This design comes from an exercise in tuning for small area, a short achievable clock period and few clock cycles per item on the open sky130 flow, not from production work. The RTL was checked by simulation tests, not by an equivalence proof against the original design. The series may have gaps, and a smaller design here may also do less where the tests do not look.

==> design/flow/design.v <==
module RC6dynamicRotFun(
    input   wire    [4:0]   inRotValue,
    input   wire    [31:0]  inData,
    output  wire    [31:0]  outData
    );
wire [31:0] r0 = inRotValue[0] ? {inData[30:0], inData[31]} : inData;
wire [31:0] r1 = inRotValue[1] ? {r0[29:0], r0[31:30]} : r0;
wire [31:0] r2 = inRotValue[2] ? {r1[27:0], r1[31:28]} : r1;
wire [31:0] r3 = inRotValue[3] ? {r2[23:0], r2[31:24]} : r2;
assign outData = inRotValue[4] ? {r3[15:0], r3[31:16]} : r3;
endmodule
module RC6keyExpansion #(parameter W = 32) (
    input   wire    [W-1:0]  inA,
    input   wire    [W-1:0]  inB,
    output  wire    [W-1:0]  outSum0,
    output  wire    [W-1:0]  outSum1
    );
wire [W-1:0] p = inA ^ inB;
wire [W-1:0] g0 = inA & inB;
wire [W-1:0] p0 = p;
wire [W-1:0] g1, p1, g2, p2, g3, p3, g4, p4, g5, p5;
genvar i;
generate
    for (i = 0; i < W; i = i + 1) begin : g_ks
        if (i >= 1) begin : g_l1
            assign g1[i] = g0[i] | (p0[i] & g0[i-1]);
            assign p1[i] = p0[i] & p0[i-1];
        end else begin : g_l1n
            assign g1[i] = g0[i];
            assign p1[i] = p0[i];
        end
        if (i >= 2) begin : g_l2
            assign g2[i] = g1[i] | (p1[i] & g1[i-2]);
            assign p2[i] = p1[i] & p1[i-2];
        end else begin : g_l2n
            assign g2[i] = g1[i];
            assign p2[i] = p1[i];
        end
        if (i >= 4) begin : g_l3
            assign g3[i] = g2[i] | (p2[i] & g2[i-4]);
            assign p3[i] = p2[i] & p2[i-4];
        end else begin : g_l3n
            assign g3[i] = g2[i];
            assign p3[i] = p2[i];
        end
        if (i >= 8) begin : g_l4
            assign g4[i] = g3[i] | (p3[i] & g3[i-8]);
            assign p4[i] = p3[i] & p3[i-8];
        end else begin : g_l4n
            assign g4[i] = g3[i];
            assign p4[i] = p3[i];
        end
        if (i >= 16) begin : g_l5
            assign g5[i] = g4[i] | (p4[i] & g4[i-16]);
            assign p5[i] = p4[i] & p4[i-16];
        end else begin : g_l5n
            assign g5[i] = g4[i];
            assign p5[i] = p4[i];
        end
    end
endgenerate
assign outSum0 = p ^ {g5[W-2:0], 1'b0};
assign outSum1 = p ^ {g5[W-2:0] | p5[W-2:0], 1'b1};
endmodule
module RC6keyReg #(parameter W = 29) (
    input   wire    [W-1:0]  inA,
    input   wire    [W-1:0]  inB,
    output  wire             outCarry
    );
wire [W-1:0] g0 = inA & inB;
wire [W-1:0] p0 = inA ^ inB;
wire [W-1:0] g1, p1, g2, p2, g3, p3, g4, p4, g5;
genvar i;
generate
    for (i = 0; i < W; i = i + 1) begin : g_ks
        if (i >= 1) begin : g_l1
            assign g1[i] = g0[i] | (p0[i] & g0[i-1]);
            assign p1[i] = p0[i] & p0[i-1];
        end else begin : g_l1n
            assign g1[i] = g0[i];
            assign p1[i] = p0[i];
        end
        if (i >= 2) begin : g_l2
            assign g2[i] = g1[i] | (p1[i] & g1[i-2]);
            assign p2[i] = p1[i] & p1[i-2];
        end else begin : g_l2n
            assign g2[i] = g1[i];
            assign p2[i] = p1[i];
        end
        if (i >= 4) begin : g_l3
            assign g3[i] = g2[i] | (p2[i] & g2[i-4]);
            assign p3[i] = p2[i] & p2[i-4];
        end else begin : g_l3n
            assign g3[i] = g2[i];
            assign p3[i] = p2[i];
        end
        if (i >= 8) begin : g_l4
            assign g4[i] = g3[i] | (p3[i] & g3[i-8]);
            assign p4[i] = p3[i] & p3[i-8];
        end else begin : g_l4n
            assign g4[i] = g3[i];
            assign p4[i] = p3[i];
        end
        if (i >= 16) begin : g_l5
            assign g5[i] = g4[i] | (p4[i] & g4[i-16]);
        end else begin : g_l5n
            assign g5[i] = g4[i];
        end
    end
endgenerate
assign outCarry = g5[W-1];
endmodule
module RC6control #(parameter W = 1) (
    input   wire            inSel,
    input   wire    [W-1:0] inData0,
    input   wire    [W-1:0] inData1,
    output  wire    [W-1:0] outData
    );
assign outData = inSel ? inData1 : inData0;
endmodule
module RC6round(
    input  wire [31:0] inData,
    output wire [31:0] outData
    );
wire w1 = (inData[11] & inData[12]) ^ (inData[0] & inData[24]);
wire w2 = (inData[11] & inData[12]) & (inData[0] & inData[24]);
wire w3 = (inData[13] & ~inData[12]) ^ (inData[0] & inData[25]) ^ (inData[1] & inData[24]);
wire w4 = ((inData[13] & ~inData[12]) & (inData[0] & inData[25])) | ((inData[13] & ~inData[12]) & (inData[1] & inData[24])) | ((inData[0] & inData[25]) & (inData[1] & inData[24]));
wire w5 = (inData[12] & inData[13]) ^ (inData[0] & inData[26]) ^ (inData[1] & inData[25]);
wire w6 = ((inData[12] & inData[13]) & (inData[0] & inData[26])) | ((inData[12] & inData[13]) & (inData[1] & inData[25])) | ((inData[0] & inData[26]) & (inData[1] & inData[25]));
wire w7 = (inData[2] & inData[24]) ^ (inData[3] & inData[23]);
wire w8 = (inData[2] & inData[24]) & (inData[3] & inData[23]);
wire w9 = (inData[14] & ~inData[13]) ^ (inData[0] & inData[27]) ^ (inData[1] & inData[26]);
wire w10 = ((inData[14] & ~inData[13]) & (inData[0] & inData[27])) | ((inData[14] & ~inData[13]) & (inData[1] & inData[26])) | ((inData[0] & inData[27]) & (inData[1] & inData[26]));
wire w11 = (inData[2] & inData[25]) ^ (inData[3] & inData[24]) ^ (inData[4] & inData[23]);
wire w12 = ((inData[2] & inData[25]) & (inData[3] & inData[24])) | ((inData[2] & inData[25]) & (inData[4] & inData[23])) | ((inData[3] & inData[24]) & (inData[4] & inData[23]));
wire w13 = (inData[13] & inData[14]) ^ (inData[0] & inData[28]) ^ (inData[1] & inData[27]);
wire w14 = ((inData[13] & inData[14]) & (inData[0] & inData[28])) | ((inData[13] & inData[14]) & (inData[1] & inData[27])) | ((inData[0] & inData[28]) & (inData[1] & inData[27]));
wire w15 = (inData[2] & inData[26]) ^ (inData[3] & inData[25]) ^ (inData[4] & inData[24]);
wire w16 = ((inData[2] & inData[26]) & (inData[3] & inData[25])) | ((inData[2] & inData[26]) & (inData[4] & inData[24])) | ((inData[3] & inData[25]) & (inData[4] & inData[24]));
wire w17 = (inData[5] & inData[23]) ^ (inData[6] & inData[22]);
wire w18 = (inData[5] & inData[23]) & (inData[6] & inData[22]);
wire w19 = (inData[15] & ~inData[14]) ^ (inData[0] & inData[29]) ^ (inData[1] & inData[28]);
wire w21 = (inData[2] & inData[27]) ^ (inData[3] & inData[26]) ^ (inData[4] & inData[25]);
wire w23 = (inData[5] & inData[24]) ^ (inData[6] & inData[23]) ^ (inData[7] & inData[22]);
wire w25 = (inData[7] & inData[8]) ^ (inData[0] & inData[16]);
wire w26 = (inData[7] & inData[8]) & (inData[0] & inData[16]);
wire w27 = (inData[9] & ~inData[8]) ^ (inData[0] & inData[17]) ^ (inData[1] & inData[16]);
wire w28 = ((inData[9] & ~inData[8]) & (inData[0] & inData[17])) | ((inData[9] & ~inData[8]) & (inData[1] & inData[16])) | ((inData[0] & inData[17]) & (inData[1] & inData[16]));
wire w29 = (inData[8] & inData[9]) ^ (inData[0] & inData[18]) ^ (inData[1] & inData[17]);
wire w30 = ((inData[8] & inData[9]) & (inData[0] & inData[18])) | ((inData[8] & inData[9]) & (inData[1] & inData[17])) | ((inData[0] & inData[18]) & (inData[1] & inData[17]));
wire w31 = (inData[2] & inData[16]) ^ (inData[3] & inData[15]);
wire w32 = (inData[2] & inData[16]) & (inData[3] & inData[15]);
wire w33 = (inData[10] & ~inData[9]) ^ (inData[0] & inData[19]) ^ (inData[1] & inData[18]);
wire w34 = ((inData[10] & ~inData[9]) & (inData[0] & inData[19])) | ((inData[10] & ~inData[9]) & (inData[1] & inData[18])) | ((inData[0] & inData[19]) & (inData[1] & inData[18]));
wire w35 = (inData[2] & inData[17]) ^ (inData[3] & inData[16]) ^ (inData[4] & inData[15]);
wire w36 = ((inData[2] & inData[17]) & (inData[3] & inData[16])) | ((inData[2] & inData[17]) & (inData[4] & inData[15])) | ((inData[3] & inData[16]) & (inData[4] & inData[15]));
wire w37 = (inData[9] & inData[10]) ^ (inData[0] & inData[20]) ^ (inData[1] & inData[19]);
wire w38 = ((inData[9] & inData[10]) & (inData[0] & inData[20])) | ((inData[9] & inData[10]) & (inData[1] & inData[19])) | ((inData[0] & inData[20]) & (inData[1] & inData[19]));
wire w39 = (inData[2] & inData[18]) ^ (inData[3] & inData[17]) ^ (inData[4] & inData[16]);
wire w40 = ((inData[2] & inData[18]) & (inData[3] & inData[17])) | ((inData[2] & inData[18]) & (inData[4] & inData[16])) | ((inData[3] & inData[17]) & (inData[4] & inData[16]));
wire w41 = (inData[5] & inData[15]) ^ (inData[6] & inData[14]);
wire w42 = (inData[5] & inData[15]) & (inData[6] & inData[14]);
wire w43 = (inData[11] & ~inData[10]) ^ (inData[0] & inData[21]) ^ (inData[1] & inData[20]);
wire w44 = ((inData[11] & ~inData[10]) & (inData[0] & inData[21])) | ((inData[11] & ~inData[10]) & (inData[1] & inData[20])) | ((inData[0] & inData[21]) & (inData[1] & inData[20]));
wire w45 = (inData[2] & inData[19]) ^ (inData[3] & inData[18]) ^ (inData[4] & inData[17]);
wire w46 = ((inData[2] & inData[19]) & (inData[3] & inData[18])) | ((inData[2] & inData[19]) & (inData[4] & inData[17])) | ((inData[3] & inData[18]) & (inData[4] & inData[17]));
wire w47 = (inData[5] & inData[16]) ^ (inData[6] & inData[15]) ^ (inData[7] & inData[14]);
wire w48 = ((inData[5] & inData[16]) & (inData[6] & inData[15])) | ((inData[5] & inData[16]) & (inData[7] & inData[14])) | ((inData[6] & inData[15]) & (inData[7] & inData[14]));
wire w49 = (inData[10] & inData[11]) ^ (inData[0] & inData[22]) ^ (inData[1] & inData[21]);
wire w50 = ((inData[10] & inData[11]) & (inData[0] & inData[22])) | ((inData[10] & inData[11]) & (inData[1] & inData[21])) | ((inData[0] & inData[22]) & (inData[1] & inData[21]));
wire w51 = (inData[2] & inData[20]) ^ (inData[3] & inData[19]) ^ (inData[4] & inData[18]);
wire w52 = ((inData[2] & inData[20]) & (inData[3] & inData[19])) | ((inData[2] & inData[20]) & (inData[4] & inData[18])) | ((inData[3] & inData[19]) & (inData[4] & inData[18]));
wire w53 = (inData[5] & inData[17]) ^ (inData[6] & inData[16]) ^ (inData[7] & inData[15]);
wire w54 = ((inData[5] & inData[17]) & (inData[6] & inData[16])) | ((inData[5] & inData[17]) & (inData[7] & inData[15])) | ((inData[6] & inData[16]) & (inData[7] & inData[15]));
wire w55 = (inData[8] & inData[14]) ^ (inData[9] & inData[13]);
wire w56 = (inData[8] & inData[14]) & (inData[9] & inData[13]);
wire w57 = (inData[12] & ~inData[11]) ^ (inData[0] & inData[23]) ^ (inData[1] & inData[22]);
wire w58 = ((inData[12] & ~inData[11]) & (inData[0] & inData[23])) | ((inData[12] & ~inData[11]) & (inData[1] & inData[22])) | ((inData[0] & inData[23]) & (inData[1] & inData[22]));
wire w59 = (inData[2] & inData[21]) ^ (inData[3] & inData[20]) ^ (inData[4] & inData[19]);
wire w60 = ((inData[2] & inData[21]) & (inData[3] & inData[20])) | ((inData[2] & inData[21]) & (inData[4] & inData[19])) | ((inData[3] & inData[20]) & (inData[4] & inData[19]));
wire w61 = (inData[5] & inData[18]) ^ (inData[6] & inData[17]) ^ (inData[7] & inData[16]);
wire w62 = ((inData[5] & inData[18]) & (inData[6] & inData[17])) | ((inData[5] & inData[18]) & (inData[7] & inData[16])) | ((inData[6] & inData[17]) & (inData[7] & inData[16]));
wire w63 = (inData[8] & inData[15]) ^ (inData[9] & inData[14]) ^ (inData[10] & inData[13]);
wire w64 = ((inData[8] & inData[15]) & (inData[9] & inData[14])) | ((inData[8] & inData[15]) & (inData[10] & inData[13])) | ((inData[9] & inData[14]) & (inData[10] & inData[13]));
wire w65 = (inData[1] & inData[23]) ^ (inData[2] & inData[22]) ^ (inData[3] & inData[21]);
wire w66 = ((inData[1] & inData[23]) & (inData[2] & inData[22])) | ((inData[1] & inData[23]) & (inData[3] & inData[21])) | ((inData[2] & inData[22]) & (inData[3] & inData[21]));
wire w67 = (inData[4] & inData[20]) ^ (inData[5] & inData[19]) ^ (inData[6] & inData[18]);
wire w68 = ((inData[4] & inData[20]) & (inData[5] & inData[19])) | ((inData[4] & inData[20]) & (inData[6] & inData[18])) | ((inData[5] & inData[19]) & (inData[6] & inData[18]));
wire w69 = (inData[7] & inData[17]) ^ (inData[8] & inData[16]) ^ (inData[9] & inData[15]);
wire w70 = ((inData[7] & inData[17]) & (inData[8] & inData[16])) | ((inData[7] & inData[17]) & (inData[9] & inData[15])) | ((inData[8] & inData[16]) & (inData[9] & inData[15]));
wire w71 = (inData[10] & inData[14]) ^ (inData[11] & inData[13]) ^ inData[26];
wire w72 = ((inData[10] & inData[14]) & (inData[11] & inData[13])) | ((inData[10] & inData[14]) & inData[26]) | ((inData[11] & inData[13]) & inData[26]);
wire w73 = (inData[2] & inData[23]) ^ (inData[3] & inData[22]) ^ (inData[4] & inData[21]);
wire w74 = ((inData[2] & inData[23]) & (inData[3] & inData[22])) | ((inData[2] & inData[23]) & (inData[4] & inData[21])) | ((inData[3] & inData[22]) & (inData[4] & inData[21]));
wire w75 = (inData[5] & inData[20]) ^ (inData[6] & inData[19]) ^ (inData[7] & inData[18]);
wire w76 = ((inData[5] & inData[20]) & (inData[6] & inData[19])) | ((inData[5] & inData[20]) & (inData[7] & inData[18])) | ((inData[6] & inData[19]) & (inData[7] & inData[18]));
wire w77 = (inData[8] & inData[17]) ^ (inData[9] & inData[16]) ^ (inData[10] & inData[15]);
wire w78 = ((inData[8] & inData[17]) & (inData[9] & inData[16])) | ((inData[8] & inData[17]) & (inData[10] & inData[15])) | ((inData[9] & inData[16]) & (inData[10] & inData[15]));
wire w79 = (inData[11] & inData[14]) ^ inData[27] ^ w3;
wire w80 = ((inData[11] & inData[14]) & inData[27]) | ((inData[11] & inData[14]) & w3) | (inData[27] & w3);
wire w81 = (inData[4] & inData[22]) ^ (inData[5] & inData[21]) ^ (inData[6] & inData[20]);
wire w82 = ((inData[4] & inData[22]) & (inData[5] & inData[21])) | ((inData[4] & inData[22]) & (inData[6] & inData[20])) | ((inData[5] & inData[21]) & (inData[6] & inData[20]));
wire w83 = (inData[7] & inData[19]) ^ (inData[8] & inData[18]) ^ (inData[9] & inData[17]);
wire w84 = ((inData[7] & inData[19]) & (inData[8] & inData[18])) | ((inData[7] & inData[19]) & (inData[9] & inData[17])) | ((inData[8] & inData[18]) & (inData[9] & inData[17]));
wire w85 = (inData[10] & inData[16]) ^ (inData[11] & inData[15]) ^ (inData[12] & inData[14]);
wire w86 = ((inData[10] & inData[16]) & (inData[11] & inData[15])) | ((inData[10] & inData[16]) & (inData[12] & inData[14])) | ((inData[11] & inData[15]) & (inData[12] & inData[14]));
wire w87 = inData[28] ^ w5 ^ w7;
wire w88 = (inData[28] & w5) | (inData[28] & w7) | (w5 & w7);
wire w89 = (inData[5] & inData[22]) ^ (inData[6] & inData[21]) ^ (inData[7] & inData[20]);
wire w90 = ((inData[5] & inData[22]) & (inData[6] & inData[21])) | ((inData[5] & inData[22]) & (inData[7] & inData[20])) | ((inData[6] & inData[21]) & (inData[7] & inData[20]));
wire w91 = (inData[8] & inData[19]) ^ (inData[9] & inData[18]) ^ (inData[10] & inData[17]);
wire w92 = ((inData[8] & inData[19]) & (inData[9] & inData[18])) | ((inData[8] & inData[19]) & (inData[10] & inData[17])) | ((inData[9] & inData[18]) & (inData[10] & inData[17]));
wire w93 = (inData[11] & inData[16]) ^ (inData[12] & inData[15]) ^ inData[29];
wire w94 = ((inData[11] & inData[16]) & (inData[12] & inData[15])) | ((inData[11] & inData[16]) & inData[29]) | ((inData[12] & inData[15]) & inData[29]);
wire w95 = w9 ^ w11 ^ w6;
wire w96 = (w9 & w11) | (w9 & w6) | (w11 & w6);
wire w97 = (inData[7] & inData[21]) ^ (inData[8] & inData[20]) ^ (inData[9] & inData[19]);
wire w98 = ((inData[7] & inData[21]) & (inData[8] & inData[20])) | ((inData[7] & inData[21]) & (inData[9] & inData[19])) | ((inData[8] & inData[20]) & (inData[9] & inData[19]));
wire w99 = (inData[10] & inData[18]) ^ (inData[11] & inData[17]) ^ (inData[12] & inData[16]);
wire w100 = ((inData[10] & inData[18]) & (inData[11] & inData[17])) | ((inData[10] & inData[18]) & (inData[12] & inData[16])) | ((inData[11] & inData[17]) & (inData[12] & inData[16]));
wire w101 = (inData[13] & inData[15]) ^ inData[30] ^ w13;
wire w102 = ((inData[13] & inData[15]) & inData[30]) | ((inData[13] & inData[15]) & w13) | (inData[30] & w13);
wire w103 = w15 ^ w17 ^ w10;
wire w104 = (w15 & w17) | (w15 & w10) | (w17 & w10);
wire w105 = (inData[8] & inData[21]) ^ (inData[9] & inData[20]) ^ (inData[10] & inData[19]);
wire w107 = (inData[11] & inData[18]) ^ (inData[12] & inData[17]) ^ (inData[13] & inData[16]);
wire w109 = inData[31] ^ w19 ^ w21;
wire w111 = w23 ^ w14 ^ w16;
wire w113 = (inData[4] & inData[5]) ^ (inData[0] & inData[10]);
wire w114 = (inData[4] & inData[5]) & (inData[0] & inData[10]);
wire w115 = (inData[6] & ~inData[5]) ^ (inData[0] & inData[11]) ^ (inData[1] & inData[10]);
wire w116 = ((inData[6] & ~inData[5]) & (inData[0] & inData[11])) | ((inData[6] & ~inData[5]) & (inData[1] & inData[10])) | ((inData[0] & inData[11]) & (inData[1] & inData[10]));
wire w117 = (inData[5] & inData[6]) ^ (inData[0] & inData[12]) ^ (inData[1] & inData[11]);
wire w118 = ((inData[5] & inData[6]) & (inData[0] & inData[12])) | ((inData[5] & inData[6]) & (inData[1] & inData[11])) | ((inData[0] & inData[12]) & (inData[1] & inData[11]));
wire w119 = (inData[2] & inData[10]) ^ (inData[3] & inData[9]);
wire w120 = (inData[2] & inData[10]) & (inData[3] & inData[9]);
wire w121 = (inData[7] & ~inData[6]) ^ (inData[0] & inData[13]) ^ (inData[1] & inData[12]);
wire w122 = ((inData[7] & ~inData[6]) & (inData[0] & inData[13])) | ((inData[7] & ~inData[6]) & (inData[1] & inData[12])) | ((inData[0] & inData[13]) & (inData[1] & inData[12]));
wire w123 = (inData[2] & inData[11]) ^ (inData[3] & inData[10]) ^ (inData[4] & inData[9]);
wire w124 = ((inData[2] & inData[11]) & (inData[3] & inData[10])) | ((inData[2] & inData[11]) & (inData[4] & inData[9])) | ((inData[3] & inData[10]) & (inData[4] & inData[9]));
wire w125 = (inData[6] & inData[7]) ^ (inData[0] & inData[14]) ^ (inData[1] & inData[13]);
wire w126 = ((inData[6] & inData[7]) & (inData[0] & inData[14])) | ((inData[6] & inData[7]) & (inData[1] & inData[13])) | ((inData[0] & inData[14]) & (inData[1] & inData[13]));
wire w127 = (inData[2] & inData[12]) ^ (inData[3] & inData[11]) ^ (inData[4] & inData[10]);
wire w128 = ((inData[2] & inData[12]) & (inData[3] & inData[11])) | ((inData[2] & inData[12]) & (inData[4] & inData[10])) | ((inData[3] & inData[11]) & (inData[4] & inData[10]));
wire w129 = (inData[5] & inData[9]) ^ (inData[6] & inData[8]);
wire w130 = (inData[5] & inData[9]) & (inData[6] & inData[8]);
wire w131 = (inData[8] & ~inData[7]) ^ (inData[0] & inData[15]) ^ (inData[1] & inData[14]);
wire w132 = ((inData[8] & ~inData[7]) & (inData[0] & inData[15])) | ((inData[8] & ~inData[7]) & (inData[1] & inData[14])) | ((inData[0] & inData[15]) & (inData[1] & inData[14]));
wire w133 = (inData[2] & inData[13]) ^ (inData[3] & inData[12]) ^ (inData[4] & inData[11]);
wire w134 = ((inData[2] & inData[13]) & (inData[3] & inData[12])) | ((inData[2] & inData[13]) & (inData[4] & inData[11])) | ((inData[3] & inData[12]) & (inData[4] & inData[11]));
wire w135 = (inData[5] & inData[10]) ^ (inData[6] & inData[9]) ^ inData[17];
wire w136 = ((inData[5] & inData[10]) & (inData[6] & inData[9])) | ((inData[5] & inData[10]) & inData[17]) | ((inData[6] & inData[9]) & inData[17]);
wire w137 = (inData[1] & inData[15]) ^ (inData[2] & inData[14]) ^ (inData[3] & inData[13]);
wire w138 = ((inData[1] & inData[15]) & (inData[2] & inData[14])) | ((inData[1] & inData[15]) & (inData[3] & inData[13])) | ((inData[2] & inData[14]) & (inData[3] & inData[13]));
wire w139 = (inData[4] & inData[12]) ^ (inData[5] & inData[11]) ^ (inData[6] & inData[10]);
wire w140 = ((inData[4] & inData[12]) & (inData[5] & inData[11])) | ((inData[4] & inData[12]) & (inData[6] & inData[10])) | ((inData[5] & inData[11]) & (inData[6] & inData[10]));
wire w141 = (inData[7] & inData[9]) ^ inData[18] ^ w25;
wire w142 = ((inData[7] & inData[9]) & inData[18]) | ((inData[7] & inData[9]) & w25) | (inData[18] & w25);
wire w143 = (inData[2] & inData[15]) ^ (inData[3] & inData[14]) ^ (inData[4] & inData[13]);
wire w144 = ((inData[2] & inData[15]) & (inData[3] & inData[14])) | ((inData[2] & inData[15]) & (inData[4] & inData[13])) | ((inData[3] & inData[14]) & (inData[4] & inData[13]));
wire w145 = (inData[5] & inData[12]) ^ (inData[6] & inData[11]) ^ (inData[7] & inData[10]);
wire w146 = ((inData[5] & inData[12]) & (inData[6] & inData[11])) | ((inData[5] & inData[12]) & (inData[7] & inData[10])) | ((inData[6] & inData[11]) & (inData[7] & inData[10]));
wire w147 = inData[19] ^ w27 ^ w26;
wire w148 = (inData[19] & w27) | (inData[19] & w26) | (w27 & w26);
wire w149 = (inData[4] & inData[14]) ^ (inData[5] & inData[13]) ^ (inData[6] & inData[12]);
wire w150 = ((inData[4] & inData[14]) & (inData[5] & inData[13])) | ((inData[4] & inData[14]) & (inData[6] & inData[12])) | ((inData[5] & inData[13]) & (inData[6] & inData[12]));
wire w151 = (inData[7] & inData[11]) ^ (inData[8] & inData[10]) ^ inData[20];
wire w152 = ((inData[7] & inData[11]) & (inData[8] & inData[10])) | ((inData[7] & inData[11]) & inData[20]) | ((inData[8] & inData[10]) & inData[20]);
wire w153 = w29 ^ w31 ^ w28;
wire w154 = (w29 & w31) | (w29 & w28) | (w31 & w28);
wire w155 = (inData[5] & inData[14]) ^ (inData[6] & inData[13]) ^ (inData[7] & inData[12]);
wire w156 = ((inData[5] & inData[14]) & (inData[6] & inData[13])) | ((inData[5] & inData[14]) & (inData[7] & inData[12])) | ((inData[6] & inData[13]) & (inData[7] & inData[12]));
wire w157 = (inData[8] & inData[11]) ^ inData[21] ^ w33;
wire w158 = ((inData[8] & inData[11]) & inData[21]) | ((inData[8] & inData[11]) & w33) | (inData[21] & w33);
wire w159 = w35 ^ w30 ^ w32;
wire w160 = (w35 & w30) | (w35 & w32) | (w30 & w32);
wire w161 = (inData[7] & inData[13]) ^ (inData[8] & inData[12]) ^ (inData[9] & inData[11]);
wire w162 = ((inData[7] & inData[13]) & (inData[8] & inData[12])) | ((inData[7] & inData[13]) & (inData[9] & inData[11])) | ((inData[8] & inData[12]) & (inData[9] & inData[11]));
wire w163 = inData[22] ^ w37 ^ w39;
wire w164 = (inData[22] & w37) | (inData[22] & w39) | (w37 & w39);
wire w165 = w41 ^ w34 ^ w36;
wire w166 = (w41 & w34) | (w41 & w36) | (w34 & w36);
wire w167 = (inData[8] & inData[13]) ^ (inData[9] & inData[12]) ^ inData[23];
wire w168 = ((inData[8] & inData[13]) & (inData[9] & inData[12])) | ((inData[8] & inData[13]) & inData[23]) | ((inData[9] & inData[12]) & inData[23]);
wire w169 = w43 ^ w45 ^ w47;
wire w170 = (w43 & w45) | (w43 & w47) | (w45 & w47);
wire w171 = w38 ^ w40 ^ w42;
wire w172 = (w38 & w40) | (w38 & w42) | (w40 & w42);
wire w173 = (inData[10] & inData[12]) ^ inData[24] ^ w49;
wire w174 = ((inData[10] & inData[12]) & inData[24]) | ((inData[10] & inData[12]) & w49) | (inData[24] & w49);
wire w175 = w51 ^ w53 ^ w55;
wire w176 = (w51 & w53) | (w51 & w55) | (w53 & w55);
wire w177 = w44 ^ w46 ^ w48;
wire w178 = (w44 & w46) | (w44 & w48) | (w46 & w48);
wire w179 = inData[25] ^ w57 ^ w59;
wire w180 = (inData[25] & w57) | (inData[25] & w59) | (w57 & w59);
wire w181 = w61 ^ w63 ^ w50;
wire w182 = (w61 & w63) | (w61 & w50) | (w63 & w50);
wire w183 = w52 ^ w54 ^ w56;
wire w184 = (w52 & w54) | (w52 & w56) | (w54 & w56);
wire w185 = w1 ^ w65 ^ w67;
wire w186 = (w1 & w65) | (w1 & w67) | (w65 & w67);
wire w187 = w69 ^ w71 ^ w58;
wire w188 = (w69 & w71) | (w69 & w58) | (w71 & w58);
wire w189 = w60 ^ w62 ^ w64;
wire w190 = (w60 & w62) | (w60 & w64) | (w62 & w64);
wire w191 = w2 ^ w73 ^ w75;
wire w192 = (w2 & w73) | (w2 & w75) | (w73 & w75);
wire w193 = w77 ^ w79 ^ w66;
wire w194 = (w77 & w79) | (w77 & w66) | (w79 & w66);
wire w195 = w68 ^ w70 ^ w72;
wire w196 = (w68 & w70) | (w68 & w72) | (w70 & w72);
wire w197 = w4 ^ w81 ^ w83;
wire w198 = (w4 & w81) | (w4 & w83) | (w81 & w83);
wire w199 = w85 ^ w87 ^ w74;
wire w200 = (w85 & w87) | (w85 & w74) | (w87 & w74);
wire w201 = w76 ^ w78 ^ w80;
wire w202 = (w76 & w78) | (w76 & w80) | (w78 & w80);
wire w203 = w8 ^ w89 ^ w91;
wire w204 = (w8 & w89) | (w8 & w91) | (w89 & w91);
wire w205 = w93 ^ w95 ^ w82;
wire w206 = (w93 & w95) | (w93 & w82) | (w95 & w82);
wire w207 = w84 ^ w86 ^ w88;
wire w208 = (w84 & w86) | (w84 & w88) | (w86 & w88);
wire w209 = w12 ^ w97 ^ w99;
wire w210 = (w12 & w97) | (w12 & w99) | (w97 & w99);
wire w211 = w101 ^ w103 ^ w90;
wire w212 = (w101 & w103) | (w101 & w90) | (w103 & w90);
wire w213 = w92 ^ w94 ^ w96;
wire w214 = (w92 & w94) | (w92 & w96) | (w94 & w96);
wire w215 = w18 ^ w105 ^ w107;
wire w217 = w109 ^ w111 ^ w98;
wire w219 = w100 ^ w102 ^ w104;
wire w221 = (inData[2] & inData[3]) ^ (inData[0] & inData[6]);
wire w222 = (inData[2] & inData[3]) & (inData[0] & inData[6]);
wire w223 = (inData[4] & ~inData[3]) ^ (inData[0] & inData[7]) ^ (inData[1] & inData[6]);
wire w224 = ((inData[4] & ~inData[3]) & (inData[0] & inData[7])) | ((inData[4] & ~inData[3]) & (inData[1] & inData[6])) | ((inData[0] & inData[7]) & (inData[1] & inData[6]));
wire w225 = (inData[3] & inData[4]) ^ (inData[0] & inData[8]) ^ (inData[1] & inData[7]);
wire w226 = ((inData[3] & inData[4]) & (inData[0] & inData[8])) | ((inData[3] & inData[4]) & (inData[1] & inData[7])) | ((inData[0] & inData[8]) & (inData[1] & inData[7]));
wire w227 = (inData[2] & inData[6]) ^ (inData[3] & inData[5]);
wire w228 = (inData[2] & inData[6]) & (inData[3] & inData[5]);
wire w229 = (inData[5] & ~inData[4]) ^ (inData[0] & inData[9]) ^ (inData[1] & inData[8]);
wire w230 = ((inData[5] & ~inData[4]) & (inData[0] & inData[9])) | ((inData[5] & ~inData[4]) & (inData[1] & inData[8])) | ((inData[0] & inData[9]) & (inData[1] & inData[8]));
wire w231 = (inData[2] & inData[7]) ^ (inData[3] & inData[6]) ^ inData[11];
wire w232 = ((inData[2] & inData[7]) & (inData[3] & inData[6])) | ((inData[2] & inData[7]) & inData[11]) | ((inData[3] & inData[6]) & inData[11]);
wire w233 = (inData[1] & inData[9]) ^ (inData[2] & inData[8]) ^ (inData[3] & inData[7]);
wire w234 = ((inData[1] & inData[9]) & (inData[2] & inData[8])) | ((inData[1] & inData[9]) & (inData[3] & inData[7])) | ((inData[2] & inData[8]) & (inData[3] & inData[7]));
wire w235 = (inData[4] & inData[6]) ^ inData[12] ^ w113;
wire w236 = ((inData[4] & inData[6]) & inData[12]) | ((inData[4] & inData[6]) & w113) | (inData[12] & w113);
wire w237 = (inData[2] & inData[9]) ^ (inData[3] & inData[8]) ^ (inData[4] & inData[7]);
wire w238 = ((inData[2] & inData[9]) & (inData[3] & inData[8])) | ((inData[2] & inData[9]) & (inData[4] & inData[7])) | ((inData[3] & inData[8]) & (inData[4] & inData[7]));
wire w239 = inData[13] ^ w115 ^ w114;
wire w240 = (inData[13] & w115) | (inData[13] & w114) | (w115 & w114);
wire w241 = (inData[4] & inData[8]) ^ (inData[5] & inData[7]) ^ inData[14];
wire w242 = ((inData[4] & inData[8]) & (inData[5] & inData[7])) | ((inData[4] & inData[8]) & inData[14]) | ((inData[5] & inData[7]) & inData[14]);
wire w243 = w117 ^ w119 ^ w116;
wire w244 = (w117 & w119) | (w117 & w116) | (w119 & w116);
wire w245 = (inData[5] & inData[8]) ^ inData[15] ^ w121;
wire w246 = ((inData[5] & inData[8]) & inData[15]) | ((inData[5] & inData[8]) & w121) | (inData[15] & w121);
wire w247 = w123 ^ w118 ^ w120;
wire w248 = (w123 & w118) | (w123 & w120) | (w118 & w120);
wire w249 = inData[16] ^ w125 ^ w127;
wire w250 = (inData[16] & w125) | (inData[16] & w127) | (w125 & w127);
wire w251 = w129 ^ w122 ^ w124;
wire w252 = (w129 & w122) | (w129 & w124) | (w122 & w124);
wire w253 = w131 ^ w133 ^ w135;
wire w254 = (w131 & w133) | (w131 & w135) | (w133 & w135);
wire w255 = w126 ^ w128 ^ w130;
wire w256 = (w126 & w128) | (w126 & w130) | (w128 & w130);
wire w257 = w137 ^ w139 ^ w141;
wire w258 = (w137 & w139) | (w137 & w141) | (w139 & w141);
wire w259 = w132 ^ w134 ^ w136;
wire w260 = (w132 & w134) | (w132 & w136) | (w134 & w136);
wire w261 = w143 ^ w145 ^ w147;
wire w262 = (w143 & w145) | (w143 & w147) | (w145 & w147);
wire w263 = w138 ^ w140 ^ w142;
wire w264 = (w138 & w140) | (w138 & w142) | (w140 & w142);
wire w265 = w149 ^ w151 ^ w153;
wire w266 = (w149 & w151) | (w149 & w153) | (w151 & w153);
wire w267 = w144 ^ w146 ^ w148;
wire w268 = (w144 & w146) | (w144 & w148) | (w146 & w148);
wire w269 = w155 ^ w157 ^ w159;
wire w270 = (w155 & w157) | (w155 & w159) | (w157 & w159);
wire w271 = w150 ^ w152 ^ w154;
wire w272 = (w150 & w152) | (w150 & w154) | (w152 & w154);
wire w273 = w161 ^ w163 ^ w165;
wire w274 = (w161 & w163) | (w161 & w165) | (w163 & w165);
wire w275 = w156 ^ w158 ^ w160;
wire w276 = (w156 & w158) | (w156 & w160) | (w158 & w160);
wire w277 = w167 ^ w169 ^ w171;
wire w278 = (w167 & w169) | (w167 & w171) | (w169 & w171);
wire w279 = w162 ^ w164 ^ w166;
wire w280 = (w162 & w164) | (w162 & w166) | (w164 & w166);
wire w281 = w173 ^ w175 ^ w177;
wire w282 = (w173 & w175) | (w173 & w177) | (w175 & w177);
wire w283 = w168 ^ w170 ^ w172;
wire w284 = (w168 & w170) | (w168 & w172) | (w170 & w172);
wire w285 = w179 ^ w181 ^ w183;
wire w286 = (w179 & w181) | (w179 & w183) | (w181 & w183);
wire w287 = w174 ^ w176 ^ w178;
wire w288 = (w174 & w176) | (w174 & w178) | (w176 & w178);
wire w289 = w185 ^ w187 ^ w189;
wire w290 = (w185 & w187) | (w185 & w189) | (w187 & w189);
wire w291 = w180 ^ w182 ^ w184;
wire w292 = (w180 & w182) | (w180 & w184) | (w182 & w184);
wire w293 = w191 ^ w193 ^ w195;
wire w294 = (w191 & w193) | (w191 & w195) | (w193 & w195);
wire w295 = w186 ^ w188 ^ w190;
wire w296 = (w186 & w188) | (w186 & w190) | (w188 & w190);
wire w297 = w197 ^ w199 ^ w201;
wire w298 = (w197 & w199) | (w197 & w201) | (w199 & w201);
wire w299 = w192 ^ w194 ^ w196;
wire w300 = (w192 & w194) | (w192 & w196) | (w194 & w196);
wire w301 = w203 ^ w205 ^ w207;
wire w302 = (w203 & w205) | (w203 & w207) | (w205 & w207);
wire w303 = w198 ^ w200 ^ w202;
wire w304 = (w198 & w200) | (w198 & w202) | (w200 & w202);
wire w305 = w209 ^ w211 ^ w213;
wire w306 = (w209 & w211) | (w209 & w213) | (w211 & w213);
wire w307 = w204 ^ w206 ^ w208;
wire w308 = (w204 & w206) | (w204 & w208) | (w206 & w208);
wire w309 = w215 ^ w217 ^ w219;
wire w311 = w210 ^ w212 ^ w214;
wire w313 = (inData[1] & inData[2]) ^ (inData[0] & inData[4]);
wire w314 = (inData[1] & inData[2]) & (inData[0] & inData[4]);
wire w315 = (inData[3] & ~inData[2]) ^ (inData[0] & inData[5]) ^ (inData[1] & inData[4]);
wire w316 = ((inData[3] & ~inData[2]) & (inData[0] & inData[5])) | ((inData[3] & ~inData[2]) & (inData[1] & inData[4])) | ((inData[0] & inData[5]) & (inData[1] & inData[4]));
wire w317 = (inData[1] & inData[5]) ^ (inData[2] & inData[4]) ^ inData[8];
wire w318 = ((inData[1] & inData[5]) & (inData[2] & inData[4])) | ((inData[1] & inData[5]) & inData[8]) | ((inData[2] & inData[4]) & inData[8]);
wire w319 = (inData[2] & inData[5]) ^ inData[9] ^ w223;
wire w320 = ((inData[2] & inData[5]) & inData[9]) | ((inData[2] & inData[5]) & w223) | (inData[9] & w223);
wire w321 = inData[10] ^ w225 ^ w227;
wire w322 = (inData[10] & w225) | (inData[10] & w227) | (w225 & w227);
wire w323 = w229 ^ w231 ^ w226;
wire w324 = (w229 & w231) | (w229 & w226) | (w231 & w226);
wire w325 = w233 ^ w235 ^ w230;
wire w326 = (w233 & w235) | (w233 & w230) | (w235 & w230);
wire w327 = w237 ^ w239 ^ w234;
wire w328 = (w237 & w239) | (w237 & w234) | (w239 & w234);
wire w329 = w241 ^ w243 ^ w238;
wire w330 = (w241 & w243) | (w241 & w238) | (w243 & w238);
wire w331 = w245 ^ w247 ^ w242;
wire w332 = (w245 & w247) | (w245 & w242) | (w247 & w242);
wire w333 = w249 ^ w251 ^ w246;
wire w334 = (w249 & w251) | (w249 & w246) | (w251 & w246);
wire w335 = w253 ^ w255 ^ w250;
wire w336 = (w253 & w255) | (w253 & w250) | (w255 & w250);
wire w337 = w257 ^ w259 ^ w254;
wire w338 = (w257 & w259) | (w257 & w254) | (w259 & w254);
wire w339 = w261 ^ w263 ^ w258;
wire w340 = (w261 & w263) | (w261 & w258) | (w263 & w258);
wire w341 = w265 ^ w267 ^ w262;
wire w342 = (w265 & w267) | (w265 & w262) | (w267 & w262);
wire w343 = w269 ^ w271 ^ w266;
wire w344 = (w269 & w271) | (w269 & w266) | (w271 & w266);
wire w345 = w273 ^ w275 ^ w270;
wire w346 = (w273 & w275) | (w273 & w270) | (w275 & w270);
wire w347 = w277 ^ w279 ^ w274;
wire w348 = (w277 & w279) | (w277 & w274) | (w279 & w274);
wire w349 = w281 ^ w283 ^ w278;
wire w350 = (w281 & w283) | (w281 & w278) | (w283 & w278);
wire w351 = w285 ^ w287 ^ w282;
wire w352 = (w285 & w287) | (w285 & w282) | (w287 & w282);
wire w353 = w289 ^ w291 ^ w286;
wire w354 = (w289 & w291) | (w289 & w286) | (w291 & w286);
wire w355 = w293 ^ w295 ^ w290;
wire w356 = (w293 & w295) | (w293 & w290) | (w295 & w290);
wire w357 = w297 ^ w299 ^ w294;
wire w358 = (w297 & w299) | (w297 & w294) | (w299 & w294);
wire w359 = w301 ^ w303 ^ w298;
wire w360 = (w301 & w303) | (w301 & w298) | (w303 & w298);
wire w361 = w305 ^ w307 ^ w302;
wire w362 = (w305 & w307) | (w305 & w302) | (w307 & w302);
wire w363 = w309 ^ w311 ^ w306;
wire w365 = (inData[0] & inData[1]) ^ (inData[0] & inData[2]);
wire w366 = (inData[0] & inData[1]) & (inData[0] & inData[2]);
wire w367 = (inData[2] & ~inData[1]) ^ (inData[0] & inData[3]) ^ inData[5];
wire w368 = ((inData[2] & ~inData[1]) & (inData[0] & inData[3])) | ((inData[2] & ~inData[1]) & inData[5]) | ((inData[0] & inData[3]) & inData[5]);
wire w369 = (inData[1] & inData[3]) ^ inData[6] ^ w313;
wire w370 = ((inData[1] & inData[3]) & inData[6]) | ((inData[1] & inData[3]) & w313) | (inData[6] & w313);
wire w371 = inData[7] ^ w315 ^ w314;
wire w372 = (inData[7] & w315) | (inData[7] & w314) | (w315 & w314);
wire w373 = w221 ^ w317 ^ w316;
wire w374 = (w221 & w317) | (w221 & w316) | (w317 & w316);
wire w375 = w222 ^ w319 ^ w318;
wire w376 = (w222 & w319) | (w222 & w318) | (w319 & w318);
wire w377 = w224 ^ w321 ^ w320;
wire w378 = (w224 & w321) | (w224 & w320) | (w321 & w320);
wire w379 = w228 ^ w323 ^ w322;
wire w380 = (w228 & w323) | (w228 & w322) | (w323 & w322);
wire w381 = w232 ^ w325 ^ w324;
wire w382 = (w232 & w325) | (w232 & w324) | (w325 & w324);
wire w383 = w236 ^ w327 ^ w326;
wire w384 = (w236 & w327) | (w236 & w326) | (w327 & w326);
wire w385 = w240 ^ w329 ^ w328;
wire w386 = (w240 & w329) | (w240 & w328) | (w329 & w328);
wire w387 = w244 ^ w331 ^ w330;
wire w388 = (w244 & w331) | (w244 & w330) | (w331 & w330);
wire w389 = w248 ^ w333 ^ w332;
wire w390 = (w248 & w333) | (w248 & w332) | (w333 & w332);
wire w391 = w252 ^ w335 ^ w334;
wire w392 = (w252 & w335) | (w252 & w334) | (w335 & w334);
wire w393 = w256 ^ w337 ^ w336;
wire w394 = (w256 & w337) | (w256 & w336) | (w337 & w336);
wire w395 = w260 ^ w339 ^ w338;
wire w396 = (w260 & w339) | (w260 & w338) | (w339 & w338);
wire w397 = w264 ^ w341 ^ w340;
wire w398 = (w264 & w341) | (w264 & w340) | (w341 & w340);
wire w399 = w268 ^ w343 ^ w342;
wire w400 = (w268 & w343) | (w268 & w342) | (w343 & w342);
wire w401 = w272 ^ w345 ^ w344;
wire w402 = (w272 & w345) | (w272 & w344) | (w345 & w344);
wire w403 = w276 ^ w347 ^ w346;
wire w404 = (w276 & w347) | (w276 & w346) | (w347 & w346);
wire w405 = w280 ^ w349 ^ w348;
wire w406 = (w280 & w349) | (w280 & w348) | (w349 & w348);
wire w407 = w284 ^ w351 ^ w350;
wire w408 = (w284 & w351) | (w284 & w350) | (w351 & w350);
wire w409 = w288 ^ w353 ^ w352;
wire w410 = (w288 & w353) | (w288 & w352) | (w353 & w352);
wire w411 = w292 ^ w355 ^ w354;
wire w412 = (w292 & w355) | (w292 & w354) | (w355 & w354);
wire w413 = w296 ^ w357 ^ w356;
wire w414 = (w296 & w357) | (w296 & w356) | (w357 & w356);
wire w415 = w300 ^ w359 ^ w358;
wire w416 = (w300 & w359) | (w300 & w358) | (w359 & w358);
wire w417 = w304 ^ w361 ^ w360;
wire w418 = (w304 & w361) | (w304 & w360) | (w361 & w360);
wire w419 = w308 ^ w363 ^ w362;
wire [31:0] ra = {w419 , w417 , w415 , w413 , w411 , w409 , w407 , w405 , w403 , w401 , w399 , w397 , w395 , w393 , w391 , w389 , w387 , w385 , w383 , w381 , w379 , w377 , w375 , w373 , w371 , w369 , w367 , inData[4] , (inData[1] & ~inData[0]) , inData[2] , inData[0] , inData[0]};
wire [31:0] rb = {w418 , w416 , w414 , w412 , w410 , w408 , w406 , w404 , w402 , w400 , w398 , w396 , w394 , w392 , w390 , w388 , w386 , w384 , w382 , w380 , w378 , w376 , w374 , w372 , w370 , w368 , w366 , w365 , inData[3] , 1'b0 , inData[1] , 1'b0};
wire [31:0] sum = ra + rb;
assign outData = {sum[26:0], sum[31:27]};
endmodule
module RC6encryption(
	input		wire			  	inClk,
	input		wire				inReset,
	input		wire				inKeyWr,
	input		wire				inDataWr,
	input 	wire 	[127:0] 	inData,
	input		wire	[255:0] 	inKey,
	output 	wire 	[127:0] 	outData,
	output	wire				outBusy
	);
localparam [31:0] P32 = 32'hB7E15163;
localparam [31:0] Q32 = 32'h9E3779B9;
function [31:0] bswap(input [31:0] x);
	bswap = {x[7:0], x[15:8], x[23:16], x[31:24]};
endfunction
function [31:0] rotl3(input [31:0] x);
	rotl3 = {x[28:0], x[31:29]};
endfunction
reg			busy;
reg	[7:0]	cnt;
reg			pass1n;		 
reg			loadD;		 
reg			stepY;		 
reg			pre;		 
reg			post;		 
reg			noTU;		 
reg			zS;			 
wire		last = (cnt == 8'd131);
wire	[7:0]	cntn = cnt + 8'd1;
wire		run = busy && !inReset && !last;	 
always @(posedge inClk) begin
	if (inReset)
		busy <= 1'b0;
	else if (!busy)
		busy <= inKeyWr & inDataWr;
	else if (last)
		busy <= 1'b0;
	cnt		<= run ? cntn : 8'd0;
	pass1n	<= run ? (cntn < 8'd43) : 1'b1;
	loadD	<= run && (cntn == 8'd1);
	stepY	<= run && (((cntn >= 8'd90) && !cntn[0]) || (cntn == 8'd131));
	pre		<= run && (cntn == 8'd90);
	post	<= run && (cntn == 8'd131);
	noTU	<= run && ((cntn == 8'd90) || (cntn == 8'd131));
	zS		<= run && ((cntn == 8'd88) || (cntn == 8'd129));
end
assign outBusy = busy;
reg	[31:0]	d0, d1, d2, d3;	 
reg	[31:0]	sr [0:42];	 
reg	[31:0]	lr [0:7];	 
reg	[31:0]	pc;			 
reg	[31:0]	SA;			 
reg	[31:0]	Br;			 
wire	[31:0]	x = SA;
wire	[31:0]	y = Br;
wire	[31:0]	L = lr[0];
wire	[28:0]	lo = x[28:0] + y[28:0];
wire			c29;
RC6keyReg #(.W(29)) _c29(.inA(x[28:0]), .inB(y[28:0]), .outCarry(c29));
wire	[2:0]		hi0 = x[31:29] + y[31:29];
wire	[2:0]		hi1 = hi0 + 3'd1;
wire	[3:0]		w = {1'b0, L[2:0]} + {1'b0, y[2:0]};
wire	[3:0]		wl0 = {1'b0, w[2:0]} + {1'b0, hi0};
wire	[3:0]		wl1 = {1'b0, w[2:0]} + {1'b0, hi1};
wire	[3:0]		wl;
RC6control #(.W(4)) _mwl(.inSel(c29), .inData0(wl0), .inData1(wl1), .outData(wl));
wire	[28:0]	b1 = L[31:3], b2 = y[31:3], b3 = x[28:0], b4 = y[28:0];
wire	[28:0]	bh = b1 ^ b2 ^ b3;
wire	[28:0]	bk = {((b1[27:0] & b2[27:0]) | (b1[27:0] & b3[27:0]) | (b2[27:0] & b3[27:0])), w[3]};
wire	[28:0]	bu = bh ^ bk ^ b4;
wire	[28:0]	bv = {((bh[27:0] & bk[27:0]) | (bh[27:0] & b4[27:0]) | (bk[27:0] & b4[27:0])), 1'b0};
wire	[28:0]	bs0, bs1;
RC6keyExpansion #(.W(29)) _addB(.inA(bu), .inB(bv), .outSum0(bs0), .outSum1(bs1));
wire	[28:0]	bs;
RC6control #(.W(29)) _mbs(.inSel(wl[3]), .inData0(bs0), .inData1(bs1), .outData(bs));
wire	[31:0]	s2 = {bs, wl[2:0]};
wire	[4:0]		rk0 = {lo[1:0], hi0} + y[4:0];
wire	[4:0]		rk1 = {lo[1:0], hi1} + y[4:0];
wire	[4:0]		rk;
RC6control #(.W(5)) _mrk(.inSel(c29), .inData0(rk0), .inData1(rk1), .outData(rk));
wire	[31:0]	Bn;
RC6dynamicRotFun _rotB(.inRotValue(rk), .inData(s2), .outData(Bn));
wire	[31:0]	Snext = pass1n ? pc : (post ? d2 : sr[0]);
wire	[3:0]		ql0 = {1'b0, Snext[2:0]} + {1'b0, hi0};
wire	[3:0]		ql1 = {1'b0, Snext[2:0]} + {1'b0, hi1};
wire	[3:0]		ql;
RC6control #(.W(4)) _mql(.inSel(c29), .inData0(ql0), .inData1(ql1), .outData(ql));
wire	[28:0]	q1 = Snext[31:3], q2 = x[28:0], q3 = y[28:0];
wire	[28:0]	qh = q1 ^ q2 ^ q3;
wire	[28:0]	qk = {((q1[27:0] & q2[27:0]) | (q1[27:0] & q3[27:0]) | (q2[27:0] & q3[27:0])), 1'b0};
wire	[28:0]	qs0, qs1;
RC6keyExpansion #(.W(29)) _addA(.inA(qh), .inB(qk), .outSum0(qs0), .outSum1(qs1));
wire	[28:0]	qs;
RC6control #(.W(29)) _mqs(.inSel(ql[3]), .inData0(qs0), .inData1(qs1), .outData(qs));
wire	[31:0]	SAn = {qs, ql[2:0]};
wire	[31:0]	An = {lo[28:0], c29 ? hi1 : hi0};
integer n;
always @(posedge inClk) begin
	for (n = 0; n < 42; n = n + 1)
		sr[n] <= sr[n + 1];
	sr[42] <= busy ? An : inData[127:96];
	if (!busy) begin
		sr[41] <= inData[95:64];
		sr[40] <= inData[63:32];
		sr[39] <= inData[31:0];
	end
	for (n = 0; n < 7; n = n + 1)
		lr[n] <= busy ? lr[n + 1] : bswap(inKey[255 - 32 * n -: 32]);
	lr[7] <= busy ? Bn : bswap(inKey[31:0]);
	pc <= busy ? pc + Q32 : P32 + Q32;
	SA <= busy ? SAn : P32;
	Br <= busy ? Bn : 32'd0;
end
reg	[31:0]	d1s, d3s;			 
reg	[31:0]	T, U;
wire	[31:0]	ft, fu;
RC6round _fB(.inData(d1s), .outData(ft));
RC6round _fD(.inData(d3s), .outData(fu));
wire	[31:0]	K0 = noTU ? sr[42] : sr[41];
wire	[31:0]	K2 = pre ? sr[41] : sr[42];
wire	[31:0]	r0, r2;
RC6dynamicRotFun _rot0(.inRotValue(U[4:0]), .inData(d0 ^ T), .outData(r0));
RC6dynamicRotFun _rot2(.inRotValue(T[4:0]), .inData(d2 ^ U), .outData(r2));
wire	[31:0]	a0 = r0 + K0;
wire	[31:0]	a2 = r2 + K2;
always @(posedge inClk) begin
	T <= ft;
	U <= fu;
	d1s <= zS ? 32'd0 : a2;
	d3s <= zS ? 32'd0 : a0;
	if (loadD) begin
		d0 <= sr[38];
		d1 <= sr[41];
		d2 <= sr[40];
		d3 <= sr[39];
	end else if (stepY) begin
		d0 <= d1;
		d1 <= post ? SAn : a2;
		d2 <= d3;
		d3 <= a0;
	end
end
assign outData = {bswap(d3), bswap(d0), bswap(d1), bswap(d2)};
endmodule
==> design/flow/flow/run.sh <==
#!/bin/bash
# The standard ORFS layout (standard.sh: unchanged synthesis and steps)
# with two knobs the settings list does not offer:
#  - the port buffers that every input and output gets are buf_2 cells.
set -euo pipefail
bash standard.sh SETUP_SLACK_MARGIN=14.2 "BUFFER_PORTS_ARGS=-buffer_cell sky130_fd_sc_hd__buf_2" finish > standard.log 2>&1
==> design/flow/standard.sh <==
#!/bin/bash
# synth_recipe.tcl (not shown) runs the flow's synth.tcl, then flattens the netlist and writes it again
# the make line also repeats each setting of config.mk as NAME=value (left out here)
make -C /OpenROAD-flow-scripts/flow DESIGN_CONFIG=/design/flow/config.mk WORK_HOME=/design/flow/orfs CLKGATE_MAP_FILE= SYNTH_SCRIPT=/design/flow/synth_recipe.tcl "${@:-finish}"
==> design/flow/config.mk <==
export PLATFORM = sky130hd
export DESIGN_NAME = RC6encryption
export DESIGN_NICKNAME = RC6encryption
export VERILOG_FILES = /design/flow/design.v
export SDC_FILE = /design/flow/constraint.sdc
export NUM_CORES = 4
export LEC_CHECK = 0
export CAP_MARGIN = 30
export CORE_MARGIN = 2
export CORE_UTILIZATION = 55
export CTS_CLUSTER_DIAMETER = 60
export CTS_CLUSTER_SIZE = 25
export SLEW_MARGIN = 30
export SYNTH_HIERARCHICAL = 1
==> design/flow/constraint.sdc <==
create_clock -name core_clock -period 20.0 [get_ports {inClk}]
set_input_delay 4.0000 -clock core_clock [delete_from_list [all_inputs] [get_ports {inClk}]]
set_output_delay 4.0000 -clock core_clock [all_outputs]
set_load 0.01 [all_outputs]
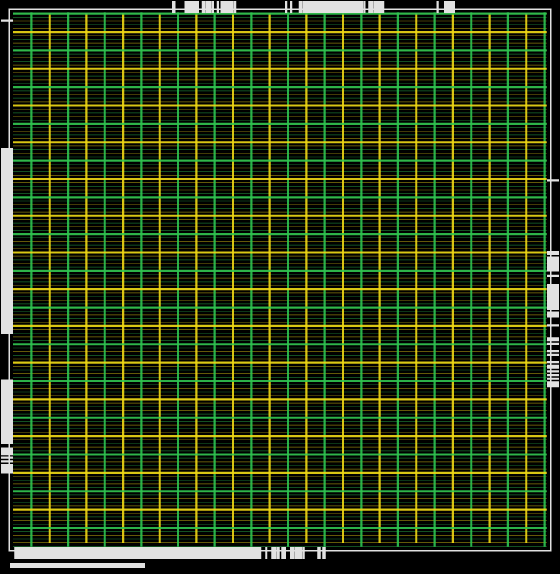
*Floorplan with the power grid, run 1*
Scale bar: 100 um. Pins as bars on the die edge.
legend:
  green:
    net: VSS
  yellow:
    net: VDD
met4 straps: 29
rows: 145
met1 rails: 146
CORE AREA: 156000 um^2
die height: 400 um
Die Width: 400 um

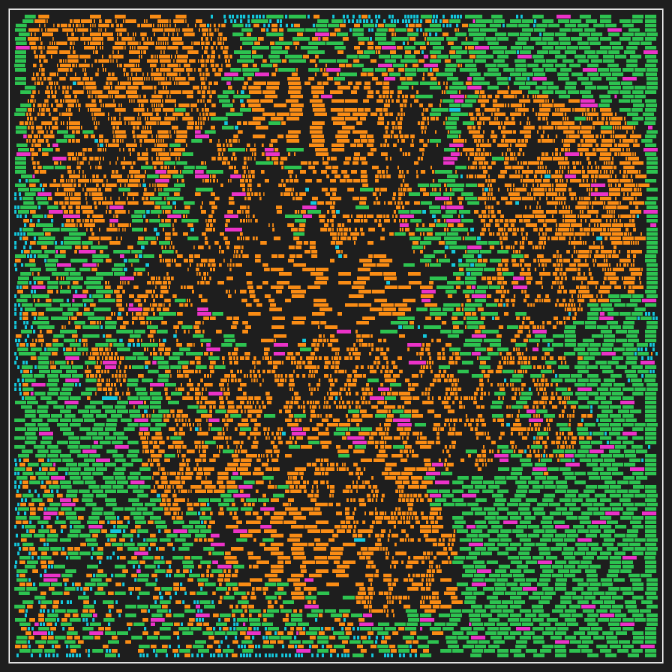
*Placement by cell class, run 1*
legend:
  orange:
    class: all other logic
    cells: 4815
  green:
    class: flip-flops
    cells: 2000
  cyan:
    class: other buffers and delay cells
    cells: 575
  magenta:
    class: clock drivers and dummy loads
    cells: 215

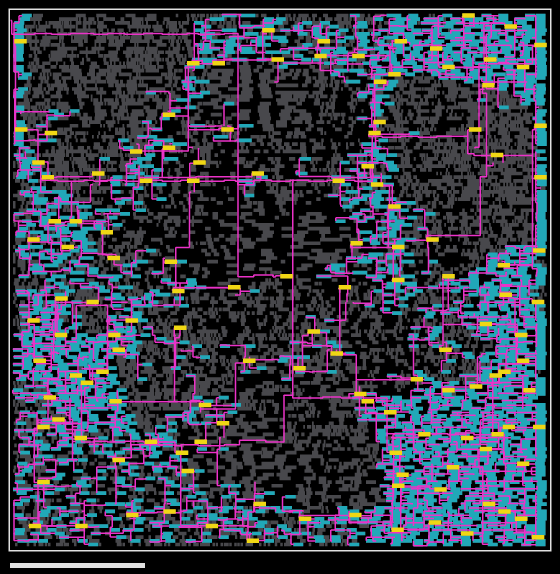
*Routed clock nets over the placement, run 1*
Scale bar: 100 um.
legend:
  cyan:
    item: flip-flops
    count: 2000
  magenta:
    item: clock wires
    length: 19700 um
  yellow:
    item: cells driving clock nets
    count: 132
flops lie: widely spread
routed clock nets: 133

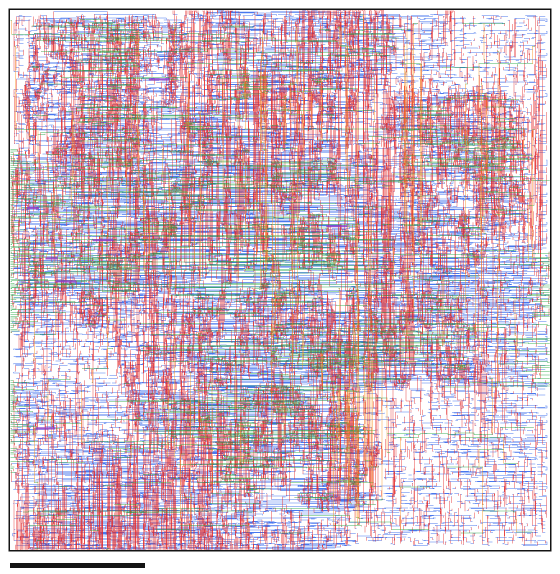
*Metal layers overlaid, run 1*
Scale bar: 100 um.
legend:
  purple:
    layer: met5
    wire_length: 82.8 um
  orange:
    layer: met4
    wire_length: 9350 um
  blue:
    layer: met1
    wire_length: 121 mm
  green:
    layer: met3
    wire_length: 28.0 mm
  red:
    layer: met2
    wire_length: 112 mm
routed wire length: 271000 um
via count: 56000
routed length per instance: 28.0 um

[run 1: per-stage QoR]
stage                     cells   util  hold WS, ns
after floorplan            7150      -        0.310
after global placement     9444  0.578        0.310
after detailed placement   9444  0.579        0.312
after CTS                  9662  0.608        0.313
after global routing       9669  0.609        0.311
final                      9676  0.609        0.312
[run 1: registers in the layout (all words and copies together) (netlist names), 8 cells and up]
| name | cells |
|---|---|
| Br | 32 |
| d3s | 32 |
| d3 | 32 |
| d1s | 32 |
| d1 | 32 |
| T | 32 |
| pc | 32 |
| d2 | 32 |
| sr | 1376 |
| cnt | 8 |
| lr | 256 |
| U | 32 |
| d0 | 32 |
| SA | 32 |
[run 1: final cells by class]
| type | instances | area (um^2) | share of cell area |
|---|---|---|---|
| diodes | 13 | 32.5 | 0.000343 |
| clock buffers | 141 | 3370 | 0.0355 |
| flip-flops and latches | 2000 | 41400 | 0.436 |
| clock inverters | 74 | 1200 | 0.0126 |
| repair buffers | 575 | 3090 | 0.0326 |
| well taps | 2058 | 2570 | 0.0271 |
| multi-input cells | 4357 | 41600 | 0.438 |
| inverters | 458 | 1730 | 0.0182 |
[run 1: kinds of logic after synthesis]
group	synth area share
AO/OA/AOI/OAI	0.0732
adder cells (fa/ha/maj)	0.150
flip-flops	0.479
XOR/XNOR	0.0403
AND/OR/NAND/NOR	0.0767
buffers and inverters	0.0391
multiplexers	0.141
other	0.0000435
[run 1: Yosys stat by module (local to each module, per instance), excerpt]
module            copies in the design  flip-flops and latches  area (um^2)
RC6dynamicRotFun                     3                       0         1950
RC6encryption                        1                    2000        58800
RC6round                             2                       0         7670
[run 1: repair_timing]
item	4_1_cts	5_1_grt
hold buffers	0	0
setup buffers	3	1
resized for setup	10	35
endpoints found under the setup margin	61	53
hold endpoints to repair	0	0
pin swaps	0	1
[run 1: how the worst max path moves through the flow]
stage / startpoint / end / slack (ns)
after global routing: d3s[15] / U[1] / 14.18
final: Br[1] / lr[7][27] / 14.25
after floorplan: d1s[1] / T[0] / 14.76
after detailed placement: Br[1] / lr[7][27] / 13.98
after CTS: d2[21] / outData[13] / 14.22
after global placement: Br[1] / lr[7][4] / 14.10
[run 1: placed cells by master (no fill, tap or decap), types with 234 or more instances in the layout]
cell type	instances
nand2_1	513
dfxtp_1	1833
buf_2	516
and2_1	255
nor2_1	234
a21oi_1	250
inv_1	455
ha_1	296
mux2_2	616
fa_1	461
[run 1: metal layers]
| metal | GRT usage | vias up |
|---|---|---|
| met5 | 0 | - |
| met4 | 0.105 | 14 |
| met3 | 0.0937 | 423 |
| met2 | 0.477 | 2600 |
| met1 | 0.500 | 28000 |
| li1 | - | 25000 |
[run 1: worst reg2reg max path, stage by stage (launching register included)]
cell	delay [ns]
dfxtp_2	0.53
ha_1	0.30
a21o_1	0.18
a21o_1	0.22
fa_1	0.57
inv_1	0.07
ha_1	0.37
nand4_1	0.22
o211a_1	0.18
o21ai_1	0.33
a21oi_2	0.22
o21ai_0	0.26
xor2_1	0.16
mux2_4	0.32
mux4_2	0.53
mux4_2	0.50
mux2_2	0.27
and2_1	0.25
a21o_1	0.18
[run 1: cell usage after synthesis (all sizes together), types with 128 or more instances]
cell,count,area [um^2]
dfxtp,1872,37500
mux2,640,7280
nand2,515,1940
fa,461,9230
inv,456,1710
ha,296,3700
a21oi,274,1480
and2,255,1600
o21ai,254,1290
clkbuf,238,921
nor2,234,878
xnor2,209,1830
mux4,192,4360
xor2,188,1650
a21o,138,1040
edfxtp,128,3840
==> results.py, run 1 <==
metrics = {
    "outcome": {
        "outcome": "finished clean",
    },
    "final_layout": {
        "drive_above_1_share": 0.229,
        "nets": 8669,
        "stdcell_area_um2": 94900,
        "nFillCells": 12500,
        "area_growth_pct": 10.2,
    },
    "timing": {
        "hold_viol": 0,
        "setup_tns_ns": 0,
        "setup_violations": 0,
        "worst_pin_slew_ns": 1.19,
        "drv_slew": 0,
        "period_needed_ns": 5.75,
        "setup_slack_ns": 14.25,
        "fin_crit_sh": 0.287,
        "relSlewSlack": 0.196,
        "max_freq_mhz": 174,
        "clock_skew_ns": 0.0523,
    },
    "synth": {
        "ys.warnings.count": 9,
        "ys_types": 104,
        "avgSynthCellArea_um2": 12.1,
        "synth_area_um2": 86200,
        "async_flop_share": 0,
        "ys_ff_latch": 2000,
        "seq_area_frac_synth": 0.479,
        "synth_edf_count": 128,
        "syn-instance-count": 7147,
        "synthFlopType": "dfxtp_1",
    },
    "setup_path": {
        "critPathMaxStageDelay_ns": 0.57,
        "cp_common_cell": "a21o_1",
        "worstPathCellList": "ha_1 > a21o_1 > a21o_1 > fa_1 > inv_1 > ha_1 > nand4_1 > o211a_1 > o21ai_1 > a21oi_2 > o21ai_0 > xor2_1 > mux2_4 > mux4_2 > mux4_2 > mux2_2 > and2_1 > a21o_1",
        "crit_path_end_kind": "flop",
        "critical_path_cell_count": 18,
        "rr_startpoint": "Br[1]",
        "critPathSlowestCell": "fa_1",
        "rrSetupSlack_ns": 14.25,
        "arrival_ns": 6.45,
        "startpoint_type": "flop",
        "cp_max_fo": 10,
        "worst-r2r-cell-count": 18,
        "r2r-end": "lr[7][27]",
        "path_buf_inv": 1,
        "critical_path_class": "flop to flop",
        "required_ns": 20.70,
    },
    "global_route": {
        "grt_max_degree": 172,
        "grt_pass1_vias": 54600,
        "grt-ovfl-total": 0,
        "grt.total_usage": 0.338,
        "grt_pass1_wl_um": 387000,
        "antenna_found_initial": 41,
    },
    "run": {
        "drv_cap": 0,
    },
    "clock_tree": {
        "clk_pin_slew_ns": 0.09,
        "clock_latency_ns": 0.83,
        "cts_buffer_depth": 3,
        "cts_made_buffers": 132,
        "h-tree-depth": 4,
        "cts_tree": "built",
        "cts_num_sinks": 2000,
        "clockRootBuffer": "clkbuf_16",
    },
    "drt": {
        "postRouteAntennaNets": 0,
        "top_layer": "met5",
        "dr_wl_met3_um": 28000,
        "drt_first_pass_iters": 8,
        "route.met2.wl_um": 112000,
        "drc": 0,
        "dr.first_iter.drc_count": 5723,
        "met1_length_um": 121000,
    },
    "place": {
        "hpwl_um": 213000,
        "gp_congestion": 1.00,
        "placed_area_um2": 90200,
        "place_ws_ns": 13.98,
        "io_buffer_count": 516,
    },
    "floorplan": {
        "io_pins": 517,
        "initial_core_util": 0.553,
        "placementRows": 145,
        "dieArea_um2": 160000,
    },
    "hold_path": {
        "hold_class": "flop to flop",
        "holdCritStartpoint": "sr[7][6]",
        "holdPathStages": 0,
        "hold_end": "sr[6][6]",
    },
}
Testbench counts for the RTL of run 1, summed over its fixed seeds: cycles 42,560, items 320.
## Run 2: what changed since run 1
==> design/flow/flow/run.sh (replaced) <==
#!/bin/bash
# The standard ORFS layout (standard.sh: unchanged synthesis and steps)
# with two knobs the settings list does not offer:
#  - the port buffers that every input and output gets are buf_2 cells.
set -euo pipefail
bash standard.sh SETUP_SLACK_MARGIN=14.45 "BUFFER_PORTS_ARGS=-buffer_cell sky130_fd_sc_hd__buf_2" finish > standard.log 2>&1
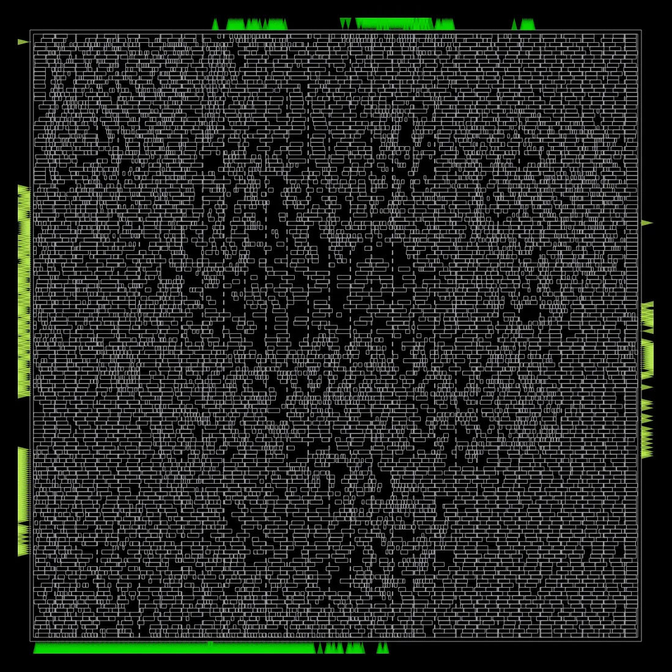
*Placement view, run 2*
fin util: 0.616
Tap Count: 2058

==> run 2 against run 1 <==
  * Still clean
  * Non-clock buffer count grew 64
  * Wire length up 1.2%
  * Setup slack gained 0.13 ns
  * Synthesized cell count stayed put
  * Via count is 1.0% higher
  * Critical endpoint is now outData[41]
  * Highest routed layer unchanged
==> results.py, run 2 <==
metrics = {
    "outcome": {
        "outcome": "finished clean",
    },
    "global_route": {
        "grt.total_usage": 0.341,
        "grt_max_degree": 172,
        "grt_pass1_wl_um": 390000,
        "grt_pass1_vias": 54900,
        "grt-ovfl-total": 0,
    },
    "final_layout": {
        "drive_above_1_share": 0.245,
        "stdcell_area_um2": 95900,
        "area_growth_pct": 11.3,
        "nets": 8733,
        "final_common_cell": "dfxtp_1",
        "reg.largest.list": "sr x1376, lr x256",
        "nFillCells": 12400,
    },
    "synth": {
        "seq_area_frac_synth": 0.479,
        "yosys-top-cells-area": "dfxtp_1, fa_1, mux2_2, mux4_2, edfxtp_1",
        "synth_common_cells": "dfxtp_1, mux2_2, nand2_1, fa_1, inv_1",
        "synth_top_cell_by_area": "dfxtp_1",
        "synthAdderAreaFrac": 0.150,
        "synth_top_family_by_area": "adder cells",
        "ys.warnings.count": 9,
        "avgSynthCellArea_um2": 12.1,
        "synth_edf_count": 128,
        "synth-xor-area-share": 0.0403,
        "synth_area_um2": 86200,
        "synthFlopType": "dfxtp_1",
        "muxShareOfSynthArea": 0.141,
        "synth-compound-area-share": 0.0732,
    },
    "drt": {
        "avgRoutedWirePerCell_um": 28.1,
        "vias": 56600,
        "drc": 0,
        "drt_first_pass_iters": 6,
        "wirelength_um": 274000,
    },
    "setup_path": {
        "startpoint_type": "flop",
        "cp_max_fo": 2,
        "crit_path_end_kind": "primary output",
        "required_ns": 16.00,
        "critPathMaxStageDelay_ns": 0.60,
        "crit_start": "d1[17]",
        "critPathSlowestCell": "edfxtp_1",
        "critical_path_class": "flop to primary output",
        "rr_startpoint": "d2[14]",
    },
    "run": {
        "drv_cap": 0,
    },
    "hold_path": {
        "hold_class": "flop to flop",
        "holdCritStartpoint": "sr[7][6]",
    },
    "timing": {
        "setup_violations": 0,
        "max_freq_mhz": 178,
        "timing.hold.ws_ns": 0.310,
        "drv_slew": 0,
        "relSlewSlack": 0.275,
        "hold_viol": 0,
        "setup_tns_ns": 0,
        "worst_pin_slew_ns": 1.08,
        "period_needed_ns": 5.62,
    },
    "place": {
        "place_ws_ns": 13.98,
        "placed_area_um2": 90200,
        "placed_cells": 9444,
        "hpwl_um": 213000,
        "io_buffer_count": 516,
        "gp_congestion": 1.00,
    },
    "clock_tree": {
        "clock_latency_ns": 0.82,
        "clk_pin_slew_ns": 0.09,
        "h-tree-depth": 4,
        "clockRootBuffer": "clkbuf_16",
        "cts_num_sinks": 2000,
        "cts_made_buffers": 132,
    },
    "floorplan": {
        "dieHeight_um": 400,
        "dieArea_um2": 160000,
        "initial_core_util": 0.553,
        "die_w_um": 400,
        "placementRows": 145,
        "io_pins": 517,
    },
}
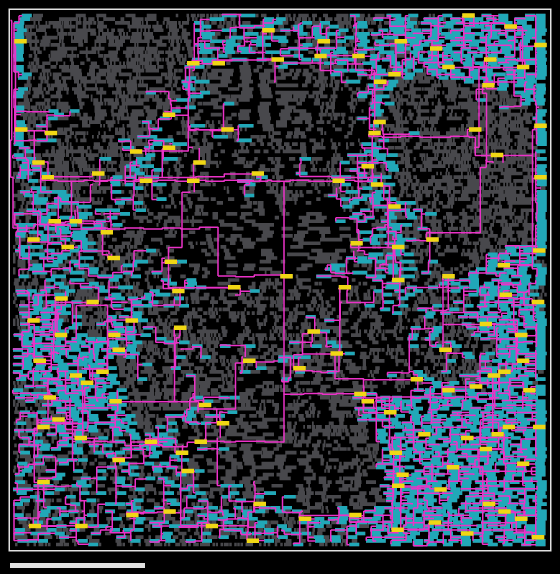
*Routed clock nets over the placement, run 2*
Scale bar: 100 um.
legend:
  yellow:
    item: cells driving clock nets
    count: 132
  magenta:
    item: clock wires
    length: 19800 um
  cyan:
    item: flip-flops
    count: 2000
routed clock nets: 133
flops lie: widely spread

run 2: cell counts after synthesis:
No cell type changed its count.
run 2: worst paths after layout:
kind	end	slack, ns	depth (start not counted)
max	outData[41]	14.38	1
min	sr[6][6]	0.31	0
max reg2reg	d1[20]	14.45	14
min reg2reg	sr[6][6]	0.31	0
run 2: area by class of cell:
type | count | area [um^2] | share of cell area
diodes | 19 | 47.5 | 0.000496
clock buffers | 141 | 3370 | 0.0351
clock inverters | 74 | 1200 | 0.0125
inverters | 458 | 1730 | 0.0180
multi-input cells | 4357 | 41800 | 0.435
flip-flops and latches | 2000 | 41500 | 0.432
well taps | 2058 | 2570 | 0.0268
repair buffers | 639 | 3770 | 0.0393
run 2: kinds of logic after synthesis:
kind of cell	count (synthesis)
other cells	1
xor+xnor	397
mux	884
flops	2000
compound gates	955
fa+ha+maj	757
buf+inv	793
simple gates	1360
run 2: per-module statistics from Yosys, one instance, submodules excluded, excerpt:
module            flops+latches  cell area [um^2]  copies in the design
RC6encryption              2000             58800                     1
RC6round                      0              7670                     2
RC6dynamicRotFun              0              1950                     3
run 2: repair_timing:
item,in CTS,in global routing
setup buffers,61,7
endpoints found under the setup margin,127,114
resized for setup,81,111
hold buffers,0,0
pin swaps,1,5
run 2: per-layer routing:
layer	vias up	GRT usage	wire (um)
met2	2663	0.480	114000
met3	428	0.0989	29300
met4	16	0.114	10400
li1	25100	-	-
met1	28400	0.500	121000
met5	-	0	114
## Run 3: what changed since run 2
--- a/design/flow/design.v
+++ b/design/flow/design.v
@@ -554,7 +554,6 @@
 reg			busy;
 reg	[7:0]	cnt;
 reg			pass1n;		 
-reg			loadD;		 
 reg			stepY;		 
 reg			pre;		 
 reg			post;		 
@@ -563,6 +562,7 @@
 wire		last = (cnt == 8'd131);
 wire	[7:0]	cntn = cnt + 8'd1;
 wire		run = busy && !inReset && !last;	 
+wire		start = !busy && inKeyWr && inDataWr && !inReset;
 always @(posedge inClk) begin
 	if (inReset)
 		busy <= 1'b0;
@@ -572,7 +572,6 @@
 		busy <= 1'b0;
 	cnt		<= run ? cntn : 8'd0;
 	pass1n	<= run ? (cntn < 8'd43) : 1'b1;
-	loadD	<= run && (cntn == 8'd1);
 	stepY	<= run && (((cntn >= 8'd90) && !cntn[0]) || (cntn == 8'd131));
 	pre		<= run && (cntn == 8'd90);
 	post	<= run && (cntn == 8'd131);
@@ -633,12 +632,7 @@
 always @(posedge inClk) begin
 	for (n = 0; n < 42; n = n + 1)
 		sr[n] <= sr[n + 1];
-	sr[42] <= busy ? An : inData[127:96];
-	if (!busy) begin
-		sr[41] <= inData[95:64];
-		sr[40] <= inData[63:32];
-		sr[39] <= inData[31:0];
-	end
+	sr[42] <= An;
 	for (n = 0; n < 7; n = n + 1)
 		lr[n] <= busy ? lr[n + 1] : bswap(inKey[255 - 32 * n -: 32]);
 	lr[7] <= busy ? Bn : bswap(inKey[31:0]);
@@ -663,11 +657,11 @@
 	U <= fu;
 	d1s <= zS ? 32'd0 : a2;
 	d3s <= zS ? 32'd0 : a0;
-	if (loadD) begin
-		d0 <= sr[38];
-		d1 <= sr[41];
-		d2 <= sr[40];
-		d3 <= sr[39];
+	if (start) begin
+		d0 <= inData[31:0];
+		d1 <= inData[127:96];
+		d2 <= inData[95:64];
+		d3 <= inData[63:32];
 	end else if (stepY) begin
 		d0 <= d1;
 		d1 <= post ? SAn : a2;
--- a/design/flow/config.mk
+++ b/design/flow/config.mk
@@ -12,3 +12,4 @@
 export CTS_CLUSTER_SIZE = 25
 export SLEW_MARGIN = 30
 export SYNTH_HIERARCHICAL = 1
+export TNS_END_PERCENT = 30
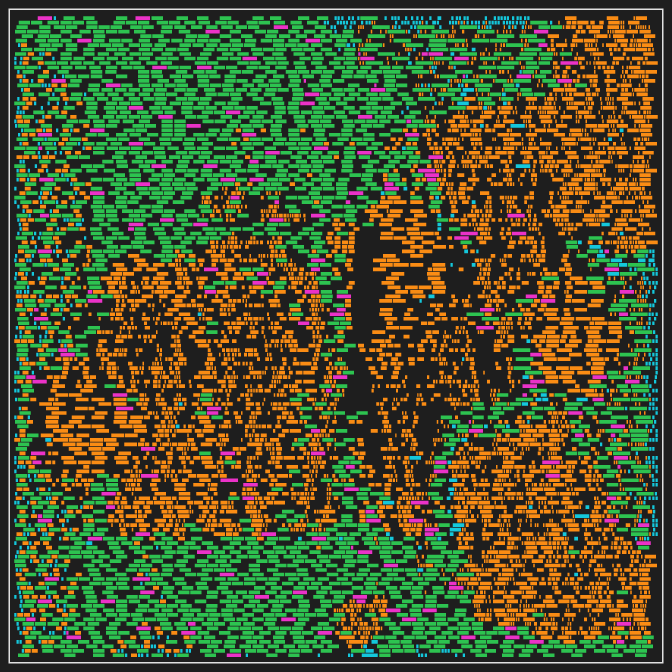
*Placement by cell class, run 3*
legend:
  cyan:
    class: other buffers and delay cells
    cells: 603
  orange:
    class: all other logic
    cells: 4719
  green:
    class: flip-flops
    cells: 1999
  magenta:
    class: clock drivers and dummy loads
    cells: 189
fin util: 0.614
Rows: 143
Seq area share: 0.444

==> run 3 against run 2 <==
  * Still clean
  * Die area decreased by 2.3%
  * Clock skew increased by 0.062 ns
  * Synthesized cell count decreased by 1.7%
  * Global-route usage decreased by 5.6 points
  * Non-clock buffer count decreased by 36
  * Wire length decreased by 18%
  * Sequential share of layout area increased by 1.2 points
  * Final area decreased by 2.8%
  * Largest cell class is now sequential cells
==> results.py, run 3 <==
metrics = {
    "setup_path": {
        "critical_path_class": "flop to primary output",
        "rr_startpoint": "d3s[0]",
        "worst-r2r-cell-count": 16,
        "critical_path_cell_count": 1,
        "crit_start": "d2[7]",
        "startpoint_type": "flop",
        "crit_path_end_kind": "primary output",
        "path_buf_inv": 1,
        "cp_max_fo": 3,
        "critPathSlowestCell": "edfxtp_1",
        "crit_family": "flip-flops",
        "critPathMaxStageDelay_ns": 0.64,
        "arrival_ns": 1.69,
        "worstPathCellList": "buf_2",
        "required_ns": 16.00,
        "rrSetupSlack_ns": 14.52,
    },
    "drt": {
        "postRouteAntennaNets": 0,
        "drt_first_pass_iters": 6,
        "vias": 52800,
        "wirelength_um": 225000,
        "avgRoutedWirePerCell_um": 23.5,
        "dr.first_iter.drc_count": 4058,
        "drc": 0,
    },
    "floorplan": {
        "io_pins": 517,
        "die_w_um": 395,
        "dieArea_um2": 156000,
        "initial_core_util": 0.554,
        "coreArea_um2": 152000,
        "dieHeight_um": 395,
    },
    "synth": {
        "syn-instance-count": 7025,
        "avgSynthCellArea_um2": 12.0,
        "ys_ff_latch": 1999,
        "seq_area_frac_synth": 0.491,
        "synth_area_um2": 84200,
        "yosys-top-cells-area": "dfxtp_1, fa_1, mux2_2, mux4_2, edfxtp_1",
        "synth_edf_count": 128,
        "synth_most_common_cell": "dfxtp_1",
        "synthFlopType": "dfxtp_1",
        "async_flop_share": 0,
        "synth_common_cells": "dfxtp_1, nand2_1, mux2_2, fa_1, inv_1",
        "synth_top_area_share": 0.445,
        "ys_types": 104,
        "ys.warnings.count": 9,
        "synth_top_cell_by_area": "dfxtp_1",
    },
    "outcome": {
        "outcome": "finished clean",
    },
    "timing": {
        "fin_crit_sh": 0.284,
        "worst_pin_slew_ns": 0.979,
        "relSlewSlack": 0.347,
        "max_freq_mhz": 176,
        "setup_tns_ns": 0,
        "setup_violations": 0,
        "hold_viol": 0,
        "drv_slew": 0,
        "period_needed_ns": 5.69,
    },
    "final_layout": {
        "nets": 8588,
        "stdcell_area_um2": 93300,
        "final_common_cell": "dfxtp_1",
        "reg.largest.list": "sr x1376, lr x256",
        "largest_reg_flops": 1376,
        "area_growth_pct": 10.8,
        "fin_cells": 9544,
        "drive_above_1_share": 0.219,
        "top_register": "sr",
        "nFillCells": 12400,
        "layout_common_cells": "dfxtp_1, nand2_1, buf_2",
    },
    "global_route": {
        "antenna_found_initial": 18,
        "grt.total_usage": 0.285,
        "grt_pass1_wl_um": 334000,
        "grt_max_degree": 100,
        "grt_pass1_vias": 52500,
        "grt-ovfl-total": 0,
    },
    "place": {
        "placed_area_um2": 88300,
        "hpwl_um": 171000,
        "io_buffer_count": 516,
        "placed_cells": 9311,
        "gp_congestion": 0.956,
    },
    "run": {
        "drv_cap": 0,
    },
    "hold_path": {
        "holdCritStartpoint": "sr[40][19]",
        "hold_class": "flop to flop",
        "holdPathStages": 0,
    },
    "clock_tree": {
        "cts_buffer_depth": 3,
        "h-tree-depth": 3,
        "cts_tree": "built",
        "cts_made_buffers": 120,
        "cts_num_sinks": 1999,
        "clk_pin_slew_ns": 0.09,
        "ctsHoldBuffers": 0,
        "clock_latency_ns": 0.82,
        "clockRootBuffer": "clkbuf_16",
    },
}
Testbench counts for the RTL of run 3, summed over its fixed seeds: cycles 42,560, items 320.
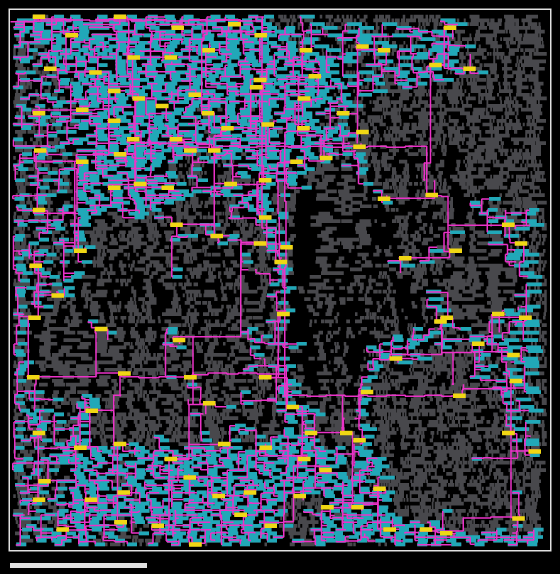
*Routed clock nets over the placement, run 3*
Scale bar: 100 um.
legend:
  magenta:
    item: clock wires
    length: 19000 um
  cyan:
    item: flip-flops
    count: 1999
  yellow:
    item: cells driving clock nets
    count: 120
flops lie: widely spread
Worst Skew: 0.115 ns

==> run 3: cell count changes in the layout (fill, tap and decap cells not counted), sizes merged, moves of 12 or more <==
cell and delta:
o22ai -14, inv -16, buf -40, mux2 -150, nand2 +146, nor3 -12
nor2 +14, diode -15, nand2b +14, a21o -30, nand4 -14
==> run 3: cell families (layout without fill, tap and decap cells) <==
family	Yosys count	count (layout)	share of synthesized area
flops	1999	1999	0.491
xor+xnor	411	411	0.0428
simple gates	1494	1495	0.0840
compound gates	883	883	0.0685
mux	723	723	0.123
other cells	1	8	0.0000445
fa+ha+maj	757	757	0.154
buf+inv	757	1238	0.0375
==> run 3: layout make-up <==
cell class                 count  area (um^2)  share of cell area
tap                         2030         2540              0.0272
antenna                        4         10.0            0.000107
clock buffer                 128         3080              0.0331
timing repair buffer         603         3530              0.0379
clock inverter                61         1040              0.0112
sequential                  1999        41400               0.444
inverter                     446         1690              0.0182
multi-input combinational   4273        40000               0.429
==> run 3: path summary, 6_finish.rpt <==
path,to
worst max-delay path,outData[31]
worst max register to register,U[29]
worst min register to register,sr[39][19]
worst min-delay path,sr[39][19]
==> run 3: per-module statistics from Yosys, one instance, submodules excluded, excerpt <==
module	cells inside	flip-flops and latches
RC6round	874	0
RC6dynamicRotFun	116	0
RC6encryption	4114	1999
==> run 3: through the flow <==
stage | hold slack, ns | worst slack [ns]
2_1_floorplan | 0.310 | 14.33
3_3_place_gp | 0.310 | 13.43
3_5_place_dp | 0.312 | 13.42
4_1_cts | 0.228 | 14.23
5_1_grt | 0.243 | 14.31
6_report | 0.244 | 14.31
==> run 3: repair_timing <==
| action | 4_1_cts | 5_1_grt |
|---|---|---|
| pin swaps | 1 | 4 |
| resized for setup | 38 | 113 |
| gates cloned | 1 | 3 |
| buffers inserted | 16 | 20 |
| setup endpoints to repair | 207 | 128 |
==> run 3: routing by layer <==
| layer | global-route usage | wire (um) | part of all wire |
|---|---|---|---|
| met1 | 0.393 | 96700 | 0.43 |
| met2 | 0.459 | 103000 | 0.46 |
| met3 | 0.0493 | 15900 | 0.071 |
| met4 | 0.0920 | 8500 | 0.038 |
| met5 | 0 | 78 | 0.00035 |
## Run 4: what changed since run 3
--- a/design/flow/config.mk
+++ b/design/flow/config.mk
@@ -7,9 +7,8 @@
 export LEC_CHECK = 0
 export CAP_MARGIN = 30
 export CORE_MARGIN = 2
-export CORE_UTILIZATION = 55
+export CORE_UTILIZATION = 62
 export CTS_CLUSTER_DIAMETER = 60
 export CTS_CLUSTER_SIZE = 25
 export SLEW_MARGIN = 30
 export SYNTH_HIERARCHICAL = 1
-export TNS_END_PERCENT = 30
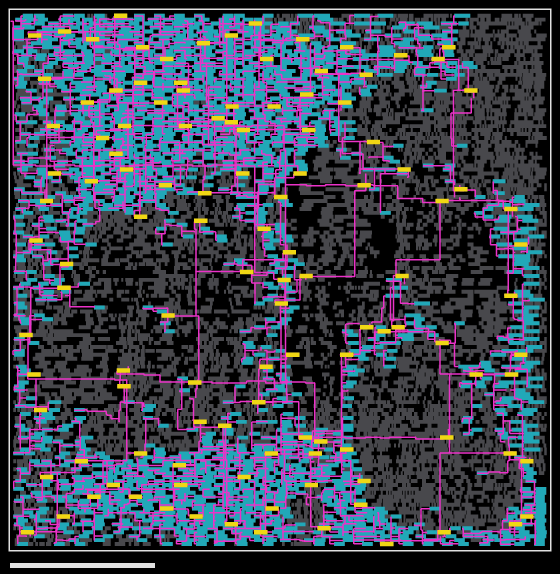
*Routed clock nets over the placement, run 4*
Scale bar: 100 um.
legend:
  magenta:
    item: clock wires
    length: 19200 um
  yellow:
    item: cells driving clock nets
    count: 119
  cyan:
    item: flip-flops
    count: 1999
flops lie: widely spread
routed clock nets: 120
Worst Skew: 0.0826 ns
worst skew pair latency: 0.80 ns

==> run 4 against run 3 <==
  * Still clean
  * Setup slack better by 0.11 ns
  * Maximum frequency grew 1.9%
  * Global-route usage is 3.2 points higher
  * Wire length is 0.21% lower
  * Synthesized cell count unchanged
  * Core utilization increased by 7.8 points
  * Hold slack improved by 0.029 ns
  * Synthesized area stayed put
  * Register-to-register slack barely moved
  * Critical endpoint is now outData[7]
  * Largest cell class unchanged
==> results.py, run 4 <==
metrics = {
    "synth": {
        "seq_area_frac_synth": 0.491,
        "syn-instance-count": 7025,
        "synth_top_area_share": 0.445,
        "avgSynthCellArea_um2": 12.0,
        "synth_most_common_cell": "dfxtp_1",
        "ys.warnings.count": 9,
        "synth_top_cell_by_area": "dfxtp_1",
        "ys_ff_latch": 1999,
        "yosys-top-cells-area": "dfxtp_1, fa_1, mux2_2, mux4_2, edfxtp_1",
        "synthFlopType": "dfxtp_1",
        "synth_common_cells": "dfxtp_1, nand2_1, mux2_2, fa_1, inv_1",
        "synth_area_um2": 84200,
        "async_flop_share": 0,
    },
    "setup_path": {
        "rr_startpoint": "d2[21]",
        "arrival_ns": 1.58,
        "crit_path_end_kind": "primary output",
        "path_buf_inv": 2,
        "rrSetupSlack_ns": 14.52,
        "cp_max_fo": 2,
        "crit_family": "flip-flops",
        "required_ns": 16.00,
        "r2r-end": "d1[24]",
        "critPathSlowestCell": "edfxtp_1",
        "critical_path_class": "flop to primary output",
    },
    "final_layout": {
        "area_growth_pct": 11.1,
        "drive_above_1_share": 0.223,
        "ff_latch_area_um2": 41400,
        "layout_common_cells": "dfxtp_1, nand2_1, buf_2",
        "top_register": "sr",
        "nets": 8622,
        "final_common_cell": "dfxtp_1",
        "nFillCells": 9752,
        "largest_reg_flops": 1376,
        "multi_input_area_um2": 40000,
    },
    "outcome": {
        "outcome": "finished clean",
    },
    "drt": {
        "postRouteAntennaNets": 0,
        "top_layer": "met5",
        "drt_first_pass_iters": 6,
        "dr_wl_met3_um": 19400,
        "drc": 0,
        "met1_length_um": 91000,
    },
    "clock_tree": {
        "cts_tree": "built",
        "cts_num_sinks": 1999,
        "clockRootBuffer": "clkbuf_16",
        "h-tree-depth": 3,
    },
    "global_route": {
        "grt_pass1_wl_um": 327000,
        "antenna_found_initial": 20,
    },
    "timing": {
        "setup_violations": 0,
        "worst_pin_slew_ns": 1.03,
        "fin_crit_sh": 0.279,
        "timing.hold.ws_ns": 0.273,
        "setup_tns_ns": 0,
        "max_freq_mhz": 179,
        "drv_slew": 0,
    },
    "hold_path": {
        "hold_end": "sr[21][15]",
        "holdPathStages": 0,
        "hold_class": "flop to flop",
    },
    "run": {
        "drv_cap": 0,
    },
    "floorplan": {
        "io_pins": 517,
        "die_w_um": 372,
        "coreArea_um2": 135000,
        "initial_core_util": 0.623,
        "dieHeight_um": 372,
    },
    "place": {
        "gp_congestion": 0.972,
        "io_buffer_count": 516,
    },
}
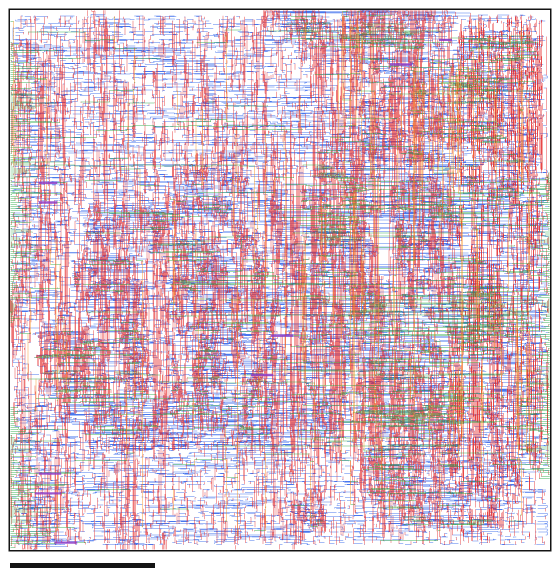
*Metal layers overlaid, run 4*
Scale bar: 100 um.
legend:
  orange:
    layer: met4
    wire_length: 9400 um
  blue:
    layer: met1
    wire_length: 91.0 mm
  purple:
    layer: met5
    wire_length: 115 um
  red:
    layer: met2
    wire_length: 104 mm
  green:
    layer: met3
    wire_length: 19400 um
GRT Total Usage: 0.317
via count: 53500
routed wire length: 224000 um
routed length per instance: 24.0 um

run 4: worst max path at each step:
stage,from,end,cells past startpoint
3_5_place_dp,inDataWr,d1[28],7
3_3_place_gp,inDataWr,d1[28],7
2_1_floorplan,inReset,d0[0],3
6_report,d2[31],outData[7],2
4_1_cts,busy,outBusy,1
5_1_grt,T[0],d3[31],14
run 4: logic make-up (layout without fill, tap and decap cells):
family	Yosys count	in the layout	share of synthesized area
flops	1999	1999	0.491
simple gates	1494	1494	0.0840
compound gates	883	883	0.0685
mux	723	723	0.123
other cells	1	15	0.0000445
buf+inv	757	1274	0.0375
xor+xnor	411	411	0.0428
fa+ha+maj	757	757	0.154
run 4: final cells by class:
class	instances	share of cell area
diodes	11	0.000294
multi-input cells	4272	0.428
inverters	446	0.0181
flip-flops and latches	1999	0.443
well taps	1781	0.0238
clock buffers	127	0.0325
repair buffers	639	0.0423
clock inverters	62	0.0122
run 4: what timing repair did:
action | CTS | global route
setup endpoints to repair | 212 | 112
resized for setup | 51 | 106
cloned | 0 | 4
pin swaps | 1 | 5
hold buffers | 0 | 0
buffers inserted | 47 | 24
run 4: per-layer routing:
metal	GRT usage	up-vias
met2	0.513	2362
met5	0	-
li1	-	24400
met3	0.0663	440
met1	0.423	26300
met4	0.115	18
run 4: Yosys stat by module (local to each module, per instance), a selection:
module	flip-flops and latches	times used	area (um^2)
RC6encryption	1999	1	57100
RC6round	0	2	7500
RC6dynamicRotFun	0	3	1950
run 4: per-stage QoR:
step / setup WS [ns] / cell area (um^2) / cells
2_1_floorplan: 14.33 / 84200 / 7028
3_3_place_gp: 13.48 / 87900 / 9059
6_report: 14.42 / 93500 / 9337
3_5_place_dp: 13.45 / 88000 / 9061
5_1_grt: 14.38 / 93500 / 9326
4_1_cts: 14.19 / 92700 / 9297
## Run 5: what changed since run 4
--- a/design/flow/config.mk
+++ b/design/flow/config.mk
@@ -7,7 +7,7 @@
 export LEC_CHECK = 0
 export CAP_MARGIN = 30
 export CORE_MARGIN = 2
-export CORE_UTILIZATION = 62
+export CORE_UTILIZATION = 50
 export CTS_CLUSTER_DIAMETER = 60
 export CTS_CLUSTER_SIZE = 25
 export SLEW_MARGIN = 30
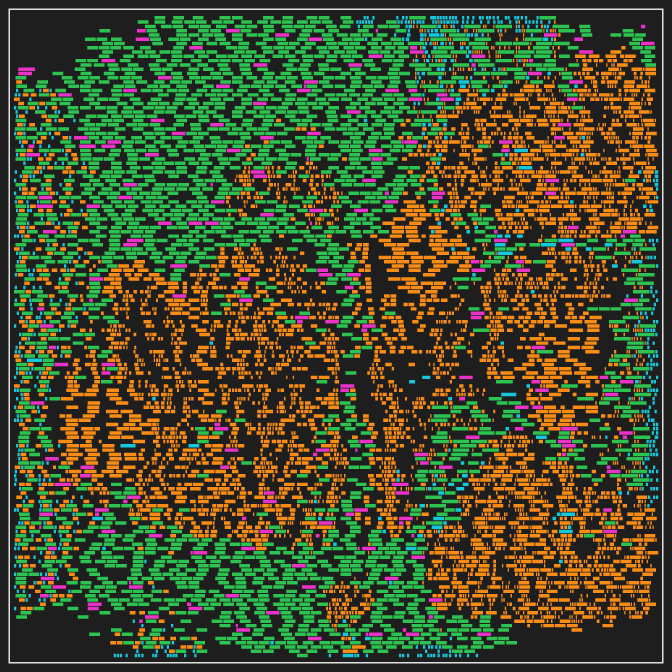
*Placement by cell class, run 5*
legend:
  green:
    class: flip-flops
    cells: 1999
  magenta:
    class: clock drivers and dummy loads
    cells: 216
  orange:
    class: all other logic
    cells: 4720
  cyan:
    class: other buffers and delay cells
    cells: 661

==> run 5 against run 4 <==
  * Cell count up 5.0%
  * Flip-flop and latch count unchanged
  * Core utilization decreased by 13 points
  * Hold slack better by 0.032 ns
  * Synthesized cell count is the same
  * Maximum frequency is 0.38% higher
  * Largest cell class unchanged
  * Via count fell by 0.60%
  * Global-route usage fell by 4.8 points
  * First-iteration DRC count is 8.5% lower
  * Clock skew decreased by 0.031 ns
==> results.py, run 5 <==
metrics = {
    "place": {
        "gp_congestion": 0.920,
        "place_ws_ns": 13.34,
        "io_buffer_count": 516,
        "hpwl_um": 178000,
        "placed_cells": 9489,
        "placed_area_um2": 88600,
    },
    "final_layout": {
        "top_register": "sr",
        "final_common_cell": "dfxtp_1",
        "nets": 8660,
        "stdcell_area_um2": 94400,
        "largest_reg_flops": 1376,
        "fin_cells": 9808,
        "reg.largest.list": "sr x1376, lr x256",
        "layout_common_cells": "dfxtp_1, nand2_1, buf_2",
        "area_growth_pct": 12.2,
        "drive_above_1_share": 0.226,
    },
    "clock_tree": {
        "cts_buffer_depth": 3,
        "cts_num_sinks": 1999,
        "h-tree-depth": 4,
        "clock_latency_ns": 0.83,
        "ctsHoldBuffers": 0,
        "cts_tree": "built",
        "cts_made_buffers": 133,
        "clk_pin_slew_ns": 0.09,
        "clockRootBuffer": "clkbuf_16",
    },
    "global_route": {
        "grt_pass1_wl_um": 343000,
        "grt.total_usage": 0.269,
        "grt-ovfl-total": 0,
        "grt_pass1_vias": 52800,
        "grt_max_degree": 207,
        "antenna_found_initial": 22,
    },
    "synth": {
        "synth_area_um2": 84200,
        "synth_top_area_share": 0.445,
        "ys.warnings.count": 9,
        "async_flop_share": 0,
        "synthFlopType": "dfxtp_1",
        "ys_ff_latch": 1999,
        "synth_common_cells": "dfxtp_1, nand2_1, mux2_2, fa_1, inv_1",
        "yosys-top-cells-area": "dfxtp_1, fa_1, mux2_2, mux4_2, edfxtp_1",
        "ys_types": 104,
        "syn-instance-count": 7025,
        "synth_edf_count": 128,
        "seq_area_frac_synth": 0.491,
        "synth_top_cell_by_area": "dfxtp_1",
        "avgSynthCellArea_um2": 12.0,
        "synth_most_common_cell": "dfxtp_1",
    },
    "outcome": {
        "outcome": "finished clean",
    },
    "setup_path": {
        "critPathSlowestCell": "edfxtp_1",
        "endpoint": "outData[38]",
        "critical_path_cell_count": 1,
        "cp_max_fo": 2,
        "r2r-end": "d1[27]",
        "required_ns": 16.00,
        "crit_path_end_kind": "primary output",
        "critical_path_class": "flop to primary output",
        "rr_startpoint": "post",
        "critPathMaxStageDelay_ns": 0.55,
        "rrSetupSlack_ns": 14.55,
        "crit_start": "d1[30]",
        "worst-r2r-cell-count": 13,
        "startpoint_type": "flop",
        "worstPathCellList": "buf_2",
        "crit_family": "flip-flops",
        "path_buf_inv": 1,
        "arrival_ns": 1.56,
    },
    "hold_path": {
        "hold_class": "flop to flop",
    },
    "timing": {
        "setup_slack_ns": 14.44,
        "setup_violations": 0,
        "fin_crit_sh": 0.278,
        "drv_slew": 0,
        "clock_skew_ns": 0.0521,
        "relSlewSlack": 0.340,
        "max_freq_mhz": 180,
        "setup_tns_ns": 0,
        "hold_viol": 0,
        "period_needed_ns": 5.56,
        "worst_pin_slew_ns": 0.990,
    },
    "drt": {
        "vias": 53200,
        "avgRoutedWirePerCell_um": 23.8,
        "avgViaCountPerCell": 5.42,
        "drc": 0,
        "drt_first_pass_iters": 6,
        "dr.first_iter.drc_count": 4046,
        "postRouteAntennaNets": 0,
    },
    "floorplan": {
        "placementRows": 150,
        "die_w_um": 414,
        "dieHeight_um": 414,
        "dieArea_um2": 172000,
        "coreArea_um2": 167000,
        "initial_core_util": 0.503,
    },
    "run": {
        "drv_cap": 0,
    },
}
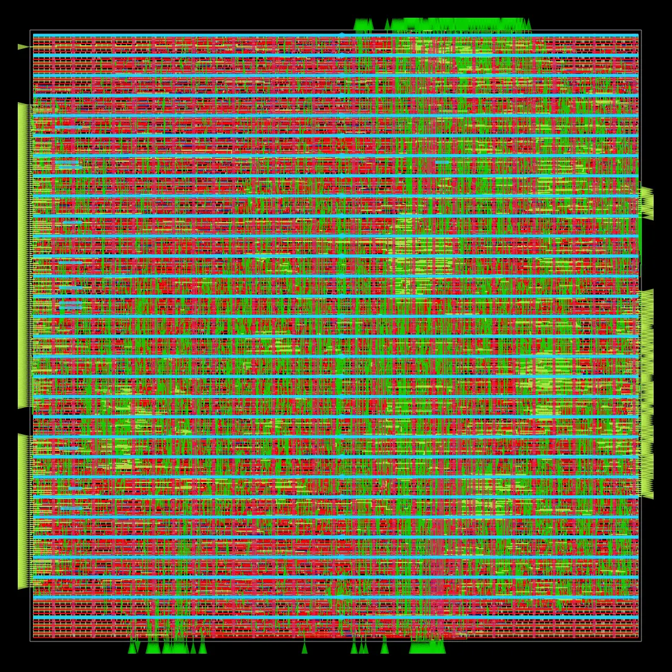
*Final layout, run 5*
fin util: 0.565
Ports: 517
routed wire length: 234000 um

run 5: cell types whose count changed in the layout (fill, tap and decap cells not counted), moves of 6 or more:
cell,delta
dfxtp_1,+6
inv_6,+8
clkinv_16,-9
clkbuf_16,+13
buf_4,+20
buf_6,+7
dfxtp_2,-6
run 5: cell families after synthesis:
| group | after synthesis | share of synthesized area |
|---|---|---|
| other | 1 | 0.0000445 |
| and+or+nand+nor | 1494 | 0.0840 |
| AOI/OAI and AO/OA | 883 | 0.0685 |
| muxes | 723 | 0.123 |
| adders and majority gates | 757 | 0.154 |
| xor gates and xnor gates | 411 | 0.0428 |
| buffers and inverters | 757 | 0.0375 |
| DFF | 1999 | 0.491 |
run 5: metal layers:
layer / part of all wire / routed length (um) / track usage / vias to the layer above
met2: 0.46 / 108000 / 0.431 / 2007
met4: 0.043 / 9940 / 0.104 / 24
li1: - / - / - / 24500
met3: 0.066 / 15400 / 0.0479 / 400
met1: 0.43 / 101000 / 0.363 / 26200
met5: 0.00064 / 149 / 0 / -
run 5: per-module statistics from Yosys (local to each module, per instance), excerpt:
module	copies in the design	flip-flops and latches	area (um^2)	cells inside
RC6encryption	1	1999	57100	4114
RC6round	2	0	7500	874
RC6dynamicRotFun	3	0	1950	116
run 5: worst min path at each step:
stage / start / end / slack (ns) / cells past startpoint
final: sr[11][1] / sr[10][1] / 0.31 / 0
after global routing: sr[11][1] / sr[10][1] / 0.30 / 0
after CTS: sr[11][1] / sr[10][1] / 0.30 / 0
after detailed placement: sr[14][21] / sr[13][21] / 0.31 / 0
after global placement: sr[11][22] / sr[10][22] / 0.31 / 0
after floorplan: sr[1][0] / sr[0][0] / 0.31 / 0
run 5: final cells by class:
class	count	area, um^2
timing repair buffer	661	4100
fill	14200	72800
antenna	8	20.0
inverter	446	1690
sequential	1999	41400
multi-input combinational	4274	40000
clock buffer	145	3420
clock inverter	71	1070
tap	2204	2760
run 5: timing repair:
action	4_1_cts	5_1_grt
gates cloned	1	5
resized for setup	32	109
pin swaps	1	6
buffers inserted	69	19
setup endpoints to repair	231	182
run 5: per-stage QoR:
stage,hold WS (ns),util
after floorplan,0.310,-
after global placement,0.310,0.529
after detailed placement,0.312,0.530
after CTS,0.304,0.561
after global routing,0.302,0.565
final,0.305,0.565
## Run 6: what changed since run 5
--- a/design/flow/config.mk
+++ b/design/flow/config.mk
@@ -7,7 +7,7 @@
 export LEC_CHECK = 0
 export CAP_MARGIN = 30
 export CORE_MARGIN = 2
-export CORE_UTILIZATION = 50
+export CORE_UTILIZATION = 55
 export CTS_CLUSTER_DIAMETER = 60
 export CTS_CLUSTER_SIZE = 25
 export SLEW_MARGIN = 30
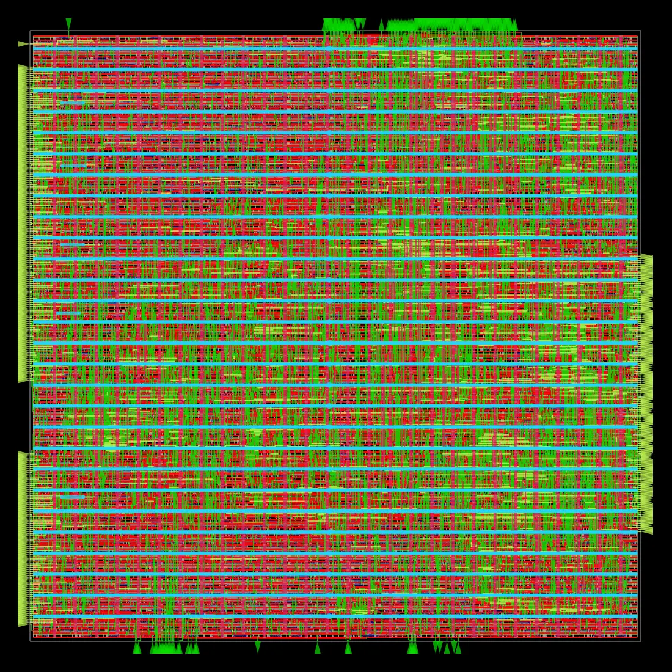
*Final layout, run 6*
non-filler cells, final: 9583
Die Area: 156000 um^2
die height: 395 um

==> run 6 against run 5 <==
  * Critical endpoint is now outData[94]
  * Still clean
  * Hold slack lost 0.062 ns
  * Global-route usage grew 1.7 points
  * Cell count shrank 2.3%
  * Core utilization grew 5.2 points
  * Clock skew grew 0.062 ns
  * Critical path depth is the same
==> results.py, run 6 <==
metrics = {
    "synth": {
        "synth_top_family_by_area": "adder cells",
        "synth_top_cell_by_area": "dfxtp_1",
        "syn-instance-count": 7025,
        "async_flop_share": 0,
        "synth_edf_count": 128,
        "seq_area_frac_synth": 0.491,
        "synth_most_common_cell": "dfxtp_1",
        "muxShareOfSynthArea": 0.123,
        "synth_top_area_share": 0.445,
        "ys_ff_latch": 1999,
        "avgSynthCellArea_um2": 12.0,
        "ys.warnings.count": 9,
    },
    "place": {
        "hpwl_um": 171000,
        "place_ws_ns": 13.42,
        "placed_area_um2": 88300,
    },
    "timing": {
        "clock_skew_ns": 0.114,
        "hold_viol": 0,
        "worst_pin_slew_ns": 0.976,
        "setup_tns_ns": 0,
        "max_freq_mhz": 180,
    },
    "floorplan": {
        "placementRows": 143,
        "initial_core_util": 0.554,
    },
    "drt": {
        "vias": 53000,
        "drc": 0,
        "wirelength_um": 225000,
    },
    "global_route": {
        "grt-ovfl-total": 0,
        "busiest_layer": "met2",
        "grt_util_met1": 0.393,
        "grt_pass1_vias": 52800,
        "grt.total_usage": 0.286,
        "met2_usage": 0.459,
    },
    "setup_path": {
        "crit_path_end_kind": "primary output",
        "critical_path_class": "flop to primary output",
        "path_buf_inv": 1,
        "critPathSlowestCell": "edfxtp_1",
        "cp_max_fo": 2,
    },
    "final_layout": {
        "final_common_cell": "dfxtp_1",
    },
    "clock_tree": {
        "cts_num_sinks": 1999,
        "clock_latency_ns": 0.82,
        "clockRootBuffer": "clkbuf_16",
        "cts_tree": "built",
    },
    "outcome": {
        "outcome": "finished clean",
    },
}
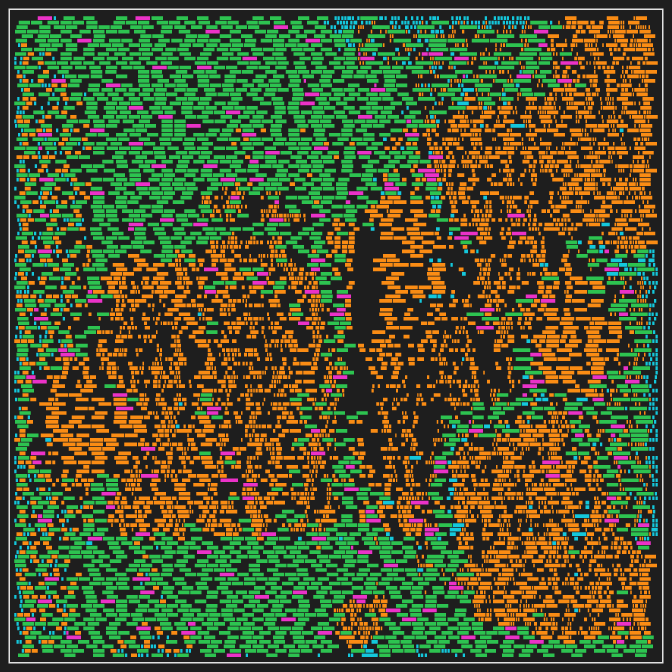
*Placement by cell class, run 6*
legend:
  orange:
    class: all other logic
    cells: 4719
  magenta:
    class: clock drivers and dummy loads
    cells: 189
  green:
    class: flip-flops
    cells: 1999
  cyan:
    class: other buffers and delay cells
    cells: 643
Finished Cell Area: 93600 um^2
Seq area share: 0.442
fin util: 0.616

[run 6: cell counts after synthesis]
No cell type changed its count.
[run 6: layer usage]
metal | up-vias | routed length [um]
met3 | 384 | 16100
met4 | 10 | 9070
li1 | 24400 | -
met2 | 2001 | 103000
met5 | - | 69
met1 | 26200 | 96500
[run 6: Yosys stat by module (local to each module, per instance), excerpt]
module            area [um^2]  cells inside
RC6round                 7500           874
RC6dynamicRotFun         1950           116
RC6encryption           57100          4114
[run 6: logic make-up (layout without fill, tap and decap cells)]
kind of cell | after synthesis | in the layout
AO/OA/AOI/OAI | 883 | 883
XOR/XNOR | 411 | 411
adder cells (fa/ha/maj) | 757 | 757
buffers and inverters | 757 | 1278
flip-flops | 1999 | 1999
multiplexers | 723 | 723
other | 1 | 7
AND/OR/NAND/NOR | 1494 | 1495
[run 6: area by class of cell]
class                           instances  area, um^2
Antenna cell                            3        7.51
Clock buffer                          128        3080
Clock inverter                         61        1040
Fill cell                           12300       58300
Inverter                              446        1690
Multi-Input combinational cell       4273       40000
Sequential cell                      1999       41400
Tap cell                             2030        2540
Timing Repair Buffer                  643        3830
[run 6: stage by stage]
step                      instances  hold slack [ns]
after floorplan                7028            0.310
after global routing           9581            0.243
after global placement         9311            0.310
after detailed placement       9311            0.312
final                          9583            0.243
after CTS                      9558            0.228
[run 6: repair_timing]
item                       in CTS  in global routing
pin swaps                       1                  5
gates resized for setup        45                113
hold buffers                    0                  0
setup endpoints to repair     207                107
setup buffers                  57                 19
gates cloned                    1                  3
[run 6: final timing paths]
check / to / slack, ns / cells past startpoint / start
max: outData[94] / 14.44 / 1 / d0[6]
min: sr[39][19] / 0.24 / 0 / sr[40][19]
max reg2reg: d1[24] / 14.54 / 16 / d2[2]
min reg2reg: sr[39][19] / 0.24 / 0 / sr[40][19]
## Run 7: what changed since run 6
--- a/design/flow/config.mk
+++ b/design/flow/config.mk
@@ -5,10 +5,10 @@
 export SDC_FILE = /design/flow/constraint.sdc
 export NUM_CORES = 4
 export LEC_CHECK = 0
-export CAP_MARGIN = 30
+export CAP_MARGIN = 20
 export CORE_MARGIN = 2
 export CORE_UTILIZATION = 55
 export CTS_CLUSTER_DIAMETER = 60
 export CTS_CLUSTER_SIZE = 25
-export SLEW_MARGIN = 30
+export SLEW_MARGIN = 20
 export SYNTH_HIERARCHICAL = 1
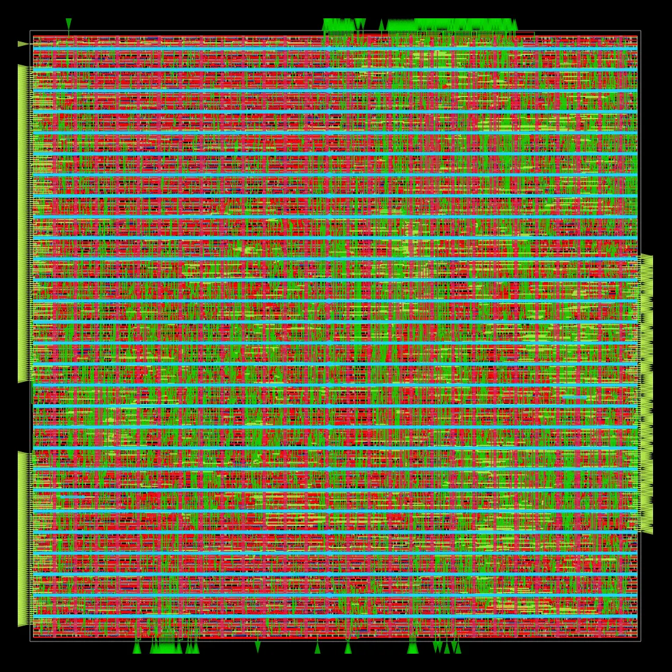
*Final layout, run 7*
Finished Cell Area: 94100 um^2
Die Width: 395 um
routed wire length: 225000 um
fin util: 0.619

==> run 7 against run 6 <==
  * Largest cell class unchanged
  * Final area is 0.46% higher
  * Critical endpoint unchanged
  * Clock skew decreased by 0.052 ns
  * Via count barely moved
  * First-iteration DRC count grew 6.5%
  * Maximum frequency about the same
  * Wire length is 0.26% higher
==> results.py, run 7 <==
metrics = {
    "hold_path": {
        "holdCritStartpoint": "sr[37][18]",
        "hold_class": "flop to flop",
        "hold_end": "sr[36][18]",
        "holdPathStages": 0,
    },
    "synth": {
        "synth_area_um2": 84200,
        "ys.warnings.count": 9,
        "seq_area_frac_synth": 0.491,
        "synth_most_common_cell": "dfxtp_1",
        "async_flop_share": 0,
        "ys_types": 104,
        "avgSynthCellArea_um2": 12.0,
        "synth_edf_count": 128,
        "synth_top_cell_by_area": "dfxtp_1",
        "yosys-top-cells-area": "dfxtp_1, fa_1, mux2_2, mux4_2, edfxtp_1",
        "syn-instance-count": 7025,
        "ys_ff_latch": 1999,
        "synth_common_cells": "dfxtp_1, nand2_1, mux2_2, fa_1, inv_1",
        "synth_top_area_share": 0.445,
        "synthFlopType": "dfxtp_1",
    },
    "clock_tree": {
        "cts_tree": "built",
        "clock_latency_ns": 0.82,
        "h-tree-depth": 4,
        "cts_num_sinks": 1999,
        "cts_made_buffers": 130,
        "clk_pin_slew_ns": 0.09,
        "cts_buffer_depth": 3,
        "ctsHoldBuffers": 0,
        "clockRootBuffer": "clkbuf_16",
    },
    "setup_path": {
        "arrival_ns": 1.57,
        "crit_family": "flip-flops",
        "rr_startpoint": "d2[3]",
        "cp_max_fo": 2,
        "worst-r2r-cell-count": 16,
        "crit_path_end_kind": "primary output",
        "critical_path_class": "flop to primary output",
        "r2r-end": "d1[24]",
        "critPathSlowestCell": "edfxtp_1",
        "rrSetupSlack_ns": 14.52,
        "path_buf_inv": 1,
        "startpoint_type": "flop",
        "required_ns": 16.00,
        "critPathMaxStageDelay_ns": 0.56,
        "worstPathCellList": "buf_2",
    },
    "timing": {
        "timing.hold.ws_ns": 0.311,
        "hold_viol": 0,
        "drv_slew": 0,
        "setup_tns_ns": 0,
        "max_freq_mhz": 180,
        "period_needed_ns": 5.57,
        "clock_skew_ns": 0.0618,
        "fin_crit_sh": 0.278,
        "setup_violations": 0,
        "rsz0062_at_grt": "yes",
        "setup_slack_ns": 14.43,
        "relSlewSlack": 0.328,
        "worst_pin_slew_ns": 1.01,
    },
    "floorplan": {
        "io_pins": 517,
        "dieArea_um2": 156000,
        "initial_core_util": 0.554,
        "placementRows": 143,
        "coreArea_um2": 152000,
    },
    "drt": {
        "dr.first_iter.drc_count": 4332,
        "drc": 0,
        "postRouteAntennaNets": 0,
        "drt_first_pass_iters": 6,
        "avgViaCountPerCell": 5.53,
    },
    "final_layout": {
        "final_common_cell": "dfxtp_1",
        "top_register": "sr",
        "drive_above_1_share": 0.224,
        "nets": 8628,
        "area_growth_pct": 11.7,
        "reg.largest.list": "sr x1376, lr x256",
        "largest_reg_flops": 1376,
        "layout_common_cells": "dfxtp_1, nand2_1, buf_2",
    },
    "global_route": {
        "antenna_found_initial": 6,
        "grt_pass1_vias": 52600,
        "grt-ovfl-total": 0,
        "grt_pass1_wl_um": 333000,
        "grt_max_degree": 100,
    },
    "place": {
        "io_buffer_count": 516,
        "place_ws_ns": 13.43,
        "hpwl_um": 171000,
        "gp_congestion": 0.956,
    },
    "run": {
        "drv_cap": 0,
    },
    "outcome": {
        "outcome": "finished clean",
    },
}
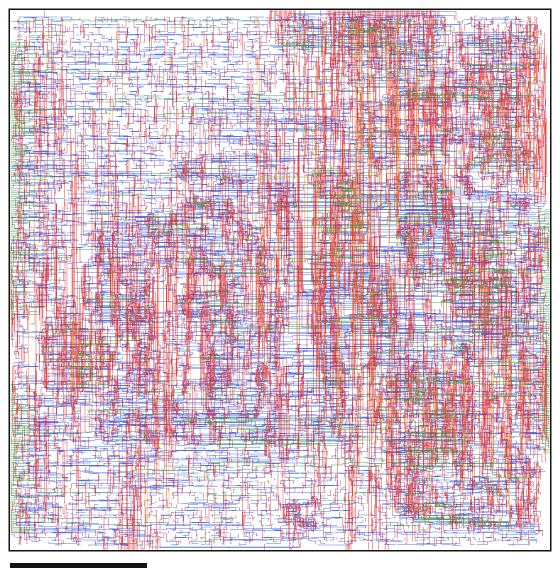
*Metal layers overlaid, run 7*
Scale bar: 100 um.
legend:
  blue:
    layer: met1
    wire_length: 97.4 mm
  red:
    layer: met2
    wire_length: 102 mm
  green:
    layer: met3
    wire_length: 15700 um
  purple:
    layer: met5
    wire_length: 27.6 um
  orange:
    layer: met4
    wire_length: 9810 um
routed length per instance: 23.5 um
GRT Total Usage: 0.285
via count: 53000

[run 7: cell count changes in the layout (fill, tap and decap cells not counted), moves of 3 or more]
cell and delta:
clkinv_16 +5, buf_4 -7, inv_8 +3, bufinv_16 +3, inv_12 -4, clkinv_8 +4, clkinv_4 +3, dfxtp_4 +4
clkbuf_16 +11, buf_2 -4
[run 7: cells by family (layout without fill, tap and decap cells)]
logic type	Yosys count	count (layout)	synth area share
compound gates	883	883	0.0685
xor+xnor	411	411	0.0428
fa+ha+maj	757	757	0.154
buf+inv	757	1289	0.0375
flops	1999	1999	0.491
mux	723	723	0.123
other cells	1	5	0.0000445
simple gates	1494	1494	0.0840
[run 7: final cells by class]
type                            count  area [um^2]
Fill cell                       12300        57900
Sequential cell                  1999        41400
Multi-Input combinational cell   4272        40000
Timing Repair Buffer              634         3790
Clock buffer                      137         3320
Tap cell                         2030         2540
Inverter                          446         1700
Clock inverter                     72         1290
Antenna cell                        1         2.50
[run 7: worst max path at each step]
stage	slack (ns)	end	from	cells past startpoint
after floorplan	14.33	d0[0]	inReset	3
after global placement	13.43	d1[28]	inDataWr	7
after detailed placement	13.43	d1[28]	inDataWr	7
after CTS	14.39	outData[94]	d0[6]	1
after global routing	14.38	outData[94]	d0[6]	1
final	14.43	outData[94]	d0[6]	1
[run 7: stage by stage]
step | cells | area, um^2
floorplan | 7028 | 84200
global route | 9590 | 94000
detailed placement | 9311 | 88300
CTS | 9569 | 93400
global placement | 9311 | 88300
finish | 9591 | 94100
[run 7: what timing repair did]
action                                 in CTS  in global routing
gates resized for setup                    56                112
endpoints found under the hold margin       0                  0
setup endpoints to repair                 210                112
pin swaps                                   1                  9
gates cloned                                0                  4
buffers inserted                           49                 17
[run 7: routing by layer]
layer	GRT usage	wire length, um	vias up	part of all wire
met3	0.0493	15700	387	0.070
met1	0.393	97400	26200	0.43
li1	-	-	24400	-
met4	0.110	9810	4	0.044
met5	0	27	-	0.00012
met2	0.450	102000	2017	0.45
[run 7: per-module statistics from Yosys (local to each module, per instance), excerpt]
module / cell area [um^2] / cells
RC6dynamicRotFun: 1950 / 116
RC6round: 7500 / 874
RC6encryption: 57100 / 4114
## Run 8: what changed since run 7
--- a/design/flow/config.mk
+++ b/design/flow/config.mk
@@ -5,10 +5,11 @@
 export SDC_FILE = /design/flow/constraint.sdc
 export NUM_CORES = 4
 export LEC_CHECK = 0
-export CAP_MARGIN = 20
+export CAP_MARGIN = 30
 export CORE_MARGIN = 2
 export CORE_UTILIZATION = 55
 export CTS_CLUSTER_DIAMETER = 60
 export CTS_CLUSTER_SIZE = 25
-export SLEW_MARGIN = 20
+export GPL_ROUTABILITY_DRIVEN = 0
+export SLEW_MARGIN = 30
 export SYNTH_HIERARCHICAL = 1
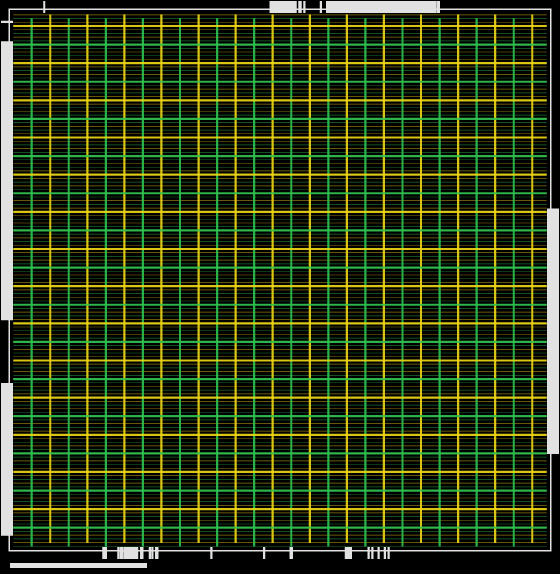
*Floorplan with the power grid, run 8*
Scale bar: 100 um. Pins as bars on the die edge.
legend:
  yellow:
    net: VDD
  green:
    net: VSS
met1 rails: 144
rows: 143
signal pins: 517
met5 straps: 28

==> run 8 against run 7 <==
  * Via count shrank 0.13%
  * Synthesized cell count is the same
  * Die area is the same
  * Setup slack gained 0.044 ns
  * Clock skew grew 0.034 ns
  * Count of clock-buffer cells in the layout shrank 8
  * Core utilization shrank 0.12 points
  * Critical path depth is the same
  * Wire length shrank 1.8%
  * Synthesized area is the same
==> results.py, run 8 <==
metrics = {
    "final_layout": {
        "area_growth_pct": 11.5,
        "reg.largest.list": "sr x1376, lr x256",
        "final_common_cell": "dfxtp_1",
        "largest_reg_flops": 1376,
        "nets": 8614,
        "layout_common_cells": "dfxtp_1, nand2_1, buf_2",
    },
    "outcome": {
        "outcome": "finished clean",
    },
    "synth": {
        "yosys-top-cells-area": "dfxtp_1, fa_1, mux2_2, mux4_2, edfxtp_1",
        "synth_common_cells": "dfxtp_1, nand2_1, mux2_2, fa_1, inv_1",
        "synth_top_area_share": 0.445,
        "synthFlopType": "dfxtp_1",
        "synth_edf_count": 128,
        "ys.warnings.count": 9,
        "ys_ff_latch": 1999,
        "synth_area_um2": 84200,
        "async_flop_share": 0,
        "synth_top_cell_by_area": "dfxtp_1",
        "avgSynthCellArea_um2": 12.0,
        "ys_types": 104,
    },
    "timing": {
        "drv_slew": 0,
        "period_needed_ns": 5.52,
        "hold_viol": 0,
        "setup_slack_ns": 14.48,
        "worst_pin_slew_ns": 0.962,
        "fin_crit_sh": 0.276,
        "max_freq_mhz": 181,
        "setup_tns_ns": 0,
        "clock_skew_ns": 0.0960,
        "setup_violations": 0,
    },
    "floorplan": {
        "placementRows": 143,
        "dieHeight_um": 395,
        "dieArea_um2": 156000,
        "io_pins": 517,
        "coreArea_um2": 152000,
    },
    "clock_tree": {
        "h-tree-depth": 3,
        "clock_latency_ns": 0.82,
        "cts_num_sinks": 1999,
        "cts_buffer_depth": 3,
        "clk_pin_slew_ns": 0.09,
    },
    "setup_path": {
        "crit_path_end_kind": "primary output",
        "critPathSlowestCell": "edfxtp_1",
        "crit_family": "flip-flops",
        "critPathMaxStageDelay_ns": 0.53,
        "worstPathCellList": "buf_2",
        "critical_path_class": "flop to primary output",
    },
    "place": {
        "place_ws_ns": 13.35,
        "io_buffer_count": 516,
    },
    "global_route": {
        "busiest_layer": "met2",
        "grt.total_usage": 0.279,
        "grt-ovfl-total": 0,
        "antenna_found_initial": 14,
        "grt_pass1_wl_um": 328000,
        "met3_usage": 0.0493,
        "grt_pass1_vias": 52100,
    },
    "hold_path": {
        "hold_class": "flop to flop",
    },
    "drt": {
        "dr.first_iter.drc_count": 4559,
        "avgRoutedWirePerCell_um": 23.1,
        "drt_first_pass_iters": 6,
        "postRouteAntennaNets": 0,
        "avgViaCountPerCell": 5.53,
    },
}
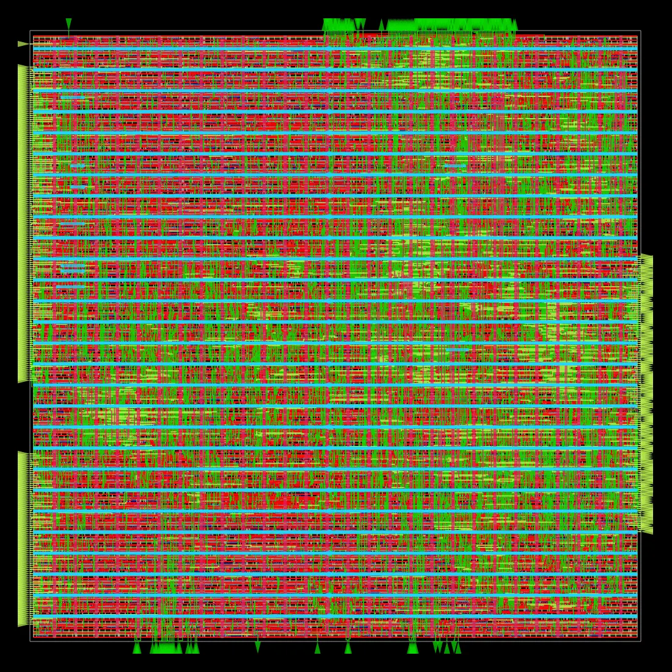
*Final layout, run 8*
routed wire length: 221000 um
fin util: 0.618
non-filler cells, final: 9580
Finished Cell Area: 93900 um^2

-- run 8: modules after synthesis, one instance, submodules excluded, excerpt --
| module | times used | flip-flops and latches |
|---|---|---|
| RC6round | 2 | 0 |
| RC6dynamicRotFun | 3 | 0 |
| RC6encryption | 1 | 1999 |
-- run 8: cell type report --
class,instances,area (um^2),share of cell area
flip-flops and latches,1999,41400,0.441
well taps,2030,2540,0.0271
diodes,3,7.51,0.0000800
inverters,446,1690,0.0180
multi-input cells,4272,40000,0.426
clock inverters,72,1260,0.0134
repair buffers,629,3890,0.0414
clock buffers,129,3080,0.0328
-- run 8: cell families (layout without fill, tap and decap cells) --
family	after synthesis	after routing	share of synthesized area
AND/OR/NAND/NOR	1494	1494	0.0840
flip-flops	1999	1999	0.491
XOR/XNOR	411	411	0.0428
multiplexers	723	723	0.123
adder cells (fa/ha/maj)	757	757	0.154
buffers and inverters	757	1276	0.0375
AO/OA/AOI/OAI	883	883	0.0685
other	1	7	0.0000445
-- run 8: per-layer routing --
layer	vias up	part of all wire
li1	24400	-
met1	26000	0.43
met2	2160	0.46
met3	357	0.076
met4	18	0.037
met5	-	0.00050
-- run 8: per-stage QoR --
stage	cell area, um^2	util	instances	hold slack (ns)
2_1_floorplan	84200	-	7028	0.310
3_5_place_dp	88300	0.581	9309	0.312
4_1_cts	93200	0.614	9558	0.259
3_3_place_gp	88200	0.581	9308	0.310
5_1_grt	93900	0.618	9577	0.265
6_report	93900	0.618	9580	0.276
-- run 8: final timing paths --
path	slack, ns	to	from	cells past startpoint
max	14.48	outData[60]	d1[4]	1
min	0.28	sr[34][6]	sr[35][6]	0
max reg2reg	14.58	lr[7][8]	Br[29]	14
min reg2reg	0.28	sr[34][6]	sr[35][6]	0
-- run 8: what timing repair did --
item                                    in CTS  in global routing
buffers inserted                            48                 13
endpoints found under the hold margin        0                  0
pin swaps                                    1                  5
endpoints found under the setup margin     220                111
resized for setup                           44                114
cloned                                       0                  4
## Run 9: what changed since run 8
==> design/flow/config.mk (replaced) <==
export PLATFORM = sky130hd
export DESIGN_NAME = RC6encryption
export DESIGN_NICKNAME = RC6encryption
export VERILOG_FILES = /design/flow/design.v
export SDC_FILE = /design/flow/constraint.sdc
export NUM_CORES = 4
export LEC_CHECK = 0
export CAP_MARGIN = 25
export CORE_MARGIN = 2
export CORE_UTILIZATION = 55
export CTS_CLUSTER_DIAMETER = 65
export CTS_CLUSTER_SIZE = 30
export SLEW_MARGIN = 25
export SYNTH_HIERARCHICAL = 1
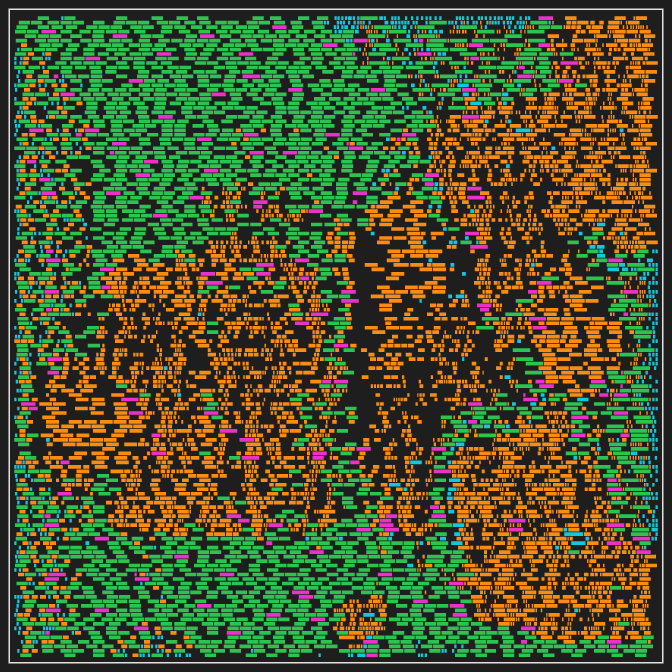
*Placement by cell class, run 9*
legend:
  magenta:
    class: clock drivers and dummy loads
    cells: 176
  green:
    class: flip-flops
    cells: 1999
  orange:
    class: all other logic
    cells: 4719
  cyan:
    class: other buffers and delay cells
    cells: 643

==> run 9 against run 8 <==
  * Register-to-register slack worse by 0.05 ns
  * Cell count fell by 0.13%
  * Core utilization shrank 0.27 points
  * Final area decreased by 0.43%
  * Synthesized cell count stayed put
  * Flip-flop and latch count stayed put
  * Largest cell class unchanged
==> results.py, run 9 <==
metrics = {
    "synth": {
        "ys_types": 104,
        "synth_area_um2": 84200,
        "ys.warnings.count": 9,
        "syn-instance-count": 7025,
        "synthAdderAreaFrac": 0.154,
        "yosys.area_share.simple": 0.0840,
        "synth_top_family_by_area": "adder cells",
        "avgSynthCellArea_um2": 12.0,
        "muxShareOfSynthArea": 0.123,
        "synth_edf_count": 128,
        "synthFlopType": "dfxtp_1",
    },
    "setup_path": {
        "cp_max_fo": 2,
        "critPathMaxStageDelay_ns": 0.56,
        "critPathSlowestCell": "edfxtp_1",
        "crit_path_end_kind": "primary output",
        "startpoint_type": "flop",
        "path_buf_inv": 1,
        "required_ns": 16.00,
    },
    "timing": {
        "setup_tns_ns": 0,
        "worst_pin_slew_ns": 1.01,
        "max_freq_mhz": 181,
        "setup_slack_ns": 14.47,
        "clock_skew_ns": 0.109,
        "relSlewSlack": 0.330,
        "rsz0062_at_grt": "yes",
        "period_needed_ns": 5.53,
        "drv_slew": 0,
    },
    "final_layout": {
        "nets": 8616,
        "nFillCells": 12300,
        "drive_above_1_share": 0.223,
        "area_growth_pct": 11.0,
        "final_common_cell": "dfxtp_1",
        "layout_common_cells": "dfxtp_1, nand2_1, buf_2",
        "fin_cells": 9568,
        "top_register": "sr",
        "largest_reg_flops": 1376,
    },
    "floorplan": {
        "die_w_um": 395,
        "dieHeight_um": 395,
        "coreArea_um2": 152000,
        "dieArea_um2": 156000,
    },
    "global_route": {
        "grt_pass1_wl_um": 335000,
        "grt_pass1_vias": 52600,
        "grt-ovfl-total": 0,
        "antenna_found_initial": 16,
    },
    "clock_tree": {
        "cts_tree": "built",
        "ctsHoldBuffers": 0,
        "cts_made_buffers": 108,
        "clockRootBuffer": "clkbuf_16",
        "cts_buffer_depth": 3,
    },
    "hold_path": {
        "hold_class": "flop to flop",
    },
    "place": {
        "gp_congestion": 0.956,
        "io_buffer_count": 516,
        "hpwl_um": 171000,
        "place_ws_ns": 13.41,
        "placed_cells": 9311,
    },
    "drt": {
        "drt_first_pass_iters": 5,
        "avgViaCountPerCell": 5.52,
    },
    "outcome": {
        "outcome": "finished clean",
    },
}
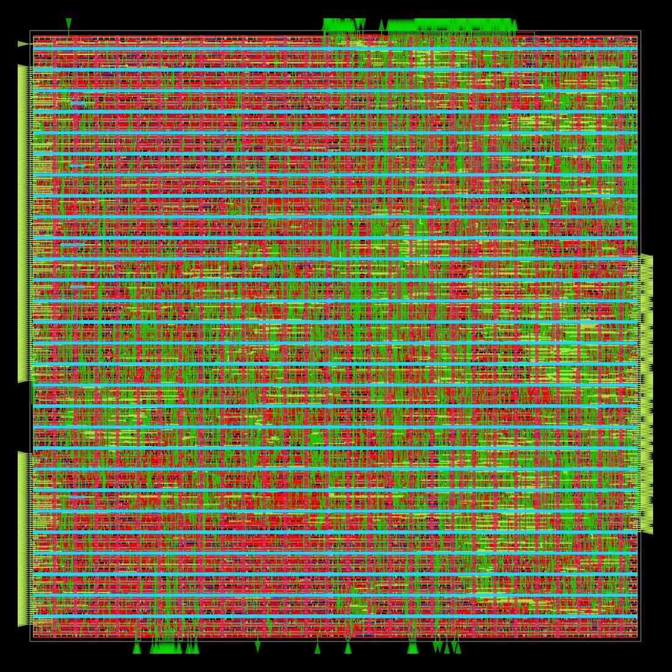
*Final layout, run 9*
fin util: 0.615
routed wire length: 226000 um

==> run 9: cell counts after synthesis <==
No cell type changed its count.
==> run 9: path summary, 6_finish.rpt <==
kind / cells after the start / start / slack, ns / end
min: 0 / sr[9][12] / 0.30 / sr[8][12]
max reg2reg: 16 / d2[16] / 14.53 / d1[24]
min reg2reg: 0 / sr[9][12] / 0.30 / sr[8][12]
max: 1 / d0[6] / 14.47 / outData[94]
==> run 9: cells by family (layout without fill, tap and decap cells) <==
group,count (synthesis),count (layout)
mux,723,723
other cells,1,5
simple gates,1494,1495
buf+inv,757,1265
compound gates,883,883
xor+xnor,411,411
fa+ha+maj,757,757
flops,1999,1999
==> run 9: final cells by class <==
cell class                 instances  area [um^2]  area share
timing repair buffer             643         3840      0.0411
multi-input combinational       4273        40000       0.428
tap                             2030         2540      0.0272
antenna                            1         2.50   0.0000268
sequential                      1999        41400       0.443
inverter                         446         1690      0.0181
clock inverter                    64         1220      0.0131
clock buffer                     112         2750      0.0294
==> run 9: per-module statistics from Yosys, one instance, submodules excluded, a selection <==
| module | flops+latches | cells inside | cell area (um^2) |
|---|---|---|---|
| RC6dynamicRotFun | 0 | 116 | 1950 |
| RC6round | 0 | 874 | 7500 |
| RC6encryption | 1999 | 4114 | 57100 |
==> run 9: metal layers <==
layer / track usage / routed length, um
met1: 0.397 / 97300
met2: 0.457 / 103000
met3: 0.0444 / 16200
met4: 0.0987 / 8610
met5: 0 / 44
==> run 9: stage by stage <==
| stage | area (um^2) | util | hold WS, ns |
|---|---|---|---|
| 3_3_place_gp | 88300 | 0.581 | 0.310 |
| 5_1_grt | 93500 | 0.615 | 0.286 |
| 2_1_floorplan | 84200 | - | 0.310 |
| 4_1_cts | 92900 | 0.612 | 0.289 |
| 3_5_place_dp | 88300 | 0.581 | 0.312 |
| 6_report | 93500 | 0.615 | 0.305 |
==> run 9: timing repair <==
action	CTS	global route
gates resized for setup	52	117
gates cloned	1	3
endpoints found under the setup margin	213	160
pin swaps	1	9
setup buffers	62	14
## Run 10: what changed since run 9
==> design/flow/flow/run.sh (replaced) <==
#!/bin/bash
# The standard ORFS layout (standard.sh: unchanged synthesis and steps)
# with two knobs the settings list does not offer:
#  - the port buffers that every input and output gets are buf_2 cells.
set -euo pipefail
bash standard.sh SETUP_SLACK_MARGIN=14.6 "BUFFER_PORTS_ARGS=-buffer_cell sky130_fd_sc_hd__buf_2" finish > standard.log 2>&1
==> design/flow/config.mk (replaced) <==
export PLATFORM = sky130hd
export DESIGN_NAME = RC6encryption
export DESIGN_NICKNAME = RC6encryption
export VERILOG_FILES = /design/flow/design.v
export SDC_FILE = /design/flow/constraint.sdc
export NUM_CORES = 4
export LEC_CHECK = 0
export CAP_MARGIN = 30
export CORE_MARGIN = 2
export CORE_UTILIZATION = 55
export CTS_CLUSTER_DIAMETER = 60
export CTS_CLUSTER_SIZE = 25
export SLEW_MARGIN = 30
export SYNTH_HIERARCHICAL = 1
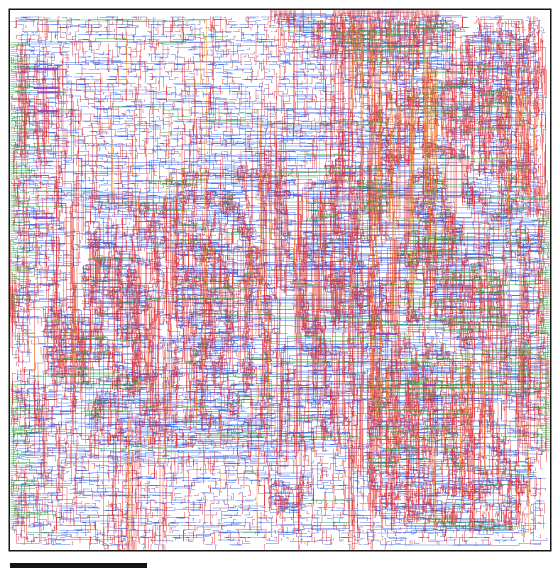
*Metal layers overlaid, run 10*
Scale bar: 100 um.
legend:
  purple:
    layer: met5
    wire_length: 95.7 um
  green:
    layer: met3
    wire_length: 16900 um
  blue:
    layer: met1
    wire_length: 97.1 mm
  red:
    layer: met2
    wire_length: 105 mm
  orange:
    layer: met4
    wire_length: 9820 um

==> run 10 against run 9 <==
  * Maximum frequency decreased by 0.26%
  * Critical path depth unchanged
  * Global-route usage is 0.49 points higher
  * Cell count grew 1.7%
  * Critical endpoint is now outData[57]
  * First-iteration DRC count decreased by 3.3%
  * Register-to-register slack better by 0.12 ns
  * Final area up 2.5%
  * Synthesized area unchanged
  * Clock skew is 0.064 ns lower
  * Still clean
  * Via count up 1.5%
  * Core utilization rose by 1.5 points
  * Setup slack lost 0.014 ns
==> results.py, run 10 <==
metrics = {
    "outcome": {
        "outcome": "finished clean",
    },
    "synth": {
        "synth_top_cell_by_area": "dfxtp_1",
        "seq_area_frac_synth": 0.491,
        "synthFlopType": "dfxtp_1",
        "ys_ff_latch": 1999,
        "synth-xor-area-share": 0.0428,
        "synth_top_area_share": 0.445,
        "ys_types": 104,
        "synth_most_common_cell": "dfxtp_1",
        "syn-instance-count": 7025,
        "synthAdderAreaFrac": 0.154,
        "muxShareOfSynthArea": 0.123,
        "synth_edf_count": 128,
        "yosys-top-cells-area": "dfxtp_1, fa_1, mux2_2, mux4_2, edfxtp_1",
        "synth_common_cells": "dfxtp_1, nand2_1, mux2_2, fa_1, inv_1",
        "avgSynthCellArea_um2": 12.0,
        "async_flop_share": 0,
        "synth-compound-area-share": 0.0685,
    },
    "clock_tree": {
        "clk_pin_slew_ns": 0.08,
        "clock_latency_ns": 0.81,
        "cts_made_buffers": 134,
        "ctsHoldBuffers": 0,
        "cts_buffer_depth": 3,
        "cts_num_sinks": 1999,
        "clockRootBuffer": "clkbuf_16",
        "h-tree-depth": 4,
        "cts_tree": "built",
    },
    "timing": {
        "relSlewSlack": 0.367,
        "setup_tns_ns": 0,
        "rsz0062_at_grt": "yes",
        "worst_pin_slew_ns": 0.923,
        "period_needed_ns": 5.55,
        "hold_viol": 0,
        "max_freq_mhz": 180,
        "fin_crit_sh": 0.277,
        "drv_slew": 0,
    },
    "setup_path": {
        "arrival_ns": 1.55,
        "critPathMaxStageDelay_ns": 0.54,
        "path_buf_inv": 1,
        "critPathSlowestCell": "edfxtp_1",
        "worstPathCellList": "buf_2",
        "required_ns": 16.00,
        "startpoint_type": "flop",
        "cp_max_fo": 2,
        "crit_path_end_kind": "primary output",
        "critical_path_class": "flop to primary output",
    },
    "final_layout": {
        "final_core_util": 0.631,
        "drive_above_1_share": 0.247,
        "layout_common_cells": "dfxtp_1, nand2_1, buf_2",
        "reg.largest.list": "sr x1376, lr x256",
        "top_register": "sr",
        "stdcell_area_um2": 95800,
        "final_common_cell": "dfxtp_1",
    },
    "global_route": {
        "grt_pass1_vias": 53600,
        "grt.total_usage": 0.291,
        "grt-ovfl-total": 0,
        "antenna_found_initial": 18,
        "grt_pass1_wl_um": 339000,
        "grt_max_degree": 95,
    },
    "place": {
        "placed_area_um2": 88300,
        "place_ws_ns": 13.23,
        "placed_cells": 9314,
        "hpwl_um": 172000,
        "io_buffer_count": 516,
    },
    "drt": {
        "wirelength_um": 228000,
        "drt_first_pass_iters": 6,
        "avgRoutedWirePerCell_um": 23.5,
        "vias": 53600,
        "dr.first_iter.drc_count": 4237,
    },
    "floorplan": {
        "die_w_um": 395,
        "coreArea_um2": 152000,
        "initial_core_util": 0.554,
    },
}
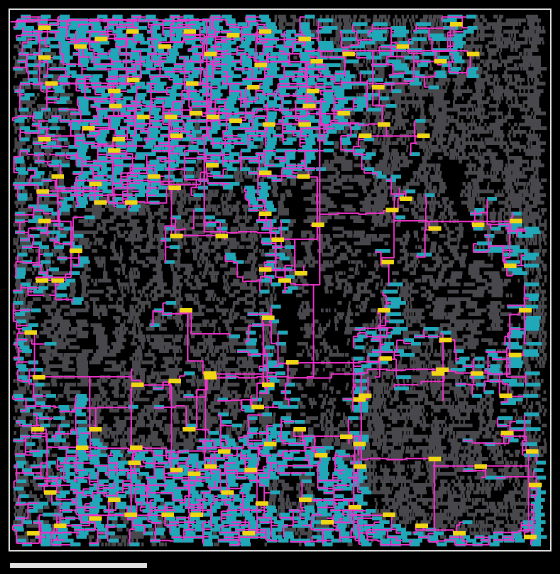
*Routed clock nets over the placement, run 10*
Scale bar: 100 um.
legend:
  cyan:
    item: flip-flops
    count: 1999
  magenta:
    item: clock wires
    length: 19400 um
  yellow:
    item: cells driving clock nets
    count: 134
routed clock nets: 135
flops lie: widely spread

## run 10: cell counts after synthesis
No cell type changed its count.
## run 10: worst paths after layout
path | startpoint | endpoint | slack (ns) | cells after the start
setup / recovery | d1[1] | outData[57] | 14.45 | 1
hold / removal | sr[28][0] | sr[27][0] | 0.32 | 0
setup reg to reg | lr[0][6] | lr[7][24] | 14.65 | 15
hold reg to reg | sr[28][0] | sr[27][0] | 0.32 | 0
## run 10: cells by family after synthesis
logic type      count (synthesis)
flops                        1999
compound gates                883
other cells                     1
buf+inv                       757
fa+ha+maj                     757
xor+xnor                      411
mux                           723
simple gates                 1494
## run 10: timing repair
action                     CTS  global route
pin swaps                    5            22
setup buffers              116            67
setup endpoints to repair  320           278
resized for setup          139           179
hold endpoints to repair     0             0
cloned                       4             2
## run 10: Yosys stat by module, one instance, submodules excluded, a selection
| module | cells | cell area, um^2 | times used |
|---|---|---|---|
| RC6dynamicRotFun | 116 | 1950 | 3 |
| RC6round | 874 | 7500 | 2 |
| RC6encryption | 4114 | 57100 | 1 |
## run 10: per-layer routing
metal | track usage | share of wire | wire length (um) | up-vias
met4 | 0.118 | 0.043 | 9820 | 14
met3 | 0.0599 | 0.074 | 16900 | 411
met2 | 0.460 | 0.46 | 105000 | 2092
met5 | 0 | 0.00042 | 95 | -
met1 | 0.391 | 0.43 | 97100 | 26400
li1 | - | - | - | 24700
## run 10: layout make-up
cell class,instances,area [um^2],area share
clock buffer,148,3490,0.0364
multi-input combinational,4273,40400,0.421
inverter,446,1700,0.0177
sequential,1999,41500,0.433
timing repair buffer,755,5070,0.0529
tap,2030,2540,0.0265
clock inverter,71,1190,0.0124
antenna,7,17.5,0.000183
## Run 11: what changed since run 10
==> design/flow/flow/run.sh (replaced) <==
#!/bin/bash
# The standard ORFS layout (standard.sh: unchanged synthesis and steps)
# with two knobs the settings list does not offer:
#  - the port buffers that every input and output gets are buf_1 cells.
set -euo pipefail
bash standard.sh SETUP_SLACK_MARGIN=14.45 "BUFFER_PORTS_ARGS=-buffer_cell sky130_fd_sc_hd__buf_1" finish > standard.log 2>&1
--- a/design/flow/config.mk
+++ b/design/flow/config.mk
@@ -10,5 +10,6 @@
 export CORE_UTILIZATION = 55
 export CTS_CLUSTER_DIAMETER = 60
 export CTS_CLUSTER_SIZE = 25
+export GPL_ROUTABILITY_DRIVEN = 0
 export SLEW_MARGIN = 30
 export SYNTH_HIERARCHICAL = 1
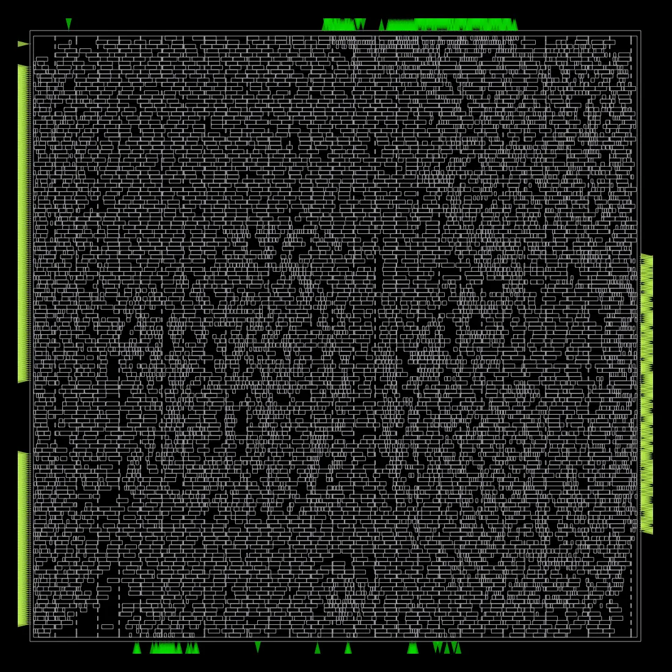
*Placement view, run 11*
fin util: 0.614
Seq area share: 0.444

==> run 11 against run 10 <==
  * Sequential share of layout area is 1.1 points higher
  * Clock skew grew 0.014 ns
  * Setup slack got worse by 0.052 ns
  * Count of clock-buffer cells in the layout decreased by 22
  * Synthesized cell count stayed put
  * Maximum frequency shrank 0.94%
  * Global-route usage down 1.1 points
  * Critical path depth up 1
  * Die area is the same
  * Largest cell class unchanged
==> results.py, run 11 <==
metrics = {
    "final_layout": {
        "reg.largest.list": "sr x1376, lr x256",
        "nFillCells": 12400,
        "top_register": "sr",
        "ff_latch_area_um2": 41400,
    },
    "synth": {
        "synth_edf_count": 128,
        "yosys-top-cells-area": "dfxtp_1, fa_1, mux2_2, mux4_2, edfxtp_1",
        "synth_top_area_share": 0.445,
        "synth_most_common_cell": "dfxtp_1",
        "seq_area_frac_synth": 0.491,
        "synth_top_cell_by_area": "dfxtp_1",
        "ys.warnings.count": 9,
        "async_flop_share": 0,
    },
    "drt": {
        "postRouteAntennaNets": 0,
        "dr.first_iter.drc_count": 4226,
        "wirelength_um": 223000,
        "avgRoutedWirePerCell_um": 23.2,
    },
    "clock_tree": {
        "cts_tree": "built",
        "clockRootBuffer": "clkbuf_16",
        "ctsHoldBuffers": 0,
        "h-tree-depth": 3,
        "clock_latency_ns": 0.79,
        "cts_made_buffers": 120,
        "cts_num_sinks": 1999,
    },
    "setup_path": {
        "critical_path_class": "flop to primary output",
        "crit_path_end_kind": "primary output",
        "required_ns": 16.00,
        "startpoint_type": "flop",
    },
    "hold_path": {
        "hold_class": "flop to flop",
        "holdPathStages": 0,
    },
    "floorplan": {
        "dieHeight_um": 395,
        "placementRows": 143,
        "dieArea_um2": 156000,
    },
    "timing": {
        "period_needed_ns": 5.60,
        "relSlewSlack": 0.392,
        "drv_slew": 0,
    },
    "global_route": {
        "grt.total_usage": 0.280,
        "grt_max_degree": 86,
        "grt_util_met1": 0.384,
        "met3_usage": 0.0532,
    },
    "place": {
        "hpwl_um": 166000,
    },
    "outcome": {
        "outcome": "finished clean",
    },
}
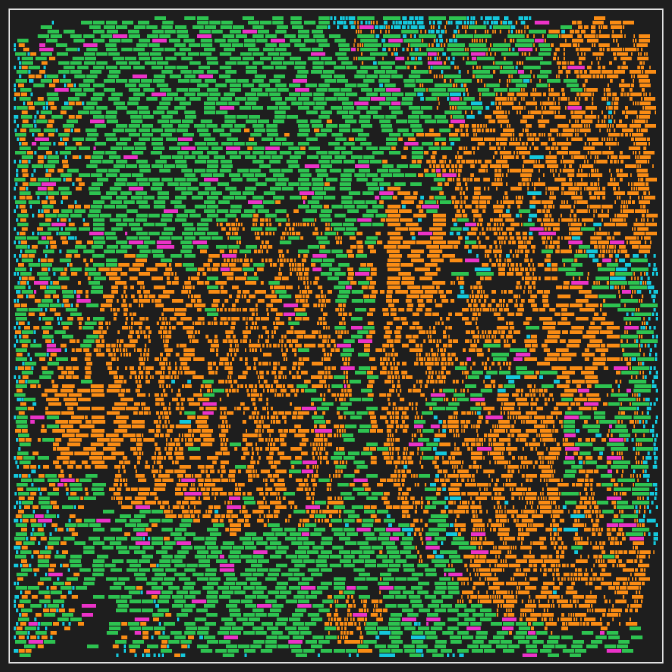
*Placement by cell class, run 11*
legend:
  magenta:
    class: clock drivers and dummy loads
    cells: 190
  cyan:
    class: other buffers and delay cells
    cells: 647
  orange:
    class: all other logic
    cells: 4720
  green:
    class: flip-flops
    cells: 1999
CORE AREA: 152000 um^2
Finished Cell Area: 93200 um^2

[run 11: cell counts after synthesis]
Identical to the previous run, type by type.
[run 11: layer usage]
layer	wire length, um	vias to the layer above
met5	0	-
met1	95400	26100
met3	17300	353
met2	100000	2143
met4	9600	0
li1	-	24400
[run 11: final timing paths]
check            start     endpoint  slack (ns)
min reg2reg  sr[22][7]    sr[21][7]        0.29
min          sr[22][7]    sr[21][7]        0.29
max reg2reg     Br[17]    lr[7][24]       14.59
max              d2[2]  outData[26]       14.40
[run 11: repair_timing]
item | 4_1_cts | 5_1_grt
setup buffers | 60 | 15
pin swaps | 2 | 6
resized for setup | 65 | 128
cloned | 2 | 5
setup endpoints to repair | 289 | 110
[run 11: metrics by stage]
stage                util  instance area (um^2)  std cells  hold slack, ns
global route        0.614                 93200       9586           0.292
detailed placement  0.577                 87600       9314           0.312
global placement    0.577                 87600       9314           0.309
CTS                 0.609                 92500       9566           0.284
floorplan               -                 84200       7028           0.310
finish              0.614                 93200       9591           0.293
[run 11: cells by family (layout without fill, tap and decap cells)]
logic type	Yosys count	in the layout	share of synthesized area
DFF	1999	1999	0.491
and+or+nand+nor	1494	1496	0.0840
AOI/OAI and AO/OA	883	883	0.0685
adders and majority gates	757	757	0.154
buffers and inverters	757	1283	0.0375
muxes	723	723	0.123
xor gates and xnor gates	411	411	0.0428
other	1	9	0.0000445
[run 11: critical path: stages, from the launching register on]
cell,delay [ns]
edfxtp_1,0.49
buf_4,0.20
buf_6,0.13
[run 11: layout make-up]
class / count / area share
flip-flops and latches: 1999 / 0.444
repair buffers: 647 / 0.0361
diodes: 5 / 0.000134
clock buffers: 126 / 0.0327
well taps: 2030 / 0.0272
multi-input cells: 4274 / 0.430
inverters: 446 / 0.0181
clock inverters: 64 / 0.0113
[run 11: Yosys stat by module (local to each module, per instance), excerpt]
module / area (um^2) / flops+latches / cells / copies in the design
RC6encryption: 57100 / 1999 / 4114 / 1
RC6round: 7500 / 0 / 874 / 2
RC6dynamicRotFun: 1950 / 0 / 116 / 3
## Run 12: what changed since run 11
==> design/flow/run.sh (new file) <==
#!/bin/bash
# synth_recipe.tcl (not shown) runs the flow's synth.tcl, then flattens the netlist and writes it again
# the make line also repeats each setting of config.mk as NAME=value (left out here)
make -C /OpenROAD-flow-scripts/flow DESIGN_CONFIG=/design/flow/config.mk WORK_HOME=/design/flow/orfs CLKGATE_MAP_FILE= SYNTH_SCRIPT=/design/flow/synth_recipe.tcl finish
--- a/design/flow/config.mk
+++ b/design/flow/config.mk
@@ -10,6 +10,5 @@
 export CORE_UTILIZATION = 55
 export CTS_CLUSTER_DIAMETER = 60
 export CTS_CLUSTER_SIZE = 25
-export GPL_ROUTABILITY_DRIVEN = 0
 export SLEW_MARGIN = 30
 export SYNTH_HIERARCHICAL = 1
removed: design/flow/flow/run.sh
removed: design/flow/standard.sh
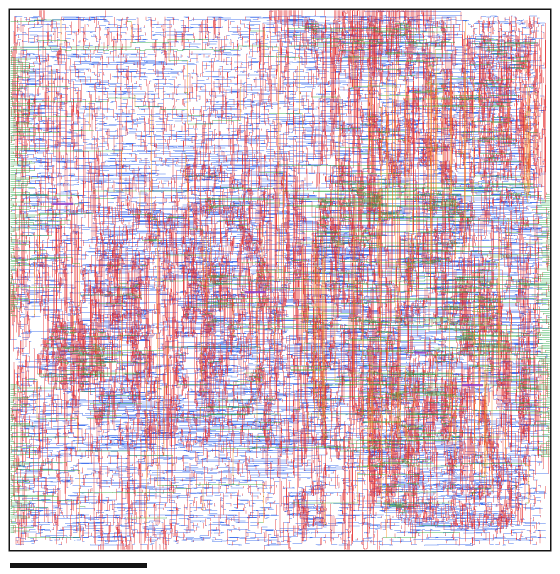
*Metal layers overlaid, run 12*
Scale bar: 100 um.
legend:
  red:
    layer: met2
    wire_length: 102 mm
  green:
    layer: met3
    wire_length: 17700 um
  blue:
    layer: met1
    wire_length: 93.9 mm
  purple:
    layer: met5
    wire_length: 48.8 um
  orange:
    layer: met4
    wire_length: 8270 um
routed wire length: 221000 um
GRT Total Usage: 0.282

==> run 12 against run 11 <==
  * Cell count decreased by 0.76%
  * Maximum frequency decreased by 17%
  * Register-to-register slack got worse by 0.64 ns
  * Flip-flop and latch count unchanged
  * Critical path type is now input pin to flop
  * Largest cell class unchanged
==> results.py, run 12 <==
metrics = {
    "outcome": {
        "outcome": "finished clean",
    },
    "clock_tree": {
        "cts_buffer_depth": 3,
        "cts_tree": "built",
        "clockRootBuffer": "clkbuf_16",
        "h-tree-depth": 3,
        "clock_latency_ns": 0.81,
        "postCtsSetupBuffers": 0,
        "ctsHoldBuffers": 0,
        "cts_resized": 0,
        "clk_pin_slew_ns": 0.09,
        "cts_num_sinks": 1999,
        "cts_made_buffers": 121,
    },
    "synth": {
        "synth_top_cell_by_area": "dfxtp_1",
        "synth_edf_count": 128,
        "seq_area_frac_synth": 0.491,
        "synthFlopType": "dfxtp_1",
        "ys.warnings.count": 9,
        "synth_most_common_cell": "dfxtp_1",
        "yosys-top-cells-area": "dfxtp_1, fa_1, mux2_2, mux4_2, edfxtp_1",
        "syn-instance-count": 7025,
        "ys_ff_latch": 1999,
        "synth_top_area_share": 0.445,
        "avgSynthCellArea_um2": 12.0,
        "synth_common_cells": "dfxtp_1, nand2_1, mux2_2, fa_1, inv_1",
        "ys_types": 104,
        "async_flop_share": 0,
        "synth_area_um2": 84200,
    },
    "floorplan": {
        "coreArea_um2": 152000,
        "dieHeight_um": 395,
        "initial_core_util": 0.554,
        "placementRows": 143,
        "dieArea_um2": 156000,
        "die_w_um": 395,
        "io_pins": 517,
    },
    "setup_path": {
        "crit_family": "buffers and inverters",
        "critPathSlowestCell": "nand4bb_4",
        "crit_path_end_kind": "flop",
        "required_ns": 20.41,
        "startpoint_type": "input pin",
        "worstPathCellList": "clkdlybuf4s50_1 > nand4bb_4 > nand2b_4 > buf_16 > buf_4",
        "arrival_ns": 7.16,
        "critical_path_class": "input pin to flop",
        "cp_max_fo": 66,
        "critPathMaxStageDelay_ns": 0.80,
        "path_buf_inv": 3,
    },
    "timing": {
        "rsz0062_at_grt": "no",
        "setup_tns_ns": 0,
        "max_freq_mhz": 148,
        "setup_violations": 0,
        "drv_slew": 0,
        "hold_viol": 0,
        "clock_skew_ns": 0.0829,
        "period_needed_ns": 6.75,
        "relSlewSlack": 0.245,
        "worst_pin_slew_ns": 1.13,
        "fin_crit_sh": 0.338,
    },
    "global_route": {
        "grt_max_degree": 191,
        "grt-ovfl-total": 0,
        "grt_pass1_vias": 52200,
        "grt_pass1_wl_um": 330000,
        "antenna_found_initial": 10,
    },
    "final_layout": {
        "reg.largest.list": "sr x1376, lr x256",
        "final_common_cell": "dfxtp_1",
        "nets": 8553,
        "drive_above_1_share": 0.136,
        "area_growth_pct": 13.1,
        "top_register": "sr",
        "largest_reg_flops": 1376,
        "nFillCells": 11900,
        "fin_cells": 9518,
        "layout_common_cells": "dfxtp_1, nand2_1, clkdlybuf4s50_1",
    },
    "drt": {
        "postRouteAntennaNets": 0,
        "drt_first_pass_iters": 6,
        "avgViaCountPerCell": 5.50,
        "vias": 52400,
        "avgRoutedWirePerCell_um": 23.3,
        "dr.first_iter.drc_count": 3940,
        "drc": 0,
    },
    "place": {
        "gp_congestion": 0.948,
        "hpwl_um": 170000,
        "placed_cells": 9314,
        "io_buffer_count": 516,
    },
    "hold_path": {
        "hold_class": "flop to flop",
    },
    "run": {
        "drv_cap": 0,
    },
}
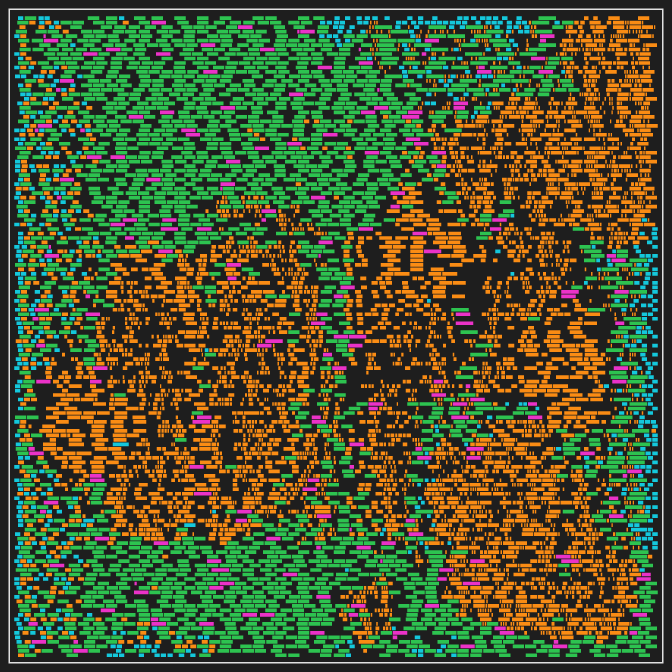
*Placement by cell class, run 12*
legend:
  orange:
    class: all other logic
    cells: 4718
  cyan:
    class: other buffers and delay cells
    cells: 568
  magenta:
    class: clock drivers and dummy loads
    cells: 197
  green:
    class: flip-flops
    cells: 1999
Finished Cell Area: 95200 um^2
Seq area share: 0.434
fin util: 0.627

[run 12: path summary, 6_finish.rpt]
check | slack [ns] | start | end | cells past startpoint
min | 0.31 | sr[39][16] | sr[38][16] | 0
max reg2reg | 13.95 | T[0] | d3[29] | 14
min reg2reg | 0.31 | sr[39][16] | sr[38][16] | 0
max | 13.25 | inReset | d3[4] | 5
[run 12: cell families (layout without fill, tap and decap cells)]
family                   count (synthesis)  after routing  share of synthesized area
AO/OA/AOI/OAI                          883            883                     0.0685
XOR/XNOR                               411            411                     0.0428
adder cells (fa/ha/maj)                757            757                      0.154
buffers and inverters                  757           1211                     0.0375
flip-flops                            1999           1999                      0.491
multiplexers                           723            723                      0.123
other                                    1             10                  0.0000445
AND/OR/NAND/NOR                       1494           1494                     0.0840
[run 12: metrics by stage]
step | cell area, um^2 | setup WS (ns) | hold slack [ns]
floorplan | 84200 | 12.09 | 0.310
global placement | 90900 | 12.25 | 0.310
detailed placement | 90900 | 12.19 | 0.312
CTS | 95200 | 13.04 | 0.290
global route | 95200 | 13.12 | 0.288
finish | 95200 | 13.25 | 0.308
[run 12: per-layer routing]
layer,GRT usage,vias up,share of wire
met4,0.102,8,0.037
met3,0.0631,347,0.080
met5,0,-,0.00022
li1,-,24300,-
met2,0.450,2002,0.46
met1,0.377,25700,0.42
[run 12: per-module statistics from Yosys, one instance, submodules excluded, excerpt]
module,area (um^2),cells,flip-flops and latches,copies in the design
RC6encryption,57100,4114,1999,1
RC6dynamicRotFun,1950,116,0,3
RC6round,7500,874,0,2
[run 12: layout make-up]
cell class / instances / area [um^2] / share of cell area
diodes: 6 / 15.0 / 0.000158
clock buffers: 132 / 3150 / 0.0331
clock inverters: 65 / 1100 / 0.0115
inverters: 446 / 1670 / 0.0176
multi-input cells: 4272 / 39800 / 0.418
flip-flops and latches: 1999 / 41300 / 0.434
well taps: 2030 / 2540 / 0.0267
repair buffers: 568 / 5620 / 0.0590

==> static timing again, ports no longer ideal <==
In the flow no input, the clock included, has a driving cell. The finished layouts below were timed again as built, in two steps.
Step 1, drivers: a clkbuf_16 drives inClk and a buf_2 each remaining input, both assumed.
Step 2 moves the port delays by t, midway between the first and last clock arrival at a register: inputs arrive t later, outputs are due t later. That takes back most of the time a late clock gives input paths.
Three values: ideal ports, drivers, drivers and shift; two values: the first two.
run | t (ns) | slack for setup (ns) | worst hold slack (ns) | worst setup path after step 2 | worst slew at a driven data input, ns
run 1 | 0.896 | 14.252 / 14.159 / 14.252 | 0.312 / 0.312 / 0.312 | register to register | 0.11
run 2 | 0.887 | 14.380 / 14.290 / 14.453 | 0.310 / 0.310 / 0.310 | register to register | 0.11
run 3 | 0.840 | 14.314 / 14.232 / 13.739 | 0.244 / 0.244 / 0.244 | input to register | 0.10
run 4 | 0.844 | 14.421 / 14.336 / 13.774 | 0.273 / 0.273 / 0.273 | input to register | 0.10
run 5 | 0.879 | 14.442 / 14.361 / 13.769 | 0.305 / 0.305 / 0.305 | input to register | 0.07
run 6 | 0.844 | 14.436 / 14.353 / 13.742 | 0.243 / 0.243 / 0.243 | input to register | 0.10
run 7 | 0.867 | 14.434 / 14.353 / 13.726 | 0.311 / 0.311 / 0.311 | input to register | 0.09
run 8 | 0.861 | 14.477 / 14.390 / 13.840 | 0.276 / 0.276 / 0.276 | input to register | 0.08
run 9 | 0.833 | 14.468 / 14.385 / 13.812 | 0.305 / 0.305 / 0.305 | input to register | 0.10
run 10 | 0.875 | 14.454 / 14.367 / 13.890 | 0.316 / 0.316 / 0.316 | input to register | 0.12
run 11 | 0.851 | 14.401 / 14.316 / 13.882 | 0.293 / 0.293 / 0.293 | input to register | 0.08
run 12 | 0.858 | 13.249 / 13.301 / 12.444 | 0.308 / 0.308 / 0.308 | input to register | 0.11
After both steps setup and hold are still met in every run listed. For run 12, which loses most, drivers alone change the setup slack by +0.052 ns; drivers and shift together by -0.805 ns.
